Context: an optimization exercise on an open-source flow, tuned for small area and a short achievable clock period. The choices shown serve that exercise and are no tape-out recipe. At most, simulation tests tie the RTL to the original design; equivalence was not proved. Not every run is shown, and edits may drop behaviour that the tests do not exercise. No functional check of the RTL was part of runs 1, 10, 11 and 15.

===== flow/run.sh =====
#!/bin/bash
set -uo pipefail
export BUFFER_PORTS_ARGS="-buffer_cell sky130_fd_sc_hd__buf_1"
bash standard.sh > flow_standard.log 2>&1

===== constraint.sdc =====
create_clock -name core_clock -period 6.5 [get_ports {clk}]
set_input_delay 1.3000 -clock core_clock [delete_from_list [all_inputs] [get_ports {clk}]]
set_output_delay 1.3000 -clock core_clock [all_outputs]
set_load 0.01 [all_outputs]

===== config.mk =====
export PLATFORM = sky130hd
export DESIGN_NAME = Matrix_Multiplication
export DESIGN_NICKNAME = Matrix_Multiplication
export VERILOG_FILES = /design/flow/design.v
export SDC_FILE = /design/flow/constraint.sdc
export NUM_CORES = 4
export LEC_CHECK = 0
export CAP_MARGIN = 20
export CORE_MARGIN = 2
export CORE_UTILIZATION = 40
export SETUP_SLACK_MARGIN = 2.0
export SLEW_MARGIN = 20
export SYNTH_HIERARCHICAL = 1
export SYNTH_MINIMUM_KEEP_SIZE = 0

===== standard.sh =====
#!/bin/bash
# synth_recipe.tcl (not shown) runs the flow's synth.tcl, then flattens the netlist and writes it again
# the make line also repeats each setting of config.mk as NAME=value (left out here)
make -C /OpenROAD-flow-scripts/flow DESIGN_CONFIG=/design/flow/config.mk WORK_HOME=/design/flow/orfs CLKGATE_MAP_FILE= SYNTH_SCRIPT=/design/flow/synth_recipe.tcl "${@:-finish}"

===== design.v =====
module Systolic_array (
    input clk, reset,
    input [7:0] in_a, in_b,
    output reg [16:0] out_c
);
  wire pp1;
  assign pp1 = in_a[0] & in_b[0];
  wire pp2;
  assign pp2 = in_a[0] & in_b[1];
  wire pp3;
  assign pp3 = in_a[0] & in_b[2];
  wire pp4;
  assign pp4 = in_a[0] & in_b[3];
  wire pp5;
  assign pp5 = in_a[0] & in_b[4];
  wire pp6;
  assign pp6 = in_a[0] & in_b[5];
  wire pp7;
  assign pp7 = in_a[0] & in_b[6];
  wire pp8;
  assign pp8 = in_a[0] & in_b[7];
  wire pp9;
  assign pp9 = in_a[1] & in_b[0];
  wire pp10;
  assign pp10 = in_a[1] & in_b[1];
  wire pp11;
  assign pp11 = in_a[1] & in_b[2];
  wire pp12;
  assign pp12 = in_a[1] & in_b[3];
  wire pp13;
  assign pp13 = in_a[1] & in_b[4];
  wire pp14;
  assign pp14 = in_a[1] & in_b[5];
  wire pp15;
  assign pp15 = in_a[1] & in_b[6];
  wire pp16;
  assign pp16 = in_a[1] & in_b[7];
  wire pp17;
  assign pp17 = in_a[2] & in_b[0];
  wire pp18;
  assign pp18 = in_a[2] & in_b[1];
  wire pp19;
  assign pp19 = in_a[2] & in_b[2];
  wire pp20;
  assign pp20 = in_a[2] & in_b[3];
  wire pp21;
  assign pp21 = in_a[2] & in_b[4];
  wire pp22;
  assign pp22 = in_a[2] & in_b[5];
  wire pp23;
  assign pp23 = in_a[2] & in_b[6];
  wire pp24;
  assign pp24 = in_a[2] & in_b[7];
  wire pp25;
  assign pp25 = in_a[3] & in_b[0];
  wire pp26;
  assign pp26 = in_a[3] & in_b[1];
  wire pp27;
  assign pp27 = in_a[3] & in_b[2];
  wire pp28;
  assign pp28 = in_a[3] & in_b[3];
  wire pp29;
  assign pp29 = in_a[3] & in_b[4];
  wire pp30;
  assign pp30 = in_a[3] & in_b[5];
  wire pp31;
  assign pp31 = in_a[3] & in_b[6];
  wire pp32;
  assign pp32 = in_a[3] & in_b[7];
  wire pp33;
  assign pp33 = in_a[4] & in_b[0];
  wire pp34;
  assign pp34 = in_a[4] & in_b[1];
  wire pp35;
  assign pp35 = in_a[4] & in_b[2];
  wire pp36;
  assign pp36 = in_a[4] & in_b[3];
  wire pp37;
  assign pp37 = in_a[4] & in_b[4];
  wire pp38;
  assign pp38 = in_a[4] & in_b[5];
  wire pp39;
  assign pp39 = in_a[4] & in_b[6];
  wire pp40;
  assign pp40 = in_a[4] & in_b[7];
  wire pp41;
  assign pp41 = in_a[5] & in_b[0];
  wire pp42;
  assign pp42 = in_a[5] & in_b[1];
  wire pp43;
  assign pp43 = in_a[5] & in_b[2];
  wire pp44;
  assign pp44 = in_a[5] & in_b[3];
  wire pp45;
  assign pp45 = in_a[5] & in_b[4];
  wire pp46;
  assign pp46 = in_a[5] & in_b[5];
  wire pp47;
  assign pp47 = in_a[5] & in_b[6];
  wire pp48;
  assign pp48 = in_a[5] & in_b[7];
  wire pp49;
  assign pp49 = in_a[6] & in_b[0];
  wire pp50;
  assign pp50 = in_a[6] & in_b[1];
  wire pp51;
  assign pp51 = in_a[6] & in_b[2];
  wire pp52;
  assign pp52 = in_a[6] & in_b[3];
  wire pp53;
  assign pp53 = in_a[6] & in_b[4];
  wire pp54;
  assign pp54 = in_a[6] & in_b[5];
  wire pp55;
  assign pp55 = in_a[6] & in_b[6];
  wire pp56;
  assign pp56 = in_a[6] & in_b[7];
  wire pp57;
  assign pp57 = in_a[7] & in_b[0];
  wire pp58;
  assign pp58 = in_a[7] & in_b[1];
  wire pp59;
  assign pp59 = in_a[7] & in_b[2];
  wire pp60;
  assign pp60 = in_a[7] & in_b[3];
  wire pp61;
  assign pp61 = in_a[7] & in_b[4];
  wire pp62;
  assign pp62 = in_a[7] & in_b[5];
  wire pp63;
  assign pp63 = in_a[7] & in_b[6];
  wire pp64;
  assign pp64 = in_a[7] & in_b[7];
  wire s65;
  wire k66;
  mm_ha u66 (.a(out_c[5]), .b(pp6), .s(s65), .co(k66));
  wire s67;
  wire k68;
  mm_fa u68 (.a(out_c[6]), .b(pp7), .c(pp14), .s(s67), .co(k68));
  wire s69;
  wire k70;
  mm_ha u70 (.a(pp21), .b(pp28), .s(s69), .co(k70));
  wire s71;
  wire k72;
  mm_fa u72 (.a(out_c[7]), .b(pp8), .c(pp15), .s(s71), .co(k72));
  wire s73;
  wire k74;
  mm_fa u74 (.a(pp22), .b(pp29), .c(pp36), .s(s73), .co(k74));
  wire s75;
  wire k76;
  mm_ha u76 (.a(pp43), .b(pp50), .s(s75), .co(k76));
  wire s77;
  wire k78;
  mm_fa u78 (.a(out_c[8]), .b(pp16), .c(pp23), .s(s77), .co(k78));
  wire s79;
  wire k80;
  mm_fa u80 (.a(pp30), .b(pp37), .c(pp44), .s(s79), .co(k80));
  wire s81;
  wire k82;
  mm_ha u82 (.a(pp51), .b(pp58), .s(s81), .co(k82));
  wire s83;
  wire k84;
  mm_fa u84 (.a(out_c[9]), .b(pp24), .c(pp31), .s(s83), .co(k84));
  wire s85;
  wire k86;
  mm_fa u86 (.a(pp38), .b(pp45), .c(pp52), .s(s85), .co(k86));
  wire s87;
  wire k88;
  mm_fa u88 (.a(out_c[10]), .b(pp32), .c(pp39), .s(s87), .co(k88));
  wire s89;
  wire k90;
  mm_ha u90 (.a(out_c[3]), .b(pp4), .s(s89), .co(k90));
  wire s91;
  wire k92;
  mm_fa u92 (.a(out_c[4]), .b(pp5), .c(pp12), .s(s91), .co(k92));
  wire s93;
  wire k94;
  mm_ha u94 (.a(pp19), .b(pp26), .s(s93), .co(k94));
  wire s95;
  wire k96;
  mm_fa u96 (.a(pp13), .b(pp20), .c(pp27), .s(s95), .co(k96));
  wire s97;
  wire k98;
  mm_fa u98 (.a(pp34), .b(pp41), .c(s65), .s(s97), .co(k98));
  wire s99;
  wire k100;
  mm_fa u100 (.a(pp35), .b(pp42), .c(pp49), .s(s99), .co(k100));
  wire s101;
  wire k102;
  mm_fa u102 (.a(k66), .b(s69), .c(s67), .s(s101), .co(k102));
  wire s103;
  wire k104;
  mm_fa u104 (.a(pp57), .b(k70), .c(s75), .s(s103), .co(k104));
  wire s105;
  wire k106;
  mm_fa u106 (.a(k68), .b(s71), .c(s73), .s(s105), .co(k106));
  wire s107;
  wire k108;
  mm_fa u108 (.a(k76), .b(s81), .c(k72), .s(s107), .co(k108));
  wire s109;
  wire k110;
  mm_fa u110 (.a(k74), .b(s77), .c(s79), .s(s109), .co(k110));
  wire s111;
  wire k112;
  mm_fa u112 (.a(pp59), .b(k82), .c(k78), .s(s111), .co(k112));
  wire s113;
  wire k114;
  mm_fa u114 (.a(k80), .b(s83), .c(s85), .s(s113), .co(k114));
  wire s115;
  wire k116;
  mm_fa u116 (.a(pp46), .b(pp53), .c(pp60), .s(s115), .co(k116));
  wire s117;
  wire k118;
  mm_fa u118 (.a(k84), .b(k86), .c(s87), .s(s117), .co(k118));
  wire s119;
  wire k120;
  mm_fa u120 (.a(out_c[11]), .b(pp40), .c(pp47), .s(s119), .co(k120));
  wire s121;
  wire k122;
  mm_fa u122 (.a(pp54), .b(pp61), .c(k88), .s(s121), .co(k122));
  wire s123;
  wire k124;
  mm_fa u124 (.a(out_c[12]), .b(pp48), .c(pp55), .s(s123), .co(k124));
  wire s125;
  wire k126;
  mm_ha u126 (.a(out_c[2]), .b(pp3), .s(s125), .co(k126));
  wire s127;
  wire k128;
  mm_fa u128 (.a(pp11), .b(pp18), .c(pp25), .s(s127), .co(k128));
  wire s129;
  wire k130;
  mm_fa u130 (.a(pp33), .b(k90), .c(s93), .s(s129), .co(k130));
  wire s131;
  wire k132;
  mm_fa u132 (.a(k94), .b(k92), .c(s95), .s(s131), .co(k132));
  wire s133;
  wire k134;
  mm_fa u134 (.a(k96), .b(s99), .c(k98), .s(s133), .co(k134));
  wire s135;
  wire k136;
  mm_fa u136 (.a(k100), .b(s103), .c(k102), .s(s135), .co(k136));
  wire s137;
  wire k138;
  mm_fa u138 (.a(k104), .b(s107), .c(k106), .s(s137), .co(k138));
  wire s139;
  wire k140;
  mm_fa u140 (.a(k108), .b(s111), .c(k110), .s(s139), .co(k140));
  wire s141;
  wire k142;
  mm_fa u142 (.a(s115), .b(k112), .c(k114), .s(s141), .co(k142));
  wire s143;
  wire k144;
  mm_fa u144 (.a(k116), .b(s119), .c(s121), .s(s143), .co(k144));
  wire s145;
  wire k146;
  mm_fa u146 (.a(pp62), .b(k120), .c(s123), .s(s145), .co(k146));
  wire s147;
  wire k148;
  mm_fa u148 (.a(out_c[13]), .b(pp56), .c(pp63), .s(s147), .co(k148));
  wire s149;
  wire k150;
  mm_ha u150 (.a(out_c[1]), .b(pp2), .s(s149), .co(k150));
  wire s151;
  wire k152;
  mm_fa u152 (.a(pp10), .b(pp17), .c(s125), .s(s151), .co(k152));
  wire s153;
  wire k154;
  mm_fa u154 (.a(k126), .b(s89), .c(s127), .s(s153), .co(k154));
  wire s155;
  wire k156;
  mm_fa u156 (.a(k128), .b(s91), .c(s129), .s(s155), .co(k156));
  wire s157;
  wire k158;
  mm_fa u158 (.a(k130), .b(s97), .c(s131), .s(s157), .co(k158));
  wire s159;
  wire k160;
  mm_fa u160 (.a(k132), .b(s101), .c(s133), .s(s159), .co(k160));
  wire s161;
  wire k162;
  mm_fa u162 (.a(s105), .b(k134), .c(s135), .s(s161), .co(k162));
  wire s163;
  wire k164;
  mm_fa u164 (.a(s109), .b(k136), .c(s137), .s(s163), .co(k164));
  wire s165;
  wire k166;
  mm_fa u166 (.a(s113), .b(k138), .c(s139), .s(s165), .co(k166));
  wire s167;
  wire k168;
  mm_fa u168 (.a(s117), .b(k140), .c(s141), .s(s167), .co(k168));
  wire s169;
  wire k170;
  mm_fa u170 (.a(k118), .b(k142), .c(s143), .s(s169), .co(k170));
  wire s171;
  wire k172;
  mm_fa u172 (.a(k122), .b(s145), .c(k144), .s(s171), .co(k172));
  wire s173;
  wire k174;
  mm_fa u174 (.a(k124), .b(s147), .c(k146), .s(s173), .co(k174));
  wire s175;
  wire k176;
  mm_fa u176 (.a(out_c[14]), .b(pp64), .c(k148), .s(s175), .co(k176));
  wire s177;
  wire k178;
  mm_ha u178 (.a(out_c[0]), .b(pp1), .s(s177), .co(k178));
  wire s179;
  wire k180;
  mm_fa u180 (.a(pp9), .b(k178), .c(s149), .s(s179), .co(k180));
  wire s181;
  wire k182;
  mm_fa u182 (.a(k150), .b(k180), .c(s151), .s(s181), .co(k182));
  wire [13:0] cx = {out_c[16], out_c[15], s175, s173, s171, s169, s167, s165, s163, s161, s159, s157, s155, s153};
  wire [13:0] cy = {1'b0, k176, k174, k172, k170, k168, k166, k164, k162, k160, k158, k156, k154, k152};
  wire s183;
  wire k184;
  mm_ha u184 (.a(s153), .b(k152), .s(s183), .co(k184));
  wire s185;
  wire k186;
  mm_ha u186 (.a(s155), .b(k154), .s(s185), .co(k186));
  wire s187;
  wire k188;
  mm_ha u188 (.a(s157), .b(k156), .s(s187), .co(k188));
  wire s189;
  wire k190;
  mm_ha u190 (.a(s159), .b(k158), .s(s189), .co(k190));
  wire s191;
  wire k192;
  mm_ha u192 (.a(s161), .b(k160), .s(s191), .co(k192));
  wire s193;
  wire k194;
  mm_ha u194 (.a(s163), .b(k162), .s(s193), .co(k194));
  wire s195;
  wire k196;
  mm_ha u196 (.a(s165), .b(k164), .s(s195), .co(k196));
  wire s197;
  wire k198;
  mm_ha u198 (.a(s167), .b(k166), .s(s197), .co(k198));
  wire s199;
  wire k200;
  mm_ha u200 (.a(s169), .b(k168), .s(s199), .co(k200));
  wire s201;
  wire k202;
  mm_ha u202 (.a(s171), .b(k170), .s(s201), .co(k202));
  wire s203;
  wire k204;
  mm_ha u204 (.a(s173), .b(k172), .s(s203), .co(k204));
  wire s205;
  wire k206;
  mm_ha u206 (.a(s175), .b(k174), .s(s205), .co(k206));
  wire s207;
  wire k208;
  mm_ha u208 (.a(out_c[15]), .b(k176), .s(s207), .co(k208));
  wire g209;
  assign g209 = k184 | (s183 & k182);
  wire g210;
  assign g210 = k186 | (s185 & g209);
  wire p211;
  assign p211 = s185 & s183;
  wire g212;
  assign g212 = k188 | (s187 & k186);
  wire p213;
  assign p213 = s187 & s185;
  wire g214;
  assign g214 = k190 | (s189 & k188);
  wire p215;
  assign p215 = s189 & s187;
  wire g216;
  assign g216 = k192 | (s191 & k190);
  wire p217;
  assign p217 = s191 & s189;
  wire g218;
  assign g218 = k194 | (s193 & k192);
  wire p219;
  assign p219 = s193 & s191;
  wire g220;
  assign g220 = k196 | (s195 & k194);
  wire p221;
  assign p221 = s195 & s193;
  wire g222;
  assign g222 = k198 | (s197 & k196);
  wire p223;
  assign p223 = s197 & s195;
  wire g224;
  assign g224 = k200 | (s199 & k198);
  wire p225;
  assign p225 = s199 & s197;
  wire g226;
  assign g226 = k202 | (s201 & k200);
  wire p227;
  assign p227 = s201 & s199;
  wire g228;
  assign g228 = k204 | (s203 & k202);
  wire p229;
  assign p229 = s203 & s201;
  wire g230;
  assign g230 = k206 | (s205 & k204);
  wire p231;
  assign p231 = s205 & s203;
  wire g232;
  assign g232 = k208 | (s207 & k206);
  wire p233;
  assign p233 = s207 & s205;
  wire g234;
  assign g234 = 1'b0 | (out_c[16] & k208);
  wire p235;
  assign p235 = out_c[16] & s207;
  wire g236;
  assign g236 = g212 | (p213 & g209);
  wire p237;
  assign p237 = p213 & s183;
  wire g238;
  assign g238 = g214 | (p215 & g210);
  wire p239;
  assign p239 = p215 & p211;
  wire g240;
  assign g240 = g216 | (p217 & g212);
  wire p241;
  assign p241 = p217 & p213;
  wire g242;
  assign g242 = g218 | (p219 & g214);
  wire p243;
  assign p243 = p219 & p215;
  wire g244;
  assign g244 = g220 | (p221 & g216);
  wire p245;
  assign p245 = p221 & p217;
  wire g246;
  assign g246 = g222 | (p223 & g218);
  wire p247;
  assign p247 = p223 & p219;
  wire g248;
  assign g248 = g224 | (p225 & g220);
  wire p249;
  assign p249 = p225 & p221;
  wire g250;
  assign g250 = g226 | (p227 & g222);
  wire p251;
  assign p251 = p227 & p223;
  wire g252;
  assign g252 = g228 | (p229 & g224);
  wire p253;
  assign p253 = p229 & p225;
  wire g254;
  assign g254 = g230 | (p231 & g226);
  wire p255;
  assign p255 = p231 & p227;
  wire g256;
  assign g256 = g232 | (p233 & g228);
  wire p257;
  assign p257 = p233 & p229;
  wire g258;
  assign g258 = g234 | (p235 & g230);
  wire p259;
  assign p259 = p235 & p231;
  wire g260;
  assign g260 = g240 | (p241 & g209);
  wire p261;
  assign p261 = p241 & s183;
  wire g262;
  assign g262 = g242 | (p243 & g210);
  wire p263;
  assign p263 = p243 & p211;
  wire g264;
  assign g264 = g244 | (p245 & g236);
  wire p265;
  assign p265 = p245 & p237;
  wire g266;
  assign g266 = g246 | (p247 & g238);
  wire p267;
  assign p267 = p247 & p239;
  wire g268;
  assign g268 = g248 | (p249 & g240);
  wire p269;
  assign p269 = p249 & p241;
  wire g270;
  assign g270 = g250 | (p251 & g242);
  wire p271;
  assign p271 = p251 & p243;
  wire g272;
  assign g272 = g252 | (p253 & g244);
  wire p273;
  assign p273 = p253 & p245;
  wire g274;
  assign g274 = g254 | (p255 & g246);
  wire p275;
  assign p275 = p255 & p247;
  wire g276;
  assign g276 = g256 | (p257 & g248);
  wire p277;
  assign p277 = p257 & p249;
  wire g278;
  assign g278 = g258 | (p259 & g250);
  wire p279;
  assign p279 = p259 & p251;
  wire g280;
  assign g280 = g268 | (p269 & g209);
  wire p281;
  assign p281 = p269 & s183;
  wire g282;
  assign g282 = g270 | (p271 & g210);
  wire p283;
  assign p283 = p271 & p211;
  wire g284;
  assign g284 = g272 | (p273 & g236);
  wire p285;
  assign p285 = p273 & p237;
  wire g286;
  assign g286 = g274 | (p275 & g238);
  wire p287;
  assign p287 = p275 & p239;
  wire g288;
  assign g288 = g276 | (p277 & g260);
  wire p289;
  assign p289 = p277 & p261;
  wire g290;
  assign g290 = g278 | (p279 & g262);
  wire p291;
  assign p291 = p279 & p263;
  wire [16:0] sum = {(out_c[16] ^ g288), (s207 ^ g286), (s205 ^ g284), (s203 ^ g282), (s201 ^ g280), (s199 ^ g266), (s197 ^ g264), (s195 ^ g262), (s193 ^ g260), (s191 ^ g238), (s189 ^ g236), (s187 ^ g210), (s185 ^ g209), (s183 ^ k182), s181, s179, s177};
  always @(posedge clk or posedge reset) begin
    if (reset)
      out_c <= 17'b0;
    else
      out_c <= sum;
  end
endmodule
module Systolic_array_int (
    input clk, reset,
    input [7:0] in_a, in_b,
    output reg [16:0] out_c
);
  wire pp1;
  assign pp1 = in_a[0] & in_b[0];
  wire pp2;
  assign pp2 = in_a[0] & in_b[1];
  wire pp3;
  assign pp3 = in_a[0] & in_b[2];
  wire pp4;
  assign pp4 = in_a[0] & in_b[3];
  wire pp5;
  assign pp5 = in_a[0] & in_b[4];
  wire pp6;
  assign pp6 = in_a[0] & in_b[5];
  wire pp7;
  assign pp7 = in_a[0] & in_b[6];
  wire pp8;
  assign pp8 = in_a[0] & in_b[7];
  wire pp9;
  assign pp9 = in_a[1] & in_b[0];
  wire pp10;
  assign pp10 = in_a[1] & in_b[1];
  wire pp11;
  assign pp11 = in_a[1] & in_b[2];
  wire pp12;
  assign pp12 = in_a[1] & in_b[3];
  wire pp13;
  assign pp13 = in_a[1] & in_b[4];
  wire pp14;
  assign pp14 = in_a[1] & in_b[5];
  wire pp15;
  assign pp15 = in_a[1] & in_b[6];
  wire pp16;
  assign pp16 = in_a[1] & in_b[7];
  wire pp17;
  assign pp17 = in_a[2] & in_b[0];
  wire pp18;
  assign pp18 = in_a[2] & in_b[1];
  wire pp19;
  assign pp19 = in_a[2] & in_b[2];
  wire pp20;
  assign pp20 = in_a[2] & in_b[3];
  wire pp21;
  assign pp21 = in_a[2] & in_b[4];
  wire pp22;
  assign pp22 = in_a[2] & in_b[5];
  wire pp23;
  assign pp23 = in_a[2] & in_b[6];
  wire pp24;
  assign pp24 = in_a[2] & in_b[7];
  wire pp25;
  assign pp25 = in_a[3] & in_b[0];
  wire pp26;
  assign pp26 = in_a[3] & in_b[1];
  wire pp27;
  assign pp27 = in_a[3] & in_b[2];
  wire pp28;
  assign pp28 = in_a[3] & in_b[3];
  wire pp29;
  assign pp29 = in_a[3] & in_b[4];
  wire pp30;
  assign pp30 = in_a[3] & in_b[5];
  wire pp31;
  assign pp31 = in_a[3] & in_b[6];
  wire pp32;
  assign pp32 = in_a[3] & in_b[7];
  wire pp33;
  assign pp33 = in_a[4] & in_b[0];
  wire pp34;
  assign pp34 = in_a[4] & in_b[1];
  wire pp35;
  assign pp35 = in_a[4] & in_b[2];
  wire pp36;
  assign pp36 = in_a[4] & in_b[3];
  wire pp37;
  assign pp37 = in_a[4] & in_b[4];
  wire pp38;
  assign pp38 = in_a[4] & in_b[5];
  wire pp39;
  assign pp39 = in_a[4] & in_b[6];
  wire pp40;
  assign pp40 = in_a[4] & in_b[7];
  wire pp41;
  assign pp41 = in_a[5] & in_b[0];
  wire pp42;
  assign pp42 = in_a[5] & in_b[1];
  wire pp43;
  assign pp43 = in_a[5] & in_b[2];
  wire pp44;
  assign pp44 = in_a[5] & in_b[3];
  wire pp45;
  assign pp45 = in_a[5] & in_b[4];
  wire pp46;
  assign pp46 = in_a[5] & in_b[5];
  wire pp47;
  assign pp47 = in_a[5] & in_b[6];
  wire pp48;
  assign pp48 = in_a[5] & in_b[7];
  wire pp49;
  assign pp49 = in_a[6] & in_b[0];
  wire pp50;
  assign pp50 = in_a[6] & in_b[1];
  wire pp51;
  assign pp51 = in_a[6] & in_b[2];
  wire pp52;
  assign pp52 = in_a[6] & in_b[3];
  wire pp53;
  assign pp53 = in_a[6] & in_b[4];
  wire pp54;
  assign pp54 = in_a[6] & in_b[5];
  wire pp55;
  assign pp55 = in_a[6] & in_b[6];
  wire pp56;
  assign pp56 = in_a[6] & in_b[7];
  wire pp57;
  assign pp57 = in_a[7] & in_b[0];
  wire pp58;
  assign pp58 = in_a[7] & in_b[1];
  wire pp59;
  assign pp59 = in_a[7] & in_b[2];
  wire pp60;
  assign pp60 = in_a[7] & in_b[3];
  wire pp61;
  assign pp61 = in_a[7] & in_b[4];
  wire pp62;
  assign pp62 = in_a[7] & in_b[5];
  wire pp63;
  assign pp63 = in_a[7] & in_b[6];
  wire pp64;
  assign pp64 = in_a[7] & in_b[7];
  wire s65;
  wire k66;
  mm_ha u66 (.a(out_c[5]), .b(pp6), .s(s65), .co(k66));
  wire s67;
  wire k68;
  mm_fa u68 (.a(out_c[6]), .b(pp7), .c(pp14), .s(s67), .co(k68));
  wire s69;
  wire k70;
  mm_ha u70 (.a(pp21), .b(pp28), .s(s69), .co(k70));
  wire s71;
  wire k72;
  mm_fa u72 (.a(out_c[7]), .b(pp8), .c(pp15), .s(s71), .co(k72));
  wire s73;
  wire k74;
  mm_fa u74 (.a(pp22), .b(pp29), .c(pp36), .s(s73), .co(k74));
  wire s75;
  wire k76;
  mm_ha u76 (.a(pp43), .b(pp50), .s(s75), .co(k76));
  wire s77;
  wire k78;
  mm_fa u78 (.a(out_c[8]), .b(pp16), .c(pp23), .s(s77), .co(k78));
  wire s79;
  wire k80;
  mm_fa u80 (.a(pp30), .b(pp37), .c(pp44), .s(s79), .co(k80));
  wire s81;
  wire k82;
  mm_ha u82 (.a(pp51), .b(pp58), .s(s81), .co(k82));
  wire s83;
  wire k84;
  mm_fa u84 (.a(out_c[9]), .b(pp24), .c(pp31), .s(s83), .co(k84));
  wire s85;
  wire k86;
  mm_fa u86 (.a(pp38), .b(pp45), .c(pp52), .s(s85), .co(k86));
  wire s87;
  wire k88;
  mm_fa u88 (.a(out_c[10]), .b(pp32), .c(pp39), .s(s87), .co(k88));
  wire s89;
  wire k90;
  mm_ha u90 (.a(out_c[3]), .b(pp4), .s(s89), .co(k90));
  wire s91;
  wire k92;
  mm_fa u92 (.a(out_c[4]), .b(pp5), .c(pp12), .s(s91), .co(k92));
  wire s93;
  wire k94;
  mm_ha u94 (.a(pp19), .b(pp26), .s(s93), .co(k94));
  wire s95;
  wire k96;
  mm_fa u96 (.a(pp13), .b(pp20), .c(pp27), .s(s95), .co(k96));
  wire s97;
  wire k98;
  mm_fa u98 (.a(pp34), .b(pp41), .c(s65), .s(s97), .co(k98));
  wire s99;
  wire k100;
  mm_fa u100 (.a(pp35), .b(pp42), .c(pp49), .s(s99), .co(k100));
  wire s101;
  wire k102;
  mm_fa u102 (.a(k66), .b(s69), .c(s67), .s(s101), .co(k102));
  wire s103;
  wire k104;
  mm_fa u104 (.a(pp57), .b(k70), .c(s75), .s(s103), .co(k104));
  wire s105;
  wire k106;
  mm_fa u106 (.a(k68), .b(s71), .c(s73), .s(s105), .co(k106));
  wire s107;
  wire k108;
  mm_fa u108 (.a(k76), .b(s81), .c(k72), .s(s107), .co(k108));
  wire s109;
  wire k110;
  mm_fa u110 (.a(k74), .b(s77), .c(s79), .s(s109), .co(k110));
  wire s111;
  wire k112;
  mm_fa u112 (.a(pp59), .b(k82), .c(k78), .s(s111), .co(k112));
  wire s113;
  wire k114;
  mm_fa u114 (.a(k80), .b(s83), .c(s85), .s(s113), .co(k114));
  wire s115;
  wire k116;
  mm_fa u116 (.a(pp46), .b(pp53), .c(pp60), .s(s115), .co(k116));
  wire s117;
  wire k118;
  mm_fa u118 (.a(k84), .b(k86), .c(s87), .s(s117), .co(k118));
  wire s119;
  wire k120;
  mm_fa u120 (.a(out_c[11]), .b(pp40), .c(pp47), .s(s119), .co(k120));
  wire s121;
  wire k122;
  mm_fa u122 (.a(pp54), .b(pp61), .c(k88), .s(s121), .co(k122));
  wire s123;
  wire k124;
  mm_fa u124 (.a(out_c[12]), .b(pp48), .c(pp55), .s(s123), .co(k124));
  wire s125;
  wire k126;
  mm_ha u126 (.a(out_c[2]), .b(pp3), .s(s125), .co(k126));
  wire s127;
  wire k128;
  mm_fa u128 (.a(pp11), .b(pp18), .c(pp25), .s(s127), .co(k128));
  wire s129;
  wire k130;
  mm_fa u130 (.a(pp33), .b(k90), .c(s93), .s(s129), .co(k130));
  wire s131;
  wire k132;
  mm_fa u132 (.a(k94), .b(k92), .c(s95), .s(s131), .co(k132));
  wire s133;
  wire k134;
  mm_fa u134 (.a(k96), .b(s99), .c(k98), .s(s133), .co(k134));
  wire s135;
  wire k136;
  mm_fa u136 (.a(k100), .b(s103), .c(k102), .s(s135), .co(k136));
  wire s137;
  wire k138;
  mm_fa u138 (.a(k104), .b(s107), .c(k106), .s(s137), .co(k138));
  wire s139;
  wire k140;
  mm_fa u140 (.a(k108), .b(s111), .c(k110), .s(s139), .co(k140));
  wire s141;
  wire k142;
  mm_fa u142 (.a(s115), .b(k112), .c(k114), .s(s141), .co(k142));
  wire s143;
  wire k144;
  mm_fa u144 (.a(k116), .b(s119), .c(s121), .s(s143), .co(k144));
  wire s145;
  wire k146;
  mm_fa u146 (.a(pp62), .b(k120), .c(s123), .s(s145), .co(k146));
  wire s147;
  wire k148;
  mm_fa u148 (.a(out_c[13]), .b(pp56), .c(pp63), .s(s147), .co(k148));
  wire s149;
  wire k150;
  mm_ha u150 (.a(out_c[1]), .b(pp2), .s(s149), .co(k150));
  wire s151;
  wire k152;
  mm_fa u152 (.a(pp10), .b(pp17), .c(s125), .s(s151), .co(k152));
  wire s153;
  wire k154;
  mm_fa u154 (.a(k126), .b(s89), .c(s127), .s(s153), .co(k154));
  wire s155;
  wire k156;
  mm_fa u156 (.a(k128), .b(s91), .c(s129), .s(s155), .co(k156));
  wire s157;
  wire k158;
  mm_fa u158 (.a(k130), .b(s97), .c(s131), .s(s157), .co(k158));
  wire s159;
  wire k160;
  mm_fa u160 (.a(k132), .b(s101), .c(s133), .s(s159), .co(k160));
  wire s161;
  wire k162;
  mm_fa u162 (.a(s105), .b(k134), .c(s135), .s(s161), .co(k162));
  wire s163;
  wire k164;
  mm_fa u164 (.a(s109), .b(k136), .c(s137), .s(s163), .co(k164));
  wire s165;
  wire k166;
  mm_fa u166 (.a(s113), .b(k138), .c(s139), .s(s165), .co(k166));
  wire s167;
  wire k168;
  mm_fa u168 (.a(s117), .b(k140), .c(s141), .s(s167), .co(k168));
  wire s169;
  wire k170;
  mm_fa u170 (.a(k118), .b(k142), .c(s143), .s(s169), .co(k170));
  wire s171;
  wire k172;
  mm_fa u172 (.a(k122), .b(s145), .c(k144), .s(s171), .co(k172));
  wire s173;
  wire k174;
  mm_fa u174 (.a(k124), .b(s147), .c(k146), .s(s173), .co(k174));
  wire s175;
  wire k176;
  mm_fa u176 (.a(out_c[14]), .b(pp64), .c(k148), .s(s175), .co(k176));
  wire s177;
  wire k178;
  mm_ha u178 (.a(out_c[0]), .b(pp1), .s(s177), .co(k178));
  wire s179;
  wire k180;
  mm_fa u180 (.a(pp9), .b(k178), .c(s149), .s(s179), .co(k180));
  wire s181;
  wire k182;
  mm_fa u182 (.a(k150), .b(k180), .c(s151), .s(s181), .co(k182));
  wire [13:0] cx = {out_c[16], out_c[15], s175, s173, s171, s169, s167, s165, s163, s161, s159, s157, s155, s153};
  wire [13:0] cy = {1'b0, k176, k174, k172, k170, k168, k166, k164, k162, k160, k158, k156, k154, k152};
  wire s183;
  wire k184;
  mm_ha u184 (.a(s153), .b(k152), .s(s183), .co(k184));
  wire s185;
  wire k186;
  mm_ha u186 (.a(s155), .b(k154), .s(s185), .co(k186));
  wire s187;
  wire k188;
  mm_ha u188 (.a(s157), .b(k156), .s(s187), .co(k188));
  wire s189;
  wire k190;
  mm_ha u190 (.a(s159), .b(k158), .s(s189), .co(k190));
  wire s191;
  wire k192;
  mm_ha u192 (.a(s161), .b(k160), .s(s191), .co(k192));
  wire s193;
  wire k194;
  mm_ha u194 (.a(s163), .b(k162), .s(s193), .co(k194));
  wire s195;
  wire k196;
  mm_ha u196 (.a(s165), .b(k164), .s(s195), .co(k196));
  wire s197;
  wire k198;
  mm_ha u198 (.a(s167), .b(k166), .s(s197), .co(k198));
  wire s199;
  wire k200;
  mm_ha u200 (.a(s169), .b(k168), .s(s199), .co(k200));
  wire s201;
  wire k202;
  mm_ha u202 (.a(s171), .b(k170), .s(s201), .co(k202));
  wire s203;
  wire k204;
  mm_ha u204 (.a(s173), .b(k172), .s(s203), .co(k204));
  wire s205;
  wire k206;
  mm_ha u206 (.a(s175), .b(k174), .s(s205), .co(k206));
  wire s207;
  wire k208;
  mm_ha u208 (.a(out_c[15]), .b(k176), .s(s207), .co(k208));
  wire g209;
  assign g209 = k184 | (s183 & k182);
  wire g210;
  assign g210 = k186 | (s185 & g209);
  wire p211;
  assign p211 = s185 & s183;
  wire g212;
  assign g212 = k190 | (s189 & k188);
  wire p213;
  assign p213 = s189 & s187;
  wire g214;
  assign g214 = k194 | (s193 & k192);
  wire p215;
  assign p215 = s193 & s191;
  wire g216;
  assign g216 = k198 | (s197 & k196);
  wire p217;
  assign p217 = s197 & s195;
  wire g218;
  assign g218 = k202 | (s201 & k200);
  wire p219;
  assign p219 = s201 & s199;
  wire g220;
  assign g220 = k206 | (s205 & k204);
  wire p221;
  assign p221 = s205 & s203;
  wire g222;
  assign g222 = 1'b0 | (out_c[16] & k208);
  wire p223;
  assign p223 = out_c[16] & s207;
  wire g224;
  assign g224 = k188 | (s187 & g210);
  wire p225;
  assign p225 = s187 & p211;
  wire g226;
  assign g226 = g212 | (p213 & g210);
  wire p227;
  assign p227 = p213 & p211;
  wire g228;
  assign g228 = k196 | (s195 & g214);
  wire p229;
  assign p229 = s195 & p215;
  wire g230;
  assign g230 = g216 | (p217 & g214);
  wire p231;
  assign p231 = p217 & p215;
  wire g232;
  assign g232 = k204 | (s203 & g218);
  wire p233;
  assign p233 = s203 & p219;
  wire g234;
  assign g234 = g220 | (p221 & g218);
  wire p235;
  assign p235 = p221 & p219;
  wire g236;
  assign g236 = k192 | (s191 & g226);
  wire p237;
  assign p237 = s191 & p227;
  wire g238;
  assign g238 = g214 | (p215 & g226);
  wire p239;
  assign p239 = p215 & p227;
  wire g240;
  assign g240 = g228 | (p229 & g226);
  wire p241;
  assign p241 = p229 & p227;
  wire g242;
  assign g242 = g230 | (p231 & g226);
  wire p243;
  assign p243 = p231 & p227;
  wire g244;
  assign g244 = k208 | (s207 & g234);
  wire p245;
  assign p245 = s207 & p235;
  wire g246;
  assign g246 = g222 | (p223 & g234);
  wire p247;
  assign p247 = p223 & p235;
  wire g248;
  assign g248 = k200 | (s199 & g242);
  wire p249;
  assign p249 = s199 & p243;
  wire g250;
  assign g250 = g218 | (p219 & g242);
  wire p251;
  assign p251 = p219 & p243;
  wire g252;
  assign g252 = g232 | (p233 & g242);
  wire p253;
  assign p253 = p233 & p243;
  wire g254;
  assign g254 = g234 | (p235 & g242);
  wire p255;
  assign p255 = p235 & p243;
  wire g256;
  assign g256 = g244 | (p245 & g242);
  wire p257;
  assign p257 = p245 & p243;
  wire g258;
  assign g258 = g246 | (p247 & g242);
  wire p259;
  assign p259 = p247 & p243;
  wire [16:0] sum = {(out_c[16] ^ g256), (s207 ^ g254), (s205 ^ g252), (s203 ^ g250), (s201 ^ g248), (s199 ^ g242), (s197 ^ g240), (s195 ^ g238), (s193 ^ g236), (s191 ^ g226), (s189 ^ g224), (s187 ^ g210), (s185 ^ g209), (s183 ^ k182), s181, s179, s177};
  always @(posedge clk or posedge reset) begin
    if (reset)
      out_c <= 17'b0;
    else
      out_c <= sum;
  end
endmodule
module mm_fa (input a, b, c, output s, co);
  assign s = a ^ b ^ c;
  assign co = (a & b) | (c & (a ^ b));
endmodule
module mm_ha (input a, b, output s, co);
  assign s = a ^ b;
  assign co = a & b;
endmodule
module Matrix_Multiplication (
  input clk, reset,
  input [7:0] a1, a2, a3, a4, b1, b2, b3, b4,
  output [16:0] c1, c2, c3, c4, c5, c6, c7, c8, c9, c10, c11, c12, c13, c14, c15, c16
);
  reg [7:0] ad1_0, ad1_1, ad1_2, ad1_3, ad2_0, ad2_1, ad2_2, ad2_3, ad3_0, ad3_1, ad3_2, ad3_3;
  reg [7:0] bd1_0, bd1_1, bd1_2, bd1_3, bd2_0, bd2_1, bd2_2, bd2_3, bd3_0, bd3_1, bd3_2, bd3_3;
  wire [7:0] ad0_0 = a1, ad0_1 = a2, ad0_2 = a3, ad0_3 = a4;
  wire [7:0] bd0_0 = b1, bd0_1 = b2, bd0_2 = b3, bd0_3 = b4;
  always @(posedge clk or posedge reset) begin
    if (reset) begin
      ad1_0 <= 8'b00000000;
      ad1_1 <= 8'b00000000;
      ad1_2 <= 8'b00000000;
      ad1_3 <= 8'b00000000;
      ad2_0 <= 8'b00000000;
      ad2_1 <= 8'b00000000;
      ad2_2 <= 8'b00000000;
      ad2_3 <= 8'b00000000;
      ad3_0 <= 8'b00000000;
      ad3_1 <= 8'b00000000;
      ad3_2 <= 8'b00000000;
      ad3_3 <= 8'b00000000;
      bd1_0 <= 8'b00000000;
      bd1_1 <= 8'b00000000;
      bd1_2 <= 8'b00000000;
      bd1_3 <= 8'b00000000;
      bd2_0 <= 8'b00000000;
      bd2_1 <= 8'b00000000;
      bd2_2 <= 8'b00000000;
      bd2_3 <= 8'b00000000;
      bd3_0 <= 8'b00000000;
      bd3_1 <= 8'b00000000;
      bd3_2 <= 8'b00000000;
      bd3_3 <= 8'b00000000;
    end else begin
      ad1_0 <= ad0_0;
      ad1_1 <= ad0_1;
      ad1_2 <= ad0_2;
      ad1_3 <= ad0_3;
      ad2_0 <= ad1_0;
      ad2_1 <= ad1_1;
      ad2_2 <= ad1_2;
      ad2_3 <= ad1_3;
      ad3_0 <= ad2_0;
      ad3_1 <= ad2_1;
      ad3_2 <= ad2_2;
      ad3_3 <= ad2_3;
      bd1_0 <= bd0_0;
      bd1_1 <= bd0_1;
      bd1_2 <= bd0_2;
      bd1_3 <= bd0_3;
      bd2_0 <= bd1_0;
      bd2_1 <= bd1_1;
      bd2_2 <= bd1_2;
      bd2_3 <= bd1_3;
      bd3_0 <= bd2_0;
      bd3_1 <= bd2_1;
      bd3_2 <= bd2_2;
      bd3_3 <= bd2_3;
    end
  end
  Systolic_array B1 (.clk(clk), .reset(reset), .in_a(ad0_0), .in_b(bd0_0), .out_c(c1));
  Systolic_array B2 (.clk(clk), .reset(reset), .in_a(ad0_1), .in_b(bd1_0), .out_c(c2));
  Systolic_array B3 (.clk(clk), .reset(reset), .in_a(ad0_2), .in_b(bd2_0), .out_c(c3));
  Systolic_array B4 (.clk(clk), .reset(reset), .in_a(ad0_3), .in_b(bd3_0), .out_c(c4));
  Systolic_array B5 (.clk(clk), .reset(reset), .in_a(ad1_0), .in_b(bd0_1), .out_c(c5));
  Systolic_array_int B6 (.clk(clk), .reset(reset), .in_a(ad1_1), .in_b(bd1_1), .out_c(c6));
  Systolic_array_int B7 (.clk(clk), .reset(reset), .in_a(ad1_2), .in_b(bd2_1), .out_c(c7));
  Systolic_array_int B8 (.clk(clk), .reset(reset), .in_a(ad1_3), .in_b(bd3_1), .out_c(c8));
  Systolic_array B9 (.clk(clk), .reset(reset), .in_a(ad2_0), .in_b(bd0_2), .out_c(c9));
  Systolic_array_int B10 (.clk(clk), .reset(reset), .in_a(ad2_1), .in_b(bd1_2), .out_c(c10));
  Systolic_array_int B11 (.clk(clk), .reset(reset), .in_a(ad2_2), .in_b(bd2_2), .out_c(c11));
  Systolic_array_int B12 (.clk(clk), .reset(reset), .in_a(ad2_3), .in_b(bd3_2), .out_c(c12));
  Systolic_array B13 (.clk(clk), .reset(reset), .in_a(ad3_0), .in_b(bd0_3), .out_c(c13));
  Systolic_array_int B14 (.clk(clk), .reset(reset), .in_a(ad3_1), .in_b(bd1_3), .out_c(c14));
  Systolic_array_int B15 (.clk(clk), .reset(reset), .in_a(ad3_2), .in_b(bd2_3), .out_c(c15));
  Systolic_array_int B16 (.clk(clk), .reset(reset), .in_a(ad3_3), .in_b(bd3_3), .out_c(c16));
endmodule

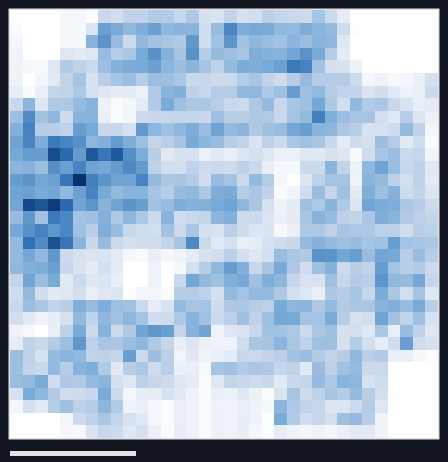
**Above:** run 1 (wiring heat map).
Bar = 100 microns. 34 x 34 tiles, from white (low) to dark blue (high), scaled to the fullest tile. Values are wire area over tile area, all layers added.
nearly empty tiles: 8.2%
fullest tile: 0.57
densest ninth of the die: left middle
mean over tiles: 0.16
tiles over half the peak: 11%
via count: 28768
wire per inst: 21.0 microns
Overall Global Routing Usage: 21.2%
Post-Route WL: 117 mm

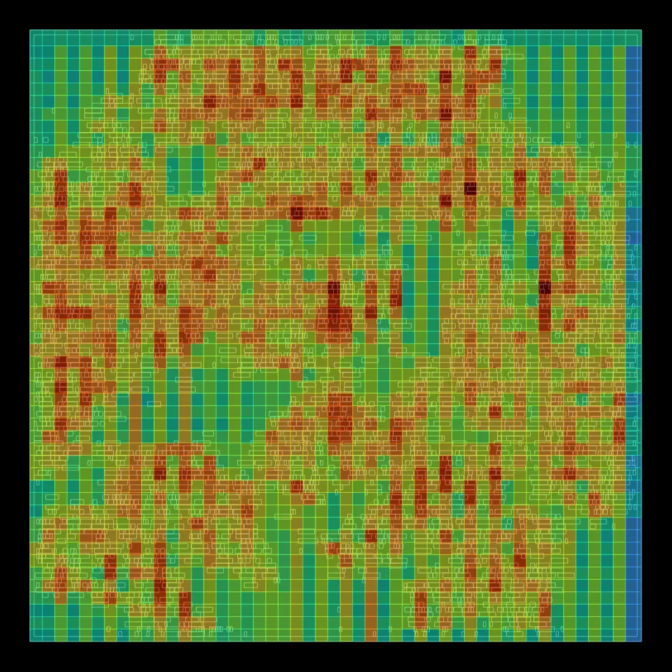
**Above:** run 1 (track usage over the die).
final core occ: 45.3%
GR Layer Usage met1: 27.6%
GR Util met2: 36.1%
Most Crowded Layer GR: met2
GR Layer Usage met3: 4.66%

==> notes.md, run 1 <==
* Status: timing/DRC/antenna clean
* Die ar. at around 120000 sq um
* Final Hold Fails at 0
* Crit path max fanout at 9
* Syn Inst Count at 3641
* DRC violations left at 0
* CTS buffer count at 66
* Reg2reg start: ad2_2[1]
* Drt first pass iters at 5
* Worst-Margin Slew at between 800 and 900 ps
* Multi-input combinational cell area at between 30000 and 40000 sq um
* Hold Startpoint: B7.out_c[16]
* Reg2Reg Setup Slack at between 2000 and 2500 ps
* Worst Hold Path Cells at 1
* Slowest stage cell, crit path: fa_1
* Async SR Flop Fraction at 100%
* Post-Layout Inst Area at 50800 sq um
* EDFF count, synth at 0
* Non-CTS buffers at 352
* Critical Path RT at about 7000 ps
* Clock Pin Slew Worst Setup and Hold Paths at roughly 60 ps
* Adder-cell area share of the yosys netlist at 46.9%
* Max_slew headroom at 45.7%
* Core Region at 112000 sq um
* RSZ-0062 raised after global routing: true
* Most frequent cells in the layout: and2_1, fa_1, dfrtp_1, ha_1, buf_1
* Worst Path Arrival at 4870 ps
* Synth Area in Compound Gates at about 5.4%
* Crit. Startpoint: a2[0]
* Largest family of logic cells by synthesized area: adder cells
* Largest net degree at the start of global routing at 98
* Final Setup Violations at 0
* Post-CTS setup buffer count at 0
* Mean Syn Cell Area at around 12 sq um
* Post-Synth XOR/XNOR Area at 2.72%
* Most common cell in the synthesized netlist: and2_1
* CP Depth at 12
* Hold Crit Class: reg -> reg
* DP Wirelength at ~95 mm
* Initial antenna violation count at 12
* Final net count at 5317
* FMAX at approximately 230 MHz
* Top cells by area, synth: fa_1, dfrtp_1, and2_1
* Yosys warns at 9
* Final ANT Viol Nets at 0
* Mapped Area at roughly 45000 sq um
* #MultiIn Comb at ~3100
* Layout fillers at roughly 10000
* Final setup TNS at 0 ps
* Die height at between 300 and 400 microns
* Io pins at 338
* Commonest cells post-synth: and2_1, fa_1, dfrtp_1
* Post-synth top area cell: fa_1
* Fin crit share at approximately 67%
* Root Buffer: clkbuf_16
* Minimum clock period at ~4400 ps
* Invs w/o clock at between 50 and 60
* Synth cell types at between 40 and 50
* CP endpoint: B2.out_c[14]
* Hold EP: B7.out_c[16]
* Cts repair resizes at 0
* Initial Util at around two fifths
* Clock buffer depth at 3
* Final Max Tran Viols at 0
* First-pass GRT wire length at between 150 and 200 mm
* Layout cells sized above 1 at 7.36%
* Initial DRC Count at 1261
* CTS H-tree lvls at 3
* Row count at 123
* Worst path bufs/invs at 1
* CTS tree: built
* Routed wl met2 at 58.7 mm
* Worst Setup Start Kind: primary input
* Endpoint class of the critical path: register
* Vias in the first global route at 32387
* Clk Latency, worst-skew pair at between 600 and 700 ps
* Routability cong. at between 0.8 and 0.9
* Signal buf overhead at about 2.8%
* Met3 wire length at 6.29 mm
* Final instance count without filler cells at approximately 5600
* Mux share of post-synthesis cell area at 0%
* Top cell type's share of synthesized area at roughly 35%
* Worst setup margin at 2130 ps
* R2R cell count at 14
* Hold buffers post-CTS at 0
* Most used cell, CP: fa_1
* Tap Count at 1500
* Post-Syn Nets at roughly 5000
* Clk_buf instances at around 90
* Sequential area share after synthesis at 25.7%
* Via/cell ratio at around 5.1
* Critical path type: in -> reg
* Sequential cell count at approximately 460
* ClkCell Share at between 4 and 5%
* Die Wd at 340 microns
* Max Cap Viol at 0
* Fraction of area in multi-input gates at 65.4%
* # clock sinks at about 460
* WHS at 465 ps
* CP cell instances: buf_1 -> and2_1 -> fa_1 -> fa_1 -> fa_1 -> fa_1 -> ha_1 -> a21oi_1 -> o21ai_0 -> a31oi_1 -> o31ai_1 -> xor2_1
* Max layer used: met5
* DRT met1 WL at between 40 and 50 mm
* Post-synthesis register bit count at roughly 460
* Most common cell after layout, fill and taps aside: and2_1
* Delay-heaviest family, CP: adder cells
* Ys flop type: dfrtp_1
* Sequential share of cell area at 22.9%
* Ant. Diodes at 0
* IO Port Bufs at 337
* Grt ovf at 0
* CP peak stage delay at ~470 ps
* FF/Latch Area at about 12000 sq um
* Worst clock skew at 32.5 ps
* Pre-CTS setup slack at around 1400 ps
* Reg2Reg Capture Point: B11.out_c[12]
* Synth-to-layout area growth at 12.6%
* Dpl cells at 5461
* Placed Area at 48200 sq um
* Simple-gate portion of the synthesized area at approximately a fifth
* Top cell category: multi-input gates
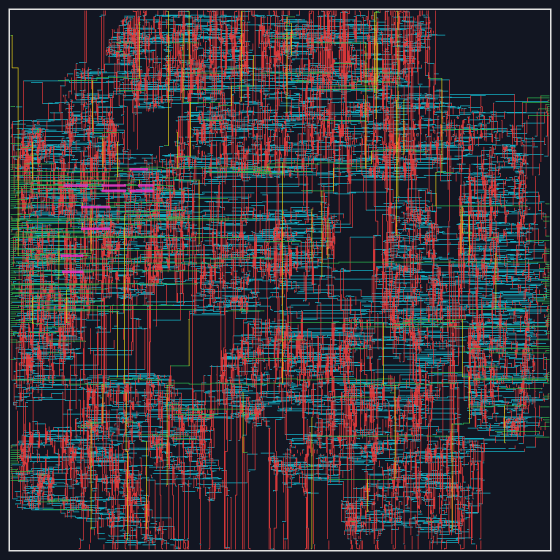
**Above:** run 1 (signal wires by layer).
[met3] green | wire length: 6290 microns
[met1] cyan | wire length: 49.6 mm
[met4] yellow | wire length: 2600 microns
[met2] red | wire length: 58.7 mm
[met5] magenta | wire length: 132 microns

**Run 1: wires at chosen ports, followed through buffers**

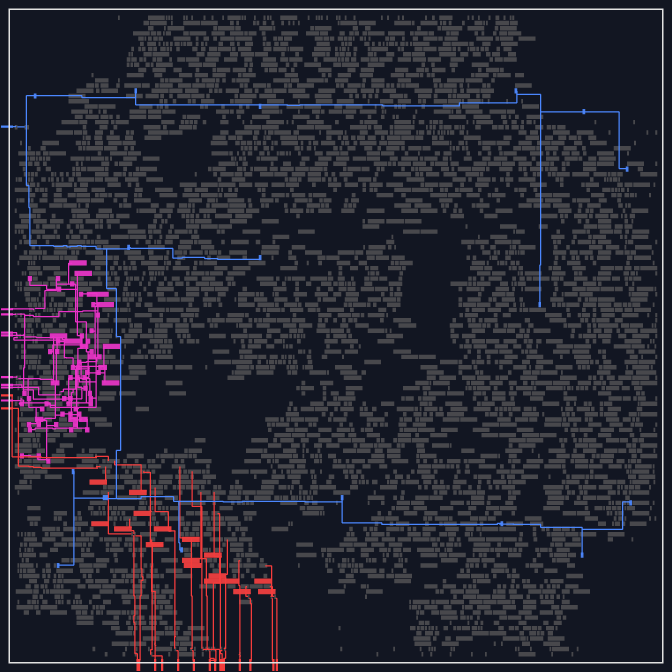

--- run 2 (diff from run 1) ---
--- a/design.v
+++ b/design.v
@@ -833,14 +833,14 @@
   wire s181;
   wire k182;
   mm_fa u182 (.a(k150), .b(k180), .c(s151), .s(s181), .co(k182));
-  wire [13:0] cx = {out_c[16], out_c[15], s175, s173, s171, s169, s167, s165, s163, s161, s159, s157, s155, s153};
-  wire [13:0] cy = {1'b0, k176, k174, k172, k170, k168, k166, k164, k162, k160, k158, k156, k154, k152};
   wire s183;
   wire k184;
-  mm_ha u184 (.a(s153), .b(k152), .s(s183), .co(k184));
+  mm_fa u184 (.a(k152), .b(s153), .c(k182), .s(s183), .co(k184));
   wire s185;
   wire k186;
-  mm_ha u186 (.a(s155), .b(k154), .s(s185), .co(k186));
+  mm_fa u186 (.a(k154), .b(s155), .c(k184), .s(s185), .co(k186));
+  wire [11:0] cx = {out_c[16], out_c[15], s175, s173, s171, s169, s167, s165, s163, s161, s159, s157};
+  wire [11:0] cy = {1'b0, k176, k174, k172, k170, k168, k166, k164, k162, k160, k158, k156};
   wire s187;
   wire k188;
   mm_ha u188 (.a(s157), .b(k156), .s(s187), .co(k188));
@@ -875,108 +875,88 @@
   wire k208;
   mm_ha u208 (.a(out_c[15]), .b(k176), .s(s207), .co(k208));
   wire g209;
-  assign g209 = k184 | (s183 & k182);
+  assign g209 = k188 | (s187 & k186);
   wire g210;
-  assign g210 = k186 | (s185 & g209);
+  assign g210 = k190 | (s189 & g209);
   wire p211;
-  assign p211 = s185 & s183;
+  assign p211 = s189 & s187;
   wire g212;
-  assign g212 = k190 | (s189 & k188);
+  assign g212 = k194 | (s193 & k192);
   wire p213;
-  assign p213 = s189 & s187;
+  assign p213 = s193 & s191;
   wire g214;
-  assign g214 = k194 | (s193 & k192);
+  assign g214 = k198 | (s197 & k196);
   wire p215;
-  assign p215 = s193 & s191;
+  assign p215 = s197 & s195;
   wire g216;
-  assign g216 = k198 | (s197 & k196);
+  assign g216 = k202 | (s201 & k200);
   wire p217;
-  assign p217 = s197 & s195;
+  assign p217 = s201 & s199;
   wire g218;
-  assign g218 = k202 | (s201 & k200);
+  assign g218 = k206 | (s205 & k204);
   wire p219;
-  assign p219 = s201 & s199;
+  assign p219 = s205 & s203;
   wire g220;
-  assign g220 = k206 | (s205 & k204);
+  assign g220 = 1'b0 | (out_c[16] & k208);
   wire p221;
-  assign p221 = s205 & s203;
+  assign p221 = out_c[16] & s207;
   wire g222;
-  assign g222 = 1'b0 | (out_c[16] & k208);
+  assign g222 = k192 | (s191 & g210);
   wire p223;
-  assign p223 = out_c[16] & s207;
+  assign p223 = s191 & p211;
   wire g224;
-  assign g224 = k188 | (s187 & g210);
+  assign g224 = g212 | (p213 & g210);
   wire p225;
-  assign p225 = s187 & p211;
+  assign p225 = p213 & p211;
   wire g226;
-  assign g226 = g212 | (p213 & g210);
+  assign g226 = k200 | (s199 & g214);
   wire p227;
-  assign p227 = p213 & p211;
+  assign p227 = s199 & p215;
   wire g228;
-  assign g228 = k196 | (s195 & g214);
+  assign g228 = g216 | (p217 & g214);
   wire p229;
-  assign p229 = s195 & p215;
+  assign p229 = p217 & p215;
   wire g230;
-  assign g230 = g216 | (p217 & g214);
+  assign g230 = k208 | (s207 & g218);
   wire p231;
-  assign p231 = p217 & p215;
+  assign p231 = s207 & p219;
   wire g232;
-  assign g232 = k204 | (s203 & g218);
+  assign g232 = g220 | (p221 & g218);
   wire p233;
-  assign p233 = s203 & p219;
+  assign p233 = p221 & p219;
   wire g234;
-  assign g234 = g220 | (p221 & g218);
+  assign g234 = k196 | (s195 & g224);
   wire p235;
-  assign p235 = p221 & p219;
+  assign p235 = s195 & p225;
   wire g236;
-  assign g236 = k192 | (s191 & g226);
+  assign g236 = g214 | (p215 & g224);
   wire p237;
-  assign p237 = s191 & p227;
+  assign p237 = p215 & p225;
   wire g238;
-  assign g238 = g214 | (p215 & g226);
+  assign g238 = g226 | (p227 & g224);
   wire p239;
-  assign p239 = p215 & p227;
+  assign p239 = p227 & p225;
   wire g240;
-  assign g240 = g228 | (p229 & g226);
+  assign g240 = g228 | (p229 & g224);
   wire p241;
-  assign p241 = p229 & p227;
+  assign p241 = p229 & p225;
   wire g242;
-  assign g242 = g230 | (p231 & g226);
+  assign g242 = k204 | (s203 & g240);
   wire p243;
-  assign p243 = p231 & p227;
+  assign p243 = s203 & p241;
   wire g244;
-  assign g244 = k208 | (s207 & g234);
+  assign g244 = g218 | (p219 & g240);
   wire p245;
-  assign p245 = s207 & p235;
+  assign p245 = p219 & p241;
   wire g246;
-  assign g246 = g222 | (p223 & g234);
+  assign g246 = g230 | (p231 & g240);
   wire p247;
-  assign p247 = p223 & p235;
+  assign p247 = p231 & p241;
   wire g248;
-  assign g248 = k200 | (s199 & g242);
+  assign g248 = g232 | (p233 & g240);
   wire p249;
-  assign p249 = s199 & p243;
-  wire g250;
-  assign g250 = g218 | (p219 & g242);
-  wire p251;
-  assign p251 = p219 & p243;
-  wire g252;
-  assign g252 = g232 | (p233 & g242);
-  wire p253;
-  assign p253 = p233 & p243;
-  wire g254;
-  assign g254 = g234 | (p235 & g242);
-  wire p255;
-  assign p255 = p235 & p243;
-  wire g256;
-  assign g256 = g244 | (p245 & g242);
-  wire p257;
-  assign p257 = p245 & p243;
-  wire g258;
-  assign g258 = g246 | (p247 & g242);
-  wire p259;
-  assign p259 = p247 & p243;
-  wire [16:0] sum = {(out_c[16] ^ g256), (s207 ^ g254), (s205 ^ g252), (s203 ^ g250), (s201 ^ g248), (s199 ^ g242), (s197 ^ g240), (s195 ^ g238), (s193 ^ g236), (s191 ^ g226), (s189 ^ g224), (s187 ^ g210), (s185 ^ g209), (s183 ^ k182), s181, s179, s177};
+  assign p249 = p233 & p241;
+  wire [16:0] sum = {(out_c[16] ^ g246), (s207 ^ g244), (s205 ^ g242), (s203 ^ g240), (s201 ^ g238), (s199 ^ g236), (s197 ^ g234), (s195 ^ g224), (s193 ^ g222), (s191 ^ g210), (s189 ^ g209), (s187 ^ k186), s185, s183, s181, s179, s177};
   always @(posedge clk or posedge reset) begin
     if (reset)
       out_c <= 17'b0;
--- a/config.mk
+++ b/config.mk
@@ -5,6 +5,7 @@
 export SDC_FILE = /design/flow/constraint.sdc
 export NUM_CORES = 4
 export LEC_CHECK = 0
+export ABC_CLOCK_PERIOD_IN_PS = 3000
 export CAP_MARGIN = 20
 export CORE_MARGIN = 2
 export CORE_UTILIZATION = 40
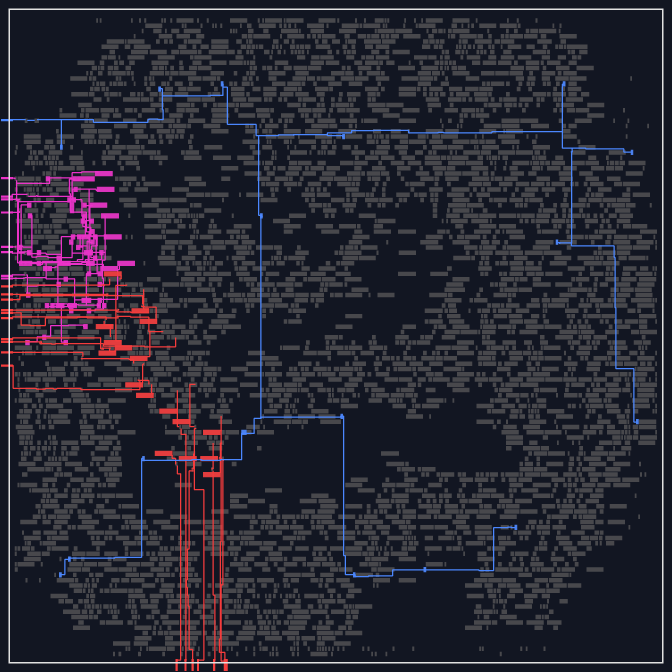
**Above:** run 2 (wires at chosen ports, followed through buffers).
[reset] blue | bits: 1 | direction: input | edge: left | end cells: 17 | buffers: 2 | wire: 1190 microns
[c6] red | bits: 17 | direction: output | edge: 10 left, 7 bottom | end cells: 17 | buffers: 17 | wire: 1740 microns
[a1] magenta | bits: 8 | direction: input | edge: left | end cells: 72 | buffers: 8 | wire: 1120 microns

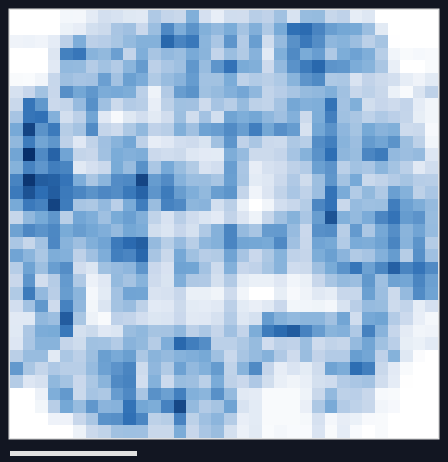
**Above:** run 2 (wiring heat map).
Bar = 100 microns. 34 x 34 tiles, from white (low) to dark blue (high), scaled to the fullest tile. Values are wire area over tile area, all layers added.
fullest tile: 0.45
nearly empty tiles: 5.6%
mean over tiles: 0.16
tiles over half the peak: 24%
densest ninth of the die: left middle
via count: 27489
wire per inst: 21.1 microns

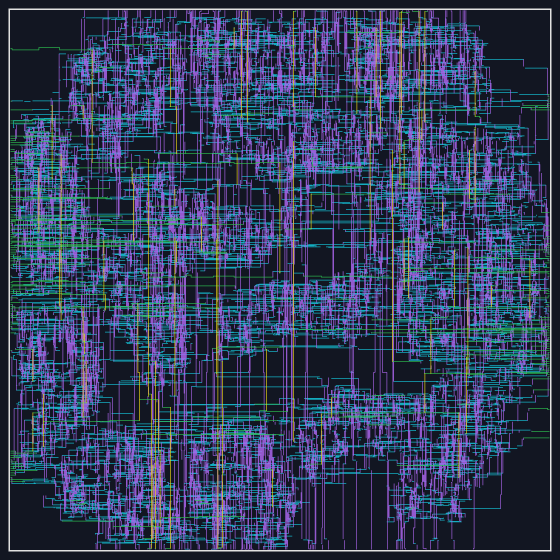
**Above:** run 2 (signal wires by layer).
[met3] green | wire length: 5690 microns
[met4] yellow | wire length: 3790 microns
[met1] cyan | wire length: 46.8 mm
[met2] purple | wire length: 56.7 mm
Post-Route WL: 113 mm
Overall Global Routing Usage: 21.0%

==> notes.md, run 2 <==
* Max layer used: met4 (was met5)
* Reg2Reg Setup Slack at 2140 ps (was 2160 ps)
* Post-synth top area cell: fa_1 (unchanged)
* Final ANT Viol Nets at 0 (unchanged)
* Worst setup margin at 2140 ps (was 2130 ps)
* Synth cell types at 35 (was 43)
* Yosys warns at 9 (unchanged)
* Multi-input combinational cell area at 32500 sq um (was 33300 sq um)
* CP cell instances: buf_6 -> and2_4 -> fa_1 -> fa_1 -> fa_1 -> ha_1 -> ha_1 -> or2_2 -> ha_2 -> o211ai_1 -> nand2_1 -> a41o_1 -> nand2_1 -> nand2_1 -> ha_2 -> nor2_2 -> xnor2_1 (was buf_1 -> and2_1 -> fa_1 -> fa_1 -> fa_1 -> fa_1 -> ha_1 -> a21oi_1 -> o21ai_0 -> a31oi_1 -> o31ai_1 -> xor2_1)
* Fin crit share at 67.1% (was 67.2%)
* Sequential share of cell area at 23.4% (was 22.9%)
* Worst Hold Path Cells at 0 (was 1)
* Initial DRC Count at 1189 (was 1261)
* Minimum clock period at 4360 ps (was 4370 ps)
* DRC violations left at 0 (unchanged)
* Io pins at 338 (unchanged)
* Hold buffers post-CTS at 0 (unchanged)
* Die height at 336 microns (was 340 microns)
* Max Cap Viol at 0 (unchanged)
* Worst Path Arrival at 4930 ps (was 4870 ps)
* Most common cell in the synthesized netlist: and2_1 (unchanged)
* Routability cong. at 0.858 (was 0.870)
* Top cell type's share of synthesized area at 37.2% (was 35.5%)
* Crit. Startpoint: bd1_2[2] (was a2[0])
* Dpl cells at 5185 (was 5461)
* Routed wl met2 at 56.7 mm (was 58.7 mm)
* EDFF count, synth at 0 (unchanged)
* Die ar. at 113000 sq um (was 116000 sq um)
* Final instance count without filler cells at 5348 (was 5592)
* GR Layer Usage met3 at 4.22% (was 4.66%)
* Signal buf overhead at 3.52% (was 2.85%)
* Adder-cell area share of the yosys netlist at 48.3% (was 46.9%)
* RSZ-0062 raised after global routing: true (unchanged)
* Clock Pin Slew Worst Setup and Hold Paths at 60 ps (about the same)
* Top cell category: multi-input gates (unchanged)
* Placed Area at 47000 sq um (was 48200 sq um)
* CTS tree: built (unchanged)
* # clock sinks at 464 (unchanged)
* Hold Crit Class: reg -> reg (unchanged)
* Crit path max fanout at 4 (was 9)
* Initial Util at 40.4% (was 40.2%)
* Commonest cells post-synth: and2_1, fa_1, dfrtp_1 (unchanged)
* CP peak stage delay at 560 ps (was 470 ps)
* GR Util met2 at 35.9% (was 36.1%)
* Final Setup Violations at 0 (unchanged)
* Core Region at 109000 sq um (was 112000 sq um)
* Final core occ at 45.7% (was 45.3%)
* IO Port Bufs at 337 (unchanged)
* Sequential cell count at 464 (unchanged)
* Die Wd at 336 microns (was 340 microns)
* Synth Area in Compound Gates at 4.64% (was 5.35%)
* Status: timing/DRC/antenna clean (unchanged)
* Max_slew headroom at 28.0% (was 45.7%)
* Most Crowded Layer GR: met2 (unchanged)
* Critical Path RT at 7070 ps (was 7000 ps)
* CP endpoint: B10.out_c[14] (was B2.out_c[14])
* Clk Latency, worst-skew pair at 660 ps (was 640 ps)
* Mux share of post-synthesis cell area at 0% (unchanged)
* Top cells by area, synth: fa_1, dfrtp_1, and2_1 (unchanged)
* Post-synthesis register bit count at 464 (unchanged)
* Initial antenna violation count at 4 (was 12)
* Synth-to-layout area growth at 13.1% (was 12.6%)
* Worst-Margin Slew at 1080 ps (was 814 ps)
* WHS at 444 ps (was 465 ps)
* Hold EP: bd3_3[1] (was B7.out_c[16])
* Worst clock skew at 14.1 ps (was 32.5 ps)
* Invs w/o clock at 17 (was 53)
* #MultiIn Comb at 2950 (was 3103)
* Largest family of logic cells by synthesized area: adder cells (unchanged)
* Layout fillers at 10089 (was 10376)
* Via/cell ratio at 5.14 (about the same)
* Mean Syn Cell Area at 12.8 sq um (was 12.4 sq um)
* Mapped Area at 44000 sq um (was 45200 sq um)
* Clock buffer depth at 3 (unchanged)
* First-pass GRT wire length at 183 mm (was 190 mm)
* Final Hold Fails at 0 (unchanged)
* Met3 wire length at 5.69 mm (was 6.29 mm)
* Simple-gate portion of the synthesized area at 17.7% (was 18.7%)
* Post-Syn Nets at 4729 (was 4918)
* Critical path type: reg -> reg (was in -> reg)
* Worst Setup Start Kind: register (was primary input)
* Tap Count at 1414 (was 1500)
* FMAX at 229 MHz (about the same)
* Row count at 121 (was 123)
* Final Max Tran Viols at 0 (unchanged)
* Slowest stage cell, crit path: fa_1 (unchanged)
* Non-CTS buffers at 392 (was 352)
* Root Buffer: clkbuf_16 (unchanged)
* Pre-CTS setup slack at 1370 ps (was 1390 ps)
* Largest net degree at the start of global routing at 143 (was 98)
* ClkCell Share at 4.16% (was 4.74%)
* R2R cell count at 17 (was 14)
* Async SR Flop Fraction at 100% (unchanged)
* Cts repair resizes at 35 (was 0)
* Final setup TNS at 0 ps (unchanged)
* Most common cell after layout, fill and taps aside: and2_1 (unchanged)
* Ys flop type: dfrtp_1 (unchanged)
* Post-Layout Inst Area at 49800 sq um (was 50800 sq um)
* Clk_buf instances at 90 (was 91)
* Layout cells sized above 1 at 9.23% (was 7.36%)
* Post-Synth XOR/XNOR Area at 2.60% (was 2.72%)
* Grt ovf at 0 (unchanged)
* Syn Inst Count at 3452 (was 3641)
* Vias in the first global route at 31518 (was 32387)
* Sequential area share after synthesis at 26.4% (was 25.7%)
* Endpoint class of the critical path: register (unchanged)
* Reg2Reg Capture Point: B10.out_c[14] (was B11.out_c[12])
* Hold Startpoint: bd2_3[1] (was B7.out_c[16])
* DP Wirelength at 89.7 mm (was 94.5 mm)
* Reg2reg start: bd1_2[2] (was ad2_2[1])
* CTS buffer count at 61 (was 66)
* FF/Latch Area at 11700 sq um (about the same)
* Most frequent cells in the layout: and2_1, fa_1, dfrtp_1, ha_1, buf_1 (unchanged)
* CP Depth at 17 (was 12)
* Drt first pass iters at 5 (unchanged)
* Ant. Diodes at 0 (unchanged)
* Delay-heaviest family, CP: adder cells (unchanged)
* DRT met1 WL at 46.8 mm (was 49.6 mm)
* Final net count at 5163 (was 5317)
* GR Layer Usage met1 at 26.9% (was 27.6%)
* Fraction of area in multi-input gates at 65.2% (was 65.4%)
* CTS H-tree lvls at 2 (was 3)
* Post-CTS setup buffer count at 26 (was 0)
* Worst path bufs/invs at 1 (unchanged)
**Run 2: track usage over the die**

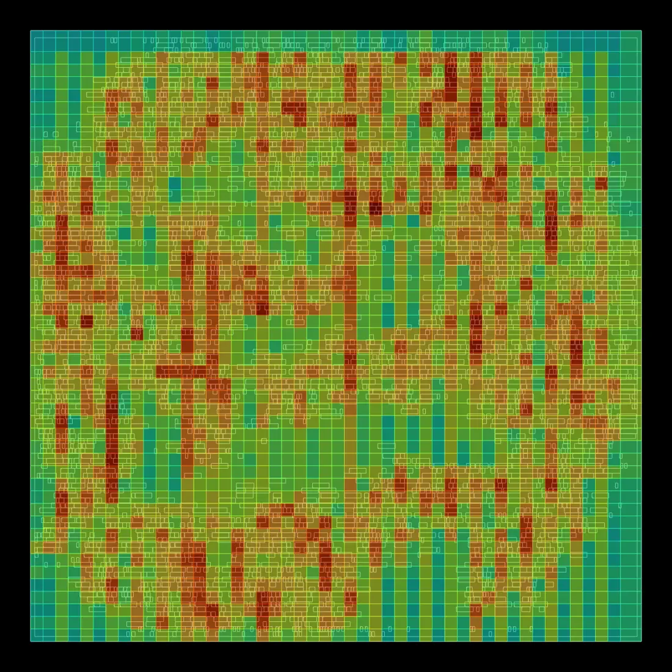

--- run 3 (diff from run 2) ---
--- a/config.mk
+++ b/config.mk
@@ -5,11 +5,10 @@
 export SDC_FILE = /design/flow/constraint.sdc
 export NUM_CORES = 4
 export LEC_CHECK = 0
-export ABC_CLOCK_PERIOD_IN_PS = 3000
 export CAP_MARGIN = 20
 export CORE_MARGIN = 2
 export CORE_UTILIZATION = 40
-export SETUP_SLACK_MARGIN = 2.0
+export SETUP_SLACK_MARGIN = 2.4
 export SLEW_MARGIN = 20
 export SYNTH_HIERARCHICAL = 1
 export SYNTH_MINIMUM_KEEP_SIZE = 0
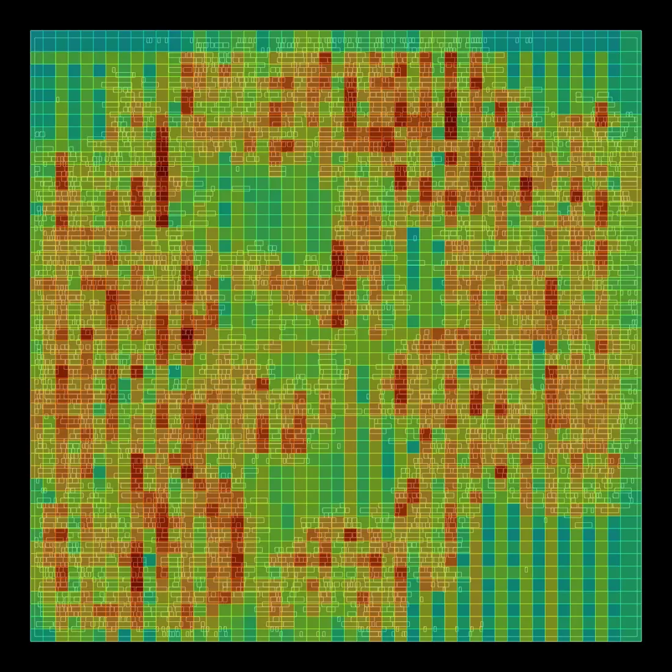
**Above:** run 3 (track usage over the die).
wire per inst: 21.8 microns
Overall Global Routing Usage: 21.7%

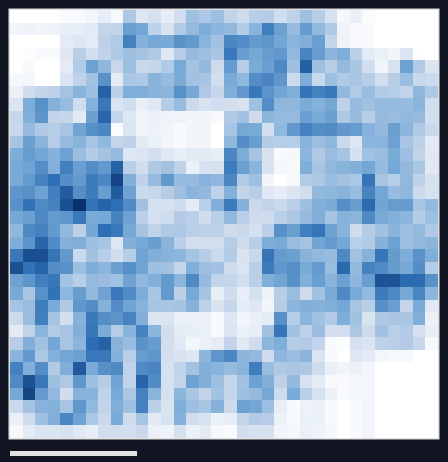
**Above:** run 3 (wiring heat map).
Bar = 100 microns. 34 x 34 tiles, from white (low) to dark blue (high), scaled to the fullest tile. Values are wire area over tile area, all layers added.
mean over tiles: 0.17
densest ninth of the die: left middle
tiles over half the peak: 24%
nearly empty tiles: 6.1%
emptiest ninth of the die: bottom right

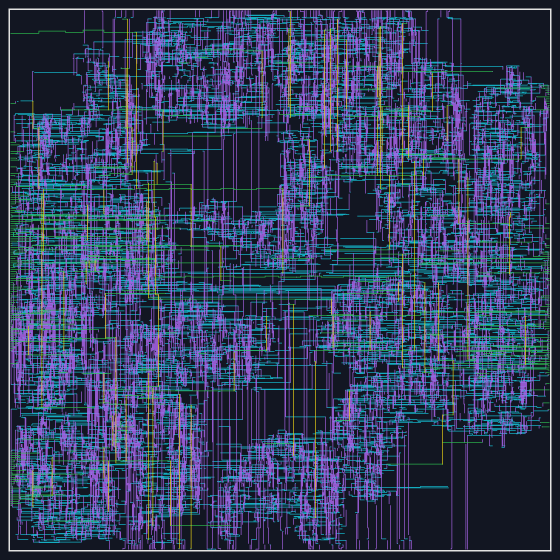
**Above:** run 3 (signal wires by layer).
[met4] yellow | wire length: 3590 microns
[met3] green | wire length: 5930 microns
[met2] purple | wire length: 58.6 mm
[met1] cyan | wire length: 49.5 mm

==> notes.md, run 3 <==
* Synth-to-layout area growth at 18.1% (was 13.1%)
* DP Wirelength at 91.4 mm (was 89.7 mm)
* Post-synthesis register bit count at 464 (unchanged)
* CTS tree: built (unchanged)
* DRC violations left at 0 (unchanged)
* Hold Crit Class: reg -> reg (unchanged)
* CTS H-tree lvls at 2 (unchanged)
* Critical Path RT at 7100 ps (was 7070 ps)
* Synth Area in Compound Gates at 4.64% (unchanged)
* EDFF count, synth at 0 (unchanged)
* Die ar. at 113000 sq um (unchanged)
* Placed Area at 47700 sq um (was 47000 sq um)
* Max Cap Viol at 0 (unchanged)
* Most common cell in the synthesized netlist: and2_1 (unchanged)
* Final setup TNS at 0 ps (unchanged)
* Ant. Diodes at 2 (was 0)
* Clock Pin Slew Worst Setup and Hold Paths at 60 ps (about the same)
* Post-Synth XOR/XNOR Area at 2.60% (unchanged)
* Mapped Area at 44000 sq um (unchanged)
* Clk_buf instances at 75 (was 90)
* Core Region at 109000 sq um (unchanged)
* Largest net degree at the start of global routing at 122 (was 143)
* Worst Path Arrival at 4850 ps (was 4930 ps)
* # clock sinks at 464 (unchanged)
* Dpl cells at 5186 (was 5185)
* Tap Count at 1414 (unchanged)
* WHS at 454 ps (was 444 ps)
* Clock buffer depth at 3 (unchanged)
* Worst Hold Path Cells at 0 (unchanged)
* Endpoint class of the critical path: register (unchanged)
* Final ANT Viol Nets at 0 (unchanged)
* Root Buffer: clkbuf_16 (unchanged)
* Worst-Margin Slew at 828 ps (was 1080 ps)
* Top cell category: multi-input gates (unchanged)
* CTS buffer count at 60 (was 61)
* Adder-cell area share of the yosys netlist at 48.3% (unchanged)
* Reg2Reg Setup Slack at 2250 ps (was 2140 ps)
* Hold EP: bd3_3[2] (was bd3_3[1])
* Slowest stage cell, crit path: fa_1 (unchanged)
* Pre-CTS setup slack at 1490 ps (was 1370 ps)
* Most frequent cells in the layout: and2_1, fa_1, dfrtp_1, ha_1, buf_1 (unchanged)
* Signal buf overhead at 4.23% (was 3.52%)
* Final instance count without filler cells at 5395 (was 5348)
* Final net count at 5206 (was 5163)
* Simple-gate portion of the synthesized area at 17.7% (unchanged)
* Post-Route WL at 118 mm (was 113 mm)
* Layout fillers at 9784 (was 10089)
* Final Hold Fails at 0 (unchanged)
* Routed wl met2 at 58.6 mm (was 56.7 mm)
* Die height at 336 microns (unchanged)
* FMAX at 235 MHz (was 229 MHz)
* Worst path bufs/invs at 2 (was 1)
* Post-CTS setup buffer count at 66 (was 26)
* R2R cell count at 15 (was 17)
* Multi-input combinational cell area at 34300 sq um (was 32500 sq um)
* Die Wd at 336 microns (unchanged)
* Row count at 121 (unchanged)
* Initial antenna violation count at 0 (was 4)
* Ys flop type: dfrtp_1 (unchanged)
* Post-Layout Inst Area at 52000 sq um (was 49800 sq um)
* Clk Latency, worst-skew pair at 700 ps (was 660 ps)
* #MultiIn Comb at 2950 (unchanged)
* Initial Util at 40.4% (unchanged)
* Grt ovf at 0 (unchanged)
* Delay-heaviest family, CP: adder cells (unchanged)
* Final Setup Violations at 0 (unchanged)
* Post-Syn Nets at 4729 (unchanged)
* Crit path max fanout at 6 (was 4)
* Syn Inst Count at 3452 (unchanged)
* RSZ-0062 raised after global routing: true (unchanged)
* Sequential share of cell area at 22.5% (was 23.4%)
* CP endpoint: B7.out_c[16] (was B10.out_c[14])
* GR Layer Usage met1 at 28.5% (was 26.9%)
* Sequential area share after synthesis at 26.4% (unchanged)
* Cts repair resizes at 221 (was 35)
* Sequential cell count at 464 (unchanged)
* Fin crit share at 65.4% (was 67.1%)
* Mean Syn Cell Area at 12.8 sq um (unchanged)
* Met3 wire length at 5.93 mm (was 5.69 mm)
* Routability cong. at 0.869 (was 0.858)
* Worst Setup Start Kind: register (unchanged)
* Minimum clock period at 4250 ps (was 4360 ps)
* Post-synth top area cell: fa_1 (unchanged)
* Io pins at 338 (unchanged)
* GR Layer Usage met3 at 3.83% (was 4.22%)
* Via/cell ratio at 5.19 (was 5.14)
* IO Port Bufs at 337 (unchanged)
* Vias in the first global route at 32004 (was 31518)
* Hold buffers post-CTS at 0 (unchanged)
* Final core occ at 47.7% (was 45.7%)
* Via count at 28009 (was 27489)
* DRT met1 WL at 49.5 mm (was 46.8 mm)
* First-pass GRT wire length at 188 mm (was 183 mm)
* Non-CTS buffers at 436 (was 392)
* CP peak stage delay at 530 ps (was 560 ps)
* Final Max Tran Viols at 0 (unchanged)
* Invs w/o clock at 17 (unchanged)
* Async SR Flop Fraction at 100% (unchanged)
* Commonest cells post-synth: and2_1, fa_1, dfrtp_1 (unchanged)
* Initial DRC Count at 1202 (was 1189)
* Max_slew headroom at 44.7% (was 28.0%)
* Largest family of logic cells by synthesized area: adder cells (unchanged)
* Most Crowded Layer GR: met2 (unchanged)
* FF/Latch Area at 11700 sq um (about the same)
* Critical path type: reg -> reg (unchanged)
* Top cells by area, synth: fa_1, dfrtp_1, and2_1 (unchanged)
* Synth cell types at 35 (unchanged)
* Max layer used: met4 (unchanged)
* Crit. Startpoint: ad1_2[1] (was bd1_2[2])
* CP Depth at 15 (was 17)
* ClkCell Share at 3.93% (was 4.16%)
* Yosys warns at 9 (unchanged)
* Layout cells sized above 1 at 18.0% (was 9.23%)
* Mux share of post-synthesis cell area at 0% (unchanged)
* Fraction of area in multi-input gates at 65.8% (was 65.2%)
* Drt first pass iters at 5 (unchanged)
* CP cell instances: buf_6 -> and2_4 -> fa_1 -> fa_1 -> fa_2 -> fa_2 -> ha_4 -> or2_4 -> ha_4 -> o211ai_1 -> nand2_1 -> a41o_1 -> buf_6 -> a221oi_4 -> xnor2_1 (was buf_6 -> and2_4 -> fa_1 -> fa_1 -> fa_1 -> ha_1 -> ha_1 -> or2_2 -> ha_2 -> o211ai_1 -> nand2_1 -> a41o_1 -> nand2_1 -> nand2_1 -> ha_2 -> nor2_2 -> xnor2_1)
* Hold Startpoint: bd2_3[2] (was bd2_3[1])
* Reg2Reg Capture Point: B7.out_c[16] (was B10.out_c[14])
* Worst setup margin at 2250 ps (was 2140 ps)
* Status: timing/DRC/antenna clean (unchanged)
* Worst clock skew at 49.4 ps (was 14.1 ps)
* Most common cell after layout, fill and taps aside: and2_1 (unchanged)
* GR Util met2 at 36.9% (was 35.9%)
* Top cell type's share of synthesized area at 37.2% (unchanged)
* Reg2reg start: ad1_2[1] (was bd1_2[2])
**Run 3: placement density heat map**

34 x 34 tiles, from white (low) to dark blue (high), 0 to 100% covered.
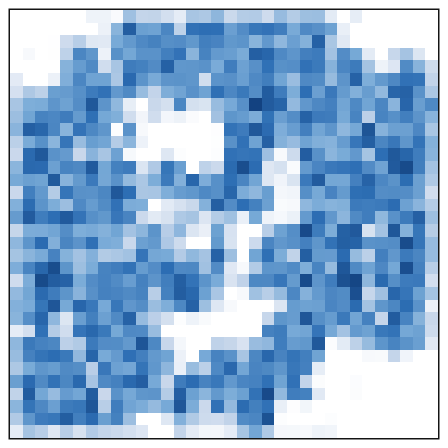

--- run 4 (diff from run 3) ---
--- a/config.mk
+++ b/config.mk
@@ -7,8 +7,8 @@
 export LEC_CHECK = 0
 export CAP_MARGIN = 20
 export CORE_MARGIN = 2
-export CORE_UTILIZATION = 40
-export SETUP_SLACK_MARGIN = 2.4
+export CORE_UTILIZATION = 60
+export SETUP_SLACK_MARGIN = 2.0
 export SLEW_MARGIN = 20
 export SYNTH_HIERARCHICAL = 1
 export SYNTH_MINIMUM_KEEP_SIZE = 0
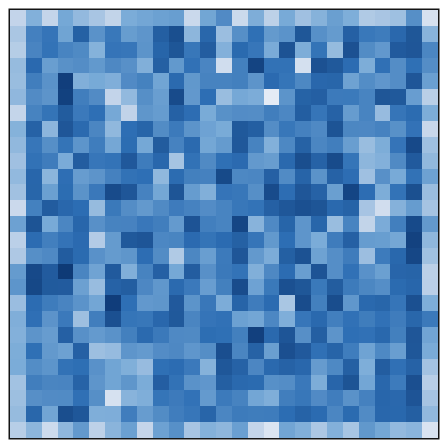
**Above:** run 4 (placement density heat map).
27 x 27 tiles, from white (low) to dark blue (high), 0 to 100% covered.
fullest tile: 96%
mean over tiles: 64%
tiles over 75% full: 27%
Core Region: 72800 sq um
final core occ: 67.7%
Initial Util: 60.5%

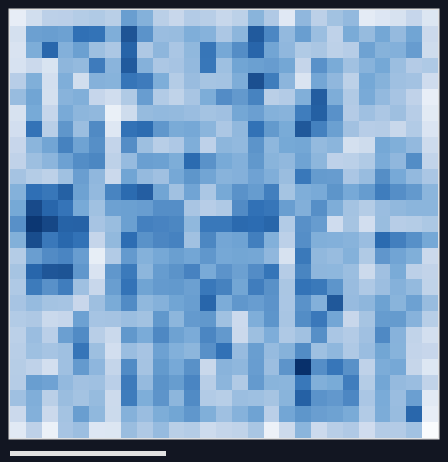
**Above:** run 4 (wiring heat map).
Bar = 100 microns. 27 x 27 tiles, from white (low) to dark blue (high), scaled to the fullest tile. Values are wire area over tile area, all layers added.
fullest tile: 0.51
tiles over half the peak: 38%
mean over tiles: 0.23
Post-Route WL: 111 mm
Overall Global Routing Usage: 31.0%

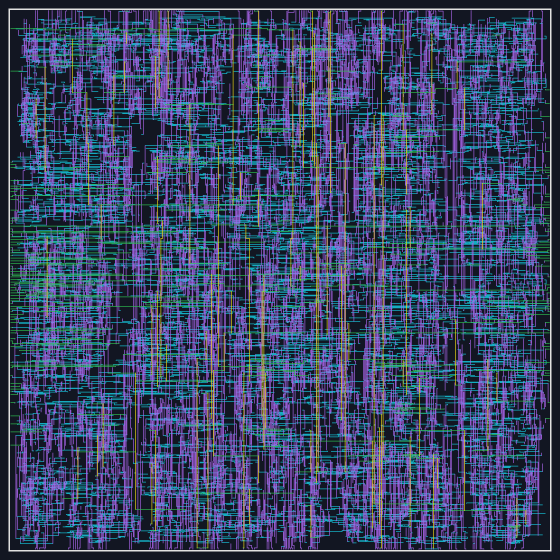
**Above:** run 4 (signal wires by layer).
wire per inst: 22.6 microns
via count: 28097

==> notes.md, run 4 <==
* # clock sinks at 464 (unchanged)
* First-pass GRT wire length at 180 mm (was 188 mm)
* Worst-Margin Slew at 768 ps (was 828 ps)
* Synth Area in Compound Gates at 4.64% (unchanged)
* Most frequent cells in the layout: and2_1, fa_1, dfrtp_1, ha_1, buf_1 (unchanged)
* Syn Inst Count at 3452 (unchanged)
* Layout cells sized above 1 at 9.70% (was 18.0%)
* Post-CTS setup buffer count at 37 (was 66)
* Max Cap Viol at 0 (unchanged)
* IO Port Bufs at 337 (unchanged)
* EDFF count, synth at 0 (unchanged)
* GR Layer Usage met1 at 39.4% (was 28.5%)
* Final setup TNS at 0 ps (unchanged)
* Critical path type: reg -> reg (unchanged)
* Reg2reg start: ad3_2[0] (was ad1_2[1])
* DRC violations left at 0 (unchanged)
* Fin crit share at 67.9% (was 65.4%)
* Worst Path Arrival at 4960 ps (was 4850 ps)
* Synth cell types at 35 (unchanged)
* CP peak stage delay at 470 ps (was 530 ps)
* Yosys warns at 9 (unchanged)
* Non-CTS buffers at 407 (was 436)
* CP Depth at 17 (was 15)
* Tap Count at 959 (was 1414)
* #MultiIn Comb at 2950 (unchanged)
* Final Setup Violations at 0 (unchanged)
* Post-Layout Inst Area at 49300 sq um (was 52000 sq um)
* CTS buffer count at 58 (was 60)
* Fraction of area in multi-input gates at 65.9% (was 65.8%)
* Worst Setup Start Kind: register (unchanged)
* R2R cell count at 17 (was 15)
* Final instance count without filler cells at 4901 (was 5395)
* Die Wd at 275 microns (was 336 microns)
* Top cell type's share of synthesized area at 37.2% (unchanged)
* ClkCell Share at 4.01% (was 3.93%)
* Ant. Diodes at 2 (unchanged)
* Hold EP: ad3_3[0] (was bd3_3[2])
* Initial antenna violation count at 2 (was 0)
* Worst path bufs/invs at 0 (was 2)
* CP cell instances: and2_1 -> ha_1 -> fa_1 -> fa_2 -> fa_2 -> fa_1 -> ha_1 -> or2_2 -> ha_1 -> o211ai_1 -> nand2_1 -> a41o_1 -> nand2_1 -> nand2_1 -> ha_1 -> nor2_2 -> xnor2_1 (was buf_6 -> and2_4 -> fa_1 -> fa_1 -> fa_2 -> fa_2 -> ha_4 -> or2_4 -> ha_4 -> o211ai_1 -> nand2_1 -> a41o_1 -> buf_6 -> a221oi_4 -> xnor2_1)
* Most Crowded Layer GR: met2 (unchanged)
* Post-Synth XOR/XNOR Area at 2.60% (unchanged)
* Multi-input combinational cell area at 32500 sq um (was 34300 sq um)
* Crit path max fanout at 7 (was 6)
* Sequential share of cell area at 23.7% (was 22.5%)
* Worst Hold Path Cells at 0 (unchanged)
* Final Max Tran Viols at 0 (unchanged)
* Signal buf overhead at 3.84% (was 4.23%)
* FMAX at 226 MHz (was 235 MHz)
* Delay-heaviest family, CP: adder cells (unchanged)
* Initial DRC Count at 1543 (was 1202)
* Top cell category: multi-input gates (unchanged)
* Post-synthesis register bit count at 464 (unchanged)
* Root Buffer: clkbuf_16 (unchanged)
* Sequential cell count at 464 (unchanged)
* Reg2Reg Capture Point: B15.out_c[14] (was B7.out_c[16])
* Dpl cells at 4729 (was 5186)
* Status: timing/DRC/antenna clean (unchanged)
* Synth-to-layout area growth at 11.9% (was 18.1%)
* Max_slew headroom at 48.8% (was 44.7%)
* Grt ovf at 0 (unchanged)
* Cts repair resizes at 36 (was 221)
* Clock Pin Slew Worst Setup and Hold Paths at 60 ps (about the same)
* Sequential area share after synthesis at 26.4% (unchanged)
* Top cells by area, synth: fa_1, dfrtp_1, and2_1 (unchanged)
* Most common cell after layout, fill and taps aside: and2_1 (unchanged)
* Worst clock skew at 23.0 ps (was 49.4 ps)
* Worst setup margin at 2080 ps (was 2250 ps)
* Most common cell in the synthesized netlist: and2_1 (unchanged)
* Row count at 99 (was 121)
* CTS H-tree lvls at 2 (unchanged)
* Minimum clock period at 4420 ps (was 4250 ps)
* Invs w/o clock at 17 (unchanged)
* Largest family of logic cells by synthesized area: adder cells (unchanged)
* Io pins at 338 (unchanged)
* Ys flop type: dfrtp_1 (unchanged)
* Routed wl met2 at 57.2 mm (was 58.6 mm)
* Clk Latency, worst-skew pair at 630 ps (was 700 ps)
* Endpoint class of the critical path: register (unchanged)
* Post-Syn Nets at 4729 (unchanged)
* Mapped Area at 44000 sq um (unchanged)
* Placed Area at 46400 sq um (was 47700 sq um)
* GR Util met2 at 54.1% (was 36.9%)
* DRT met1 WL at 43.3 mm (was 49.5 mm)
* Simple-gate portion of the synthesized area at 17.7% (unchanged)
* FF/Latch Area at 11700 sq um (about the same)
* RSZ-0062 raised after global routing: false (was true)
* Vias in the first global route at 32428 (was 32004)
* Hold buffers post-CTS at 0 (unchanged)
* WHS at 434 ps (was 454 ps)
* GR Layer Usage met3 at 5.23% (was 3.83%)
* Met3 wire length at 5.77 mm (was 5.93 mm)
**Run 4: wires at chosen ports, followed through buffers**

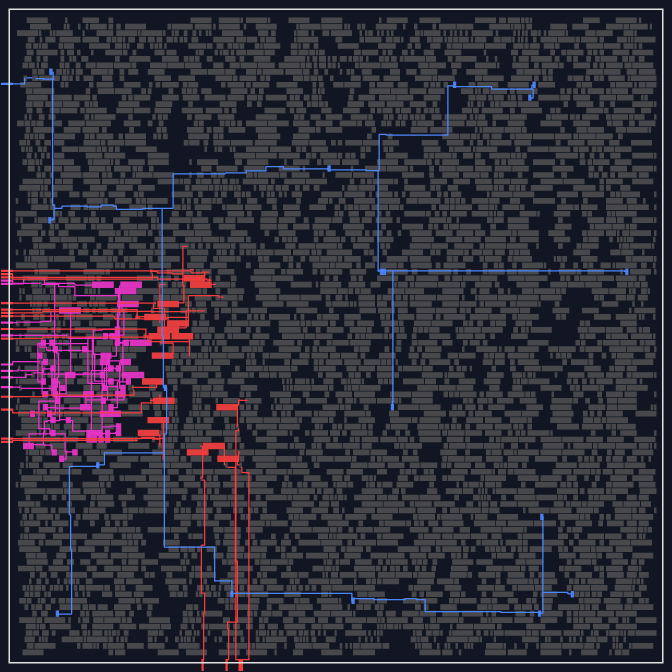

--- run 5 (diff from run 4) ---
--- a/config.mk
+++ b/config.mk
@@ -7,7 +7,8 @@
 export LEC_CHECK = 0
 export CAP_MARGIN = 20
 export CORE_MARGIN = 2
-export CORE_UTILIZATION = 60
+export CORE_UTILIZATION = 40
+export PLACE_DENSITY = 0.75
 export SETUP_SLACK_MARGIN = 2.0
 export SLEW_MARGIN = 20
 export SYNTH_HIERARCHICAL = 1
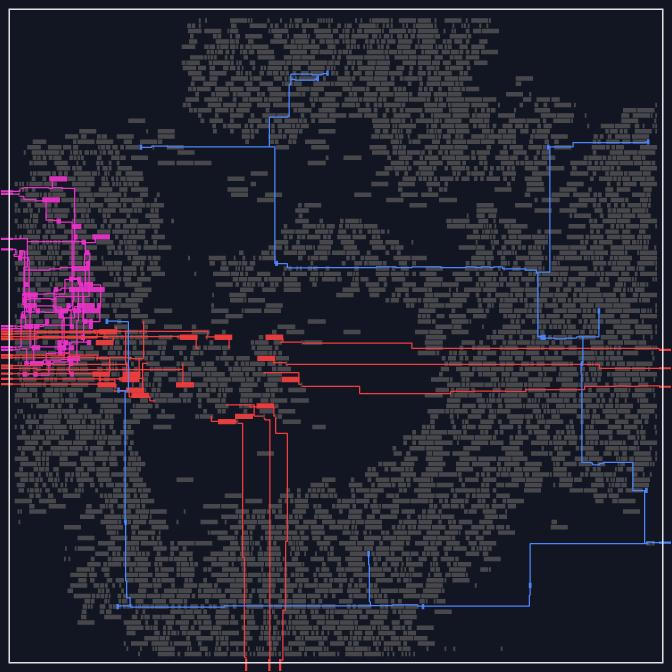
**Above:** run 5 (wires at chosen ports, followed through buffers).
[reset] blue | bits: 1 | direction: input | edge: right | end cells: 17 | buffers: 2 | wire: 1220 microns
[c6] red | bits: 17 | direction: output | edge: 11 left, 3 right, 3 bottom | end cells: 17 | buffers: 17 | wire: 2010 microns
[a1] magenta | bits: 8 | direction: input | edge: left | end cells: 72 | buffers: 8 | wire: 1100 microns

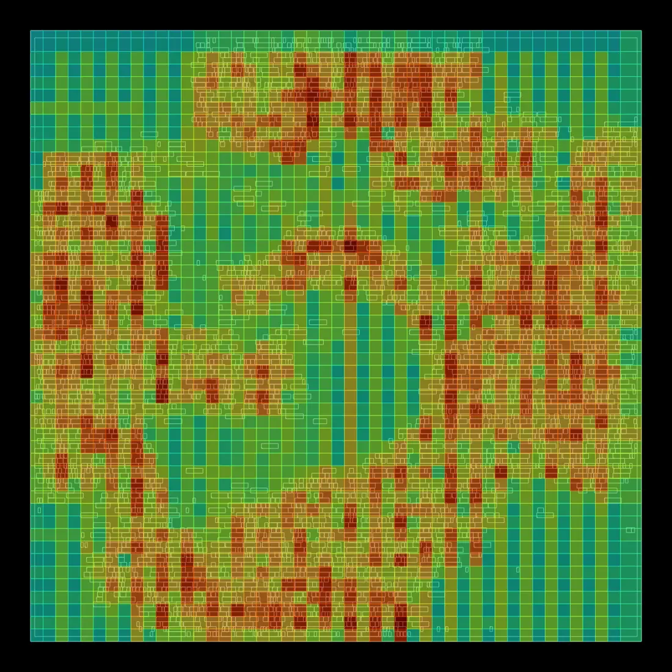
**Above:** run 5 (track usage over the die).
GR Layer Usage met3: 5.88%
final core occ: 45.7%
GR Layer Usage met1: 25.6%

==> notes.md, run 5 <==
* Signal buf overhead at 3.46% (was 3.84%)
* Die height at 336 microns (was 275 microns)
* R2R cell count at 17 (unchanged)
* Largest family of logic cells by synthesized area: adder cells (unchanged)
* Clk Latency, worst-skew pair at 680 ps (was 630 ps)
* First-pass GRT wire length at 180 mm (about the same)
* IO Port Bufs at 337 (unchanged)
* Most frequent cells in the layout: and2_1, fa_1, dfrtp_1, ha_1, buf_1 (unchanged)
* Ys flop type: dfrtp_1 (unchanged)
* Post-Route WL at 111 mm (about the same)
* FMAX at 226 MHz (about the same)
* Dpl cells at 5185 (was 4729)
* Worst-Margin Slew at 917 ps (was 768 ps)
* DRT met1 WL at 44.4 mm (was 43.3 mm)
* Placed Area at 47000 sq um (was 46400 sq um)
* Worst setup margin at 2070 ps (was 2080 ps)
* Overall Global Routing Usage at 20.4% (was 31.0%)
* WHS at 469 ps (was 434 ps)
* CTS buffer count at 61 (was 58)
* Met3 wire length at 8.81 mm (was 5.77 mm)
* Routability cong. at 0.918 (was 0.929)
* Endpoint class of the critical path: register (unchanged)
* Routed wl met2 at 55.2 mm (was 57.2 mm)
* Synth Area in Compound Gates at 4.64% (unchanged)
* Status: timing/DRC/antenna clean (unchanged)
* Layout fillers at 9767 (was 5413)
* Most common cell after layout, fill and taps aside: and2_1 (unchanged)
* Via count at 28030 (was 28097)
* Hold Crit Class: reg -> reg (unchanged)
* CP cell instances: buf_1 -> and2_1 -> fa_1 -> fa_1 -> fa_1 -> fa_1 -> ha_1 -> a21oi_1 -> o21ai_0 -> a31oi_1 -> o31ai_1 -> xor2_1 (was and2_1 -> ha_1 -> fa_1 -> fa_2 -> fa_2 -> fa_1 -> ha_1 -> or2_2 -> ha_1 -> o211ai_1 -> nand2_1 -> a41o_1 -> nand2_1 -> nand2_1 -> ha_1 -> nor2_2 -> xnor2_1)
* Crit. Startpoint: a3[2] (was ad3_2[0])
* Post-Synth XOR/XNOR Area at 2.60% (unchanged)
* Top cells by area, synth: fa_1, dfrtp_1, and2_1 (unchanged)
* EDFF count, synth at 0 (unchanged)
* Final Setup Violations at 0 (unchanged)
* Final ANT Viol Nets at 0 (unchanged)
* Cts repair resizes at 24 (was 36)
* Top cell category: multi-input gates (unchanged)
* Via/cell ratio at 5.24 (was 5.73)
* Async SR Flop Fraction at 100% (unchanged)
* Mean Syn Cell Area at 12.8 sq um (unchanged)
* Critical Path RT at 7050 ps (was 7040 ps)
* CTS tree: built (unchanged)
* Clk_buf instances at 76 (unchanged)
* Worst Path Arrival at 4980 ps (was 4960 ps)
* Wire per inst at 20.8 microns (was 22.6 microns)
* Grt ovf at 0 (unchanged)
* Max layer used: met5 (was met4)
* Critical path type: in -> reg (was reg -> reg)
* Yosys warns at 9 (unchanged)
* Post-CTS setup buffer count at 20 (was 37)
* Post-Syn Nets at 4729 (unchanged)
* Sequential cell count at 464 (unchanged)
* Post-Layout Inst Area at 49800 sq um (was 49300 sq um)
* Pre-CTS setup slack at 1350 ps (about the same)
* Worst Setup Start Kind: primary input (was register)
* Final Hold Fails at 0 (unchanged)
* Synth-to-layout area growth at 13.0% (was 11.9%)
* Adder-cell area share of the yosys netlist at 48.3% (unchanged)
* RSZ-0062 raised after global routing: true (was false)
* Initial DRC Count at 1439 (was 1543)
* Io pins at 338 (unchanged)
* Largest net degree at the start of global routing at 116 (was 193)
* Non-CTS buffers at 388 (was 407)
* #MultiIn Comb at 2950 (unchanged)
* Fin crit share at 68.1% (was 67.9%)
* GR Util met2 at 34.4% (was 54.1%)
* Max Cap Viol at 0 (unchanged)
* CP endpoint: B3.out_c[14] (was B15.out_c[14])
* Reg2reg start: ad1_2[0] (was ad3_2[0])
* Worst Hold Path Cells at 1 (was 0)
* Clock Pin Slew Worst Setup and Hold Paths at 60 ps (about the same)
* CP Depth at 12 (was 17)
* Vias in the first global route at 31869 (was 32428)
* Max_slew headroom at 38.9% (was 48.8%)
* Root Buffer: clkbuf_16 (unchanged)
* Core Region at 109000 sq um (was 72800 sq um)
* Top cell type's share of synthesized area at 37.2% (unchanged)
* Die ar. at 113000 sq um (was 75600 sq um)
* Minimum clock period at 4430 ps (was 4420 ps)
* Hold Startpoint: B8.out_c[16] (was ad2_3[0])
* Layout cells sized above 1 at 8.59% (was 9.70%)
* Most common cell in the synthesized netlist: and2_1 (unchanged)
* DP Wirelength at 88.0 mm (was 87.6 mm)
* Final net count at 5159 (was 5175)
* FF/Latch Area at 11700 sq um (about the same)
* Tap Count at 1414 (was 959)
* Post-synth top area cell: fa_1 (unchanged)
* Simple-gate portion of the synthesized area at 17.7% (unchanged)
* Slowest stage cell, crit path: fa_1 (unchanged)
* Reg2Reg Capture Point: B7.out_c[14] (was B15.out_c[14])
* Most used cell, CP: fa_1 (was ha_1)
* Final instance count without filler cells at 5347 (was 4901)
* DRC violations left at 0 (unchanged)
* Die Wd at 336 microns (was 275 microns)
* Sequential share of cell area at 23.4% (was 23.7%)
* Initial antenna violation count at 5 (was 2)
* Synth cell types at 35 (unchanged)
* Ant. Diodes at 0 (was 2)
* Most Crowded Layer GR: met2 (unchanged)
* # clock sinks at 464 (unchanged)
* Reg2Reg Setup Slack at 2140 ps (was 2080 ps)
* Row count at 121 (was 99)
* Hold EP: B8.out_c[16] (was ad3_3[0])
* Invs w/o clock at 17 (unchanged)
* Delay-heaviest family, CP: adder cells (unchanged)
* Commonest cells post-synth: and2_1, fa_1, dfrtp_1 (unchanged)
* Syn Inst Count at 3452 (unchanged)
* Worst path bufs/invs at 1 (was 0)
* CTS H-tree lvls at 2 (unchanged)
* Clock buffer depth at 3 (unchanged)
* Post-synthesis register bit count at 464 (unchanged)
* Drt first pass iters at 6 (was 5)
* Sequential area share after synthesis at 26.4% (unchanged)
* Hold buffers post-CTS at 0 (unchanged)
* Mapped Area at 44000 sq um (unchanged)
* CP peak stage delay at 510 ps (was 470 ps)
* Final setup TNS at 0 ps (unchanged)
* Mux share of post-synthesis cell area at 0% (unchanged)
* Final Max Tran Viols at 0 (unchanged)
* Worst clock skew at 43.5 ps (was 23.0 ps)
* Initial Util at 40.4% (was 60.5%)
* Crit path max fanout at 9 (was 7)
* Multi-input combinational cell area at 32400 sq um (was 32500 sq um)
* Fraction of area in multi-input gates at 65.1% (was 65.9%)
* ClkCell Share at 4.35% (was 4.01%)
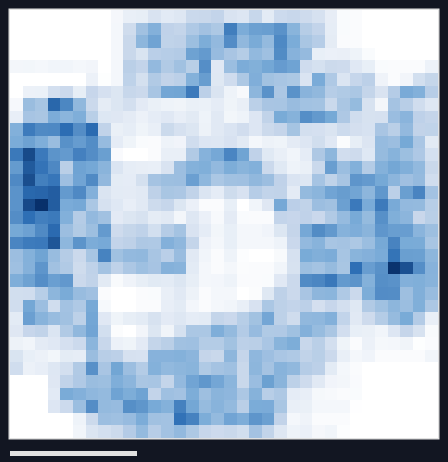
**Above:** run 5 (wiring heat map).
Bar = 100 microns. 34 x 34 tiles, from white (low) to dark blue (high), scaled to the fullest tile. Values are wire area over tile area, all layers added.
fullest tile: 0.59
nearly empty tiles: 12%
mean over tiles: 0.16

**Run 5: placement density heat map**

34 x 34 tiles, from white (low) to dark blue (high), 0 to 100% covered.
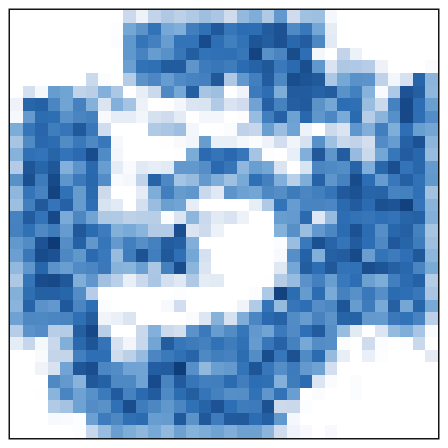

--- run 6 (diff from run 5) ---
--- a/config.mk
+++ b/config.mk
@@ -8,7 +8,6 @@
 export CAP_MARGIN = 20
 export CORE_MARGIN = 2
 export CORE_UTILIZATION = 40
-export PLACE_DENSITY = 0.75
 export SETUP_SLACK_MARGIN = 2.0
 export SLEW_MARGIN = 20
 export SYNTH_HIERARCHICAL = 1
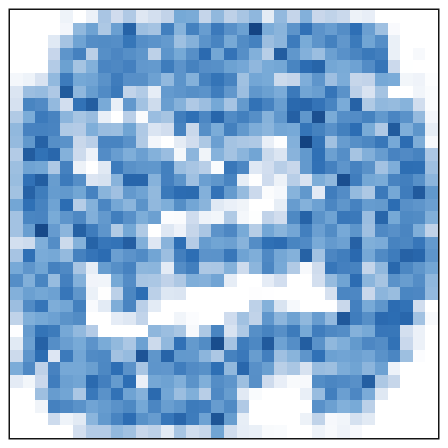
**Above:** run 6 (placement density heat map).
34 x 34 tiles, from white (low) to dark blue (high), 0 to 100% covered.
emptiest ninth of the die: bottom right
mean over tiles: 43%
nearly empty tiles: 12%
Initial Util: 40.4%
Core Region: 109000 sq um

==> notes.md, run 6 <==
* Status: timing/DRC/antenna clean (unchanged)
* Critical Path RT at 7070 ps (was 7050 ps)
* Tap Count at 1414 (unchanged)
* Worst Setup Start Kind: register (was primary input)
* Worst Hold Path Cells at 0 (was 1)
* Io pins at 338 (unchanged)
* Layout cells sized above 1 at 9.23% (was 8.59%)
* Initial antenna violation count at 4 (was 5)
* Syn Inst Count at 3452 (unchanged)
* Routed wl met2 at 56.7 mm (was 55.2 mm)
* # clock sinks at 464 (unchanged)
* Die height at 336 microns (unchanged)
* Largest net degree at the start of global routing at 143 (was 116)
* Vias in the first global route at 31518 (was 31869)
* Row count at 121 (unchanged)
* #MultiIn Comb at 2950 (unchanged)
* Worst-Margin Slew at 1080 ps (was 917 ps)
* CP Depth at 17 (was 12)
* Fraction of area in multi-input gates at 65.2% (was 65.1%)
* GR Layer Usage met1 at 26.9% (was 25.6%)
* Grt ovf at 0 (unchanged)
* Mapped Area at 44000 sq um (unchanged)
* Minimum clock period at 4360 ps (was 4430 ps)
* Hold Startpoint: bd2_3[1] (was B8.out_c[16])
* Post-synth top area cell: fa_1 (unchanged)
* Multi-input combinational cell area at 32500 sq um (was 32400 sq um)
* Top cell category: multi-input gates (unchanged)
* Clock buffer depth at 3 (unchanged)
* Overall Global Routing Usage at 21.0% (was 20.4%)
* Reg2Reg Capture Point: B10.out_c[14] (was B7.out_c[14])
* Top cells by area, synth: fa_1, dfrtp_1, and2_1 (unchanged)
* Commonest cells post-synth: and2_1, fa_1, dfrtp_1 (unchanged)
* Synth-to-layout area growth at 13.1% (was 13.0%)
* Yosys warns at 9 (unchanged)
* Dpl cells at 5185 (unchanged)
* Critical path type: reg -> reg (was in -> reg)
* Crit. Startpoint: bd1_2[2] (was a3[2])
* Simple-gate portion of the synthesized area at 17.7% (unchanged)
* Most common cell after layout, fill and taps aside: and2_1 (unchanged)
* Max layer used: met4 (was met5)
* Final core occ at 45.7% (about the same)
* Final net count at 5163 (was 5159)
* Via count at 27489 (was 28030)
* Synth cell types at 35 (unchanged)
* Most common cell in the synthesized netlist: and2_1 (unchanged)
* Hold buffers post-CTS at 0 (unchanged)
* RSZ-0062 raised after global routing: true (unchanged)
* Post-Synth XOR/XNOR Area at 2.60% (unchanged)
* Post-Route WL at 113 mm (was 111 mm)
* Wire per inst at 21.1 microns (was 20.8 microns)
* Worst path bufs/invs at 1 (unchanged)
* Post-Layout Inst Area at 49800 sq um (about the same)
* Hold EP: bd3_3[1] (was B8.out_c[16])
* Crit path max fanout at 4 (was 9)
* CTS H-tree lvls at 2 (unchanged)
* Delay-heaviest family, CP: adder cells (unchanged)
* Hold Crit Class: reg -> reg (unchanged)
* Fin crit share at 67.1% (was 68.1%)
--- run 7 (diff from run 6) ---
--- a/config.mk
+++ b/config.mk
@@ -8,7 +8,7 @@
 export CAP_MARGIN = 20
 export CORE_MARGIN = 2
 export CORE_UTILIZATION = 40
-export SETUP_SLACK_MARGIN = 2.0
+export SETUP_SLACK_MARGIN = 1.8
 export SLEW_MARGIN = 20
 export SYNTH_HIERARCHICAL = 1
 export SYNTH_MINIMUM_KEEP_SIZE = 0
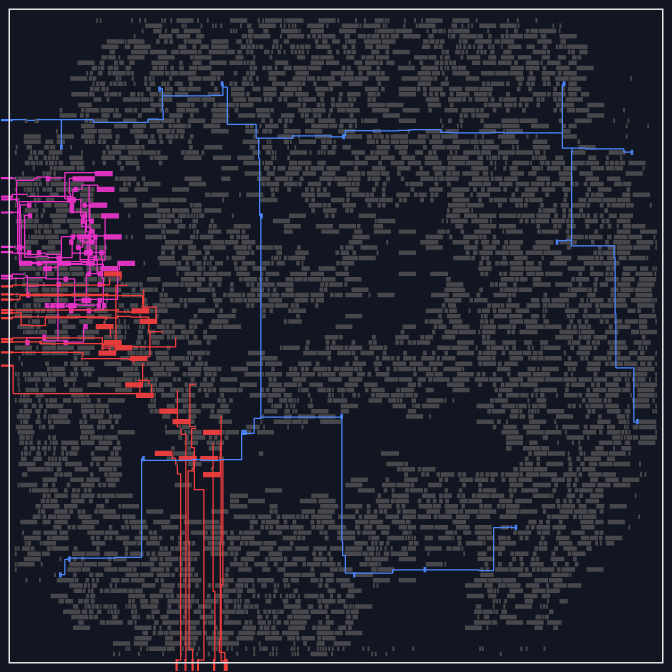
**Above:** run 7 (wires at chosen ports, followed through buffers).
[a1] magenta | bits: 8 | direction: input | edge: left | end cells: 72 | buffers: 8 | wire: 1120 microns
[c6] red | bits: 17 | direction: output | edge: 10 left, 7 bottom | end cells: 17 | buffers: 17 | wire: 1740 microns
[reset] blue | bits: 1 | direction: input | edge: left | end cells: 17 | buffers: 2 | wire: 1190 microns
io pins: 338
IO Port Bufs: 337

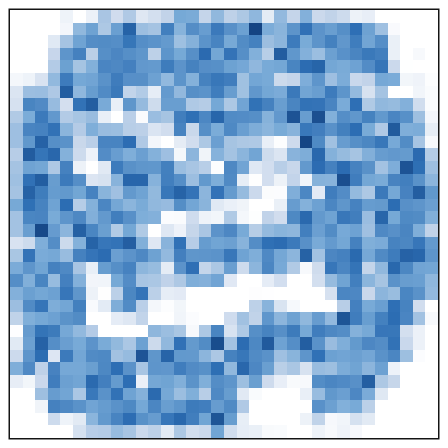
**Above:** run 7 (placement density heat map).
34 x 34 tiles, from white (low) to dark blue (high), 0 to 100% covered.
tiles over 75% full: 5.4%
fullest tile: 92%
emptiest ninth of the die: bottom right
nearly empty tiles: 13%
mean over tiles: 42%

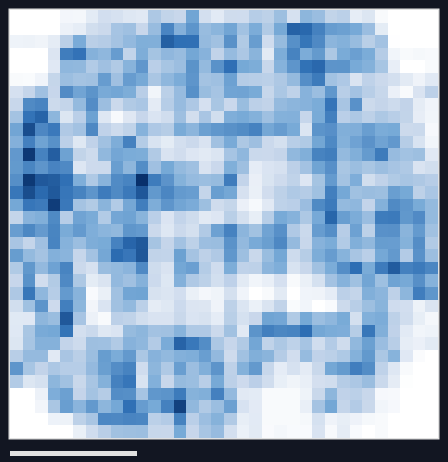
**Above:** run 7 (wiring heat map).
Bar = 100 microns. 34 x 34 tiles, from white (low) to dark blue (high), scaled to the fullest tile. Values are wire area over tile area, all layers added.
wire per inst: 21.1 microns
Post-Route WL: 112 mm
Overall Global Routing Usage: 20.9%
via count: 27337

==> notes.md, run 7 <==
* Status: timing/DRC/antenna clean (unchanged)
* Pre-CTS setup slack at 1370 ps (unchanged)
* Syn Inst Count at 3452 (unchanged)
* Largest family of logic cells by synthesized area: adder cells (unchanged)
* Layout fillers at 10105 (was 10089)
* Clock buffer depth at 3 (unchanged)
* Via/cell ratio at 5.13 (was 5.14)
* Endpoint class of the critical path: register (unchanged)
* FMAX at 220 MHz (was 229 MHz)
* CTS buffer count at 61 (unchanged)
* Most Crowded Layer GR: met2 (unchanged)
* # clock sinks at 464 (unchanged)
* Adder-cell area share of the yosys netlist at 48.3% (unchanged)
* CP peak stage delay at 480 ps (was 560 ps)
* Dpl cells at 5185 (unchanged)
* Signal buf overhead at 3.06% (was 3.52%)
* Drt first pass iters at 5 (unchanged)
* Ys flop type: dfrtp_1 (unchanged)
* Largest net degree at the start of global routing at 143 (unchanged)
* R2R cell count at 17 (unchanged)
* Synth Area in Compound Gates at 4.64% (unchanged)
* Hold EP: bd3_3[2] (was bd3_3[1])
* Clk Latency, worst-skew pair at 660 ps (about the same)
* DRT met1 WL at 46.9 mm (was 46.8 mm)
* Mapped Area at 44000 sq um (unchanged)
* First-pass GRT wire length at 182 mm (was 183 mm)
* Invs w/o clock at 17 (unchanged)
* Placed Area at 47000 sq um (unchanged)
* Fraction of area in multi-input gates at 65.4% (was 65.2%)
* Tap Count at 1414 (unchanged)
* Worst setup margin at 1960 ps (was 2140 ps)
* Post-synthesis register bit count at 464 (unchanged)
* Max Cap Viol at 0 (unchanged)
* Worst Setup Start Kind: register (unchanged)
* Simple-gate portion of the synthesized area at 17.7% (unchanged)
* Post-Syn Nets at 4729 (unchanged)
* Initial DRC Count at 1173 (was 1189)
* CP Depth at 17 (unchanged)
* Worst Hold Path Cells at 0 (unchanged)
* GR Layer Usage met1 at 26.7% (was 26.9%)
* Critical path type: reg -> reg (unchanged)
* ClkCell Share at 4.19% (was 4.16%)
* Crit path max fanout at 8 (was 4)
* DRC violations left at 0 (unchanged)
* Clock Pin Slew Worst Setup and Hold Paths at 60 ps (about the same)
* Worst path bufs/invs at 0 (was 1)
* Mux share of post-synthesis cell area at 0% (unchanged)
* Hold Startpoint: bd2_3[2] (was bd2_3[1])
* Post-Layout Inst Area at 49400 sq um (was 49800 sq um)
* Minimum clock period at 4540 ps (was 4360 ps)
* DP Wirelength at 89.7 mm (unchanged)
* Worst clock skew at 13.6 ps (was 14.1 ps)
* Met3 wire length at 5.53 mm (was 5.69 mm)
* Die Wd at 336 microns (unchanged)
* Cts repair resizes at 13 (was 35)
* Mean Syn Cell Area at 12.8 sq um (unchanged)
* EDFF count, synth at 0 (unchanged)
* CTS H-tree lvls at 2 (unchanged)
* Clk_buf instances at 90 (unchanged)
* GR Util met2 at 35.7% (was 35.9%)
* Slowest stage cell, crit path: dfrtp_1 (was fa_1)
* Row count at 121 (unchanged)
* #MultiIn Comb at 2950 (unchanged)
* Reg2Reg Capture Point: B8.out_c[14] (was B10.out_c[14])
* Final Max Tran Viols at 0 (unchanged)
* FF/Latch Area at 11700 sq um (about the same)
* Top cell category: multi-input gates (unchanged)
* Worst Path Arrival at 5120 ps (was 4930 ps)
* Hold buffers post-CTS at 0 (unchanged)
* Final Hold Fails at 0 (unchanged)
* Hold Crit Class: reg -> reg (unchanged)
* Commonest cells post-synth: and2_1, fa_1, dfrtp_1 (unchanged)
* Sequential area share after synthesis at 26.4% (unchanged)
* Final net count at 5140 (was 5163)
* Sequential cell count at 464 (unchanged)
* Initial antenna violation count at 5 (was 4)
* Die height at 336 microns (unchanged)
* Worst-Margin Slew at 1080 ps (about the same)
* GR Layer Usage met3 at 4.24% (was 4.22%)
* Synth cell types at 35 (unchanged)
* Top cell type's share of synthesized area at 37.2% (unchanged)
* CP endpoint: B8.out_c[14] (was B10.out_c[14])
* Routability cong. at 0.858 (unchanged)
* Post-synth top area cell: fa_1 (unchanged)
**Run 7: signal wires by layer**

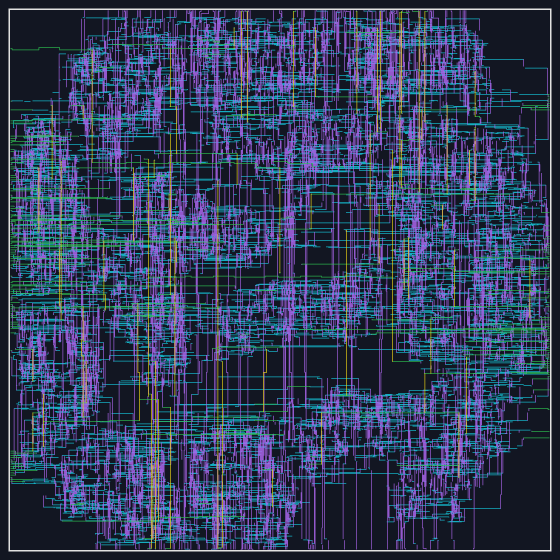

--- run 8 (diff from run 7) ---
--- a/config.mk
+++ b/config.mk
@@ -8,7 +8,7 @@
 export CAP_MARGIN = 20
 export CORE_MARGIN = 2
 export CORE_UTILIZATION = 40
-export SETUP_SLACK_MARGIN = 1.8
+export SETUP_SLACK_MARGIN = 2.2
 export SLEW_MARGIN = 20
 export SYNTH_HIERARCHICAL = 1
 export SYNTH_MINIMUM_KEEP_SIZE = 0
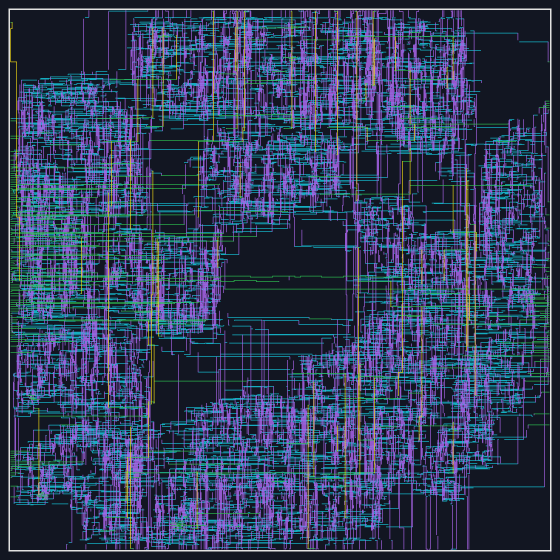
**Above:** run 8 (signal wires by layer).
[met2] purple | wire length: 56.0 mm
[met1] cyan | wire length: 48.2 mm
[met3] green | wire length: 6360 microns
[met4] yellow | wire length: 3300 microns

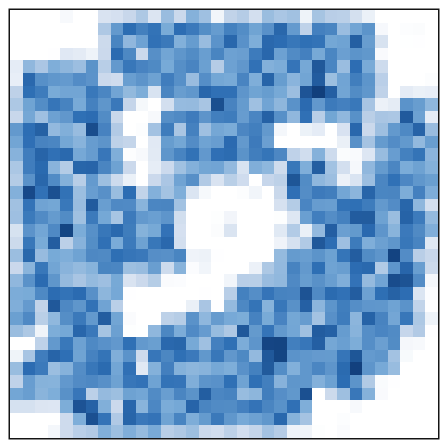
**Above:** run 8 (placement density heat map).
34 x 34 tiles, from white (low) to dark blue (high), 0 to 100% covered.
final core occ: 46.7%

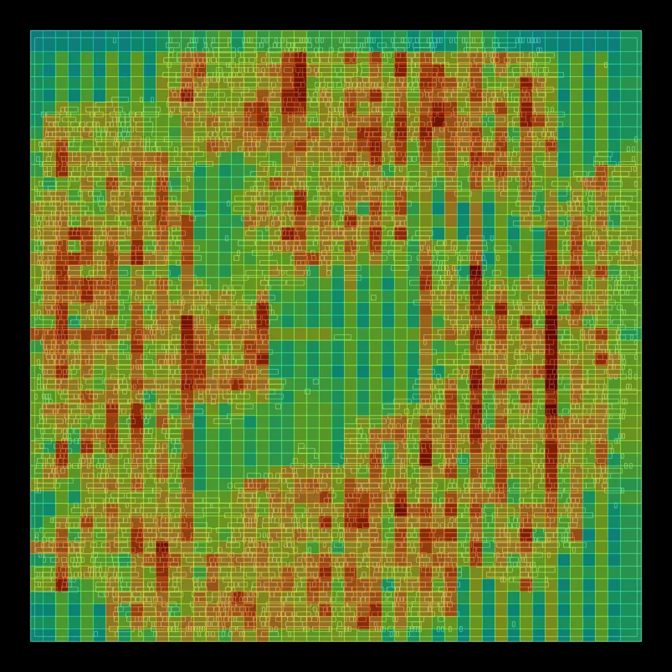
**Above:** run 8 (track usage over the die).
GR Util met2: 35.1%
GR Layer Usage met3: 4.47%
GR Layer Usage met1: 28.0%
Overall Global Routing Usage: 21.2%

==> notes.md, run 8 <==
* Mux share of post-synthesis cell area at 0% (unchanged)
* Die ar. at 113000 sq um (unchanged)
* Post-Syn Nets at 4729 (unchanged)
* Post-Synth XOR/XNOR Area at 2.60% (unchanged)
* Critical path type: reg -> reg (unchanged)
* Fraction of area in multi-input gates at 65.4% (about the same)
* Final Hold Fails at 0 (unchanged)
* FMAX at 235 MHz (was 220 MHz)
* Worst Setup Start Kind: register (unchanged)
* Die height at 336 microns (unchanged)
* DRC violations left at 0 (unchanged)
* Placed Area at 47400 sq um (was 47000 sq um)
* CP peak stage delay at 460 ps (was 480 ps)
* Crit. Startpoint: bd2_2[2] (was bd3_1[1])
* #MultiIn Comb at 2950 (unchanged)
* Clk_buf instances at 78 (was 90)
* EDFF count, synth at 0 (unchanged)
* Clock buffer depth at 3 (unchanged)
* Slowest stage cell, crit path: dfrtp_2 (was dfrtp_1)
* Final instance count without filler cells at 5379 (was 5325)
* WHS at 468 ps (was 453 ps)
* Commonest cells post-synth: and2_1, fa_1, dfrtp_1 (unchanged)
* Clk Latency, worst-skew pair at 670 ps (was 660 ps)
* Via/cell ratio at 5.15 (was 5.13)
* CP cell instances: and2_4 -> ha_4 -> fa_1 -> fa_2 -> fa_2 -> fa_2 -> ha_2 -> or2_4 -> ha_4 -> o211ai_1 -> nand2_1 -> a41o_1 -> nand2_1 -> nand2_1 -> ha_1 -> nor2_2 -> xnor2_1 (was and2_1 -> ha_1 -> fa_1 -> fa_1 -> fa_1 -> fa_1 -> ha_1 -> or2_2 -> ha_1 -> o211ai_1 -> nand2_1 -> a41o_1 -> nand2_1 -> nand2_1 -> ha_1 -> nor2_2 -> xnor2_1)
* Synth cell types at 35 (unchanged)
* Final net count at 5192 (was 5140)
* Multi-input combinational cell area at 33200 sq um (was 32300 sq um)
* Invs w/o clock at 17 (unchanged)
* Post-Route WL at 114 mm (was 112 mm)
* Fin crit share at 65.5% (was 69.9%)
* Worst-Margin Slew at 765 ps (was 1080 ps)
* Reg2Reg Setup Slack at 2240 ps (was 1960 ps)
* Via count at 27691 (was 27337)
* Wire per inst at 21.2 microns (was 21.1 microns)
* Post-Layout Inst Area at 50900 sq um (was 49400 sq um)
* DP Wirelength at 89.9 mm (was 89.7 mm)
* Reg2Reg Capture Point: B11.out_c[14] (was B8.out_c[14])
* Most Crowded Layer GR: met2 (unchanged)
* Adder-cell area share of the yosys netlist at 48.3% (unchanged)
* R2R cell count at 17 (unchanged)
* RSZ-0062 raised after global routing: true (was false)
* Post-CTS setup buffer count at 56 (was 0)
* Layout fillers at 9962 (was 10105)
* Syn Inst Count at 3452 (unchanged)
* Worst path bufs/invs at 0 (unchanged)
* Worst Path Arrival at 4830 ps (was 5120 ps)
* Final Max Tran Viols at 0 (unchanged)
* Max layer used: met4 (unchanged)
* Simple-gate portion of the synthesized area at 17.7% (unchanged)
* Core Region at 109000 sq um (unchanged)
* Status: timing/DRC/antenna clean (unchanged)
* Mapped Area at 44000 sq um (unchanged)
* First-pass GRT wire length at 184 mm (was 182 mm)
* Hold EP: B7.out_c[16] (was bd3_3[2])
* CP endpoint: B11.out_c[14] (was B8.out_c[14])
* FF/Latch Area at 11700 sq um (about the same)
* Pre-CTS setup slack at 1470 ps (was 1370 ps)
* Synth-to-layout area growth at 15.5% (was 12.2%)
* Post-synth top area cell: fa_1 (unchanged)
* Minimum clock period at 4260 ps (was 4540 ps)
* Drt first pass iters at 5 (unchanged)
* Final setup TNS at 0 ps (unchanged)
* Initial DRC Count at 1253 (was 1173)
* Max_slew headroom at 48.9% (was 28.2%)
* Layout cells sized above 1 at 13.8% (was 5.98%)
* Row count at 121 (unchanged)
* Routability cong. at 0.871 (was 0.858)
* Sequential area share after synthesis at 26.4% (unchanged)
* # clock sinks at 464 (unchanged)
* Yosys warns at 9 (unchanged)
* Most frequent cells in the layout: and2_1, fa_1, dfrtp_1, ha_1, buf_1 (unchanged)
* Endpoint class of the critical path: register (unchanged)
* Hold Crit Class: reg -> reg (unchanged)
* Ant. Diodes at 0 (unchanged)
* Final Setup Violations at 0 (unchanged)
* CP Depth at 17 (unchanged)
* Grt ovf at 0 (unchanged)
* Top cell type's share of synthesized area at 37.2% (unchanged)
* Routed wl met2 at 56.0 mm (was 56.3 mm)
* Most common cell after layout, fill and taps aside: and2_1 (unchanged)
* Initial antenna violation count at 2 (was 5)
* Sequential cell count at 464 (unchanged)
* Initial Util at 40.4% (unchanged)
* Crit path max fanout at 3 (was 8)
* IO Port Bufs at 337 (unchanged)
* Cts repair resizes at 101 (was 13)
* CTS buffer count at 60 (was 61)
* Final ANT Viol Nets at 0 (unchanged)
* Met3 wire length at 6.36 mm (was 5.53 mm)
* Max Cap Viol at 0 (unchanged)
* Dpl cells at 5187 (was 5185)
* Reg2reg start: bd2_2[2] (was bd3_1[1])
* Worst clock skew at 29.3 ps (was 13.6 ps)
* Clock Pin Slew Worst Setup and Hold Paths at 60 ps (about the same)
* Sequential share of cell area at 23.0% (was 23.6%)
* Hold buffers post-CTS at 0 (unchanged)
* Worst setup margin at 2240 ps (was 1960 ps)
* Hold Startpoint: B7.out_c[16] (was bd2_3[2])
* Delay-heaviest family, CP: adder cells (unchanged)
* Worst Hold Path Cells at 1 (was 0)
* Top cell category: multi-input gates (unchanged)
* Non-CTS buffers at 422 (was 369)
* Largest family of logic cells by synthesized area: adder cells (unchanged)
* Root Buffer: clkbuf_16 (unchanged)
**Run 8: wires at chosen ports, followed through buffers**

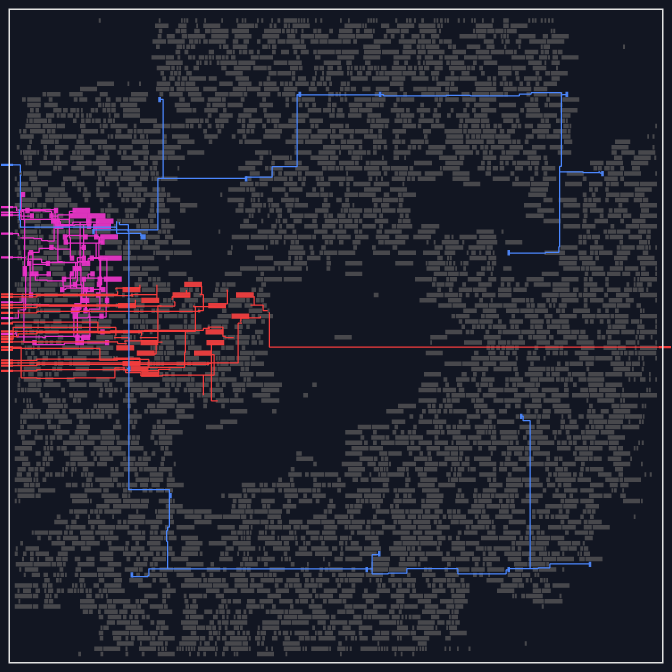

--- run 9 (diff from run 8) ---
==> flow/run.sh (replaced) <==
#!/bin/bash
set -uo pipefail
export BUFFER_PORTS_ARGS="-buffer_cell sky130_fd_sc_hd__buf_1"
export CTS_ARGS="-sink_clustering_enable -repair_clock_nets -sink_clustering_size 24 -sink_clustering_max_diameter 150"
bash standard.sh > flow_standard.log 2>&1
--- a/config.mk
+++ b/config.mk
@@ -8,7 +8,7 @@
 export CAP_MARGIN = 20
 export CORE_MARGIN = 2
 export CORE_UTILIZATION = 40
-export SETUP_SLACK_MARGIN = 2.2
+export SETUP_SLACK_MARGIN = 2.0
 export SLEW_MARGIN = 20
 export SYNTH_HIERARCHICAL = 1
 export SYNTH_MINIMUM_KEEP_SIZE = 0
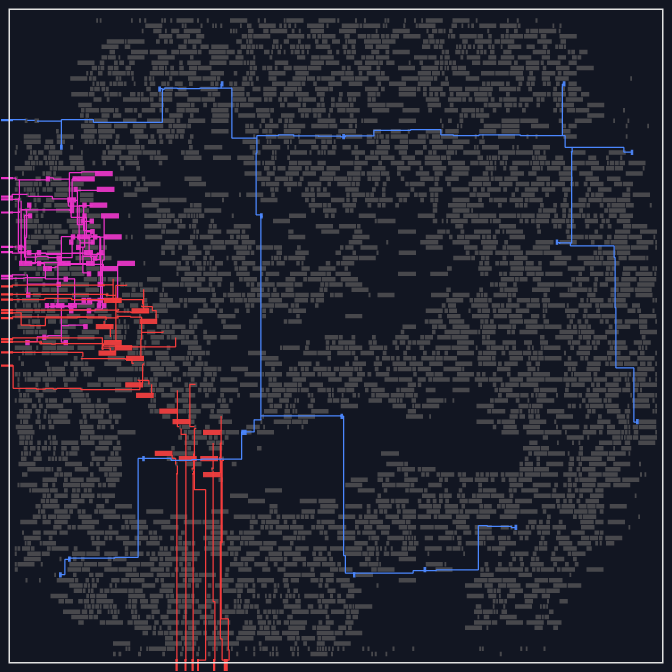
**Above:** run 9 (wires at chosen ports, followed through buffers).

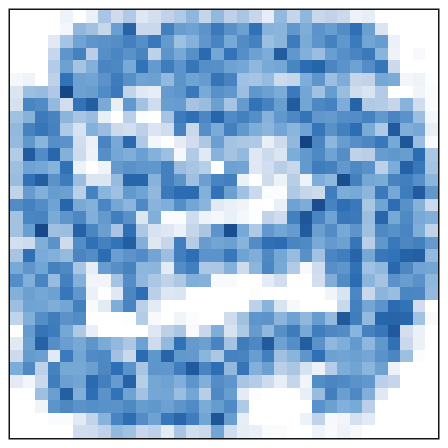
**Above:** run 9 (placement density heat map).
34 x 34 tiles, from white (low) to dark blue (high), 0 to 100% covered.
fullest tile: 93%
tiles over 75% full: 5.4%
nearly empty tiles: 13%
emptiest ninth of the die: bottom right
mean over tiles: 42%

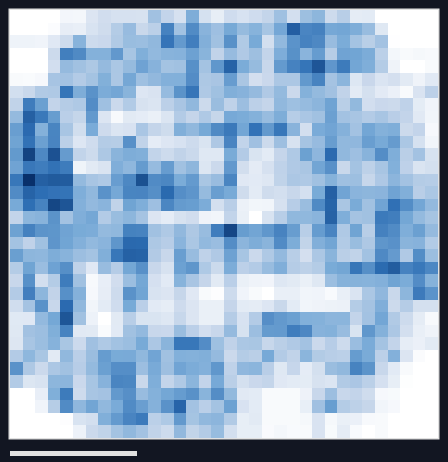
**Above:** run 9 (wiring heat map).
Bar = 100 microns. 34 x 34 tiles, from white (low) to dark blue (high), scaled to the fullest tile. Values are wire area over tile area, all layers added.
via count: 27085
wire per inst: 21.2 microns
Post-Route WL: 112 mm

==> notes.md, run 9 <==
* Initial antenna violation count at 4 (was 2)
* Final net count at 5128 (was 5192)
* Hold Crit Class: reg -> reg (unchanged)
* Layout cells sized above 1 at 7.91% (was 13.8%)
* Die Wd at 336 microns (unchanged)
* Simple-gate portion of the synthesized area at 17.7% (unchanged)
* Critical Path RT at 7060 ps (was 7070 ps)
* Critical path type: reg -> reg (unchanged)
* Cts repair resizes at 36 (was 101)
* Mean Syn Cell Area at 12.8 sq um (unchanged)
* FF/Latch Area at 11700 sq um (about the same)
* Delay-heaviest family, CP: adder cells (unchanged)
* Top cell category: multi-input gates (unchanged)
* Status: timing/DRC/antenna clean (unchanged)
* FMAX at 229 MHz (was 235 MHz)
* Core Region at 109000 sq um (unchanged)
* Sequential share of cell area at 24.1% (was 23.0%)
* Placed Area at 47000 sq um (was 47400 sq um)
* EDFF count, synth at 0 (unchanged)
* Sequential cell count at 464 (unchanged)
* Final setup TNS at 0 ps (unchanged)
* CP Depth at 17 (unchanged)
* Met3 wire length at 4.95 mm (was 6.36 mm)
* Crit. Startpoint: bd2_1[2] (was bd2_2[2])
* Via/cell ratio at 5.14 (was 5.15)
* Clk_buf instances at 25 (was 78)
* CTS buffer count at 24 (was 60)
* Layout fillers at 10146 (was 9962)
* Pre-CTS setup slack at 1370 ps (was 1470 ps)
* Final instance count without filler cells at 5270 (was 5379)
* Non-CTS buffers at 394 (was 422)
* Worst Hold Path Cells at 0 (was 1)
* Final Max Tran Viols at 0 (unchanged)
* DP Wirelength at 89.7 mm (was 89.9 mm)
* WHS at 458 ps (was 468 ps)
* #MultiIn Comb at 2950 (unchanged)
* Initial DRC Count at 1254 (was 1253)
* First-pass GRT wire length at 181 mm (was 184 mm)
* Most frequent cells in the layout: and2_1, fa_1, dfrtp_1, ha_1, buf_1 (unchanged)
* Hold EP: bd3_3[1] (was B7.out_c[16])
* Post-synthesis register bit count at 464 (unchanged)
* Dpl cells at 5185 (was 5187)
* Worst-Margin Slew at 1080 ps (was 765 ps)
* Initial Util at 40.4% (unchanged)
* Clock Pin Slew Worst Setup and Hold Paths at 110 ps (was 60 ps)
* Final core occ at 44.5% (was 46.7%)
* ClkCell Share at 1.44% (was 4.12%)
* # clock sinks at 464 (unchanged)
* Largest family of logic cells by synthesized area: adder cells (unchanged)
* Final Hold Fails at 0 (unchanged)
* Fraction of area in multi-input gates at 67.0% (was 65.4%)
* R2R cell count at 17 (unchanged)
* Routability cong. at 0.858 (was 0.871)
* RSZ-0062 raised after global routing: true (unchanged)
* Commonest cells post-synth: and2_1, fa_1, dfrtp_1 (unchanged)
* Sequential area share after synthesis at 26.4% (unchanged)
* Clock buffer depth at 3 (unchanged)
* DRT met1 WL at 46.7 mm (was 48.2 mm)
* Die height at 336 microns (unchanged)
* Ant. Diodes at 1 (was 0)
* CP peak stage delay at 510 ps (was 460 ps)
* Overall Global Routing Usage at 20.7% (was 21.2%)
* Most Crowded Layer GR: met2 (unchanged)
* Die ar. at 113000 sq um (unchanged)
* Syn Inst Count at 3452 (unchanged)
* Largest net degree at the start of global routing at 143 (was 50)
* Max Cap Viol at 0 (unchanged)
* Post-Syn Nets at 4729 (unchanged)
* Drt first pass iters at 5 (unchanged)
* CTS tree: built (unchanged)
* Clk Latency, worst-skew pair at 640 ps (was 670 ps)
* Signal buf overhead at 3.67% (was 3.94%)
* Most common cell after layout, fill and taps aside: and2_1 (unchanged)
* Reg2Reg Setup Slack at 2130 ps (was 2240 ps)
* Worst setup margin at 2130 ps (was 2240 ps)
* IO Port Bufs at 337 (unchanged)
* Worst clock skew at 38.6 ps (was 29.3 ps)
* Tap Count at 1414 (unchanged)
* Minimum clock period at 4370 ps (was 4260 ps)
* Fin crit share at 67.3% (was 65.5%)
* Invs w/o clock at 17 (unchanged)
* Endpoint class of the critical path: register (unchanged)
* Vias in the first global route at 30999 (was 31828)
* Worst Setup Start Kind: register (unchanged)
* Yosys warns at 9 (unchanged)
* Io pins at 338 (unchanged)
* Ys flop type: dfrtp_1 (unchanged)
* GR Layer Usage met3 at 3.52% (was 4.47%)
* Async SR Flop Fraction at 100% (unchanged)
* GR Layer Usage met1 at 26.9% (was 28.0%)
* GR Util met2 at 36.2% (was 35.1%)
* CP endpoint: B7.out_c[14] (was B11.out_c[14])
* Hold Startpoint: bd2_3[1] (was B7.out_c[16])
* Root Buffer: clkbuf_16 (unchanged)
* Worst Path Arrival at 4940 ps (was 4830 ps)
* Routed wl met2 at 57.1 mm (was 56.0 mm)
* Mapped Area at 44000 sq um (unchanged)
* Synth Area in Compound Gates at 4.64% (unchanged)
* Post-Synth XOR/XNOR Area at 2.60% (unchanged)
* Slowest stage cell, crit path: fa_1 (was dfrtp_2)
* DRC violations left at 0 (unchanged)
* Reg2reg start: bd2_1[2] (was bd2_2[2])
* Max layer used: met4 (unchanged)
* CTS H-tree lvls at 1 (was 2)
* Synth-to-layout area growth at 10.2% (was 15.5%)
* Post-synth top area cell: fa_1 (unchanged)
* Most common cell in the synthesized netlist: and2_1 (unchanged)
* Worst path bufs/invs at 1 (was 0)
* Post-CTS setup buffer count at 24 (was 56)
* Final ANT Viol Nets at 0 (unchanged)
* Mux share of post-synthesis cell area at 0% (unchanged)
* Adder-cell area share of the yosys netlist at 48.3% (unchanged)
* Grt ovf at 0 (unchanged)
* Crit path max fanout at 6 (was 3)
* Row count at 121 (unchanged)
* Synth cell types at 35 (unchanged)
**Run 9: track usage over the die**

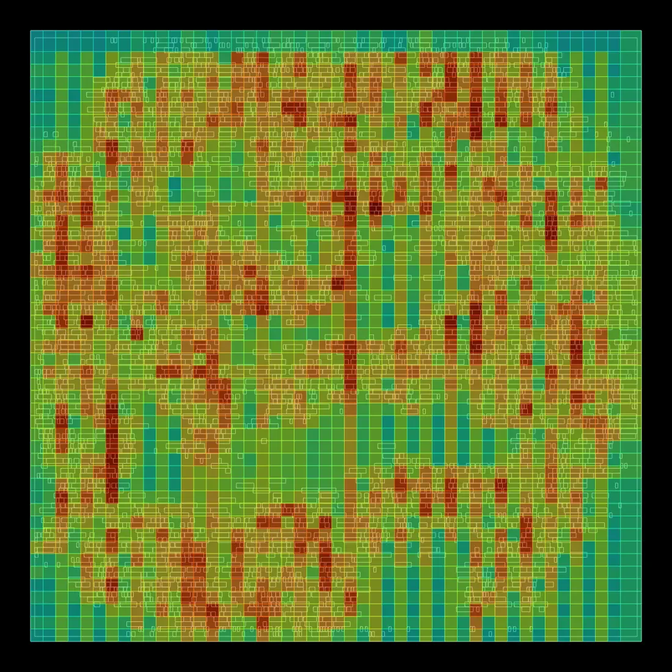

--- run 10 (diff from run 9) ---
--- a/design.v
+++ b/design.v
@@ -841,122 +841,8 @@
   mm_fa u186 (.a(k154), .b(s155), .c(k184), .s(s185), .co(k186));
   wire [11:0] cx = {out_c[16], out_c[15], s175, s173, s171, s169, s167, s165, s163, s161, s159, s157};
   wire [11:0] cy = {1'b0, k176, k174, k172, k170, k168, k166, k164, k162, k160, k158, k156};
-  wire s187;
-  wire k188;
-  mm_ha u188 (.a(s157), .b(k156), .s(s187), .co(k188));
-  wire s189;
-  wire k190;
-  mm_ha u190 (.a(s159), .b(k158), .s(s189), .co(k190));
-  wire s191;
-  wire k192;
-  mm_ha u192 (.a(s161), .b(k160), .s(s191), .co(k192));
-  wire s193;
-  wire k194;
-  mm_ha u194 (.a(s163), .b(k162), .s(s193), .co(k194));
-  wire s195;
-  wire k196;
-  mm_ha u196 (.a(s165), .b(k164), .s(s195), .co(k196));
-  wire s197;
-  wire k198;
-  mm_ha u198 (.a(s167), .b(k166), .s(s197), .co(k198));
-  wire s199;
-  wire k200;
-  mm_ha u200 (.a(s169), .b(k168), .s(s199), .co(k200));
-  wire s201;
-  wire k202;
-  mm_ha u202 (.a(s171), .b(k170), .s(s201), .co(k202));
-  wire s203;
-  wire k204;
-  mm_ha u204 (.a(s173), .b(k172), .s(s203), .co(k204));
-  wire s205;
-  wire k206;
-  mm_ha u206 (.a(s175), .b(k174), .s(s205), .co(k206));
-  wire s207;
-  wire k208;
-  mm_ha u208 (.a(out_c[15]), .b(k176), .s(s207), .co(k208));
-  wire g209;
-  assign g209 = k188 | (s187 & k186);
-  wire g210;
-  assign g210 = k190 | (s189 & g209);
-  wire p211;
-  assign p211 = s189 & s187;
-  wire g212;
-  assign g212 = k194 | (s193 & k192);
-  wire p213;
-  assign p213 = s193 & s191;
-  wire g214;
-  assign g214 = k198 | (s197 & k196);
-  wire p215;
-  assign p215 = s197 & s195;
-  wire g216;
-  assign g216 = k202 | (s201 & k200);
-  wire p217;
-  assign p217 = s201 & s199;
-  wire g218;
-  assign g218 = k206 | (s205 & k204);
-  wire p219;
-  assign p219 = s205 & s203;
-  wire g220;
-  assign g220 = 1'b0 | (out_c[16] & k208);
-  wire p221;
-  assign p221 = out_c[16] & s207;
-  wire g222;
-  assign g222 = k192 | (s191 & g210);
-  wire p223;
-  assign p223 = s191 & p211;
-  wire g224;
-  assign g224 = g212 | (p213 & g210);
-  wire p225;
-  assign p225 = p213 & p211;
-  wire g226;
-  assign g226 = k200 | (s199 & g214);
-  wire p227;
-  assign p227 = s199 & p215;
-  wire g228;
-  assign g228 = g216 | (p217 & g214);
-  wire p229;
-  assign p229 = p217 & p215;
-  wire g230;
-  assign g230 = k208 | (s207 & g218);
-  wire p231;
-  assign p231 = s207 & p219;
-  wire g232;
-  assign g232 = g220 | (p221 & g218);
-  wire p233;
-  assign p233 = p221 & p219;
-  wire g234;
-  assign g234 = k196 | (s195 & g224);
-  wire p235;
-  assign p235 = s195 & p225;
-  wire g236;
-  assign g236 = g214 | (p215 & g224);
-  wire p237;
-  assign p237 = p215 & p225;
-  wire g238;
-  assign g238 = g226 | (p227 & g224);
-  wire p239;
-  assign p239 = p227 & p225;
-  wire g240;
-  assign g240 = g228 | (p229 & g224);
-  wire p241;
-  assign p241 = p229 & p225;
-  wire g242;
-  assign g242 = k204 | (s203 & g240);
-  wire p243;
-  assign p243 = s203 & p241;
-  wire g244;
-  assign g244 = g218 | (p219 & g240);
-  wire p245;
-  assign p245 = p219 & p241;
-  wire g246;
-  assign g246 = g230 | (p231 & g240);
-  wire p247;
-  assign p247 = p231 & p241;
-  wire g248;
-  assign g248 = g232 | (p233 & g240);
-  wire p249;
-  assign p249 = p233 & p241;
-  wire [16:0] sum = {(out_c[16] ^ g246), (s207 ^ g244), (s205 ^ g242), (s203 ^ g240), (s201 ^ g238), (s199 ^ g236), (s197 ^ g234), (s195 ^ g224), (s193 ^ g222), (s191 ^ g210), (s189 ^ g209), (s187 ^ k186), s185, s183, s181, s179, s177};
+  wire [11:0] cs = cx + cy + k186;
+  wire [16:0] sum = {cs[11], cs[10], cs[9], cs[8], cs[7], cs[6], cs[5], cs[4], cs[3], cs[2], cs[1], cs[0], s185, s183, s181, s179, s177};
   always @(posedge clk or posedge reset) begin
     if (reset)
       out_c <= 17'b0;
==> flow/run.sh (replaced) <==
#!/bin/bash
set -uo pipefail
export BUFFER_PORTS_ARGS="-buffer_cell sky130_fd_sc_hd__buf_1"
bash standard.sh > flow_standard.log 2>&1
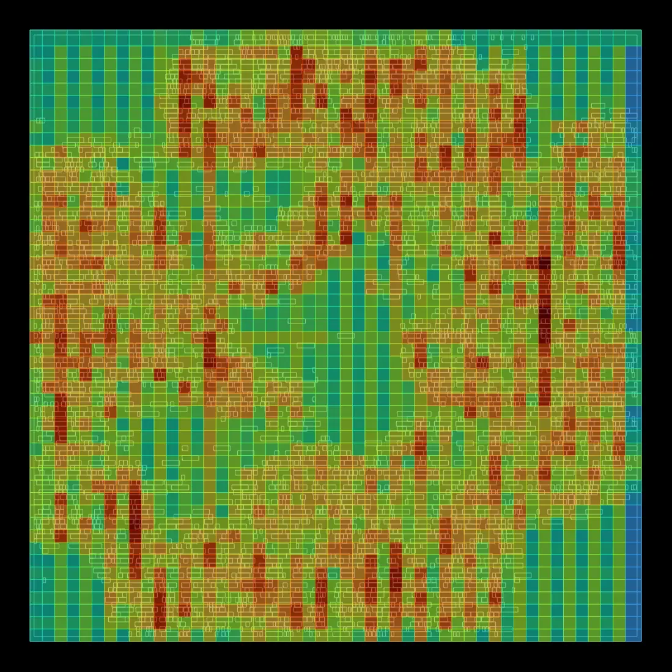
**Above:** run 10 (track usage over the die).
GR Layer Usage met1: 27.1%
wire per inst: 20.8 microns
final core occ: 45.4%
GR Util met2: 34.4%
Overall Global Routing Usage: 20.7%

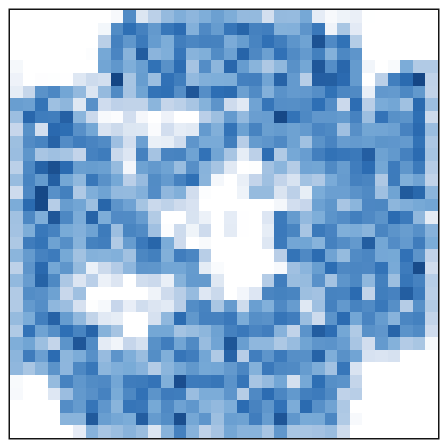
**Above:** run 10 (placement density heat map).
34 x 34 tiles, from white (low) to dark blue (high), 0 to 100% covered.
nearly empty tiles: 15%
tiles over 75% full: 6.4%
mean over tiles: 42%
emptiest ninth of the die: middle
fullest tile: 92%
Core Region: 112000 sq um
Initial Util: 40.3%

==> notes.md, run 10 <==
* Largest family of logic cells by synthesized area: adder cells (unchanged)
* Worst Path Arrival at 4910 ps (was 4940 ps)
* Minimum clock period at 4400 ps (was 4370 ps)
* Yosys warns at 9 (unchanged)
* Clock Pin Slew Worst Setup and Hold Paths at 60 ps (was 110 ps)
* Sequential area share after synthesis at 25.7% (was 26.4%)
* Die height at 340 microns (was 336 microns)
* Synth Area in Compound Gates at 6.59% (was 4.64%)
* Final net count at 5212 (was 5128)
* Grt ovf at 0 (unchanged)
* Top cell category: multi-input gates (unchanged)
* Ant. Diodes at 0 (was 1)
* Most frequent cells in the layout: and2_1, fa_1, dfrtp_1, ha_1, buf_1 (unchanged)
* WHS at 471 ps (was 458 ps)
* Reg2Reg Capture Point: B15.out_c[13] (was B7.out_c[14])
* Post-Syn Nets at 4801 (was 4729)
* Layout fillers at 10323 (was 10146)
* Tap Count at 1500 (was 1414)
* Dpl cells at 5379 (was 5185)
* Reg2Reg Setup Slack at 2140 ps (was 2130 ps)
* Non-CTS buffers at 364 (was 394)
* Routed wl met2 at 56.0 mm (was 57.1 mm)
* CTS H-tree lvls at 3 (was 1)
* DRC violations left at 0 (unchanged)
* Hold Crit Class: reg -> reg (unchanged)
* Post-Route WL at 115 mm (was 112 mm)
* Clock buffer depth at 3 (unchanged)
* Final Hold Fails at 0 (unchanged)
* CP endpoint: B1.out_c[14] (was B7.out_c[14])
* Row count at 123 (was 121)
* Initial DRC Count at 1287 (was 1254)
* CP Depth at 12 (was 17)
* Fraction of area in multi-input gates at 65.5% (was 67.0%)
* Crit. Startpoint: a1[2] (was bd2_1[2])
* Post-synthesis register bit count at 464 (unchanged)
* Post-Synth XOR/XNOR Area at 3.06% (was 2.60%)
* Hold EP: B3.out_c[16] (was bd3_3[1])
* Post-Layout Inst Area at 50900 sq um (was 48500 sq um)
* Worst-Margin Slew at 973 ps (was 1080 ps)
* Multi-input combinational cell area at 33300 sq um (was 32500 sq um)
* Slowest stage cell, crit path: fa_1 (unchanged)
* DRT met1 WL at 48.6 mm (was 46.7 mm)
* Io pins at 338 (unchanged)
* Worst Setup Start Kind: primary input (was register)
* Ys flop type: dfrtp_1 (unchanged)
* Mux share of post-synthesis cell area at 0% (unchanged)
* Sequential cell count at 464 (unchanged)
* GR Layer Usage met3 at 4.87% (was 3.52%)
* Routability cong. at 0.868 (was 0.858)
* Die Wd at 340 microns (was 336 microns)
* Final Setup Violations at 0 (unchanged)
* Die ar. at 116000 sq um (was 113000 sq um)
* EDFF count, synth at 0 (unchanged)
* Endpoint class of the critical path: register (unchanged)
* Most common cell after layout, fill and taps aside: and2_1 (unchanged)
* Final ANT Viol Nets at 0 (unchanged)
* Via/cell ratio at 5.16 (was 5.14)
* CP cell instances: clkbuf_2 -> and2_1 -> fa_1 -> fa_1 -> fa_1 -> fa_1 -> ha_1 -> a21oi_1 -> o21ai_0 -> a31oi_1 -> o31ai_1 -> xor2_1 (was buf_4 -> and2_1 -> fa_1 -> fa_1 -> fa_1 -> ha_1 -> ha_1 -> or2_2 -> ha_2 -> o211ai_1 -> nand2_1 -> a41o_1 -> nand2_1 -> nand2_1 -> ha_1 -> nor2_1 -> xnor2_1)
* #MultiIn Comb at 3022 (was 2950)
* ClkCell Share at 4.56% (was 1.44%)
* Commonest cells post-synth: and2_1, fa_1, dfrtp_1 (unchanged)
* Reg2reg start: bd2_3[2] (was bd2_1[2])
* Mapped Area at 45200 sq um (was 44000 sq um)
* Invs w/o clock at 53 (was 17)
* Status: timing/DRC/antenna clean (unchanged)
* Final Max Tran Viols at 0 (unchanged)
* Worst Hold Path Cells at 1 (was 0)
* Critical Path RT at 7000 ps (was 7060 ps)
* Drt first pass iters at 5 (unchanged)
* Met3 wire length at 6.75 mm (was 4.95 mm)
* Worst clock skew at 23.4 ps (was 38.6 ps)
* Syn Inst Count at 3560 (was 3452)
* RSZ-0062 raised after global routing: false (was true)
* Final setup TNS at 0 ps (unchanged)
* # clock sinks at 464 (unchanged)
* Hold Startpoint: B3.out_c[16] (was bd2_3[1])
* R2R cell count at 14 (was 17)
* Crit path max fanout at 9 (was 6)
* Initial antenna violation count at 0 (was 4)
* Fin crit share at 67.8% (was 67.3%)
* CP peak stage delay at 510 ps (about the same)
* Worst setup margin at 2100 ps (was 2130 ps)
* FMAX at 227 MHz (was 229 MHz)
* Cts repair resizes at 12 (was 36)
* Clk_buf instances at 87 (was 25)
* Async SR Flop Fraction at 100% (unchanged)
* IO Port Bufs at 337 (unchanged)
* FF/Latch Area at 11700 sq um (about the same)
* Signal buf overhead at 2.99% (was 3.67%)
* Top cells by area, synth: fa_1, dfrtp_1, and2_1 (unchanged)
* Critical path type: in -> reg (was reg -> reg)
* Most Crowded Layer GR: met2 (unchanged)
* Pre-CTS setup slack at 1350 ps (was 1370 ps)
* Post-CTS setup buffer count at 0 (was 24)
* Simple-gate portion of the synthesized area at 17.5% (was 17.7%)
* Placed Area at 48300 sq um (was 47000 sq um)
* Clk Latency, worst-skew pair at 640 ps (about the same)
* CTS tree: built (unchanged)
* Max_slew headroom at 35.1% (was 28.0%)
* Mean Syn Cell Area at 12.7 sq um (was 12.8 sq um)
* Vias in the first global route at 32472 (was 30999)
* Largest net degree at the start of global routing at 108 (was 143)
* Synth-to-layout area growth at 12.7% (was 10.2%)
* Most common cell in the synthesized netlist: and2_1 (unchanged)
* Synth cell types at 42 (was 35)
* CTS buffer count at 66 (was 24)
* Top cell type's share of synthesized area at 37.0% (was 37.2%)
* Hold buffers post-CTS at 0 (unchanged)
* Adder-cell area share of the yosys netlist at 46.4% (was 48.3%)
* Post-synth top area cell: fa_1 (unchanged)
* First-pass GRT wire length at 187 mm (was 181 mm)
* Layout cells sized above 1 at 8.45% (was 7.91%)
* Sequential share of cell area at 22.9% (was 24.1%)
* Most used cell, CP: fa_1
* Max layer used: met4 (unchanged)
* Via count at 28513 (was 27085)
* Worst path bufs/invs at 1 (unchanged)
* Final instance count without filler cells at 5524 (was 5270)
* Delay-heaviest family, CP: adder cells (unchanged)
* Max Cap Viol at 0 (unchanged)
* Root Buffer: clkbuf_16 (unchanged)
* DP Wirelength at 91.4 mm (was 89.7 mm)
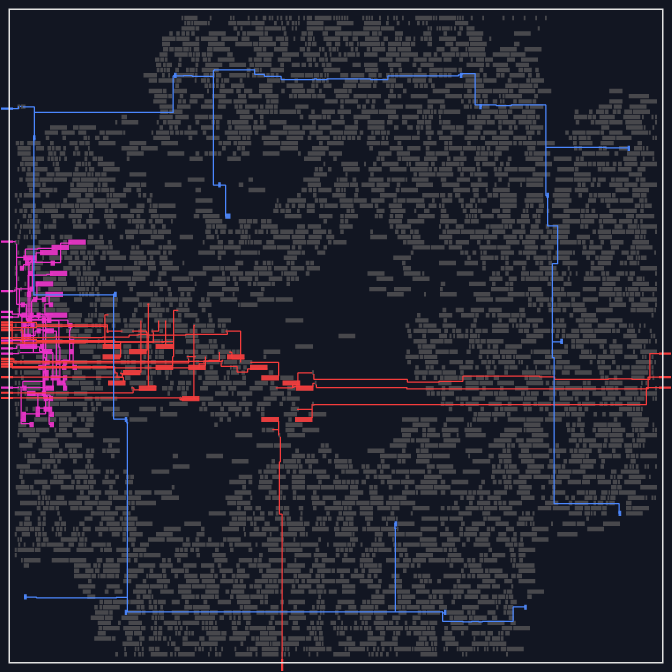
**Above:** run 10 (wires at chosen ports, followed through buffers).
[c6] red | bits: 17 | direction: output | edge: 13 left, 3 right, 1 bottom | end cells: 17 | buffers: 17 | wire: 2210 microns
[reset] blue | bits: 1 | direction: input | edge: left | end cells: 17 | buffers: 2 | wire: 1350 microns
[a1] magenta | bits: 8 | direction: input | edge: left | end cells: 72 | buffers: 8 | wire: 928 microns

**Run 10: wiring heat map**

Bar = 100 microns. 34 x 34 tiles, from white (low) to dark blue (high), scaled to the fullest tile. Values are wire area over tile area, all layers added.
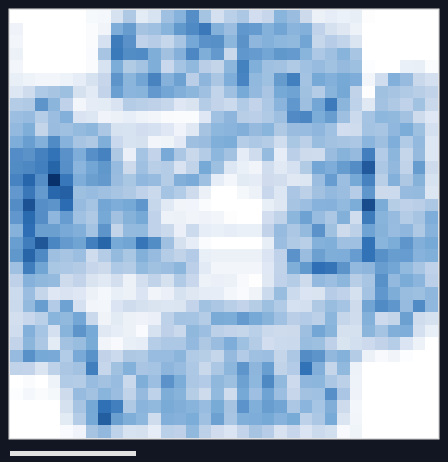

--- run 11 (diff from run 10) ---
--- a/design.v
+++ b/design.v
@@ -305,11 +305,11 @@
   wire s179;
   wire k180;
   mm_fa u180 (.a(pp9), .b(k178), .c(s149), .s(s179), .co(k180));
+  wire [14:0] cx = {out_c[16], out_c[15], s175, s173, s171, s169, s167, s165, s163, s161, s159, s157, s155, s153, s151};
+  wire [14:0] cy = {1'b0, k176, k174, k172, k170, k168, k166, k164, k162, k160, k158, k156, k154, k152, k150};
   wire s181;
   wire k182;
-  mm_fa u182 (.a(k150), .b(k180), .c(s151), .s(s181), .co(k182));
-  wire [13:0] cx = {out_c[16], out_c[15], s175, s173, s171, s169, s167, s165, s163, s161, s159, s157, s155, s153};
-  wire [13:0] cy = {1'b0, k176, k174, k172, k170, k168, k166, k164, k162, k160, k158, k156, k154, k152};
+  mm_ha u182 (.a(s151), .b(k150), .s(s181), .co(k182));
   wire s183;
   wire k184;
   mm_ha u184 (.a(s153), .b(k152), .s(s183), .co(k184));
@@ -350,172 +350,120 @@
   wire k208;
   mm_ha u208 (.a(out_c[15]), .b(k176), .s(s207), .co(k208));
   wire g209;
-  assign g209 = k184 | (s183 & k182);
+  assign g209 = k182 | (s181 & k180);
   wire g210;
-  assign g210 = k186 | (s185 & g209);
+  assign g210 = k184 | (s183 & g209);
   wire p211;
-  assign p211 = s185 & s183;
+  assign p211 = s183 & s181;
   wire g212;
   assign g212 = k188 | (s187 & k186);
   wire p213;
   assign p213 = s187 & s185;
   wire g214;
-  assign g214 = k190 | (s189 & k188);
+  assign g214 = k192 | (s191 & k190);
   wire p215;
-  assign p215 = s189 & s187;
+  assign p215 = s191 & s189;
   wire g216;
-  assign g216 = k192 | (s191 & k190);
+  assign g216 = k196 | (s195 & k194);
   wire p217;
-  assign p217 = s191 & s189;
+  assign p217 = s195 & s193;
   wire g218;
-  assign g218 = k194 | (s193 & k192);
+  assign g218 = k200 | (s199 & k198);
   wire p219;
-  assign p219 = s193 & s191;
+  assign p219 = s199 & s197;
   wire g220;
-  assign g220 = k196 | (s195 & k194);
+  assign g220 = k204 | (s203 & k202);
   wire p221;
-  assign p221 = s195 & s193;
+  assign p221 = s203 & s201;
   wire g222;
-  assign g222 = k198 | (s197 & k196);
+  assign g222 = k208 | (s207 & k206);
   wire p223;
-  assign p223 = s197 & s195;
+  assign p223 = s207 & s205;
   wire g224;
-  assign g224 = k200 | (s199 & k198);
+  assign g224 = k186 | (s185 & g210);
   wire p225;
-  assign p225 = s199 & s197;
+  assign p225 = s185 & p211;
   wire g226;
-  assign g226 = k202 | (s201 & k200);
+  assign g226 = g212 | (p213 & g210);
   wire p227;
-  assign p227 = s201 & s199;
+  assign p227 = p213 & p211;
   wire g228;
-  assign g228 = k204 | (s203 & k202);
+  assign g228 = k194 | (s193 & g214);
   wire p229;
-  assign p229 = s203 & s201;
+  assign p229 = s193 & p215;
   wire g230;
-  assign g230 = k206 | (s205 & k204);
+  assign g230 = g216 | (p217 & g214);
   wire p231;
-  assign p231 = s205 & s203;
+  assign p231 = p217 & p215;
   wire g232;
-  assign g232 = k208 | (s207 & k206);
+  assign g232 = k202 | (s201 & g218);
   wire p233;
-  assign p233 = s207 & s205;
+  assign p233 = s201 & p219;
   wire g234;
-  assign g234 = 1'b0 | (out_c[16] & k208);
+  assign g234 = g220 | (p221 & g218);
   wire p235;
-  assign p235 = out_c[16] & s207;
+  assign p235 = p221 & p219;
   wire g236;
-  assign g236 = g212 | (p213 & g209);
+  assign g236 = 1'b0 | (out_c[16] & g222);
   wire p237;
-  assign p237 = p213 & s183;
+  assign p237 = out_c[16] & p223;
   wire g238;
-  assign g238 = g214 | (p215 & g210);
+  assign g238 = k190 | (s189 & g226);
   wire p239;
-  assign p239 = p215 & p211;
+  assign p239 = s189 & p227;
   wire g240;
-  assign g240 = g216 | (p217 & g212);
+  assign g240 = g214 | (p215 & g226);
   wire p241;
-  assign p241 = p217 & p213;
+  assign p241 = p215 & p227;
   wire g242;
-  assign g242 = g218 | (p219 & g214);
+  assign g242 = g228 | (p229 & g226);
   wire p243;
-  assign p243 = p219 & p215;
+  assign p243 = p229 & p227;
   wire g244;
-  assign g244 = g220 | (p221 & g216);
+  assign g244 = g230 | (p231 & g226);
   wire p245;
-  assign p245 = p221 & p217;
+  assign p245 = p231 & p227;
   wire g246;
-  assign g246 = g222 | (p223 & g218);
+  assign g246 = k206 | (s205 & g234);
   wire p247;
-  assign p247 = p223 & p219;
+  assign p247 = s205 & p235;
   wire g248;
-  assign g248 = g224 | (p225 & g220);
+  assign g248 = g222 | (p223 & g234);
   wire p249;
-  assign p249 = p225 & p221;
+  assign p249 = p223 & p235;
   wire g250;
-  assign g250 = g226 | (p227 & g222);
+  assign g250 = g236 | (p237 & g234);
   wire p251;
-  assign p251 = p227 & p223;
+  assign p251 = p237 & p235;
   wire g252;
-  assign g252 = g228 | (p229 & g224);
+  assign g252 = k198 | (s197 & g244);
   wire p253;
-  assign p253 = p229 & p225;
+  assign p253 = s197 & p245;
   wire g254;
-  assign g254 = g230 | (p231 & g226);
+  assign g254 = g218 | (p219 & g244);
   wire p255;
-  assign p255 = p231 & p227;
+  assign p255 = p219 & p245;
   wire g256;
-  assign g256 = g232 | (p233 & g228);
+  assign g256 = g232 | (p233 & g244);
   wire p257;
-  assign p257 = p233 & p229;
+  assign p257 = p233 & p245;
   wire g258;
-  assign g258 = g234 | (p235 & g230);
+  assign g258 = g234 | (p235 & g244);
   wire p259;
-  assign p259 = p235 & p231;
+  assign p259 = p235 & p245;
   wire g260;
-  assign g260 = g240 | (p241 & g209);
+  assign g260 = g246 | (p247 & g244);
   wire p261;
-  assign p261 = p241 & s183;
+  assign p261 = p247 & p245;
   wire g262;
-  assign g262 = g242 | (p243 & g210);
+  assign g262 = g248 | (p249 & g244);
   wire p263;
-  assign p263 = p243 & p211;
+  assign p263 = p249 & p245;
   wire g264;
-  assign g264 = g244 | (p245 & g236);
+  assign g264 = g250 | (p251 & g244);
   wire p265;
-  assign p265 = p245 & p237;
-  wire g266;
-  assign g266 = g246 | (p247 & g238);
-  wire p267;
-  assign p267 = p247 & p239;
-  wire g268;
-  assign g268 = g248 | (p249 & g240);
-  wire p269;
-  assign p269 = p249 & p241;
-  wire g270;
-  assign g270 = g250 | (p251 & g242);
-  wire p271;
-  assign p271 = p251 & p243;
-  wire g272;
-  assign g272 = g252 | (p253 & g244);
-  wire p273;
-  assign p273 = p253 & p245;
-  wire g274;
-  assign g274 = g254 | (p255 & g246);
-  wire p275;
-  assign p275 = p255 & p247;
-  wire g276;
-  assign g276 = g256 | (p257 & g248);
-  wire p277;
-  assign p277 = p257 & p249;
-  wire g278;
-  assign g278 = g258 | (p259 & g250);
-  wire p279;
-  assign p279 = p259 & p251;
-  wire g280;
-  assign g280 = g268 | (p269 & g209);
-  wire p281;
-  assign p281 = p269 & s183;
-  wire g282;
-  assign g282 = g270 | (p271 & g210);
-  wire p283;
-  assign p283 = p271 & p211;
-  wire g284;
-  assign g284 = g272 | (p273 & g236);
-  wire p285;
-  assign p285 = p273 & p237;
-  wire g286;
-  assign g286 = g274 | (p275 & g238);
-  wire p287;
-  assign p287 = p275 & p239;
-  wire g288;
-  assign g288 = g276 | (p277 & g260);
-  wire p289;
-  assign p289 = p277 & p261;
-  wire g290;
-  assign g290 = g278 | (p279 & g262);
-  wire p291;
-  assign p291 = p279 & p263;
-  wire [16:0] sum = {(out_c[16] ^ g288), (s207 ^ g286), (s205 ^ g284), (s203 ^ g282), (s201 ^ g280), (s199 ^ g266), (s197 ^ g264), (s195 ^ g262), (s193 ^ g260), (s191 ^ g238), (s189 ^ g236), (s187 ^ g210), (s185 ^ g209), (s183 ^ k182), s181, s179, s177};
+  assign p265 = p251 & p245;
+  wire [16:0] sum = {(out_c[16] ^ g262), (s207 ^ g260), (s205 ^ g258), (s203 ^ g256), (s201 ^ g254), (s199 ^ g252), (s197 ^ g244), (s195 ^ g242), (s193 ^ g240), (s191 ^ g238), (s189 ^ g226), (s187 ^ g224), (s185 ^ g210), (s183 ^ g209), (s181 ^ k180), s179, s177};
   always @(posedge clk or posedge reset) begin
     if (reset)
       out_c <= 17'b0;
@@ -841,8 +789,122 @@
   mm_fa u186 (.a(k154), .b(s155), .c(k184), .s(s185), .co(k186));
   wire [11:0] cx = {out_c[16], out_c[15], s175, s173, s171, s169, s167, s165, s163, s161, s159, s157};
   wire [11:0] cy = {1'b0, k176, k174, k172, k170, k168, k166, k164, k162, k160, k158, k156};
-  wire [11:0] cs = cx + cy + k186;
-  wire [16:0] sum = {cs[11], cs[10], cs[9], cs[8], cs[7], cs[6], cs[5], cs[4], cs[3], cs[2], cs[1], cs[0], s185, s183, s181, s179, s177};
+  wire s187;
+  wire k188;
+  mm_ha u188 (.a(s157), .b(k156), .s(s187), .co(k188));
+  wire s189;
+  wire k190;
+  mm_ha u190 (.a(s159), .b(k158), .s(s189), .co(k190));
+  wire s191;
+  wire k192;
+  mm_ha u192 (.a(s161), .b(k160), .s(s191), .co(k192));
+  wire s193;
+  wire k194;
+  mm_ha u194 (.a(s163), .b(k162), .s(s193), .co(k194));
+  wire s195;
+  wire k196;
+  mm_ha u196 (.a(s165), .b(k164), .s(s195), .co(k196));
+  wire s197;
+  wire k198;
+  mm_ha u198 (.a(s167), .b(k166), .s(s197), .co(k198));
+  wire s199;
+  wire k200;
+  mm_ha u200 (.a(s169), .b(k168), .s(s199), .co(k200));
+  wire s201;
+  wire k202;
+  mm_ha u202 (.a(s171), .b(k170), .s(s201), .co(k202));
+  wire s203;
+  wire k204;
+  mm_ha u204 (.a(s173), .b(k172), .s(s203), .co(k204));
+  wire s205;
+  wire k206;
+  mm_ha u206 (.a(s175), .b(k174), .s(s205), .co(k206));
+  wire s207;
+  wire k208;
+  mm_ha u208 (.a(out_c[15]), .b(k176), .s(s207), .co(k208));
+  wire g209;
+  assign g209 = k188 | (s187 & k186);
+  wire g210;
+  assign g210 = k190 | (s189 & g209);
+  wire p211;
+  assign p211 = s189 & s187;
+  wire g212;
+  assign g212 = k194 | (s193 & k192);
+  wire p213;
+  assign p213 = s193 & s191;
+  wire g214;
+  assign g214 = k198 | (s197 & k196);
+  wire p215;
+  assign p215 = s197 & s195;
+  wire g216;
+  assign g216 = k202 | (s201 & k200);
+  wire p217;
+  assign p217 = s201 & s199;
+  wire g218;
+  assign g218 = k206 | (s205 & k204);
+  wire p219;
+  assign p219 = s205 & s203;
+  wire g220;
+  assign g220 = 1'b0 | (out_c[16] & k208);
+  wire p221;
+  assign p221 = out_c[16] & s207;
+  wire g222;
+  assign g222 = k192 | (s191 & g210);
+  wire p223;
+  assign p223 = s191 & p211;
+  wire g224;
+  assign g224 = g212 | (p213 & g210);
+  wire p225;
+  assign p225 = p213 & p211;
+  wire g226;
+  assign g226 = k200 | (s199 & g214);
+  wire p227;
+  assign p227 = s199 & p215;
+  wire g228;
+  assign g228 = g216 | (p217 & g214);
+  wire p229;
+  assign p229 = p217 & p215;
+  wire g230;
+  assign g230 = k208 | (s207 & g218);
+  wire p231;
+  assign p231 = s207 & p219;
+  wire g232;
+  assign g232 = g220 | (p221 & g218);
+  wire p233;
+  assign p233 = p221 & p219;
+  wire g234;
+  assign g234 = k196 | (s195 & g224);
+  wire p235;
+  assign p235 = s195 & p225;
+  wire g236;
+  assign g236 = g214 | (p215 & g224);
+  wire p237;
+  assign p237 = p215 & p225;
+  wire g238;
+  assign g238 = g226 | (p227 & g224);
+  wire p239;
+  assign p239 = p227 & p225;
+  wire g240;
+  assign g240 = g228 | (p229 & g224);
+  wire p241;
+  assign p241 = p229 & p225;
+  wire g242;
+  assign g242 = k204 | (s203 & g240);
+  wire p243;
+  assign p243 = s203 & p241;
+  wire g244;
+  assign g244 = g218 | (p219 & g240);
+  wire p245;
+  assign p245 = p219 & p241;
+  wire g246;
+  assign g246 = g230 | (p231 & g240);
+  wire p247;
+  assign p247 = p231 & p241;
+  wire g248;
+  assign g248 = g232 | (p233 & g240);
+  wire p249;
+  assign p249 = p233 & p241;
+  wire [16:0] sum = {(out_c[16] ^ g246), (s207 ^ g244), (s205 ^ g242), (s203 ^ g240), (s201 ^ g238), (s199 ^ g236), (s197 ^ g234), (s195 ^ g224), (s193 ^ g222), (s191 ^ g210), (s189 ^ g209), (s187 ^ k186), s185, s183, s181, s179, s177};
   always @(posedge clk or posedge reset) begin
     if (reset)
       out_c <= 17'b0;
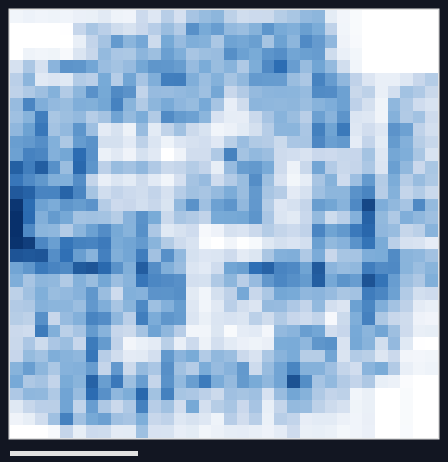
**Above:** run 11 (wiring heat map).
Bar = 100 microns. 34 x 34 tiles, from white (low) to dark blue (high), scaled to the fullest tile. Values are wire area over tile area, all layers added.
via count: 27339
Overall Global Routing Usage: 21.2%
Post-Route WL: 113 mm
wire per inst: 21.2 microns

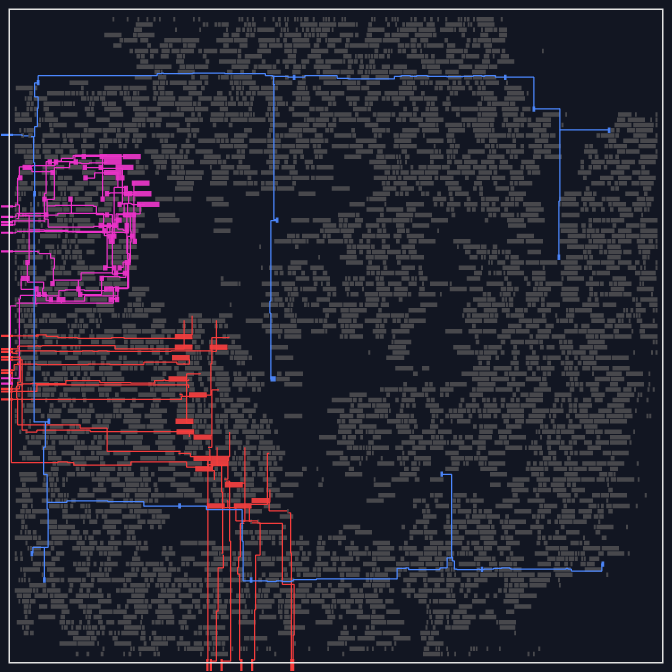
**Above:** run 11 (wires at chosen ports, followed through buffers).
[a1] magenta | bits: 8 | direction: input | edge: left | end cells: 72 | buffers: 9 | wire: 1450 microns
[reset] blue | bits: 1 | direction: input | edge: left | end cells: 17 | buffers: 2 | wire: 1260 microns
[c6] red | bits: 17 | direction: output | edge: 10 left, 7 bottom | end cells: 17 | buffers: 17 | wire: 2140 microns

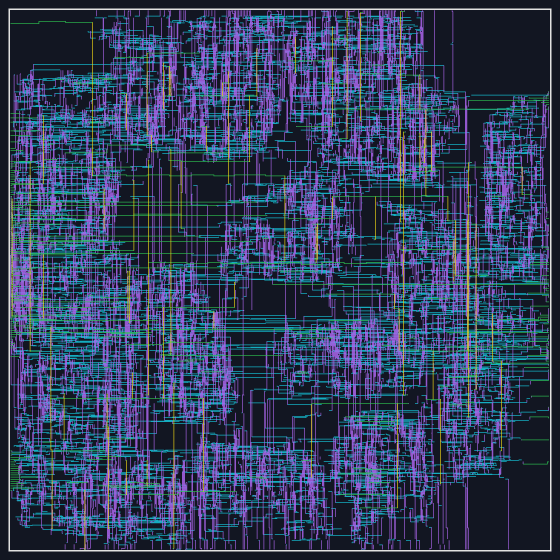
**Above:** run 11 (signal wires by layer).

==> notes.md, run 11 <==
* Sequential area share after synthesis at 26.5% (was 25.7%)
* Critical path type: in -> reg (unchanged)
* FF/Latch Area at 11700 sq um (about the same)
* Synth-to-layout area growth at 14.8% (was 12.7%)
* Post-Syn Nets at 4722 (was 4801)
* Sequential share of cell area at 23.2% (was 22.9%)
* Largest net degree at the start of global routing at 129 (was 108)
* GR Layer Usage met3 at 3.72% (was 4.87%)
* Final Max Tran Viols at 0 (unchanged)
* Post-CTS setup buffer count at 28 (was 0)
* Die height at 335 microns (was 340 microns)
* Minimum clock period at 4380 ps (was 4400 ps)
* Hold Startpoint: B11.out_c[16] (was B3.out_c[16])
* R2R cell count at 15 (was 14)
* GR Layer Usage met1 at 27.9% (was 27.1%)
* DP Wirelength at 89.7 mm (was 91.4 mm)
* Final core occ at 46.3% (was 45.4%)
* Placed Area at 47400 sq um (was 48300 sq um)
* Row count at 121 (was 123)
* DRT met1 WL at 48.4 mm (was 48.6 mm)
* Core Region at 109000 sq um (was 112000 sq um)
* Adder-cell area share of the yosys netlist at 49.0% (was 46.4%)
* Layout fillers at 9824 (was 10323)
* Status: timing/DRC/antenna clean (unchanged)
* Crit. Startpoint: b2[3] (was a1[2])
* Dpl cells at 5180 (was 5379)
* Fin crit share at 67.4% (was 67.8%)
* CP Depth at 15 (was 12)
* Initial antenna violation count at 0 (unchanged)
* Io pins at 338 (unchanged)
* Reg2reg start: bd1_1[2] (was bd2_3[2])
* Sequential cell count at 464 (unchanged)
* Clock Pin Slew Worst Setup and Hold Paths at 60 ps (about the same)
* Synth cell types at 33 (was 42)
* Final Setup Violations at 0 (unchanged)
* Ys flop type: dfrtp_1 (unchanged)
* Critical Path RT at 7050 ps (was 7000 ps)
* Pre-CTS setup slack at 1210 ps (was 1350 ps)
* Routed wl met2 at 55.9 mm (was 56.0 mm)
* GR Util met2 at 36.0% (was 34.4%)
* Final setup TNS at 0 ps (unchanged)
* Hold Crit Class: reg -> reg (unchanged)
* Yosys warns at 9 (unchanged)
* Mean Syn Cell Area at 12.8 sq um (was 12.7 sq um)
* Async SR Flop Fraction at 100% (unchanged)
* Die ar. at 112000 sq um (was 116000 sq um)
* Clk Latency, worst-skew pair at 680 ps (was 640 ps)
* Clk_buf instances at 84 (was 87)
* Most frequent cells in the layout: and2_1, fa_1, dfrtp_1, ha_1, buf_1 (unchanged)
* Most Crowded Layer GR: met2 (unchanged)
* Top cell type's share of synthesized area at 37.0% (about the same)
* CTS H-tree lvls at 2 (was 3)
* Invs w/o clock at 45 (was 53)
* # clock sinks at 464 (unchanged)
* Most common cell in the synthesized netlist: and2_1 (unchanged)
* Top cells by area, synth: fa_1, dfrtp_1, and2_1 (unchanged)
* Commonest cells post-synth: and2_1, fa_1, dfrtp_1 (unchanged)
* Largest family of logic cells by synthesized area: adder cells (unchanged)
* Mux share of post-synthesis cell area at 0% (unchanged)
* Cts repair resizes at 33 (was 12)
* Reg2Reg Setup Slack at 2150 ps (was 2140 ps)
* Syn Inst Count at 3424 (was 3560)
* Max_slew headroom at 44.1% (was 35.1%)
* Root Buffer: clkbuf_16 (unchanged)
* Non-CTS buffers at 401 (was 364)
* First-pass GRT wire length at 184 mm (was 187 mm)
* Via/cell ratio at 5.11 (was 5.16)
* RSZ-0062 raised after global routing: false (unchanged)
* Met3 wire length at 5.59 mm (was 6.75 mm)
* Max Cap Viol at 0 (unchanged)
* Routability cong. at 0.854 (was 0.868)
* Worst setup margin at 2120 ps (was 2100 ps)
* Drt first pass iters at 5 (unchanged)
* ClkCell Share at 4.16% (was 4.56%)
* Grt ovf at 0 (unchanged)
* Worst Path Arrival at 4940 ps (was 4910 ps)
* CP cell instances: clkbuf_2 -> and2_4 -> fa_1 -> fa_2 -> fa_1 -> fa_1 -> ha_4 -> nand3_2 -> a21oi_2 -> or2_1 -> o21ai_1 -> nand2b_1 -> ha_2 -> nor2_2 -> xnor2_1 (was clkbuf_2 -> and2_1 -> fa_1 -> fa_1 -> fa_1 -> fa_1 -> ha_1 -> a21oi_1 -> o21ai_0 -> a31oi_1 -> o31ai_1 -> xor2_1)
* Worst-Margin Slew at 839 ps (was 973 ps)
* Worst Hold Path Cells at 1 (unchanged)
* Most used cell, CP: fa_1 (unchanged)
* Post-Synth XOR/XNOR Area at 2.20% (was 3.06%)
* CP endpoint: B5.out_c[11] (was B1.out_c[14])
* Endpoint class of the critical path: register (unchanged)
* Delay-heaviest family, CP: adder cells (unchanged)
* Ant. Diodes at 1 (was 0)
* Signal buf overhead at 3.63% (was 2.99%)
* Multi-input combinational cell area at 32800 sq um (was 33300 sq um)
* Post-Layout Inst Area at 50400 sq um (was 50900 sq um)
* IO Port Bufs at 337 (unchanged)
* Most common cell after layout, fill and taps aside: and2_1 (unchanged)
* Synth Area in Compound Gates at 4.10% (was 6.59%)
* Mapped Area at 43900 sq um (was 45200 sq um)
* Layout cells sized above 1 at 12.2% (was 8.45%)
* Worst Setup Start Kind: primary input (unchanged)
* Fraction of area in multi-input gates at 65.2% (was 65.5%)
* FMAX at 228 MHz (was 227 MHz)
* CP peak stage delay at 510 ps (about the same)
* Slowest stage cell, crit path: fa_1 (unchanged)
* Vias in the first global route at 31685 (was 32472)
* WHS at 471 ps (about the same)
* Crit path max fanout at 9 (unchanged)
* Initial DRC Count at 1094 (was 1287)
* Hold EP: B11.out_c[16] (was B3.out_c[16])
* EDFF count, synth at 0 (unchanged)
* CTS tree: built (unchanged)
* Worst clock skew at 23.7 ps (was 23.4 ps)
* #MultiIn Comb at 2915 (was 3022)
* Initial Util at 40.3% (about the same)
* Final instance count without filler cells at 5347 (was 5524)
* Reg2Reg Capture Point: B6.out_c[16] (was B15.out_c[13])
* Post-synth top area cell: fa_1 (unchanged)
* CTS buffer count at 60 (was 66)
* Max layer used: met4 (unchanged)
* Hold buffers post-CTS at 0 (unchanged)
* Post-synthesis register bit count at 464 (unchanged)
* Tap Count at 1414 (was 1500)
* Clock buffer depth at 3 (unchanged)
* Die Wd at 335 microns (was 340 microns)
* Final ANT Viol Nets at 0 (unchanged)
* Final Hold Fails at 0 (unchanged)
* Worst path bufs/invs at 1 (unchanged)
* Top cell category: multi-input gates (unchanged)
* Simple-gate portion of the synthesized area at 17.8% (was 17.5%)
* DRC violations left at 0 (unchanged)
* Final net count at 5185 (was 5212)
**Run 11: track usage over the die**

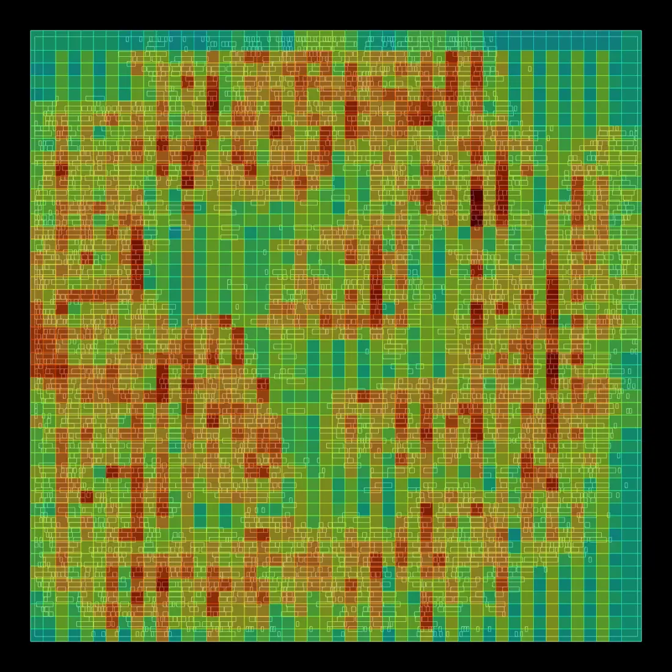

--- run 12 (changed files replaced; the others as in run 11) ---
==> design.v <==
module Systolic_array (
    input clk, reset,
    input [7:0] in_na, in_nb,
    output reg [16:0] out_c
);
  wire pp1;
  assign pp1 = ~(in_na[0] | in_nb[0]);
  wire pp2;
  assign pp2 = ~(in_na[0] | in_nb[1]);
  wire pp3;
  assign pp3 = ~(in_na[0] | in_nb[2]);
  wire pp4;
  assign pp4 = ~(in_na[0] | in_nb[3]);
  wire pp5;
  assign pp5 = ~(in_na[0] | in_nb[4]);
  wire pp6;
  assign pp6 = ~(in_na[0] | in_nb[5]);
  wire pp7;
  assign pp7 = ~(in_na[0] | in_nb[6]);
  wire pp8;
  assign pp8 = ~(in_na[0] | in_nb[7]);
  wire pp9;
  assign pp9 = ~(in_na[1] | in_nb[0]);
  wire pp10;
  assign pp10 = ~(in_na[1] | in_nb[1]);
  wire pp11;
  assign pp11 = ~(in_na[1] | in_nb[2]);
  wire pp12;
  assign pp12 = ~(in_na[1] | in_nb[3]);
  wire pp13;
  assign pp13 = ~(in_na[1] | in_nb[4]);
  wire pp14;
  assign pp14 = ~(in_na[1] | in_nb[5]);
  wire pp15;
  assign pp15 = ~(in_na[1] | in_nb[6]);
  wire pp16;
  assign pp16 = ~(in_na[1] | in_nb[7]);
  wire pp17;
  assign pp17 = ~(in_na[2] | in_nb[0]);
  wire pp18;
  assign pp18 = ~(in_na[2] | in_nb[1]);
  wire pp19;
  assign pp19 = ~(in_na[2] | in_nb[2]);
  wire pp20;
  assign pp20 = ~(in_na[2] | in_nb[3]);
  wire pp21;
  assign pp21 = ~(in_na[2] | in_nb[4]);
  wire pp22;
  assign pp22 = ~(in_na[2] | in_nb[5]);
  wire pp23;
  assign pp23 = ~(in_na[2] | in_nb[6]);
  wire pp24;
  assign pp24 = ~(in_na[2] | in_nb[7]);
  wire pp25;
  assign pp25 = ~(in_na[3] | in_nb[0]);
  wire pp26;
  assign pp26 = ~(in_na[3] | in_nb[1]);
  wire pp27;
  assign pp27 = ~(in_na[3] | in_nb[2]);
  wire pp28;
  assign pp28 = ~(in_na[3] | in_nb[3]);
  wire pp29;
  assign pp29 = ~(in_na[3] | in_nb[4]);
  wire pp30;
  assign pp30 = ~(in_na[3] | in_nb[5]);
  wire pp31;
  assign pp31 = ~(in_na[3] | in_nb[6]);
  wire pp32;
  assign pp32 = ~(in_na[3] | in_nb[7]);
  wire pp33;
  assign pp33 = ~(in_na[4] | in_nb[0]);
  wire pp34;
  assign pp34 = ~(in_na[4] | in_nb[1]);
  wire pp35;
  assign pp35 = ~(in_na[4] | in_nb[2]);
  wire pp36;
  assign pp36 = ~(in_na[4] | in_nb[3]);
  wire pp37;
  assign pp37 = ~(in_na[4] | in_nb[4]);
  wire pp38;
  assign pp38 = ~(in_na[4] | in_nb[5]);
  wire pp39;
  assign pp39 = ~(in_na[4] | in_nb[6]);
  wire pp40;
  assign pp40 = ~(in_na[4] | in_nb[7]);
  wire pp41;
  assign pp41 = ~(in_na[5] | in_nb[0]);
  wire pp42;
  assign pp42 = ~(in_na[5] | in_nb[1]);
  wire pp43;
  assign pp43 = ~(in_na[5] | in_nb[2]);
  wire pp44;
  assign pp44 = ~(in_na[5] | in_nb[3]);
  wire pp45;
  assign pp45 = ~(in_na[5] | in_nb[4]);
  wire pp46;
  assign pp46 = ~(in_na[5] | in_nb[5]);
  wire pp47;
  assign pp47 = ~(in_na[5] | in_nb[6]);
  wire pp48;
  assign pp48 = ~(in_na[5] | in_nb[7]);
  wire pp49;
  assign pp49 = ~(in_na[6] | in_nb[0]);
  wire pp50;
  assign pp50 = ~(in_na[6] | in_nb[1]);
  wire pp51;
  assign pp51 = ~(in_na[6] | in_nb[2]);
  wire pp52;
  assign pp52 = ~(in_na[6] | in_nb[3]);
  wire pp53;
  assign pp53 = ~(in_na[6] | in_nb[4]);
  wire pp54;
  assign pp54 = ~(in_na[6] | in_nb[5]);
  wire pp55;
  assign pp55 = ~(in_na[6] | in_nb[6]);
  wire pp56;
  assign pp56 = ~(in_na[6] | in_nb[7]);
  wire pp57;
  assign pp57 = ~(in_na[7] | in_nb[0]);
  wire pp58;
  assign pp58 = ~(in_na[7] | in_nb[1]);
  wire pp59;
  assign pp59 = ~(in_na[7] | in_nb[2]);
  wire pp60;
  assign pp60 = ~(in_na[7] | in_nb[3]);
  wire pp61;
  assign pp61 = ~(in_na[7] | in_nb[4]);
  wire pp62;
  assign pp62 = ~(in_na[7] | in_nb[5]);
  wire pp63;
  assign pp63 = ~(in_na[7] | in_nb[6]);
  wire pp64;
  assign pp64 = ~(in_na[7] | in_nb[7]);
  wire s65;
  wire k66;
  mm_ha u66 (.a(out_c[5]), .b(pp6), .s(s65), .co(k66));
  wire s67;
  wire k68;
  mm_fa u68 (.a(out_c[6]), .b(pp7), .c(pp14), .s(s67), .co(k68));
  wire s69;
  wire k70;
  mm_ha u70 (.a(pp21), .b(pp28), .s(s69), .co(k70));
  wire s71;
  wire k72;
  mm_fa u72 (.a(out_c[7]), .b(pp8), .c(pp15), .s(s71), .co(k72));
  wire s73;
  wire k74;
  mm_fa u74 (.a(pp22), .b(pp29), .c(pp36), .s(s73), .co(k74));
  wire s75;
  wire k76;
  mm_ha u76 (.a(pp43), .b(pp50), .s(s75), .co(k76));
  wire s77;
  wire k78;
  mm_fa u78 (.a(out_c[8]), .b(pp16), .c(pp23), .s(s77), .co(k78));
  wire s79;
  wire k80;
  mm_fa u80 (.a(pp30), .b(pp37), .c(pp44), .s(s79), .co(k80));
  wire s81;
  wire k82;
  mm_ha u82 (.a(pp51), .b(pp58), .s(s81), .co(k82));
  wire s83;
  wire k84;
  mm_fa u84 (.a(out_c[9]), .b(pp24), .c(pp31), .s(s83), .co(k84));
  wire s85;
  wire k86;
  mm_fa u86 (.a(pp38), .b(pp45), .c(pp52), .s(s85), .co(k86));
  wire s87;
  wire k88;
  mm_fa u88 (.a(out_c[10]), .b(pp32), .c(pp39), .s(s87), .co(k88));
  wire s89;
  wire k90;
  mm_ha u90 (.a(out_c[3]), .b(pp4), .s(s89), .co(k90));
  wire s91;
  wire k92;
  mm_fa u92 (.a(out_c[4]), .b(pp5), .c(pp12), .s(s91), .co(k92));
  wire s93;
  wire k94;
  mm_ha u94 (.a(pp19), .b(pp26), .s(s93), .co(k94));
  wire s95;
  wire k96;
  mm_fa u96 (.a(pp13), .b(pp20), .c(pp27), .s(s95), .co(k96));
  wire s97;
  wire k98;
  mm_fa u98 (.a(pp34), .b(pp41), .c(s65), .s(s97), .co(k98));
  wire s99;
  wire k100;
  mm_fa u100 (.a(pp35), .b(pp42), .c(pp49), .s(s99), .co(k100));
  wire s101;
  wire k102;
  mm_fa u102 (.a(k66), .b(s69), .c(s67), .s(s101), .co(k102));
  wire s103;
  wire k104;
  mm_fa u104 (.a(pp57), .b(k70), .c(s75), .s(s103), .co(k104));
  wire s105;
  wire k106;
  mm_fa u106 (.a(k68), .b(s71), .c(s73), .s(s105), .co(k106));
  wire s107;
  wire k108;
  mm_fa u108 (.a(k76), .b(s81), .c(k72), .s(s107), .co(k108));
  wire s109;
  wire k110;
  mm_fa u110 (.a(k74), .b(s77), .c(s79), .s(s109), .co(k110));
  wire s111;
  wire k112;
  mm_fa u112 (.a(pp59), .b(k82), .c(k78), .s(s111), .co(k112));
  wire s113;
  wire k114;
  mm_fa u114 (.a(k80), .b(s83), .c(s85), .s(s113), .co(k114));
  wire s115;
  wire k116;
  mm_fa u116 (.a(pp46), .b(pp53), .c(pp60), .s(s115), .co(k116));
  wire s117;
  wire k118;
  mm_fa u118 (.a(k84), .b(k86), .c(s87), .s(s117), .co(k118));
  wire s119;
  wire k120;
  mm_fa u120 (.a(out_c[11]), .b(pp40), .c(pp47), .s(s119), .co(k120));
  wire s121;
  wire k122;
  mm_fa u122 (.a(pp54), .b(pp61), .c(k88), .s(s121), .co(k122));
  wire s123;
  wire k124;
  mm_fa u124 (.a(out_c[12]), .b(pp48), .c(pp55), .s(s123), .co(k124));
  wire s125;
  wire k126;
  mm_ha u126 (.a(out_c[2]), .b(pp3), .s(s125), .co(k126));
  wire s127;
  wire k128;
  mm_fa u128 (.a(pp11), .b(pp18), .c(pp25), .s(s127), .co(k128));
  wire s129;
  wire k130;
  mm_fa u130 (.a(pp33), .b(k90), .c(s93), .s(s129), .co(k130));
  wire s131;
  wire k132;
  mm_fa u132 (.a(k94), .b(k92), .c(s95), .s(s131), .co(k132));
  wire s133;
  wire k134;
  mm_fa u134 (.a(k96), .b(s99), .c(k98), .s(s133), .co(k134));
  wire s135;
  wire k136;
  mm_fa u136 (.a(k100), .b(s103), .c(k102), .s(s135), .co(k136));
  wire s137;
  wire k138;
  mm_fa u138 (.a(k104), .b(s107), .c(k106), .s(s137), .co(k138));
  wire s139;
  wire k140;
  mm_fa u140 (.a(k108), .b(s111), .c(k110), .s(s139), .co(k140));
  wire s141;
  wire k142;
  mm_fa u142 (.a(s115), .b(k112), .c(k114), .s(s141), .co(k142));
  wire s143;
  wire k144;
  mm_fa u144 (.a(k116), .b(s119), .c(s121), .s(s143), .co(k144));
  wire s145;
  wire k146;
  mm_fa u146 (.a(pp62), .b(k120), .c(s123), .s(s145), .co(k146));
  wire s147;
  wire k148;
  mm_fa u148 (.a(out_c[13]), .b(pp56), .c(pp63), .s(s147), .co(k148));
  wire s149;
  wire k150;
  mm_ha u150 (.a(out_c[1]), .b(pp2), .s(s149), .co(k150));
  wire s151;
  wire k152;
  mm_fa u152 (.a(pp10), .b(pp17), .c(s125), .s(s151), .co(k152));
  wire s153;
  wire k154;
  mm_fa u154 (.a(k126), .b(s89), .c(s127), .s(s153), .co(k154));
  wire s155;
  wire k156;
  mm_fa u156 (.a(k128), .b(s91), .c(s129), .s(s155), .co(k156));
  wire s157;
  wire k158;
  mm_fa u158 (.a(k130), .b(s97), .c(s131), .s(s157), .co(k158));
  wire s159;
  wire k160;
  mm_fa u160 (.a(k132), .b(s101), .c(s133), .s(s159), .co(k160));
  wire s161;
  wire k162;
  mm_fa u162 (.a(s105), .b(k134), .c(s135), .s(s161), .co(k162));
  wire s163;
  wire k164;
  mm_fa u164 (.a(s109), .b(k136), .c(s137), .s(s163), .co(k164));
  wire s165;
  wire k166;
  mm_fa u166 (.a(s113), .b(k138), .c(s139), .s(s165), .co(k166));
  wire s167;
  wire k168;
  mm_fa u168 (.a(s117), .b(k140), .c(s141), .s(s167), .co(k168));
  wire s169;
  wire k170;
  mm_fa u170 (.a(k118), .b(k142), .c(s143), .s(s169), .co(k170));
  wire s171;
  wire k172;
  mm_fa u172 (.a(k122), .b(s145), .c(k144), .s(s171), .co(k172));
  wire s173;
  wire k174;
  mm_fa u174 (.a(k124), .b(s147), .c(k146), .s(s173), .co(k174));
  wire s175;
  wire k176;
  mm_fa u176 (.a(out_c[14]), .b(pp64), .c(k148), .s(s175), .co(k176));
  wire s177;
  wire k178;
  mm_ha u178 (.a(out_c[0]), .b(pp1), .s(s177), .co(k178));
  wire s179;
  wire k180;
  mm_fa u180 (.a(pp9), .b(k178), .c(s149), .s(s179), .co(k180));
  wire s181;
  wire k182;
  mm_fa u182 (.a(k150), .b(k180), .c(s151), .s(s181), .co(k182));
  wire [13:0] cx = {out_c[16], out_c[15], s175, s173, s171, s169, s167, s165, s163, s161, s159, s157, s155, s153};
  wire [13:0] cy = {1'b0, k176, k174, k172, k170, k168, k166, k164, k162, k160, k158, k156, k154, k152};
  wire s183;
  wire k184;
  mm_ha u184 (.a(s153), .b(k152), .s(s183), .co(k184));
  wire s185;
  wire k186;
  mm_ha u186 (.a(s155), .b(k154), .s(s185), .co(k186));
  wire s187;
  wire k188;
  mm_ha u188 (.a(s157), .b(k156), .s(s187), .co(k188));
  wire s189;
  wire k190;
  mm_ha u190 (.a(s159), .b(k158), .s(s189), .co(k190));
  wire s191;
  wire k192;
  mm_ha u192 (.a(s161), .b(k160), .s(s191), .co(k192));
  wire s193;
  wire k194;
  mm_ha u194 (.a(s163), .b(k162), .s(s193), .co(k194));
  wire s195;
  wire k196;
  mm_ha u196 (.a(s165), .b(k164), .s(s195), .co(k196));
  wire s197;
  wire k198;
  mm_ha u198 (.a(s167), .b(k166), .s(s197), .co(k198));
  wire s199;
  wire k200;
  mm_ha u200 (.a(s169), .b(k168), .s(s199), .co(k200));
  wire s201;
  wire k202;
  mm_ha u202 (.a(s171), .b(k170), .s(s201), .co(k202));
  wire s203;
  wire k204;
  mm_ha u204 (.a(s173), .b(k172), .s(s203), .co(k204));
  wire s205;
  wire k206;
  mm_ha u206 (.a(s175), .b(k174), .s(s205), .co(k206));
  wire s207;
  wire k208;
  mm_ha u208 (.a(out_c[15]), .b(k176), .s(s207), .co(k208));
  wire g209;
  assign g209 = k184 | (s183 & k182);
  wire g210;
  assign g210 = k186 | (s185 & g209);
  wire p211;
  assign p211 = s185 & s183;
  wire g212;
  assign g212 = k188 | (s187 & k186);
  wire p213;
  assign p213 = s187 & s185;
  wire g214;
  assign g214 = k190 | (s189 & k188);
  wire p215;
  assign p215 = s189 & s187;
  wire g216;
  assign g216 = k192 | (s191 & k190);
  wire p217;
  assign p217 = s191 & s189;
  wire g218;
  assign g218 = k194 | (s193 & k192);
  wire p219;
  assign p219 = s193 & s191;
  wire g220;
  assign g220 = k196 | (s195 & k194);
  wire p221;
  assign p221 = s195 & s193;
  wire g222;
  assign g222 = k198 | (s197 & k196);
  wire p223;
  assign p223 = s197 & s195;
  wire g224;
  assign g224 = k200 | (s199 & k198);
  wire p225;
  assign p225 = s199 & s197;
  wire g226;
  assign g226 = k202 | (s201 & k200);
  wire p227;
  assign p227 = s201 & s199;
  wire g228;
  assign g228 = k204 | (s203 & k202);
  wire p229;
  assign p229 = s203 & s201;
  wire g230;
  assign g230 = k206 | (s205 & k204);
  wire p231;
  assign p231 = s205 & s203;
  wire g232;
  assign g232 = k208 | (s207 & k206);
  wire p233;
  assign p233 = s207 & s205;
  wire g234;
  assign g234 = 1'b0 | (out_c[16] & k208);
  wire p235;
  assign p235 = out_c[16] & s207;
  wire g236;
  assign g236 = g212 | (p213 & g209);
  wire p237;
  assign p237 = p213 & s183;
  wire g238;
  assign g238 = g214 | (p215 & g210);
  wire p239;
  assign p239 = p215 & p211;
  wire g240;
  assign g240 = g216 | (p217 & g212);
  wire p241;
  assign p241 = p217 & p213;
  wire g242;
  assign g242 = g218 | (p219 & g214);
  wire p243;
  assign p243 = p219 & p215;
  wire g244;
  assign g244 = g220 | (p221 & g216);
  wire p245;
  assign p245 = p221 & p217;
  wire g246;
  assign g246 = g222 | (p223 & g218);
  wire p247;
  assign p247 = p223 & p219;
  wire g248;
  assign g248 = g224 | (p225 & g220);
  wire p249;
  assign p249 = p225 & p221;
  wire g250;
  assign g250 = g226 | (p227 & g222);
  wire p251;
  assign p251 = p227 & p223;
  wire g252;
  assign g252 = g228 | (p229 & g224);
  wire p253;
  assign p253 = p229 & p225;
  wire g254;
  assign g254 = g230 | (p231 & g226);
  wire p255;
  assign p255 = p231 & p227;
  wire g256;
  assign g256 = g232 | (p233 & g228);
  wire p257;
  assign p257 = p233 & p229;
  wire g258;
  assign g258 = g234 | (p235 & g230);
  wire p259;
  assign p259 = p235 & p231;
  wire g260;
  assign g260 = g240 | (p241 & g209);
  wire p261;
  assign p261 = p241 & s183;
  wire g262;
  assign g262 = g242 | (p243 & g210);
  wire p263;
  assign p263 = p243 & p211;
  wire g264;
  assign g264 = g244 | (p245 & g236);
  wire p265;
  assign p265 = p245 & p237;
  wire g266;
  assign g266 = g246 | (p247 & g238);
  wire p267;
  assign p267 = p247 & p239;
  wire g268;
  assign g268 = g248 | (p249 & g240);
  wire p269;
  assign p269 = p249 & p241;
  wire g270;
  assign g270 = g250 | (p251 & g242);
  wire p271;
  assign p271 = p251 & p243;
  wire g272;
  assign g272 = g252 | (p253 & g244);
  wire p273;
  assign p273 = p253 & p245;
  wire g274;
  assign g274 = g254 | (p255 & g246);
  wire p275;
  assign p275 = p255 & p247;
  wire g276;
  assign g276 = g256 | (p257 & g248);
  wire p277;
  assign p277 = p257 & p249;
  wire g278;
  assign g278 = g258 | (p259 & g250);
  wire p279;
  assign p279 = p259 & p251;
  wire g280;
  assign g280 = g268 | (p269 & g209);
  wire p281;
  assign p281 = p269 & s183;
  wire g282;
  assign g282 = g270 | (p271 & g210);
  wire p283;
  assign p283 = p271 & p211;
  wire g284;
  assign g284 = g272 | (p273 & g236);
  wire p285;
  assign p285 = p273 & p237;
  wire g286;
  assign g286 = g274 | (p275 & g238);
  wire p287;
  assign p287 = p275 & p239;
  wire g288;
  assign g288 = g276 | (p277 & g260);
  wire p289;
  assign p289 = p277 & p261;
  wire g290;
  assign g290 = g278 | (p279 & g262);
  wire p291;
  assign p291 = p279 & p263;
  wire [16:0] sum = {(out_c[16] ^ g288), (s207 ^ g286), (s205 ^ g284), (s203 ^ g282), (s201 ^ g280), (s199 ^ g266), (s197 ^ g264), (s195 ^ g262), (s193 ^ g260), (s191 ^ g238), (s189 ^ g236), (s187 ^ g210), (s185 ^ g209), (s183 ^ k182), s181, s179, s177};
  always @(posedge clk or posedge reset) begin
    if (reset)
      out_c <= 17'b0;
    else
      out_c <= sum;
  end
endmodule
module Systolic_array_int (
    input clk, reset,
    input [7:0] in_na, in_nb,
    output reg [16:0] out_c
);
  wire pp1;
  assign pp1 = ~(in_na[0] | in_nb[0]);
  wire pp2;
  assign pp2 = ~(in_na[0] | in_nb[1]);
  wire pp3;
  assign pp3 = ~(in_na[0] | in_nb[2]);
  wire pp4;
  assign pp4 = ~(in_na[0] | in_nb[3]);
  wire pp5;
  assign pp5 = ~(in_na[0] | in_nb[4]);
  wire pp6;
  assign pp6 = ~(in_na[0] | in_nb[5]);
  wire pp7;
  assign pp7 = ~(in_na[0] | in_nb[6]);
  wire pp8;
  assign pp8 = ~(in_na[0] | in_nb[7]);
  wire pp9;
  assign pp9 = ~(in_na[1] | in_nb[0]);
  wire pp10;
  assign pp10 = ~(in_na[1] | in_nb[1]);
  wire pp11;
  assign pp11 = ~(in_na[1] | in_nb[2]);
  wire pp12;
  assign pp12 = ~(in_na[1] | in_nb[3]);
  wire pp13;
  assign pp13 = ~(in_na[1] | in_nb[4]);
  wire pp14;
  assign pp14 = ~(in_na[1] | in_nb[5]);
  wire pp15;
  assign pp15 = ~(in_na[1] | in_nb[6]);
  wire pp16;
  assign pp16 = ~(in_na[1] | in_nb[7]);
  wire pp17;
  assign pp17 = ~(in_na[2] | in_nb[0]);
  wire pp18;
  assign pp18 = ~(in_na[2] | in_nb[1]);
  wire pp19;
  assign pp19 = ~(in_na[2] | in_nb[2]);
  wire pp20;
  assign pp20 = ~(in_na[2] | in_nb[3]);
  wire pp21;
  assign pp21 = ~(in_na[2] | in_nb[4]);
  wire pp22;
  assign pp22 = ~(in_na[2] | in_nb[5]);
  wire pp23;
  assign pp23 = ~(in_na[2] | in_nb[6]);
  wire pp24;
  assign pp24 = ~(in_na[2] | in_nb[7]);
  wire pp25;
  assign pp25 = ~(in_na[3] | in_nb[0]);
  wire pp26;
  assign pp26 = ~(in_na[3] | in_nb[1]);
  wire pp27;
  assign pp27 = ~(in_na[3] | in_nb[2]);
  wire pp28;
  assign pp28 = ~(in_na[3] | in_nb[3]);
  wire pp29;
  assign pp29 = ~(in_na[3] | in_nb[4]);
  wire pp30;
  assign pp30 = ~(in_na[3] | in_nb[5]);
  wire pp31;
  assign pp31 = ~(in_na[3] | in_nb[6]);
  wire pp32;
  assign pp32 = ~(in_na[3] | in_nb[7]);
  wire pp33;
  assign pp33 = ~(in_na[4] | in_nb[0]);
  wire pp34;
  assign pp34 = ~(in_na[4] | in_nb[1]);
  wire pp35;
  assign pp35 = ~(in_na[4] | in_nb[2]);
  wire pp36;
  assign pp36 = ~(in_na[4] | in_nb[3]);
  wire pp37;
  assign pp37 = ~(in_na[4] | in_nb[4]);
  wire pp38;
  assign pp38 = ~(in_na[4] | in_nb[5]);
  wire pp39;
  assign pp39 = ~(in_na[4] | in_nb[6]);
  wire pp40;
  assign pp40 = ~(in_na[4] | in_nb[7]);
  wire pp41;
  assign pp41 = ~(in_na[5] | in_nb[0]);
  wire pp42;
  assign pp42 = ~(in_na[5] | in_nb[1]);
  wire pp43;
  assign pp43 = ~(in_na[5] | in_nb[2]);
  wire pp44;
  assign pp44 = ~(in_na[5] | in_nb[3]);
  wire pp45;
  assign pp45 = ~(in_na[5] | in_nb[4]);
  wire pp46;
  assign pp46 = ~(in_na[5] | in_nb[5]);
  wire pp47;
  assign pp47 = ~(in_na[5] | in_nb[6]);
  wire pp48;
  assign pp48 = ~(in_na[5] | in_nb[7]);
  wire pp49;
  assign pp49 = ~(in_na[6] | in_nb[0]);
  wire pp50;
  assign pp50 = ~(in_na[6] | in_nb[1]);
  wire pp51;
  assign pp51 = ~(in_na[6] | in_nb[2]);
  wire pp52;
  assign pp52 = ~(in_na[6] | in_nb[3]);
  wire pp53;
  assign pp53 = ~(in_na[6] | in_nb[4]);
  wire pp54;
  assign pp54 = ~(in_na[6] | in_nb[5]);
  wire pp55;
  assign pp55 = ~(in_na[6] | in_nb[6]);
  wire pp56;
  assign pp56 = ~(in_na[6] | in_nb[7]);
  wire pp57;
  assign pp57 = ~(in_na[7] | in_nb[0]);
  wire pp58;
  assign pp58 = ~(in_na[7] | in_nb[1]);
  wire pp59;
  assign pp59 = ~(in_na[7] | in_nb[2]);
  wire pp60;
  assign pp60 = ~(in_na[7] | in_nb[3]);
  wire pp61;
  assign pp61 = ~(in_na[7] | in_nb[4]);
  wire pp62;
  assign pp62 = ~(in_na[7] | in_nb[5]);
  wire pp63;
  assign pp63 = ~(in_na[7] | in_nb[6]);
  wire pp64;
  assign pp64 = ~(in_na[7] | in_nb[7]);
  wire s65;
  wire k66;
  mm_ha u66 (.a(out_c[5]), .b(pp6), .s(s65), .co(k66));
  wire s67;
  wire k68;
  mm_fa u68 (.a(out_c[6]), .b(pp7), .c(pp14), .s(s67), .co(k68));
  wire s69;
  wire k70;
  mm_ha u70 (.a(pp21), .b(pp28), .s(s69), .co(k70));
  wire s71;
  wire k72;
  mm_fa u72 (.a(out_c[7]), .b(pp8), .c(pp15), .s(s71), .co(k72));
  wire s73;
  wire k74;
  mm_fa u74 (.a(pp22), .b(pp29), .c(pp36), .s(s73), .co(k74));
  wire s75;
  wire k76;
  mm_ha u76 (.a(pp43), .b(pp50), .s(s75), .co(k76));
  wire s77;
  wire k78;
  mm_fa u78 (.a(out_c[8]), .b(pp16), .c(pp23), .s(s77), .co(k78));
  wire s79;
  wire k80;
  mm_fa u80 (.a(pp30), .b(pp37), .c(pp44), .s(s79), .co(k80));
  wire s81;
  wire k82;
  mm_ha u82 (.a(pp51), .b(pp58), .s(s81), .co(k82));
  wire s83;
  wire k84;
  mm_fa u84 (.a(out_c[9]), .b(pp24), .c(pp31), .s(s83), .co(k84));
  wire s85;
  wire k86;
  mm_fa u86 (.a(pp38), .b(pp45), .c(pp52), .s(s85), .co(k86));
  wire s87;
  wire k88;
  mm_fa u88 (.a(out_c[10]), .b(pp32), .c(pp39), .s(s87), .co(k88));
  wire s89;
  wire k90;
  mm_ha u90 (.a(out_c[3]), .b(pp4), .s(s89), .co(k90));
  wire s91;
  wire k92;
  mm_fa u92 (.a(out_c[4]), .b(pp5), .c(pp12), .s(s91), .co(k92));
  wire s93;
  wire k94;
  mm_ha u94 (.a(pp19), .b(pp26), .s(s93), .co(k94));
  wire s95;
  wire k96;
  mm_fa u96 (.a(pp13), .b(pp20), .c(pp27), .s(s95), .co(k96));
  wire s97;
  wire k98;
  mm_fa u98 (.a(pp34), .b(pp41), .c(s65), .s(s97), .co(k98));
  wire s99;
  wire k100;
  mm_fa u100 (.a(pp35), .b(pp42), .c(pp49), .s(s99), .co(k100));
  wire s101;
  wire k102;
  mm_fa u102 (.a(k66), .b(s69), .c(s67), .s(s101), .co(k102));
  wire s103;
  wire k104;
  mm_fa u104 (.a(pp57), .b(k70), .c(s75), .s(s103), .co(k104));
  wire s105;
  wire k106;
  mm_fa u106 (.a(k68), .b(s71), .c(s73), .s(s105), .co(k106));
  wire s107;
  wire k108;
  mm_fa u108 (.a(k76), .b(s81), .c(k72), .s(s107), .co(k108));
  wire s109;
  wire k110;
  mm_fa u110 (.a(k74), .b(s77), .c(s79), .s(s109), .co(k110));
  wire s111;
  wire k112;
  mm_fa u112 (.a(pp59), .b(k82), .c(k78), .s(s111), .co(k112));
  wire s113;
  wire k114;
  mm_fa u114 (.a(k80), .b(s83), .c(s85), .s(s113), .co(k114));
  wire s115;
  wire k116;
  mm_fa u116 (.a(pp46), .b(pp53), .c(pp60), .s(s115), .co(k116));
  wire s117;
  wire k118;
  mm_fa u118 (.a(k84), .b(k86), .c(s87), .s(s117), .co(k118));
  wire s119;
  wire k120;
  mm_fa u120 (.a(out_c[11]), .b(pp40), .c(pp47), .s(s119), .co(k120));
  wire s121;
  wire k122;
  mm_fa u122 (.a(pp54), .b(pp61), .c(k88), .s(s121), .co(k122));
  wire s123;
  wire k124;
  mm_fa u124 (.a(out_c[12]), .b(pp48), .c(pp55), .s(s123), .co(k124));
  wire s125;
  wire k126;
  mm_ha u126 (.a(out_c[2]), .b(pp3), .s(s125), .co(k126));
  wire s127;
  wire k128;
  mm_fa u128 (.a(pp11), .b(pp18), .c(pp25), .s(s127), .co(k128));
  wire s129;
  wire k130;
  mm_fa u130 (.a(pp33), .b(k90), .c(s93), .s(s129), .co(k130));
  wire s131;
  wire k132;
  mm_fa u132 (.a(k94), .b(k92), .c(s95), .s(s131), .co(k132));
  wire s133;
  wire k134;
  mm_fa u134 (.a(k96), .b(s99), .c(k98), .s(s133), .co(k134));
  wire s135;
  wire k136;
  mm_fa u136 (.a(k100), .b(s103), .c(k102), .s(s135), .co(k136));
  wire s137;
  wire k138;
  mm_fa u138 (.a(k104), .b(s107), .c(k106), .s(s137), .co(k138));
  wire s139;
  wire k140;
  mm_fa u140 (.a(k108), .b(s111), .c(k110), .s(s139), .co(k140));
  wire s141;
  wire k142;
  mm_fa u142 (.a(s115), .b(k112), .c(k114), .s(s141), .co(k142));
  wire s143;
  wire k144;
  mm_fa u144 (.a(k116), .b(s119), .c(s121), .s(s143), .co(k144));
  wire s145;
  wire k146;
  mm_fa u146 (.a(pp62), .b(k120), .c(s123), .s(s145), .co(k146));
  wire s147;
  wire k148;
  mm_fa u148 (.a(out_c[13]), .b(pp56), .c(pp63), .s(s147), .co(k148));
  wire s149;
  wire k150;
  mm_ha u150 (.a(out_c[1]), .b(pp2), .s(s149), .co(k150));
  wire s151;
  wire k152;
  mm_fa u152 (.a(pp10), .b(pp17), .c(s125), .s(s151), .co(k152));
  wire s153;
  wire k154;
  mm_fa u154 (.a(k126), .b(s89), .c(s127), .s(s153), .co(k154));
  wire s155;
  wire k156;
  mm_fa u156 (.a(k128), .b(s91), .c(s129), .s(s155), .co(k156));
  wire s157;
  wire k158;
  mm_fa u158 (.a(k130), .b(s97), .c(s131), .s(s157), .co(k158));
  wire s159;
  wire k160;
  mm_fa u160 (.a(k132), .b(s101), .c(s133), .s(s159), .co(k160));
  wire s161;
  wire k162;
  mm_fa u162 (.a(s105), .b(k134), .c(s135), .s(s161), .co(k162));
  wire s163;
  wire k164;
  mm_fa u164 (.a(s109), .b(k136), .c(s137), .s(s163), .co(k164));
  wire s165;
  wire k166;
  mm_fa u166 (.a(s113), .b(k138), .c(s139), .s(s165), .co(k166));
  wire s167;
  wire k168;
  mm_fa u168 (.a(s117), .b(k140), .c(s141), .s(s167), .co(k168));
  wire s169;
  wire k170;
  mm_fa u170 (.a(k118), .b(k142), .c(s143), .s(s169), .co(k170));
  wire s171;
  wire k172;
  mm_fa u172 (.a(k122), .b(s145), .c(k144), .s(s171), .co(k172));
  wire s173;
  wire k174;
  mm_fa u174 (.a(k124), .b(s147), .c(k146), .s(s173), .co(k174));
  wire s175;
  wire k176;
  mm_fa u176 (.a(out_c[14]), .b(pp64), .c(k148), .s(s175), .co(k176));
  wire s177;
  wire k178;
  mm_ha u178 (.a(out_c[0]), .b(pp1), .s(s177), .co(k178));
  wire s179;
  wire k180;
  mm_fa u180 (.a(pp9), .b(k178), .c(s149), .s(s179), .co(k180));
  wire s181;
  wire k182;
  mm_fa u182 (.a(k150), .b(k180), .c(s151), .s(s181), .co(k182));
  wire s183;
  wire k184;
  mm_fa u184 (.a(k152), .b(s153), .c(k182), .s(s183), .co(k184));
  wire s185;
  wire k186;
  mm_fa u186 (.a(k154), .b(s155), .c(k184), .s(s185), .co(k186));
  wire [11:0] cx = {out_c[16], out_c[15], s175, s173, s171, s169, s167, s165, s163, s161, s159, s157};
  wire [11:0] cy = {1'b0, k176, k174, k172, k170, k168, k166, k164, k162, k160, k158, k156};
  wire s187;
  wire k188;
  mm_ha u188 (.a(s157), .b(k156), .s(s187), .co(k188));
  wire s189;
  wire k190;
  mm_ha u190 (.a(s159), .b(k158), .s(s189), .co(k190));
  wire s191;
  wire k192;
  mm_ha u192 (.a(s161), .b(k160), .s(s191), .co(k192));
  wire s193;
  wire k194;
  mm_ha u194 (.a(s163), .b(k162), .s(s193), .co(k194));
  wire s195;
  wire k196;
  mm_ha u196 (.a(s165), .b(k164), .s(s195), .co(k196));
  wire s197;
  wire k198;
  mm_ha u198 (.a(s167), .b(k166), .s(s197), .co(k198));
  wire s199;
  wire k200;
  mm_ha u200 (.a(s169), .b(k168), .s(s199), .co(k200));
  wire s201;
  wire k202;
  mm_ha u202 (.a(s171), .b(k170), .s(s201), .co(k202));
  wire s203;
  wire k204;
  mm_ha u204 (.a(s173), .b(k172), .s(s203), .co(k204));
  wire s205;
  wire k206;
  mm_ha u206 (.a(s175), .b(k174), .s(s205), .co(k206));
  wire s207;
  wire k208;
  mm_ha u208 (.a(out_c[15]), .b(k176), .s(s207), .co(k208));
  wire g209;
  assign g209 = k188 | (s187 & k186);
  wire g210;
  assign g210 = k190 | (s189 & g209);
  wire p211;
  assign p211 = s189 & s187;
  wire g212;
  assign g212 = k194 | (s193 & k192);
  wire p213;
  assign p213 = s193 & s191;
  wire g214;
  assign g214 = k198 | (s197 & k196);
  wire p215;
  assign p215 = s197 & s195;
  wire g216;
  assign g216 = k202 | (s201 & k200);
  wire p217;
  assign p217 = s201 & s199;
  wire g218;
  assign g218 = k206 | (s205 & k204);
  wire p219;
  assign p219 = s205 & s203;
  wire g220;
  assign g220 = 1'b0 | (out_c[16] & k208);
  wire p221;
  assign p221 = out_c[16] & s207;
  wire g222;
  assign g222 = k192 | (s191 & g210);
  wire p223;
  assign p223 = s191 & p211;
  wire g224;
  assign g224 = g212 | (p213 & g210);
  wire p225;
  assign p225 = p213 & p211;
  wire g226;
  assign g226 = k200 | (s199 & g214);
  wire p227;
  assign p227 = s199 & p215;
  wire g228;
  assign g228 = g216 | (p217 & g214);
  wire p229;
  assign p229 = p217 & p215;
  wire g230;
  assign g230 = k208 | (s207 & g218);
  wire p231;
  assign p231 = s207 & p219;
  wire g232;
  assign g232 = g220 | (p221 & g218);
  wire p233;
  assign p233 = p221 & p219;
  wire g234;
  assign g234 = k196 | (s195 & g224);
  wire p235;
  assign p235 = s195 & p225;
  wire g236;
  assign g236 = g214 | (p215 & g224);
  wire p237;
  assign p237 = p215 & p225;
  wire g238;
  assign g238 = g226 | (p227 & g224);
  wire p239;
  assign p239 = p227 & p225;
  wire g240;
  assign g240 = g228 | (p229 & g224);
  wire p241;
  assign p241 = p229 & p225;
  wire g242;
  assign g242 = k204 | (s203 & g240);
  wire p243;
  assign p243 = s203 & p241;
  wire g244;
  assign g244 = g218 | (p219 & g240);
  wire p245;
  assign p245 = p219 & p241;
  wire g246;
  assign g246 = g230 | (p231 & g240);
  wire p247;
  assign p247 = p231 & p241;
  wire g248;
  assign g248 = g232 | (p233 & g240);
  wire p249;
  assign p249 = p233 & p241;
  wire [16:0] sum = {(out_c[16] ^ g246), (s207 ^ g244), (s205 ^ g242), (s203 ^ g240), (s201 ^ g238), (s199 ^ g236), (s197 ^ g234), (s195 ^ g224), (s193 ^ g222), (s191 ^ g210), (s189 ^ g209), (s187 ^ k186), s185, s183, s181, s179, s177};
  always @(posedge clk or posedge reset) begin
    if (reset)
      out_c <= 17'b0;
    else
      out_c <= sum;
  end
endmodule
module mm_fa (input a, b, c, output s, co);
  assign s = a ^ b ^ c;
  assign co = (a & b) | (c & (a ^ b));
endmodule
module mm_ha (input a, b, output s, co);
  assign s = a ^ b;
  assign co = a & b;
endmodule
module Matrix_Multiplication (
  input clk, reset,
  input [7:0] a1, a2, a3, a4, b1, b2, b3, b4,
  output [16:0] c1, c2, c3, c4, c5, c6, c7, c8, c9, c10, c11, c12, c13, c14, c15, c16
);
  reg [7:0] ad1_0, ad1_1, ad1_2, ad1_3, ad2_0, ad2_1, ad2_2, ad2_3, ad3_0, ad3_1, ad3_2, ad3_3;
  reg [7:0] bd1_0, bd1_1, bd1_2, bd1_3, bd2_0, bd2_1, bd2_2, bd2_3, bd3_0, bd3_1, bd3_2, bd3_3;
  wire [7:0] ad0_0 = ~a1, ad0_1 = ~a2, ad0_2 = ~a3, ad0_3 = ~a4;
  wire [7:0] bd0_0 = ~b1, bd0_1 = ~b2, bd0_2 = ~b3, bd0_3 = ~b4;
  always @(posedge clk or posedge reset) begin
    if (reset) begin
      ad1_0 <= 8'b11111111;
      ad1_1 <= 8'b11111111;
      ad1_2 <= 8'b11111111;
      ad1_3 <= 8'b11111111;
      ad2_0 <= 8'b11111111;
      ad2_1 <= 8'b11111111;
      ad2_2 <= 8'b11111111;
      ad2_3 <= 8'b11111111;
      ad3_0 <= 8'b11111111;
      ad3_1 <= 8'b11111111;
      ad3_2 <= 8'b11111111;
      ad3_3 <= 8'b11111111;
      bd1_0 <= 8'b11111111;
      bd1_1 <= 8'b11111111;
      bd1_2 <= 8'b11111111;
      bd1_3 <= 8'b11111111;
      bd2_0 <= 8'b11111111;
      bd2_1 <= 8'b11111111;
      bd2_2 <= 8'b11111111;
      bd2_3 <= 8'b11111111;
      bd3_0 <= 8'b11111111;
      bd3_1 <= 8'b11111111;
      bd3_2 <= 8'b11111111;
      bd3_3 <= 8'b11111111;
    end else begin
      ad1_0 <= ad0_0;
      ad1_1 <= ad0_1;
      ad1_2 <= ad0_2;
      ad1_3 <= ad0_3;
      ad2_0 <= ad1_0;
      ad2_1 <= ad1_1;
      ad2_2 <= ad1_2;
      ad2_3 <= ad1_3;
      ad3_0 <= ad2_0;
      ad3_1 <= ad2_1;
      ad3_2 <= ad2_2;
      ad3_3 <= ad2_3;
      bd1_0 <= bd0_0;
      bd1_1 <= bd0_1;
      bd1_2 <= bd0_2;
      bd1_3 <= bd0_3;
      bd2_0 <= bd1_0;
      bd2_1 <= bd1_1;
      bd2_2 <= bd1_2;
      bd2_3 <= bd1_3;
      bd3_0 <= bd2_0;
      bd3_1 <= bd2_1;
      bd3_2 <= bd2_2;
      bd3_3 <= bd2_3;
    end
  end
  Systolic_array B1 (.clk(clk), .reset(reset), .in_na(ad0_0), .in_nb(bd0_0), .out_c(c1));
  Systolic_array B2 (.clk(clk), .reset(reset), .in_na(ad0_1), .in_nb(bd1_0), .out_c(c2));
  Systolic_array B3 (.clk(clk), .reset(reset), .in_na(ad0_2), .in_nb(bd2_0), .out_c(c3));
  Systolic_array B4 (.clk(clk), .reset(reset), .in_na(ad0_3), .in_nb(bd3_0), .out_c(c4));
  Systolic_array B5 (.clk(clk), .reset(reset), .in_na(ad1_0), .in_nb(bd0_1), .out_c(c5));
  Systolic_array_int B6 (.clk(clk), .reset(reset), .in_na(ad1_1), .in_nb(bd1_1), .out_c(c6));
  Systolic_array_int B7 (.clk(clk), .reset(reset), .in_na(ad1_2), .in_nb(bd2_1), .out_c(c7));
  Systolic_array_int B8 (.clk(clk), .reset(reset), .in_na(ad1_3), .in_nb(bd3_1), .out_c(c8));
  Systolic_array B9 (.clk(clk), .reset(reset), .in_na(ad2_0), .in_nb(bd0_2), .out_c(c9));
  Systolic_array_int B10 (.clk(clk), .reset(reset), .in_na(ad2_1), .in_nb(bd1_2), .out_c(c10));
  Systolic_array_int B11 (.clk(clk), .reset(reset), .in_na(ad2_2), .in_nb(bd2_2), .out_c(c11));
  Systolic_array_int B12 (.clk(clk), .reset(reset), .in_na(ad2_3), .in_nb(bd3_2), .out_c(c12));
  Systolic_array B13 (.clk(clk), .reset(reset), .in_na(ad3_0), .in_nb(bd0_3), .out_c(c13));
  Systolic_array_int B14 (.clk(clk), .reset(reset), .in_na(ad3_1), .in_nb(bd1_3), .out_c(c14));
  Systolic_array_int B15 (.clk(clk), .reset(reset), .in_na(ad3_2), .in_nb(bd2_3), .out_c(c15));
  Systolic_array_int B16 (.clk(clk), .reset(reset), .in_na(ad3_3), .in_nb(bd3_3), .out_c(c16));
endmodule
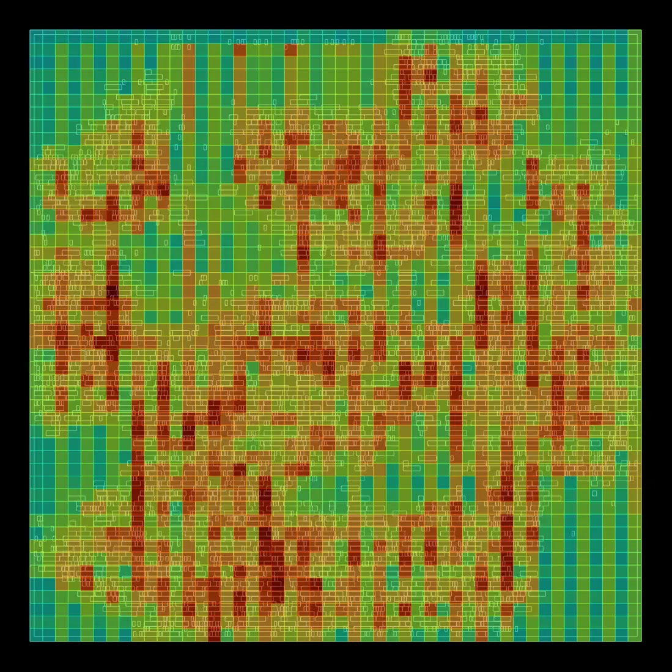
**Above:** run 12 (track usage over the die).
final core occ: 45.6%
GR Util met2: 35.8%

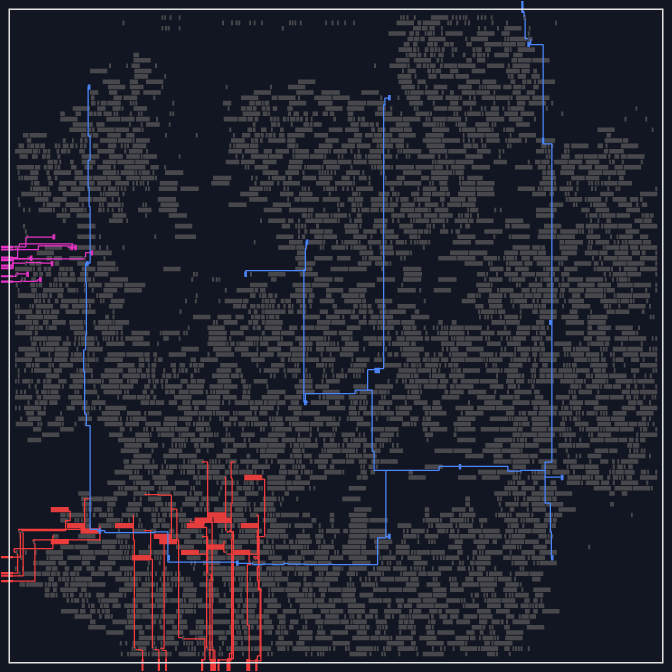
**Above:** run 12 (wires at chosen ports, followed through buffers).
[c6] red | bits: 17 | direction: output | edge: 13 bottom, 4 left | end cells: 17 | buffers: 17 | wire: 1400 microns
[reset] blue | bits: 1 | direction: input | edge: top | end cells: 17 | buffers: 2 | wire: 1220 microns
[a1] magenta | bits: 8 | direction: input | edge: left | end cells: 8 | buffers: 8 | wire: 203 microns

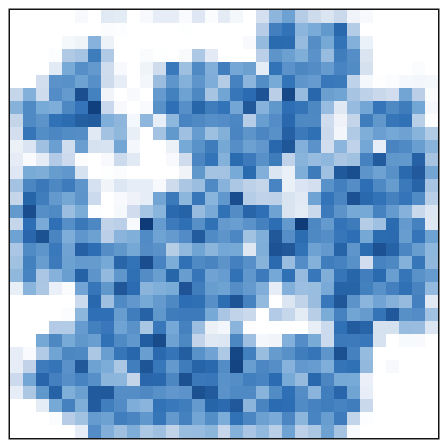
**Above:** run 12 (placement density heat map).
33 x 33 tiles, from white (low) to dark blue (high), 0 to 100% covered.
nearly empty tiles: 16%
densest ninth of the die: right middle
tiles over 75% full: 9.9%
fullest tile: 96%
emptiest ninth of the die: top left

==> notes.md, run 12 <==
* Status: timing/DRC/antenna clean (unchanged)
* CTS buffer count at 61 (was 60)
* Post-CTS setup buffer count at 55 (was 28)
* Post-Layout Inst Area at 48600 sq um (was 50400 sq um)
* Synth cell types at 36 (was 33)
* Via/cell ratio at 5.23 (was 5.11)
* GR Layer Usage met3 at 5.66% (was 3.72%)
* Worst setup margin at 2060 ps (was 2120 ps)
* Pre-CTS setup slack at 1420 ps (was 1210 ps)
* Fin crit share at 68.3% (was 67.4%)
* Post-Synth XOR/XNOR Area at 2.67% (was 2.20%)
* EDFF count, synth at 0 (unchanged)
* Critical path type: reg -> reg (was in -> reg)
* GR Layer Usage met1 at 28.5% (was 27.9%)
* Initial Util at 40.2% (was 40.3%)
* Slowest stage cell, crit path: dfstp_2 (was fa_1)
* Syn Inst Count at 3772 (was 3424)
* R2R cell count at 17 (was 15)
* DRC violations left at 0 (unchanged)
* First-pass GRT wire length at 187 mm (was 184 mm)
* Minimum clock period at 4440 ps (was 4380 ps)
* Root Buffer: clkbuf_16 (unchanged)
* #MultiIn Comb at 2950 (was 2915)
* Yosys warns at 9 (unchanged)
* Vias in the first global route at 31490 (was 31685)
* Placed Area at 45200 sq um (was 47400 sq um)
* Die height at 332 microns (was 335 microns)
* Hold Crit Class: reg -> reg (unchanged)
* Layout cells sized above 1 at 14.2% (was 12.2%)
* Worst Hold Path Cells at 0 (was 1)
* Sequential cell count at 464 (unchanged)
* CP endpoint: B11.out_c[14] (was B5.out_c[11])
* WHS at 400 ps (was 471 ps)
* Final Max Tran Viols at 0 (unchanged)
* Worst Setup Start Kind: register (was primary input)
* Largest net degree at the start of global routing at 71 (was 129)
* Max layer used: met5 (was met4)
* Most common cell in the synthesized netlist: nor2_1 (was and2_1)
* Reg2Reg Setup Slack at 2060 ps (was 2150 ps)
* Endpoint class of the critical path: register (unchanged)
* Top cell type's share of synthesized area at 38.1% (was 37.0%)
* Synth-to-layout area growth at 13.3% (was 14.8%)
* Most Crowded Layer GR: met2 (unchanged)
* Layout fillers at 9822 (was 9824)
* Largest family of logic cells by synthesized area: adder cells (unchanged)
* Met3 wire length at 8.50 mm (was 5.59 mm)
* Sequential share of cell area at 24.4% (was 23.2%)
* IO Port Bufs at 337 (unchanged)
* Hold buffers post-CTS at 0 (unchanged)
* Multi-input combinational cell area at 30200 sq um (was 32800 sq um)
* Most common cell after layout, fill and taps aside: nor2_1 (was and2_1)
* Ant. Diodes at 0 (was 1)
* CTS tree: built (unchanged)
* Die Wd at 332 microns (was 335 microns)
* Reg2Reg Capture Point: B11.out_c[14] (was B6.out_c[16])
* CP Depth at 17 (was 15)
* Hold Startpoint: ad1_1[1] (was B11.out_c[16])
* Final setup TNS at 0 ps (unchanged)
* Clock Pin Slew Worst Setup and Hold Paths at 70 ps (was 60 ps)
* Drt first pass iters at 6 (was 5)
* Routability cong. at 0.888 (was 0.854)
* Overall Global Routing Usage at 22.2% (was 21.2%)
* ClkCell Share at 4.61% (was 4.16%)
* Final ANT Viol Nets at 0 (unchanged)
* Initial antenna violation count at 8 (was 0)
* Critical Path RT at 7080 ps (was 7050 ps)
* Delay-heaviest family, CP: adder cells (unchanged)
* Final net count at 5295 (was 5185)
* Final Setup Violations at 0 (unchanged)
* Final instance count without filler cells at 5474 (was 5347)
* Async SR Flop Fraction at 100% (unchanged)
* Adder-cell area share of the yosys netlist at 49.6% (was 49.0%)
* Non-CTS buffers at 460 (was 401)
* Mapped Area at 42900 sq um (was 43900 sq um)
* Sequential area share after synthesis at 27.6% (was 26.5%)
* Invs w/o clock at 81 (was 45)
* Routed wl met2 at 55.8 mm (was 55.9 mm)
* Top cells by area, synth: fa_1, dfrtp_1, dfstp_2 (was fa_1, dfrtp_1, and2_1)
* Worst path bufs/invs at 0 (was 1)
* Clk_buf instances at 76 (was 84)
* Mux share of post-synthesis cell area at 0% (unchanged)
* CTS H-tree lvls at 2 (unchanged)
* Simple-gate portion of the synthesized area at 12.2% (was 17.8%)
* Clock buffer depth at 3 (unchanged)
* Die ar. at 110000 sq um (was 112000 sq um)
* Cts repair resizes at 7 (was 33)
* Io pins at 338 (unchanged)
* Core Region at 107000 sq um (was 109000 sq um)
* Initial DRC Count at 1537 (was 1094)
* Post-synth top area cell: fa_1 (unchanged)
* # clock sinks at 464 (unchanged)
* FMAX at 225 MHz (was 228 MHz)
* Row count at 120 (was 121)
* Most frequent cells in the layout: nor2_1, fa_1, ha_1, buf_1, dfrtp_1 (was and2_1, fa_1, dfrtp_1, ha_1, buf_1)
* Clk Latency, worst-skew pair at 680 ps (about the same)
* Signal buf overhead at 4.67% (was 3.63%)
* Reg2reg start: bd2_2[2] (was bd1_1[2])
* Worst clock skew at 28.0 ps (was 23.7 ps)
* DRT met1 WL at 48.1 mm (was 48.4 mm)
* Crit path max fanout at 4 (was 9)
* Hold EP: ad2_1[1] (was B11.out_c[16])
* Post-Syn Nets at 5049 (was 4722)
* CP peak stage delay at 630 ps (was 510 ps)
* Via count at 28608 (was 27339)
* Fraction of area in multi-input gates at 62.1% (was 65.2%)
* Crit. Startpoint: bd2_2[2] (was b2[3])
* Max Cap Viol at 0 (unchanged)
* Final Hold Fails at 0 (unchanged)
* Top cell category: multi-input gates (unchanged)
* Commonest cells post-synth: nor2_1, fa_1, ha_1 (was and2_1, fa_1, dfrtp_1)
* Post-Route WL at 118 mm (was 113 mm)
* Worst-Margin Slew at 867 ps (was 839 ps)
* Dpl cells at 5239 (was 5180)
* Post-synthesis register bit count at 464 (unchanged)
* Synth Area in Compound Gates at 4.76% (was 4.10%)
* Mean Syn Cell Area at 11.4 sq um (was 12.8 sq um)
* RSZ-0062 raised after global routing: true (was false)
* Grt ovf at 0 (unchanged)
* Worst Path Arrival at 5020 ps (was 4940 ps)
* Wire per inst at 21.6 microns (was 21.2 microns)
* Ys flop type: dfrtp_1 (unchanged)
* Max_slew headroom at 42.2% (was 44.1%)
* DP Wirelength at 94.1 mm (was 89.7 mm)
* FF/Latch Area at 11900 sq um (was 11700 sq um)
* Tap Count at 1403 (was 1414)
* CP cell instances: nor2_1 -> ha_1 -> fa_1 -> fa_2 -> fa_2 -> fa_2 -> ha_2 -> or2_4 -> ha_4 -> o211ai_1 -> nand2_1 -> a41o_1 -> nand2_1 -> nand2_1 -> ha_2 -> nor2_2 -> xnor2_1 (was clkbuf_2 -> and2_4 -> fa_1 -> fa_2 -> fa_1 -> fa_1 -> ha_4 -> nand3_2 -> a21oi_2 -> or2_1 -> o21ai_1 -> nand2b_1 -> ha_2 -> nor2_2 -> xnor2_1)
**Run 12: wiring heat map**

Bar = 100 microns. 33 x 33 tiles, from white (low) to dark blue (high), scaled to the fullest tile. Values are wire area over tile area, all layers added.
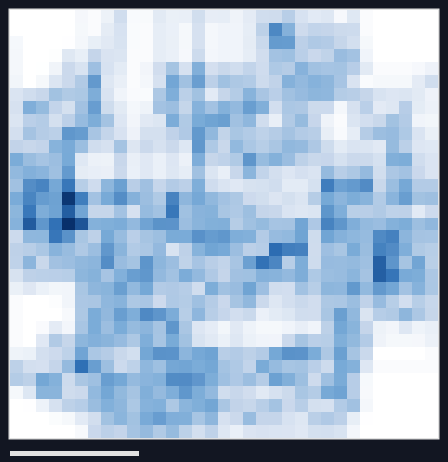

--- run 13 (diff from run 12) ---
==> flow/run.sh (replaced) <==
#!/bin/bash
set -uo pipefail
export BUFFER_PORTS_ARGS="-buffer_cell sky130_fd_sc_hd__buf_1"
export CTS_ARGS="-sink_clustering_enable -repair_clock_nets -sink_clustering_size 24 -sink_clustering_max_diameter 150"
export RECOVER_POWER=100
bash standard.sh > flow_standard.log 2>&1
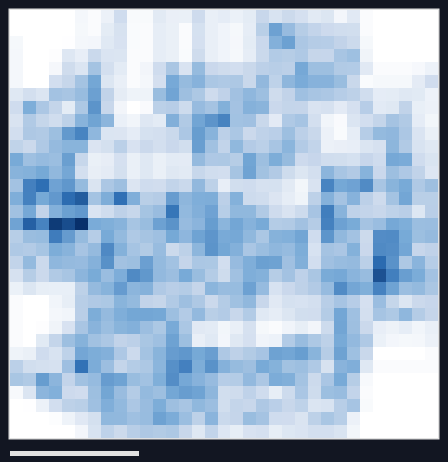
**Above:** run 13 (wiring heat map).
Bar = 100 microns. 33 x 33 tiles, from white (low) to dark blue (high), scaled to the fullest tile. Values are wire area over tile area, all layers added.
tiles over half the peak: 12%
fullest tile: 0.61
mean over tiles: 0.17
wire per inst: 21.7 microns
Post-Route WL: 117 mm
via count: 28317
Overall Global Routing Usage: 21.9%

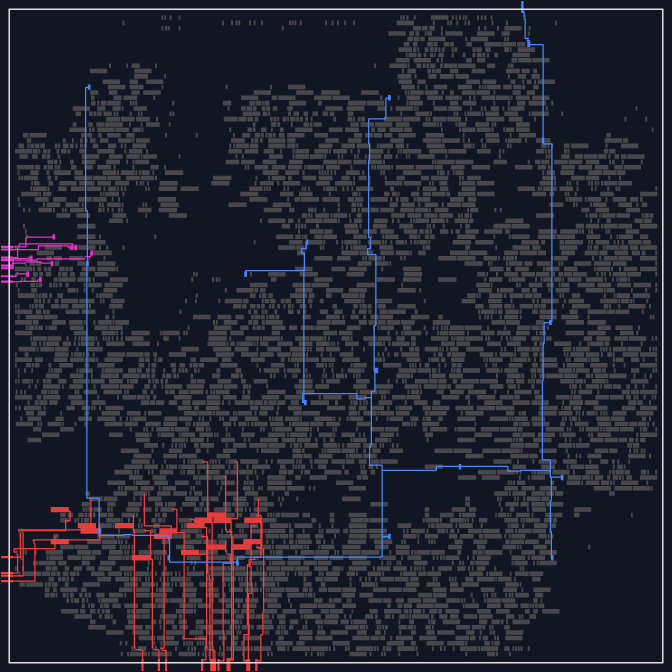
**Above:** run 13 (wires at chosen ports, followed through buffers).
[a1] magenta | bits: 8 | direction: input | edge: left | end cells: 8 | buffers: 8 | wire: 203 microns
[reset] blue | bits: 1 | direction: input | edge: top | end cells: 17 | buffers: 2 | wire: 1230 microns
[c6] red | bits: 17 | direction: output | edge: 13 bottom, 4 left | end cells: 17 | buffers: 17 | wire: 1400 microns

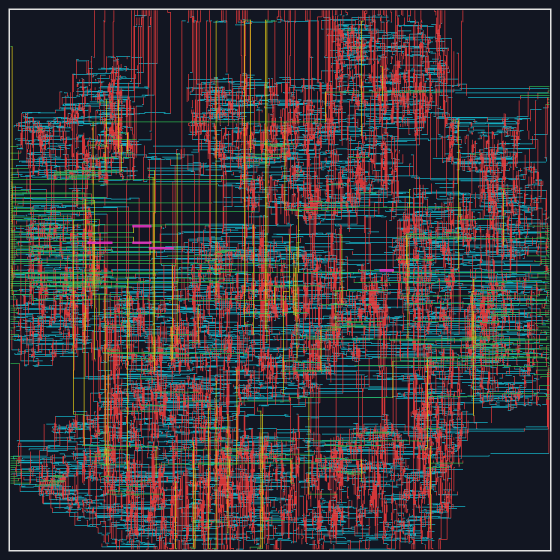
**Above:** run 13 (signal wires by layer).

==> notes.md, run 13 <==
* Status: failed layout checks (was timing/DRC/antenna clean)
* Violated checks: max-capacitance violations, max-slew violations
* Layout fillers at 10030 (was 9822)
* Tap Count at 1403 (unchanged)
* Synth-to-layout area growth at 8.54% (was 13.3%)
* CP Depth at 15 (was 17)
* Die ar. at 110000 sq um (unchanged)
* FMAX at 203 MHz (was 225 MHz)
* Hold Crit Class: reg -> reg (unchanged)
* Syn Inst Count at 3772 (unchanged)
* Core Region at 107000 sq um (unchanged)
* GR Layer Usage met1 at 28.9% (was 28.5%)
* Clock Pin Slew Worst Setup and Hold Paths at 110 ps (was 70 ps)
* GR Layer Usage met3 at 4.43% (was 5.66%)
* Top cell category: multi-input gates (unchanged)
* Initial Util at 40.2% (unchanged)
* Max Cap Viol at 4 (was 0)
* Post-Synth XOR/XNOR Area at 2.67% (unchanged)
* Die Wd at 332 microns (unchanged)
* Final Max Tran Viols at 199 (was 0)
* Dpl cells at 5239 (unchanged)
* Post-CTS setup buffer count at 56 (was 55)
* Final core occ at 43.6% (was 45.6%)
* DP Wirelength at 94.1 mm (unchanged)
* Critical Path RT at 6990 ps (was 7080 ps)
* Worst Path Arrival at 5420 ps (was 5020 ps)
* Minimum clock period at 4930 ps (was 4440 ps)
* Sequential cell count at 464 (unchanged)
* First-pass GRT wire length at 186 mm (was 187 mm)
* Endpoint class of the critical path: register (unchanged)
* Final instance count without filler cells at 5401 (was 5474)
* Routability cong. at 0.888 (unchanged)
* Invs w/o clock at 81 (unchanged)
* Yosys warns at 9 (unchanged)
* Post-synth top area cell: fa_1 (unchanged)
* Most used cell, CP: fa_1
* Largest net degree at the start of global routing at 71 (unchanged)
* CP endpoint: B11.out_c[16] (was B11.out_c[14])
* Max_slew headroom at -71.3% (was 42.2%)
* Initial antenna violation count at 10 (was 8)
* Initial DRC Count at 1619 (was 1537)
* CP cell instances: nor2_1 -> ha_1 -> fa_1 -> fa_1 -> fa_1 -> fa_1 -> ha_1 -> or2_2 -> ha_1 -> o211ai_1 -> nand2_1 -> a41o_1 -> clkbuf_1 -> a221oi_1 -> xnor2_1 (was nor2_1 -> ha_1 -> fa_1 -> fa_2 -> fa_2 -> fa_2 -> ha_2 -> or2_4 -> ha_4 -> o211ai_1 -> nand2_1 -> a41o_1 -> nand2_1 -> nand2_1 -> ha_2 -> nor2_2 -> xnor2_1)
* Mapped Area at 42900 sq um (unchanged)
* Grt ovf at 0 (unchanged)
* R2R cell count at 15 (was 17)
* Max layer used: met5 (unchanged)
* Post-Syn Nets at 5049 (unchanged)
* Routed wl met2 at 56.8 mm (was 55.8 mm)
* Clk_buf instances at 39 (was 76)
* Largest family of logic cells by synthesized area: adder cells (unchanged)
* Row count at 120 (unchanged)
* Mean Syn Cell Area at 11.4 sq um (unchanged)
* Drt first pass iters at 5 (was 6)
* Reg2reg start: bd2_2[2] (unchanged)
* Worst Hold Path Cells at 0 (unchanged)
* Critical path type: reg -> reg (unchanged)
* Ant. Diodes at 3 (was 0)
* DRT met1 WL at 48.1 mm (about the same)
* Adder-cell area share of the yosys netlist at 49.6% (unchanged)
* RSZ-0062 raised after global routing: true (unchanged)
* Hold Startpoint: ad1_1[1] (unchanged)
* Most Crowded Layer GR: met2 (unchanged)
* Reg2Reg Capture Point: B11.out_c[16] (was B11.out_c[14])
* GR Util met2 at 36.2% (was 35.8%)
* DRC violations left at 0 (unchanged)
* Root Buffer: clkbuf_16 (unchanged)
* Slowest stage cell, crit path: dfstp_1 (was dfstp_2)
* Worst-Margin Slew at 2570 ps (was 867 ps)
* Most common cell after layout, fill and taps aside: nor2_1 (unchanged)
* Met3 wire length at 7.87 mm (was 8.50 mm)
* Worst path bufs/invs at 1 (was 0)
* Mux share of post-synthesis cell area at 0% (unchanged)
* Crit. Startpoint: bd2_2[2] (unchanged)
* Pre-CTS setup slack at 1420 ps (unchanged)
* Final net count at 5256 (was 5295)
* Io pins at 338 (unchanged)
* Cts repair resizes at 6 (was 7)
**Run 13: placement density heat map**

33 x 33 tiles, from white (low) to dark blue (high), 0 to 100% covered.
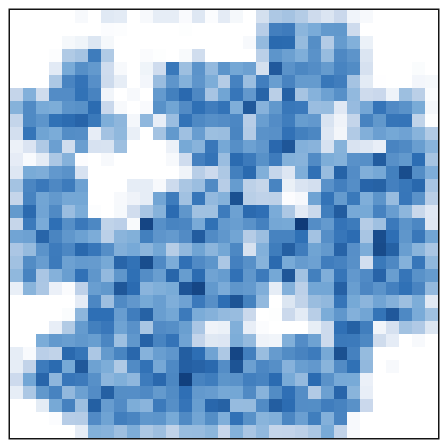

--- run 14 (diff from run 13) ---
==> flow/run.sh (replaced) <==
#!/bin/bash
set -uo pipefail
export BUFFER_PORTS_ARGS="-buffer_cell sky130_fd_sc_hd__buf_1"
export CTS_ARGS="-sink_clustering_enable -repair_clock_nets -sink_clustering_size 24 -sink_clustering_max_diameter 150"
bash standard.sh > flow_standard.log 2>&1
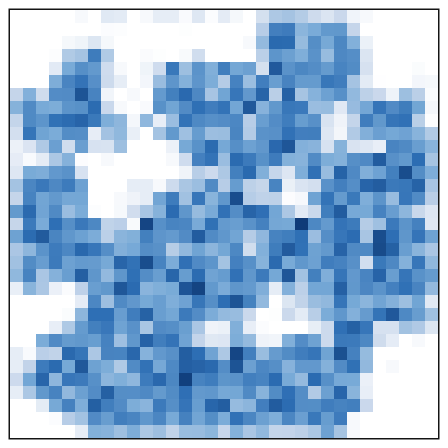
**Above:** run 14 (placement density heat map).
33 x 33 tiles, from white (low) to dark blue (high), 0 to 100% covered.
densest ninth of the die: right middle
mean over tiles: 41%
emptiest ninth of the die: top left

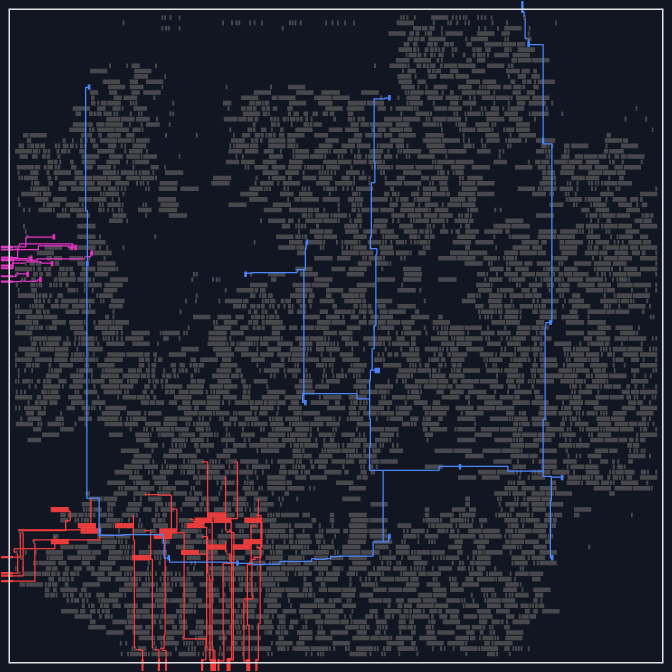
**Above:** run 14 (wires at chosen ports, followed through buffers).
[a1] magenta | bits: 8 | direction: input | edge: left | end cells: 8 | buffers: 8 | wire: 203 microns
[c6] red | bits: 17 | direction: output | edge: 13 bottom, 4 left | end cells: 17 | buffers: 17 | wire: 1390 microns
[reset] blue | bits: 1 | direction: input | edge: top | end cells: 17 | buffers: 2 | wire: 1220 microns

==> notes.md, run 14 <==
* CP endpoint: B11.out_c[14] (was B11.out_c[16])
* Initial Util at 40.2% (unchanged)
* DP Wirelength at 94.1 mm (unchanged)
* Top cells by area, synth: fa_1, dfrtp_1, dfstp_2 (unchanged)
* Via/cell ratio at 5.25 (was 5.24)
* Final ANT Viol Nets at 0 (unchanged)
* Final Hold Fails at 0 (unchanged)
* Async SR Flop Fraction at 100% (unchanged)
* Sequential share of cell area at 25.2% (was 25.4%)
* Worst Hold Path Cells at 0 (unchanged)
* Post-synthesis register bit count at 464 (unchanged)
* Layout cells sized above 1 at 12.4% (was 7.06%)
* Routability cong. at 0.888 (unchanged)
* Worst-Margin Slew at 868 ps (was 2570 ps)
* Max_slew headroom at 42.1% (was -71.3%)
* Root Buffer: clkbuf_16 (unchanged)
* Clk Latency, worst-skew pair at 610 ps (about the same)
* Post-Synth XOR/XNOR Area at 2.67% (unchanged)
* Reg2Reg Capture Point: B11.out_c[14] (was B11.out_c[16])
* Worst Path Arrival at 5020 ps (was 5420 ps)
* Status: timing/DRC/antenna clean (was failed layout checks)
* Clock buffer depth at 3 (unchanged)
* Drt first pass iters at 5 (unchanged)
* Die ar. at 110000 sq um (unchanged)
* GR Layer Usage met1 at 28.9% (unchanged)
* Fin crit share at 69.2% (was 75.9%)
* Top cell category: multi-input gates (unchanged)
* CTS buffer count at 23 (unchanged)
* Die Wd at 332 microns (unchanged)
* Hold EP: ad2_1[1] (unchanged)
* First-pass GRT wire length at 186 mm (unchanged)
* Io pins at 338 (unchanged)
* Invs w/o clock at 81 (unchanged)
* Final core occ at 44.1% (was 43.6%)
* DRC violations left at 0 (unchanged)
* Final Max Tran Viols at 0 (was 199)
* Core Region at 107000 sq um (unchanged)
* Hold buffers post-CTS at 0 (unchanged)
* Hold Crit Class: reg -> reg (unchanged)
* Post-CTS setup buffer count at 56 (unchanged)
* Ys flop type: dfrtp_1 (unchanged)
* Mean Syn Cell Area at 11.4 sq um (unchanged)
* Met3 wire length at 8.10 mm (was 7.87 mm)
* Worst Setup Start Kind: register (unchanged)
* Most common cell after layout, fill and taps aside: nor2_1 (unchanged)
* Grt ovf at 0 (unchanged)
* Minimum clock period at 4500 ps (was 4930 ps)
* Synth cell types at 36 (unchanged)
* CP cell instances: nor2_1 -> ha_1 -> fa_1 -> fa_2 -> fa_2 -> fa_2 -> ha_2 -> or2_4 -> ha_4 -> o211ai_1 -> nand2_1 -> a41o_1 -> nand2_1 -> nand2_1 -> ha_2 -> nor2_2 -> xnor2_1 (was nor2_1 -> ha_1 -> fa_1 -> fa_1 -> fa_1 -> fa_1 -> ha_1 -> or2_2 -> ha_1 -> o211ai_1 -> nand2_1 -> a41o_1 -> clkbuf_1 -> a221oi_1 -> xnor2_1)
* EDFF count, synth at 0 (unchanged)
* FF/Latch Area at 11900 sq um (about the same)
* Most common cell in the synthesized netlist: nor2_1 (unchanged)
* Commonest cells post-synth: nor2_1, fa_1, ha_1 (unchanged)
* ClkCell Share at 1.42% (was 1.44%)
* Signal buf overhead at 4.86% (was 4.80%)
* Worst clock skew at 22.5 ps (was 21.2 ps)
* Most frequent cells in the layout: nor2_1, fa_1, ha_1, buf_1, dfrtp_1 (unchanged)
* Sequential cell count at 464 (unchanged)
* Pre-CTS setup slack at 1420 ps (unchanged)
* Initial DRC Count at 1576 (was 1619)
* Crit. Startpoint: bd2_2[2] (unchanged)
* WHS at 400 ps (was 446 ps)
* Max Cap Viol at 0 (was 4)
* CP Depth at 17 (was 15)
* Syn Inst Count at 3772 (unchanged)
* Post-Syn Nets at 5049 (unchanged)
* Critical path type: reg -> reg (unchanged)
* Crit path max fanout at 4 (unchanged)
* CTS tree: built (unchanged)
* GR Util met2 at 36.2% (unchanged)
* FMAX at 222 MHz (was 203 MHz)
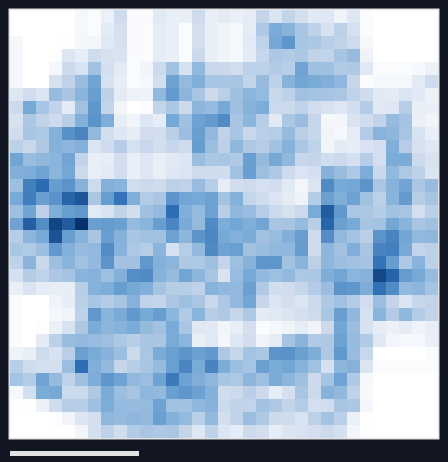
**Above:** run 14 (wiring heat map).
Bar = 100 microns. 33 x 33 tiles, from white (low) to dark blue (high), scaled to the fullest tile. Values are wire area over tile area, all layers added.
tiles over half the peak: 14%
fullest tile: 0.58
mean over tiles: 0.17
nearly empty tiles: 8.4%
wire per inst: 21.6 microns
via count: 28352
Post-Route WL: 117 mm

**Run 14: signal wires by layer**

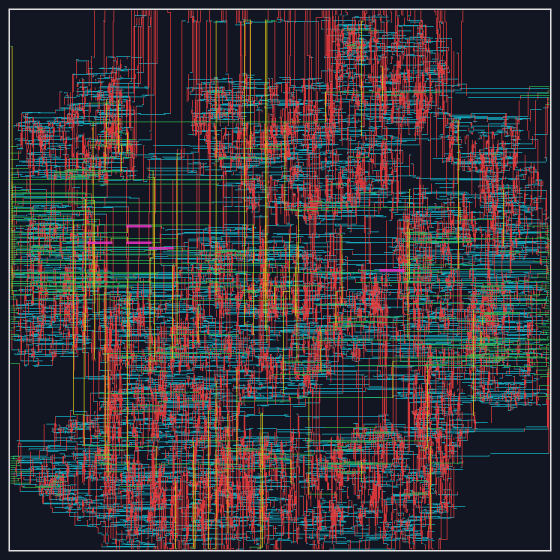

--- run 15 (diff from run 14) ---
--- a/design.v
+++ b/design.v
@@ -3,6 +3,7 @@
     input [7:0] in_na, in_nb,
     output reg [16:0] out_c
 );
+  wire [16:0] acc = out_c;
   wire pp1;
   assign pp1 = ~(in_na[0] | in_nb[0]);
   wire pp2;
@@ -133,16 +134,16 @@
   assign pp64 = ~(in_na[7] | in_nb[7]);
   wire s65;
   wire k66;
-  mm_ha u66 (.a(out_c[5]), .b(pp6), .s(s65), .co(k66));
+  mm_ha u66 (.a(acc[5]), .b(pp6), .s(s65), .co(k66));
   wire s67;
   wire k68;
-  mm_fa u68 (.a(out_c[6]), .b(pp7), .c(pp14), .s(s67), .co(k68));
+  mm_fa u68 (.a(acc[6]), .b(pp7), .c(pp14), .s(s67), .co(k68));
   wire s69;
   wire k70;
   mm_ha u70 (.a(pp21), .b(pp28), .s(s69), .co(k70));
   wire s71;
   wire k72;
-  mm_fa u72 (.a(out_c[7]), .b(pp8), .c(pp15), .s(s71), .co(k72));
+  mm_fa u72 (.a(acc[7]), .b(pp8), .c(pp15), .s(s71), .co(k72));
   wire s73;
   wire k74;
   mm_fa u74 (.a(pp22), .b(pp29), .c(pp36), .s(s73), .co(k74));
@@ -151,7 +152,7 @@
   mm_ha u76 (.a(pp43), .b(pp50), .s(s75), .co(k76));
   wire s77;
   wire k78;
-  mm_fa u78 (.a(out_c[8]), .b(pp16), .c(pp23), .s(s77), .co(k78));
+  mm_fa u78 (.a(acc[8]), .b(pp16), .c(pp23), .s(s77), .co(k78));
   wire s79;
   wire k80;
   mm_fa u80 (.a(pp30), .b(pp37), .c(pp44), .s(s79), .co(k80));
@@ -160,19 +161,19 @@
   mm_ha u82 (.a(pp51), .b(pp58), .s(s81), .co(k82));
   wire s83;
   wire k84;
-  mm_fa u84 (.a(out_c[9]), .b(pp24), .c(pp31), .s(s83), .co(k84));
+  mm_fa u84 (.a(acc[9]), .b(pp24), .c(pp31), .s(s83), .co(k84));
   wire s85;
   wire k86;
   mm_fa u86 (.a(pp38), .b(pp45), .c(pp52), .s(s85), .co(k86));
   wire s87;
   wire k88;
-  mm_fa u88 (.a(out_c[10]), .b(pp32), .c(pp39), .s(s87), .co(k88));
+  mm_fa u88 (.a(acc[10]), .b(pp32), .c(pp39), .s(s87), .co(k88));
   wire s89;
   wire k90;
-  mm_ha u90 (.a(out_c[3]), .b(pp4), .s(s89), .co(k90));
+  mm_ha u90 (.a(acc[3]), .b(pp4), .s(s89), .co(k90));
   wire s91;
   wire k92;
-  mm_fa u92 (.a(out_c[4]), .b(pp5), .c(pp12), .s(s91), .co(k92));
+  mm_fa u92 (.a(acc[4]), .b(pp5), .c(pp12), .s(s91), .co(k92));
   wire s93;
   wire k94;
   mm_ha u94 (.a(pp19), .b(pp26), .s(s93), .co(k94));
@@ -214,16 +215,16 @@
   mm_fa u118 (.a(k84), .b(k86), .c(s87), .s(s117), .co(k118));
   wire s119;
   wire k120;
-  mm_fa u120 (.a(out_c[11]), .b(pp40), .c(pp47), .s(s119), .co(k120));
+  mm_fa u120 (.a(acc[11]), .b(pp40), .c(pp47), .s(s119), .co(k120));
   wire s121;
   wire k122;
   mm_fa u122 (.a(pp54), .b(pp61), .c(k88), .s(s121), .co(k122));
   wire s123;
   wire k124;
-  mm_fa u124 (.a(out_c[12]), .b(pp48), .c(pp55), .s(s123), .co(k124));
+  mm_fa u124 (.a(acc[12]), .b(pp48), .c(pp55), .s(s123), .co(k124));
   wire s125;
   wire k126;
-  mm_ha u126 (.a(out_c[2]), .b(pp3), .s(s125), .co(k126));
+  mm_ha u126 (.a(acc[2]), .b(pp3), .s(s125), .co(k126));
   wire s127;
   wire k128;
   mm_fa u128 (.a(pp11), .b(pp18), .c(pp25), .s(s127), .co(k128));
@@ -256,10 +257,10 @@
   mm_fa u146 (.a(pp62), .b(k120), .c(s123), .s(s145), .co(k146));
   wire s147;
   wire k148;
-  mm_fa u148 (.a(out_c[13]), .b(pp56), .c(pp63), .s(s147), .co(k148));
+  mm_fa u148 (.a(acc[13]), .b(pp56), .c(pp63), .s(s147), .co(k148));
   wire s149;
   wire k150;
-  mm_ha u150 (.a(out_c[1]), .b(pp2), .s(s149), .co(k150));
+  mm_ha u150 (.a(acc[1]), .b(pp2), .s(s149), .co(k150));
   wire s151;
   wire k152;
   mm_fa u152 (.a(pp10), .b(pp17), .c(s125), .s(s151), .co(k152));
@@ -298,18 +299,16 @@
   mm_fa u174 (.a(k124), .b(s147), .c(k146), .s(s173), .co(k174));
   wire s175;
   wire k176;
-  mm_fa u176 (.a(out_c[14]), .b(pp64), .c(k148), .s(s175), .co(k176));
+  mm_fa u176 (.a(acc[14]), .b(pp64), .c(k148), .s(s175), .co(k176));
   wire s177;
   wire k178;
-  mm_ha u178 (.a(out_c[0]), .b(pp1), .s(s177), .co(k178));
+  mm_ha u178 (.a(acc[0]), .b(pp1), .s(s177), .co(k178));
   wire s179;
   wire k180;
   mm_fa u180 (.a(pp9), .b(k178), .c(s149), .s(s179), .co(k180));
   wire s181;
   wire k182;
   mm_fa u182 (.a(k150), .b(k180), .c(s151), .s(s181), .co(k182));
-  wire [13:0] cx = {out_c[16], out_c[15], s175, s173, s171, s169, s167, s165, s163, s161, s159, s157, s155, s153};
-  wire [13:0] cy = {1'b0, k176, k174, k172, k170, k168, k166, k164, k162, k160, k158, k156, k154, k152};
   wire s183;
   wire k184;
   mm_ha u184 (.a(s153), .b(k152), .s(s183), .co(k184));
@@ -348,7 +347,7 @@
   mm_ha u206 (.a(s175), .b(k174), .s(s205), .co(k206));
   wire s207;
   wire k208;
-  mm_ha u208 (.a(out_c[15]), .b(k176), .s(s207), .co(k208));
+  mm_ha u208 (.a(acc[15]), .b(k176), .s(s207), .co(k208));
   wire g209;
   assign g209 = k184 | (s183 & k182);
   wire g210;
@@ -400,9 +399,9 @@
   wire p233;
   assign p233 = s207 & s205;
   wire g234;
-  assign g234 = 1'b0 | (out_c[16] & k208);
+  assign g234 = 1'b0 | (acc[16] & k208);
   wire p235;
-  assign p235 = out_c[16] & s207;
+  assign p235 = acc[16] & s207;
   wire g236;
   assign g236 = g212 | (p213 & g209);
   wire p237;
@@ -515,7 +514,7 @@
   assign g290 = g278 | (p279 & g262);
   wire p291;
   assign p291 = p279 & p263;
-  wire [16:0] sum = {(out_c[16] ^ g288), (s207 ^ g286), (s205 ^ g284), (s203 ^ g282), (s201 ^ g280), (s199 ^ g266), (s197 ^ g264), (s195 ^ g262), (s193 ^ g260), (s191 ^ g238), (s189 ^ g236), (s187 ^ g210), (s185 ^ g209), (s183 ^ k182), s181, s179, s177};
+  wire [16:0] sum = {(acc[16] ^ g288), (s207 ^ g286), (s205 ^ g284), (s203 ^ g282), (s201 ^ g280), (s199 ^ g266), (s197 ^ g264), (s195 ^ g262), (s193 ^ g260), (s191 ^ g238), (s189 ^ g236), (s187 ^ g210), (s185 ^ g209), (s183 ^ k182), s181, s179, s177};
   always @(posedge clk or posedge reset) begin
     if (reset)
       out_c <= 17'b0;
@@ -528,6 +527,7 @@
     input [7:0] in_na, in_nb,
     output reg [16:0] out_c
 );
+  wire [16:0] acc = out_c;
   wire pp1;
   assign pp1 = ~(in_na[0] | in_nb[0]);
   wire pp2;
@@ -658,16 +658,16 @@
   assign pp64 = ~(in_na[7] | in_nb[7]);
   wire s65;
   wire k66;
-  mm_ha u66 (.a(out_c[5]), .b(pp6), .s(s65), .co(k66));
+  mm_ha u66 (.a(acc[5]), .b(pp6), .s(s65), .co(k66));
   wire s67;
   wire k68;
-  mm_fa u68 (.a(out_c[6]), .b(pp7), .c(pp14), .s(s67), .co(k68));
+  mm_fa u68 (.a(acc[6]), .b(pp7), .c(pp14), .s(s67), .co(k68));
   wire s69;
   wire k70;
   mm_ha u70 (.a(pp21), .b(pp28), .s(s69), .co(k70));
   wire s71;
   wire k72;
-  mm_fa u72 (.a(out_c[7]), .b(pp8), .c(pp15), .s(s71), .co(k72));
+  mm_fa u72 (.a(acc[7]), .b(pp8), .c(pp15), .s(s71), .co(k72));
   wire s73;
   wire k74;
   mm_fa u74 (.a(pp22), .b(pp29), .c(pp36), .s(s73), .co(k74));
@@ -676,7 +676,7 @@
   mm_ha u76 (.a(pp43), .b(pp50), .s(s75), .co(k76));
   wire s77;
   wire k78;
-  mm_fa u78 (.a(out_c[8]), .b(pp16), .c(pp23), .s(s77), .co(k78));
+  mm_fa u78 (.a(acc[8]), .b(pp16), .c(pp23), .s(s77), .co(k78));
   wire s79;
   wire k80;
   mm_fa u80 (.a(pp30), .b(pp37), .c(pp44), .s(s79), .co(k80));
@@ -685,19 +685,19 @@
   mm_ha u82 (.a(pp51), .b(pp58), .s(s81), .co(k82));
   wire s83;
   wire k84;
-  mm_fa u84 (.a(out_c[9]), .b(pp24), .c(pp31), .s(s83), .co(k84));
+  mm_fa u84 (.a(acc[9]), .b(pp24), .c(pp31), .s(s83), .co(k84));
   wire s85;
   wire k86;
   mm_fa u86 (.a(pp38), .b(pp45), .c(pp52), .s(s85), .co(k86));
   wire s87;
   wire k88;
-  mm_fa u88 (.a(out_c[10]), .b(pp32), .c(pp39), .s(s87), .co(k88));
+  mm_fa u88 (.a(acc[10]), .b(pp32), .c(pp39), .s(s87), .co(k88));
   wire s89;
   wire k90;
-  mm_ha u90 (.a(out_c[3]), .b(pp4), .s(s89), .co(k90));
+  mm_ha u90 (.a(acc[3]), .b(pp4), .s(s89), .co(k90));
   wire s91;
   wire k92;
-  mm_fa u92 (.a(out_c[4]), .b(pp5), .c(pp12), .s(s91), .co(k92));
+  mm_fa u92 (.a(acc[4]), .b(pp5), .c(pp12), .s(s91), .co(k92));
   wire s93;
   wire k94;
   mm_ha u94 (.a(pp19), .b(pp26), .s(s93), .co(k94));
@@ -739,16 +739,16 @@
   mm_fa u118 (.a(k84), .b(k86), .c(s87), .s(s117), .co(k118));
   wire s119;
   wire k120;
-  mm_fa u120 (.a(out_c[11]), .b(pp40), .c(pp47), .s(s119), .co(k120));
+  mm_fa u120 (.a(acc[11]), .b(pp40), .c(pp47), .s(s119), .co(k120));
   wire s121;
   wire k122;
   mm_fa u122 (.a(pp54), .b(pp61), .c(k88), .s(s121), .co(k122));
   wire s123;
   wire k124;
-  mm_fa u124 (.a(out_c[12]), .b(pp48), .c(pp55), .s(s123), .co(k124));
+  mm_fa u124 (.a(acc[12]), .b(pp48), .c(pp55), .s(s123), .co(k124));
   wire s125;
   wire k126;
-  mm_ha u126 (.a(out_c[2]), .b(pp3), .s(s125), .co(k126));
+  mm_ha u126 (.a(acc[2]), .b(pp3), .s(s125), .co(k126));
   wire s127;
   wire k128;
   mm_fa u128 (.a(pp11), .b(pp18), .c(pp25), .s(s127), .co(k128));
@@ -781,10 +781,10 @@
   mm_fa u146 (.a(pp62), .b(k120), .c(s123), .s(s145), .co(k146));
   wire s147;
   wire k148;
-  mm_fa u148 (.a(out_c[13]), .b(pp56), .c(pp63), .s(s147), .co(k148));
+  mm_fa u148 (.a(acc[13]), .b(pp56), .c(pp63), .s(s147), .co(k148));
   wire s149;
   wire k150;
-  mm_ha u150 (.a(out_c[1]), .b(pp2), .s(s149), .co(k150));
+  mm_ha u150 (.a(acc[1]), .b(pp2), .s(s149), .co(k150));
   wire s151;
   wire k152;
   mm_fa u152 (.a(pp10), .b(pp17), .c(s125), .s(s151), .co(k152));
@@ -823,10 +823,10 @@
   mm_fa u174 (.a(k124), .b(s147), .c(k146), .s(s173), .co(k174));
   wire s175;
   wire k176;
-  mm_fa u176 (.a(out_c[14]), .b(pp64), .c(k148), .s(s175), .co(k176));
+  mm_fa u176 (.a(acc[14]), .b(pp64), .c(k148), .s(s175), .co(k176));
   wire s177;
   wire k178;
-  mm_ha u178 (.a(out_c[0]), .b(pp1), .s(s177), .co(k178));
+  mm_ha u178 (.a(acc[0]), .b(pp1), .s(s177), .co(k178));
   wire s179;
   wire k180;
   mm_fa u180 (.a(pp9), .b(k178), .c(s149), .s(s179), .co(k180));
@@ -839,8 +839,6 @@
   wire s185;
   wire k186;
   mm_fa u186 (.a(k154), .b(s155), .c(k184), .s(s185), .co(k186));
-  wire [11:0] cx = {out_c[16], out_c[15], s175, s173, s171, s169, s167, s165, s163, s161, s159, s157};
-  wire [11:0] cy = {1'b0, k176, k174, k172, k170, k168, k166, k164, k162, k160, k158, k156};
   wire s187;
   wire k188;
   mm_ha u188 (.a(s157), .b(k156), .s(s187), .co(k188));
@@ -873,7 +871,7 @@
   mm_ha u206 (.a(s175), .b(k174), .s(s205), .co(k206));
   wire s207;
   wire k208;
-  mm_ha u208 (.a(out_c[15]), .b(k176), .s(s207), .co(k208));
+  mm_ha u208 (.a(acc[15]), .b(k176), .s(s207), .co(k208));
   wire g209;
   assign g209 = k188 | (s187 & k186);
   wire g210;
@@ -897,9 +895,9 @@
   wire p219;
   assign p219 = s205 & s203;
   wire g220;
-  assign g220 = 1'b0 | (out_c[16] & k208);
+  assign g220 = 1'b0 | (acc[16] & k208);
   wire p221;
-  assign p221 = out_c[16] & s207;
+  assign p221 = acc[16] & s207;
   wire g222;
   assign g222 = k192 | (s191 & g210);
   wire p223;
@@ -956,7 +954,7 @@
   assign g248 = g232 | (p233 & g240);
   wire p249;
   assign p249 = p233 & p241;
-  wire [16:0] sum = {(out_c[16] ^ g246), (s207 ^ g244), (s205 ^ g242), (s203 ^ g240), (s201 ^ g238), (s199 ^ g236), (s197 ^ g234), (s195 ^ g224), (s193 ^ g222), (s191 ^ g210), (s189 ^ g209), (s187 ^ k186), s185, s183, s181, s179, s177};
+  wire [16:0] sum = {(acc[16] ^ g246), (s207 ^ g244), (s205 ^ g242), (s203 ^ g240), (s201 ^ g238), (s199 ^ g236), (s197 ^ g234), (s195 ^ g224), (s193 ^ g222), (s191 ^ g210), (s189 ^ g209), (s187 ^ k186), s185, s183, s181, s179, s177};
   always @(posedge clk or posedge reset) begin
     if (reset)
       out_c <= 17'b0;
--- a/config.mk
+++ b/config.mk
@@ -8,7 +8,7 @@
 export CAP_MARGIN = 20
 export CORE_MARGIN = 2
 export CORE_UTILIZATION = 40
-export SETUP_SLACK_MARGIN = 2.0
+export SETUP_SLACK_MARGIN = 2.2
 export SLEW_MARGIN = 20
 export SYNTH_HIERARCHICAL = 1
 export SYNTH_MINIMUM_KEEP_SIZE = 0
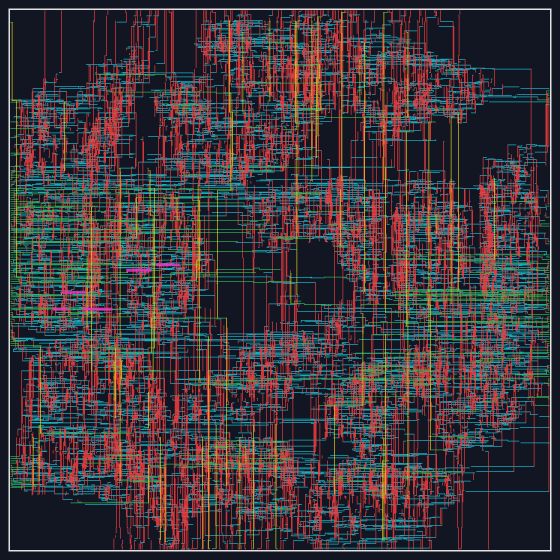
**Above:** run 15 (signal wires by layer).
Post-Route WL: 116 mm
Overall Global Routing Usage: 21.5%
via count: 28393
wire per inst: 21.2 microns

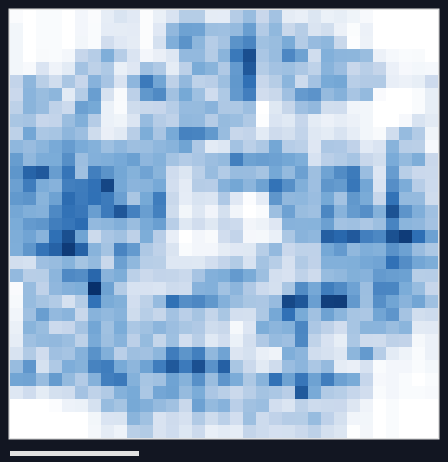
**Above:** run 15 (wiring heat map).
Bar = 100 microns. 33 x 33 tiles, from white (low) to dark blue (high), scaled to the fullest tile. Values are wire area over tile area, all layers added.

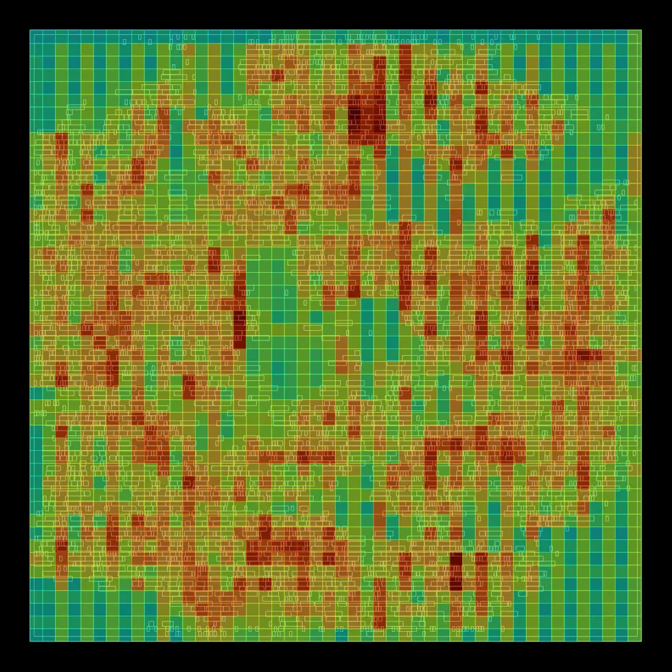
**Above:** run 15 (track usage over the die).
GR Layer Usage met1: 27.8%
final core occ: 45.8%
GR Util met2: 36.2%

==> notes.md, run 15 <==
* Non-CTS buffers at 526 (was 459)
* #MultiIn Comb at 2950 (unchanged)
* Cts repair resizes at 92 (was 6)
* Slowest stage cell, crit path: dfstp_2 (unchanged)
* Dpl cells at 5238 (was 5239)
* Grt ovf at 0 (unchanged)
* Worst path bufs/invs at 2 (was 0)
* Largest family of logic cells by synthesized area: adder cells (unchanged)
* Final Hold Fails at 0 (unchanged)
* Pre-CTS setup slack at 1470 ps (was 1420 ps)
* Status: timing/DRC/antenna clean (unchanged)
* Layout cells sized above 1 at 20.6% (was 12.4%)
* Multi-input combinational cell area at 31200 sq um (was 30200 sq um)
* Sequential cell count at 464 (unchanged)
* First-pass GRT wire length at 184 mm (was 186 mm)
* Invs w/o clock at 83 (was 81)
* FMAX at 232 MHz (was 222 MHz)
* Final net count at 5326 (was 5256)
* Most common cell after layout, fill and taps aside: nor2_1 (unchanged)
* Root Buffer: clkbuf_16 (unchanged)
* CP peak stage delay at 580 ps (was 660 ps)
* Row count at 120 (unchanged)
* Core Region at 107000 sq um (unchanged)
* Simple-gate portion of the synthesized area at 12.2% (unchanged)
* Vias in the first global route at 31661 (was 31052)
* R2R cell count at 18 (was 17)
* Commonest cells post-synth: nor2_1, fa_1, ha_1 (unchanged)
* Initial Util at 40.2% (unchanged)
* Clock Pin Slew Worst Setup and Hold Paths at 100 ps (was 110 ps)
* Fraction of area in multi-input gates at 63.8% (was 64.1%)
* Top cell category: multi-input gates (unchanged)
* Crit. Startpoint: bd3_2[2] (was bd2_2[2])
* Max_slew headroom at 41.1% (was 42.1%)
* Worst clock skew at 25.8 ps (was 22.5 ps)
* Post-synthesis register bit count at 464 (unchanged)
* Delay-heaviest family, CP: adder cells (unchanged)
* Most Crowded Layer GR: met2 (unchanged)
* Routed wl met2 at 56.7 mm (was 56.8 mm)
* Tap Count at 1403 (unchanged)
* CP Depth at 18 (was 17)
* Crit path max fanout at 3 (was 4)
* Endpoint class of the critical path: register (unchanged)
* Post-Synth XOR/XNOR Area at 2.67% (unchanged)
* Most common cell in the synthesized netlist: nor2_1 (unchanged)
* Ant. Diodes at 0 (was 4)
* Final setup TNS at 0 ps (unchanged)
* Die Wd at 332 microns (unchanged)
* Mean Syn Cell Area at 11.4 sq um (unchanged)
* CP cell instances: buf_6 -> buf_6 -> nor2_2 -> fa_1 -> fa_1 -> fa_1 -> ha_1 -> ha_2 -> or2_4 -> ha_4 -> o211ai_1 -> nand2_2 -> a41o_1 -> nand2_1 -> nand2_2 -> ha_4 -> nor2_2 -> xnor2_1 (was nor2_1 -> ha_1 -> fa_1 -> fa_2 -> fa_2 -> fa_2 -> ha_2 -> or2_4 -> ha_4 -> o211ai_1 -> nand2_1 -> a41o_1 -> nand2_1 -> nand2_1 -> ha_2 -> nor2_2 -> xnor2_1)
* Syn Inst Count at 3772 (unchanged)
* EDFF count, synth at 0 (unchanged)
* Hold Startpoint: bd2_3[4] (was ad1_1[1])
* IO Port Bufs at 337 (unchanged)
* CP endpoint: B12.out_c[14] (was B11.out_c[14])
* FF/Latch Area at 11900 sq um (about the same)
* Post-Layout Inst Area at 48900 sq um (was 47100 sq um)
* Placed Area at 45800 sq um (was 45200 sq um)
* Final instance count without filler cells at 5469 (was 5402)
* Clk_buf instances at 40 (was 39)
* Sequential area share after synthesis at 27.6% (unchanged)
* Reg2reg start: bd3_2[2] (was bd2_2[2])
* Drt first pass iters at 5 (unchanged)
* Io pins at 338 (unchanged)
* Worst setup margin at 2200 ps (was 2000 ps)
* DRT met1 WL at 47.5 mm (was 47.8 mm)
* ClkCell Share at 1.52% (was 1.42%)
* RSZ-0062 raised after global routing: true (unchanged)
* Clock buffer depth at 3 (unchanged)
* WHS at 393 ps (was 400 ps)
* Worst Hold Path Cells at 0 (unchanged)
* Hold EP: bd3_3[4] (was ad2_1[1])
* Critical Path RT at 7040 ps (was 7030 ps)
* Initial antenna violation count at 6 (was 10)
* CTS H-tree lvls at 1 (unchanged)
* Met3 wire length at 7.12 mm (was 8.10 mm)
* DP Wirelength at 91.7 mm (was 94.1 mm)
* Synth cell types at 36 (unchanged)
* Clk Latency, worst-skew pair at 620 ps (was 610 ps)
* Mapped Area at 42900 sq um (unchanged)
* Via/cell ratio at 5.19 (was 5.25)
* Largest net degree at the start of global routing at 162 (was 71)
* Minimum clock period at 4300 ps (was 4500 ps)
* Final ANT Viol Nets at 0 (unchanged)
* Async SR Flop Fraction at 100% (unchanged)
* Most frequent cells in the layout: nor2_1, fa_1, ha_1, buf_1, dfrtp_1 (unchanged)
* # clock sinks at 464 (unchanged)
* Mux share of post-synthesis cell area at 0% (unchanged)
* Initial DRC Count at 1322 (was 1576)
* Hold Crit Class: reg -> reg (unchanged)
* Signal buf overhead at 5.83% (was 4.86%)
* Yosys warns at 9 (unchanged)
* CTS buffer count at 24 (was 23)
* Max layer used: met5 (unchanged)
* Worst Path Arrival at 4840 ps (was 5020 ps)
* Max Cap Viol at 0 (unchanged)

what the ideal ports hide:
The flow's constraints put no driver on any port. The routed layouts listed below were extracted and timed again, unchanged, in two steps. Step 1: set_driving_cell puts a clkbuf_16 on clk and a buf_2 on each other input, an assumption about the parent block. Step 2 times the ports against the registers' clock, not the clock port: input delays grow and output delays shrink by t, the midpoint of the rising clock arrivals with the driver on. Slacks: ideal ports / drivers / drivers and shift; pairs: ideal ports / drivers.
run | shift t [ns] | setup slack, ns | worst setup path after step 2
run 1 | 0.700 | 2.134 / 2.156 / 1.471 | input to register
run 2 | 0.726 | 2.141 / 2.141 / 1.506 | input to register
run 3 | 0.744 | 2.247 / 2.247 / 1.745 | input to register
run 4 | 0.694 | 2.085 / 2.085 / 1.505 | input to register
run 5 | 0.718 | 2.072 / 2.110 / 1.392 | input to register
run 6 | 0.726 | 2.141 / 2.141 / 1.506 | input to register
run 7 | 0.726 | 1.959 / 1.959 / 1.371 | input to register
run 8 | 0.734 | 2.239 / 2.239 / 1.570 | input to register
run 9 | 0.695 | 2.126 / 2.126 / 1.513 | input to register
run 10 | 0.704 | 2.095 / 2.144 / 1.439 | input to register
run 11 | 0.734 | 2.118 / 2.145 / 1.432 | input to register
run 12 | 0.743 | 2.058 / 2.058 / 1.452 | input to register
run 13 | 0.673 | 1.568 / 1.568 / 1.124 | input to register
run 14 | 0.671 | 2.004 / 2.004 / 1.488 | input to register
run 15 | 0.683 | 2.195 / 2.195 / 1.596 | input to register
The setup slack of run 11, which loses most, moves by +0.027 ns with the drivers and by -0.686 ns with both steps.
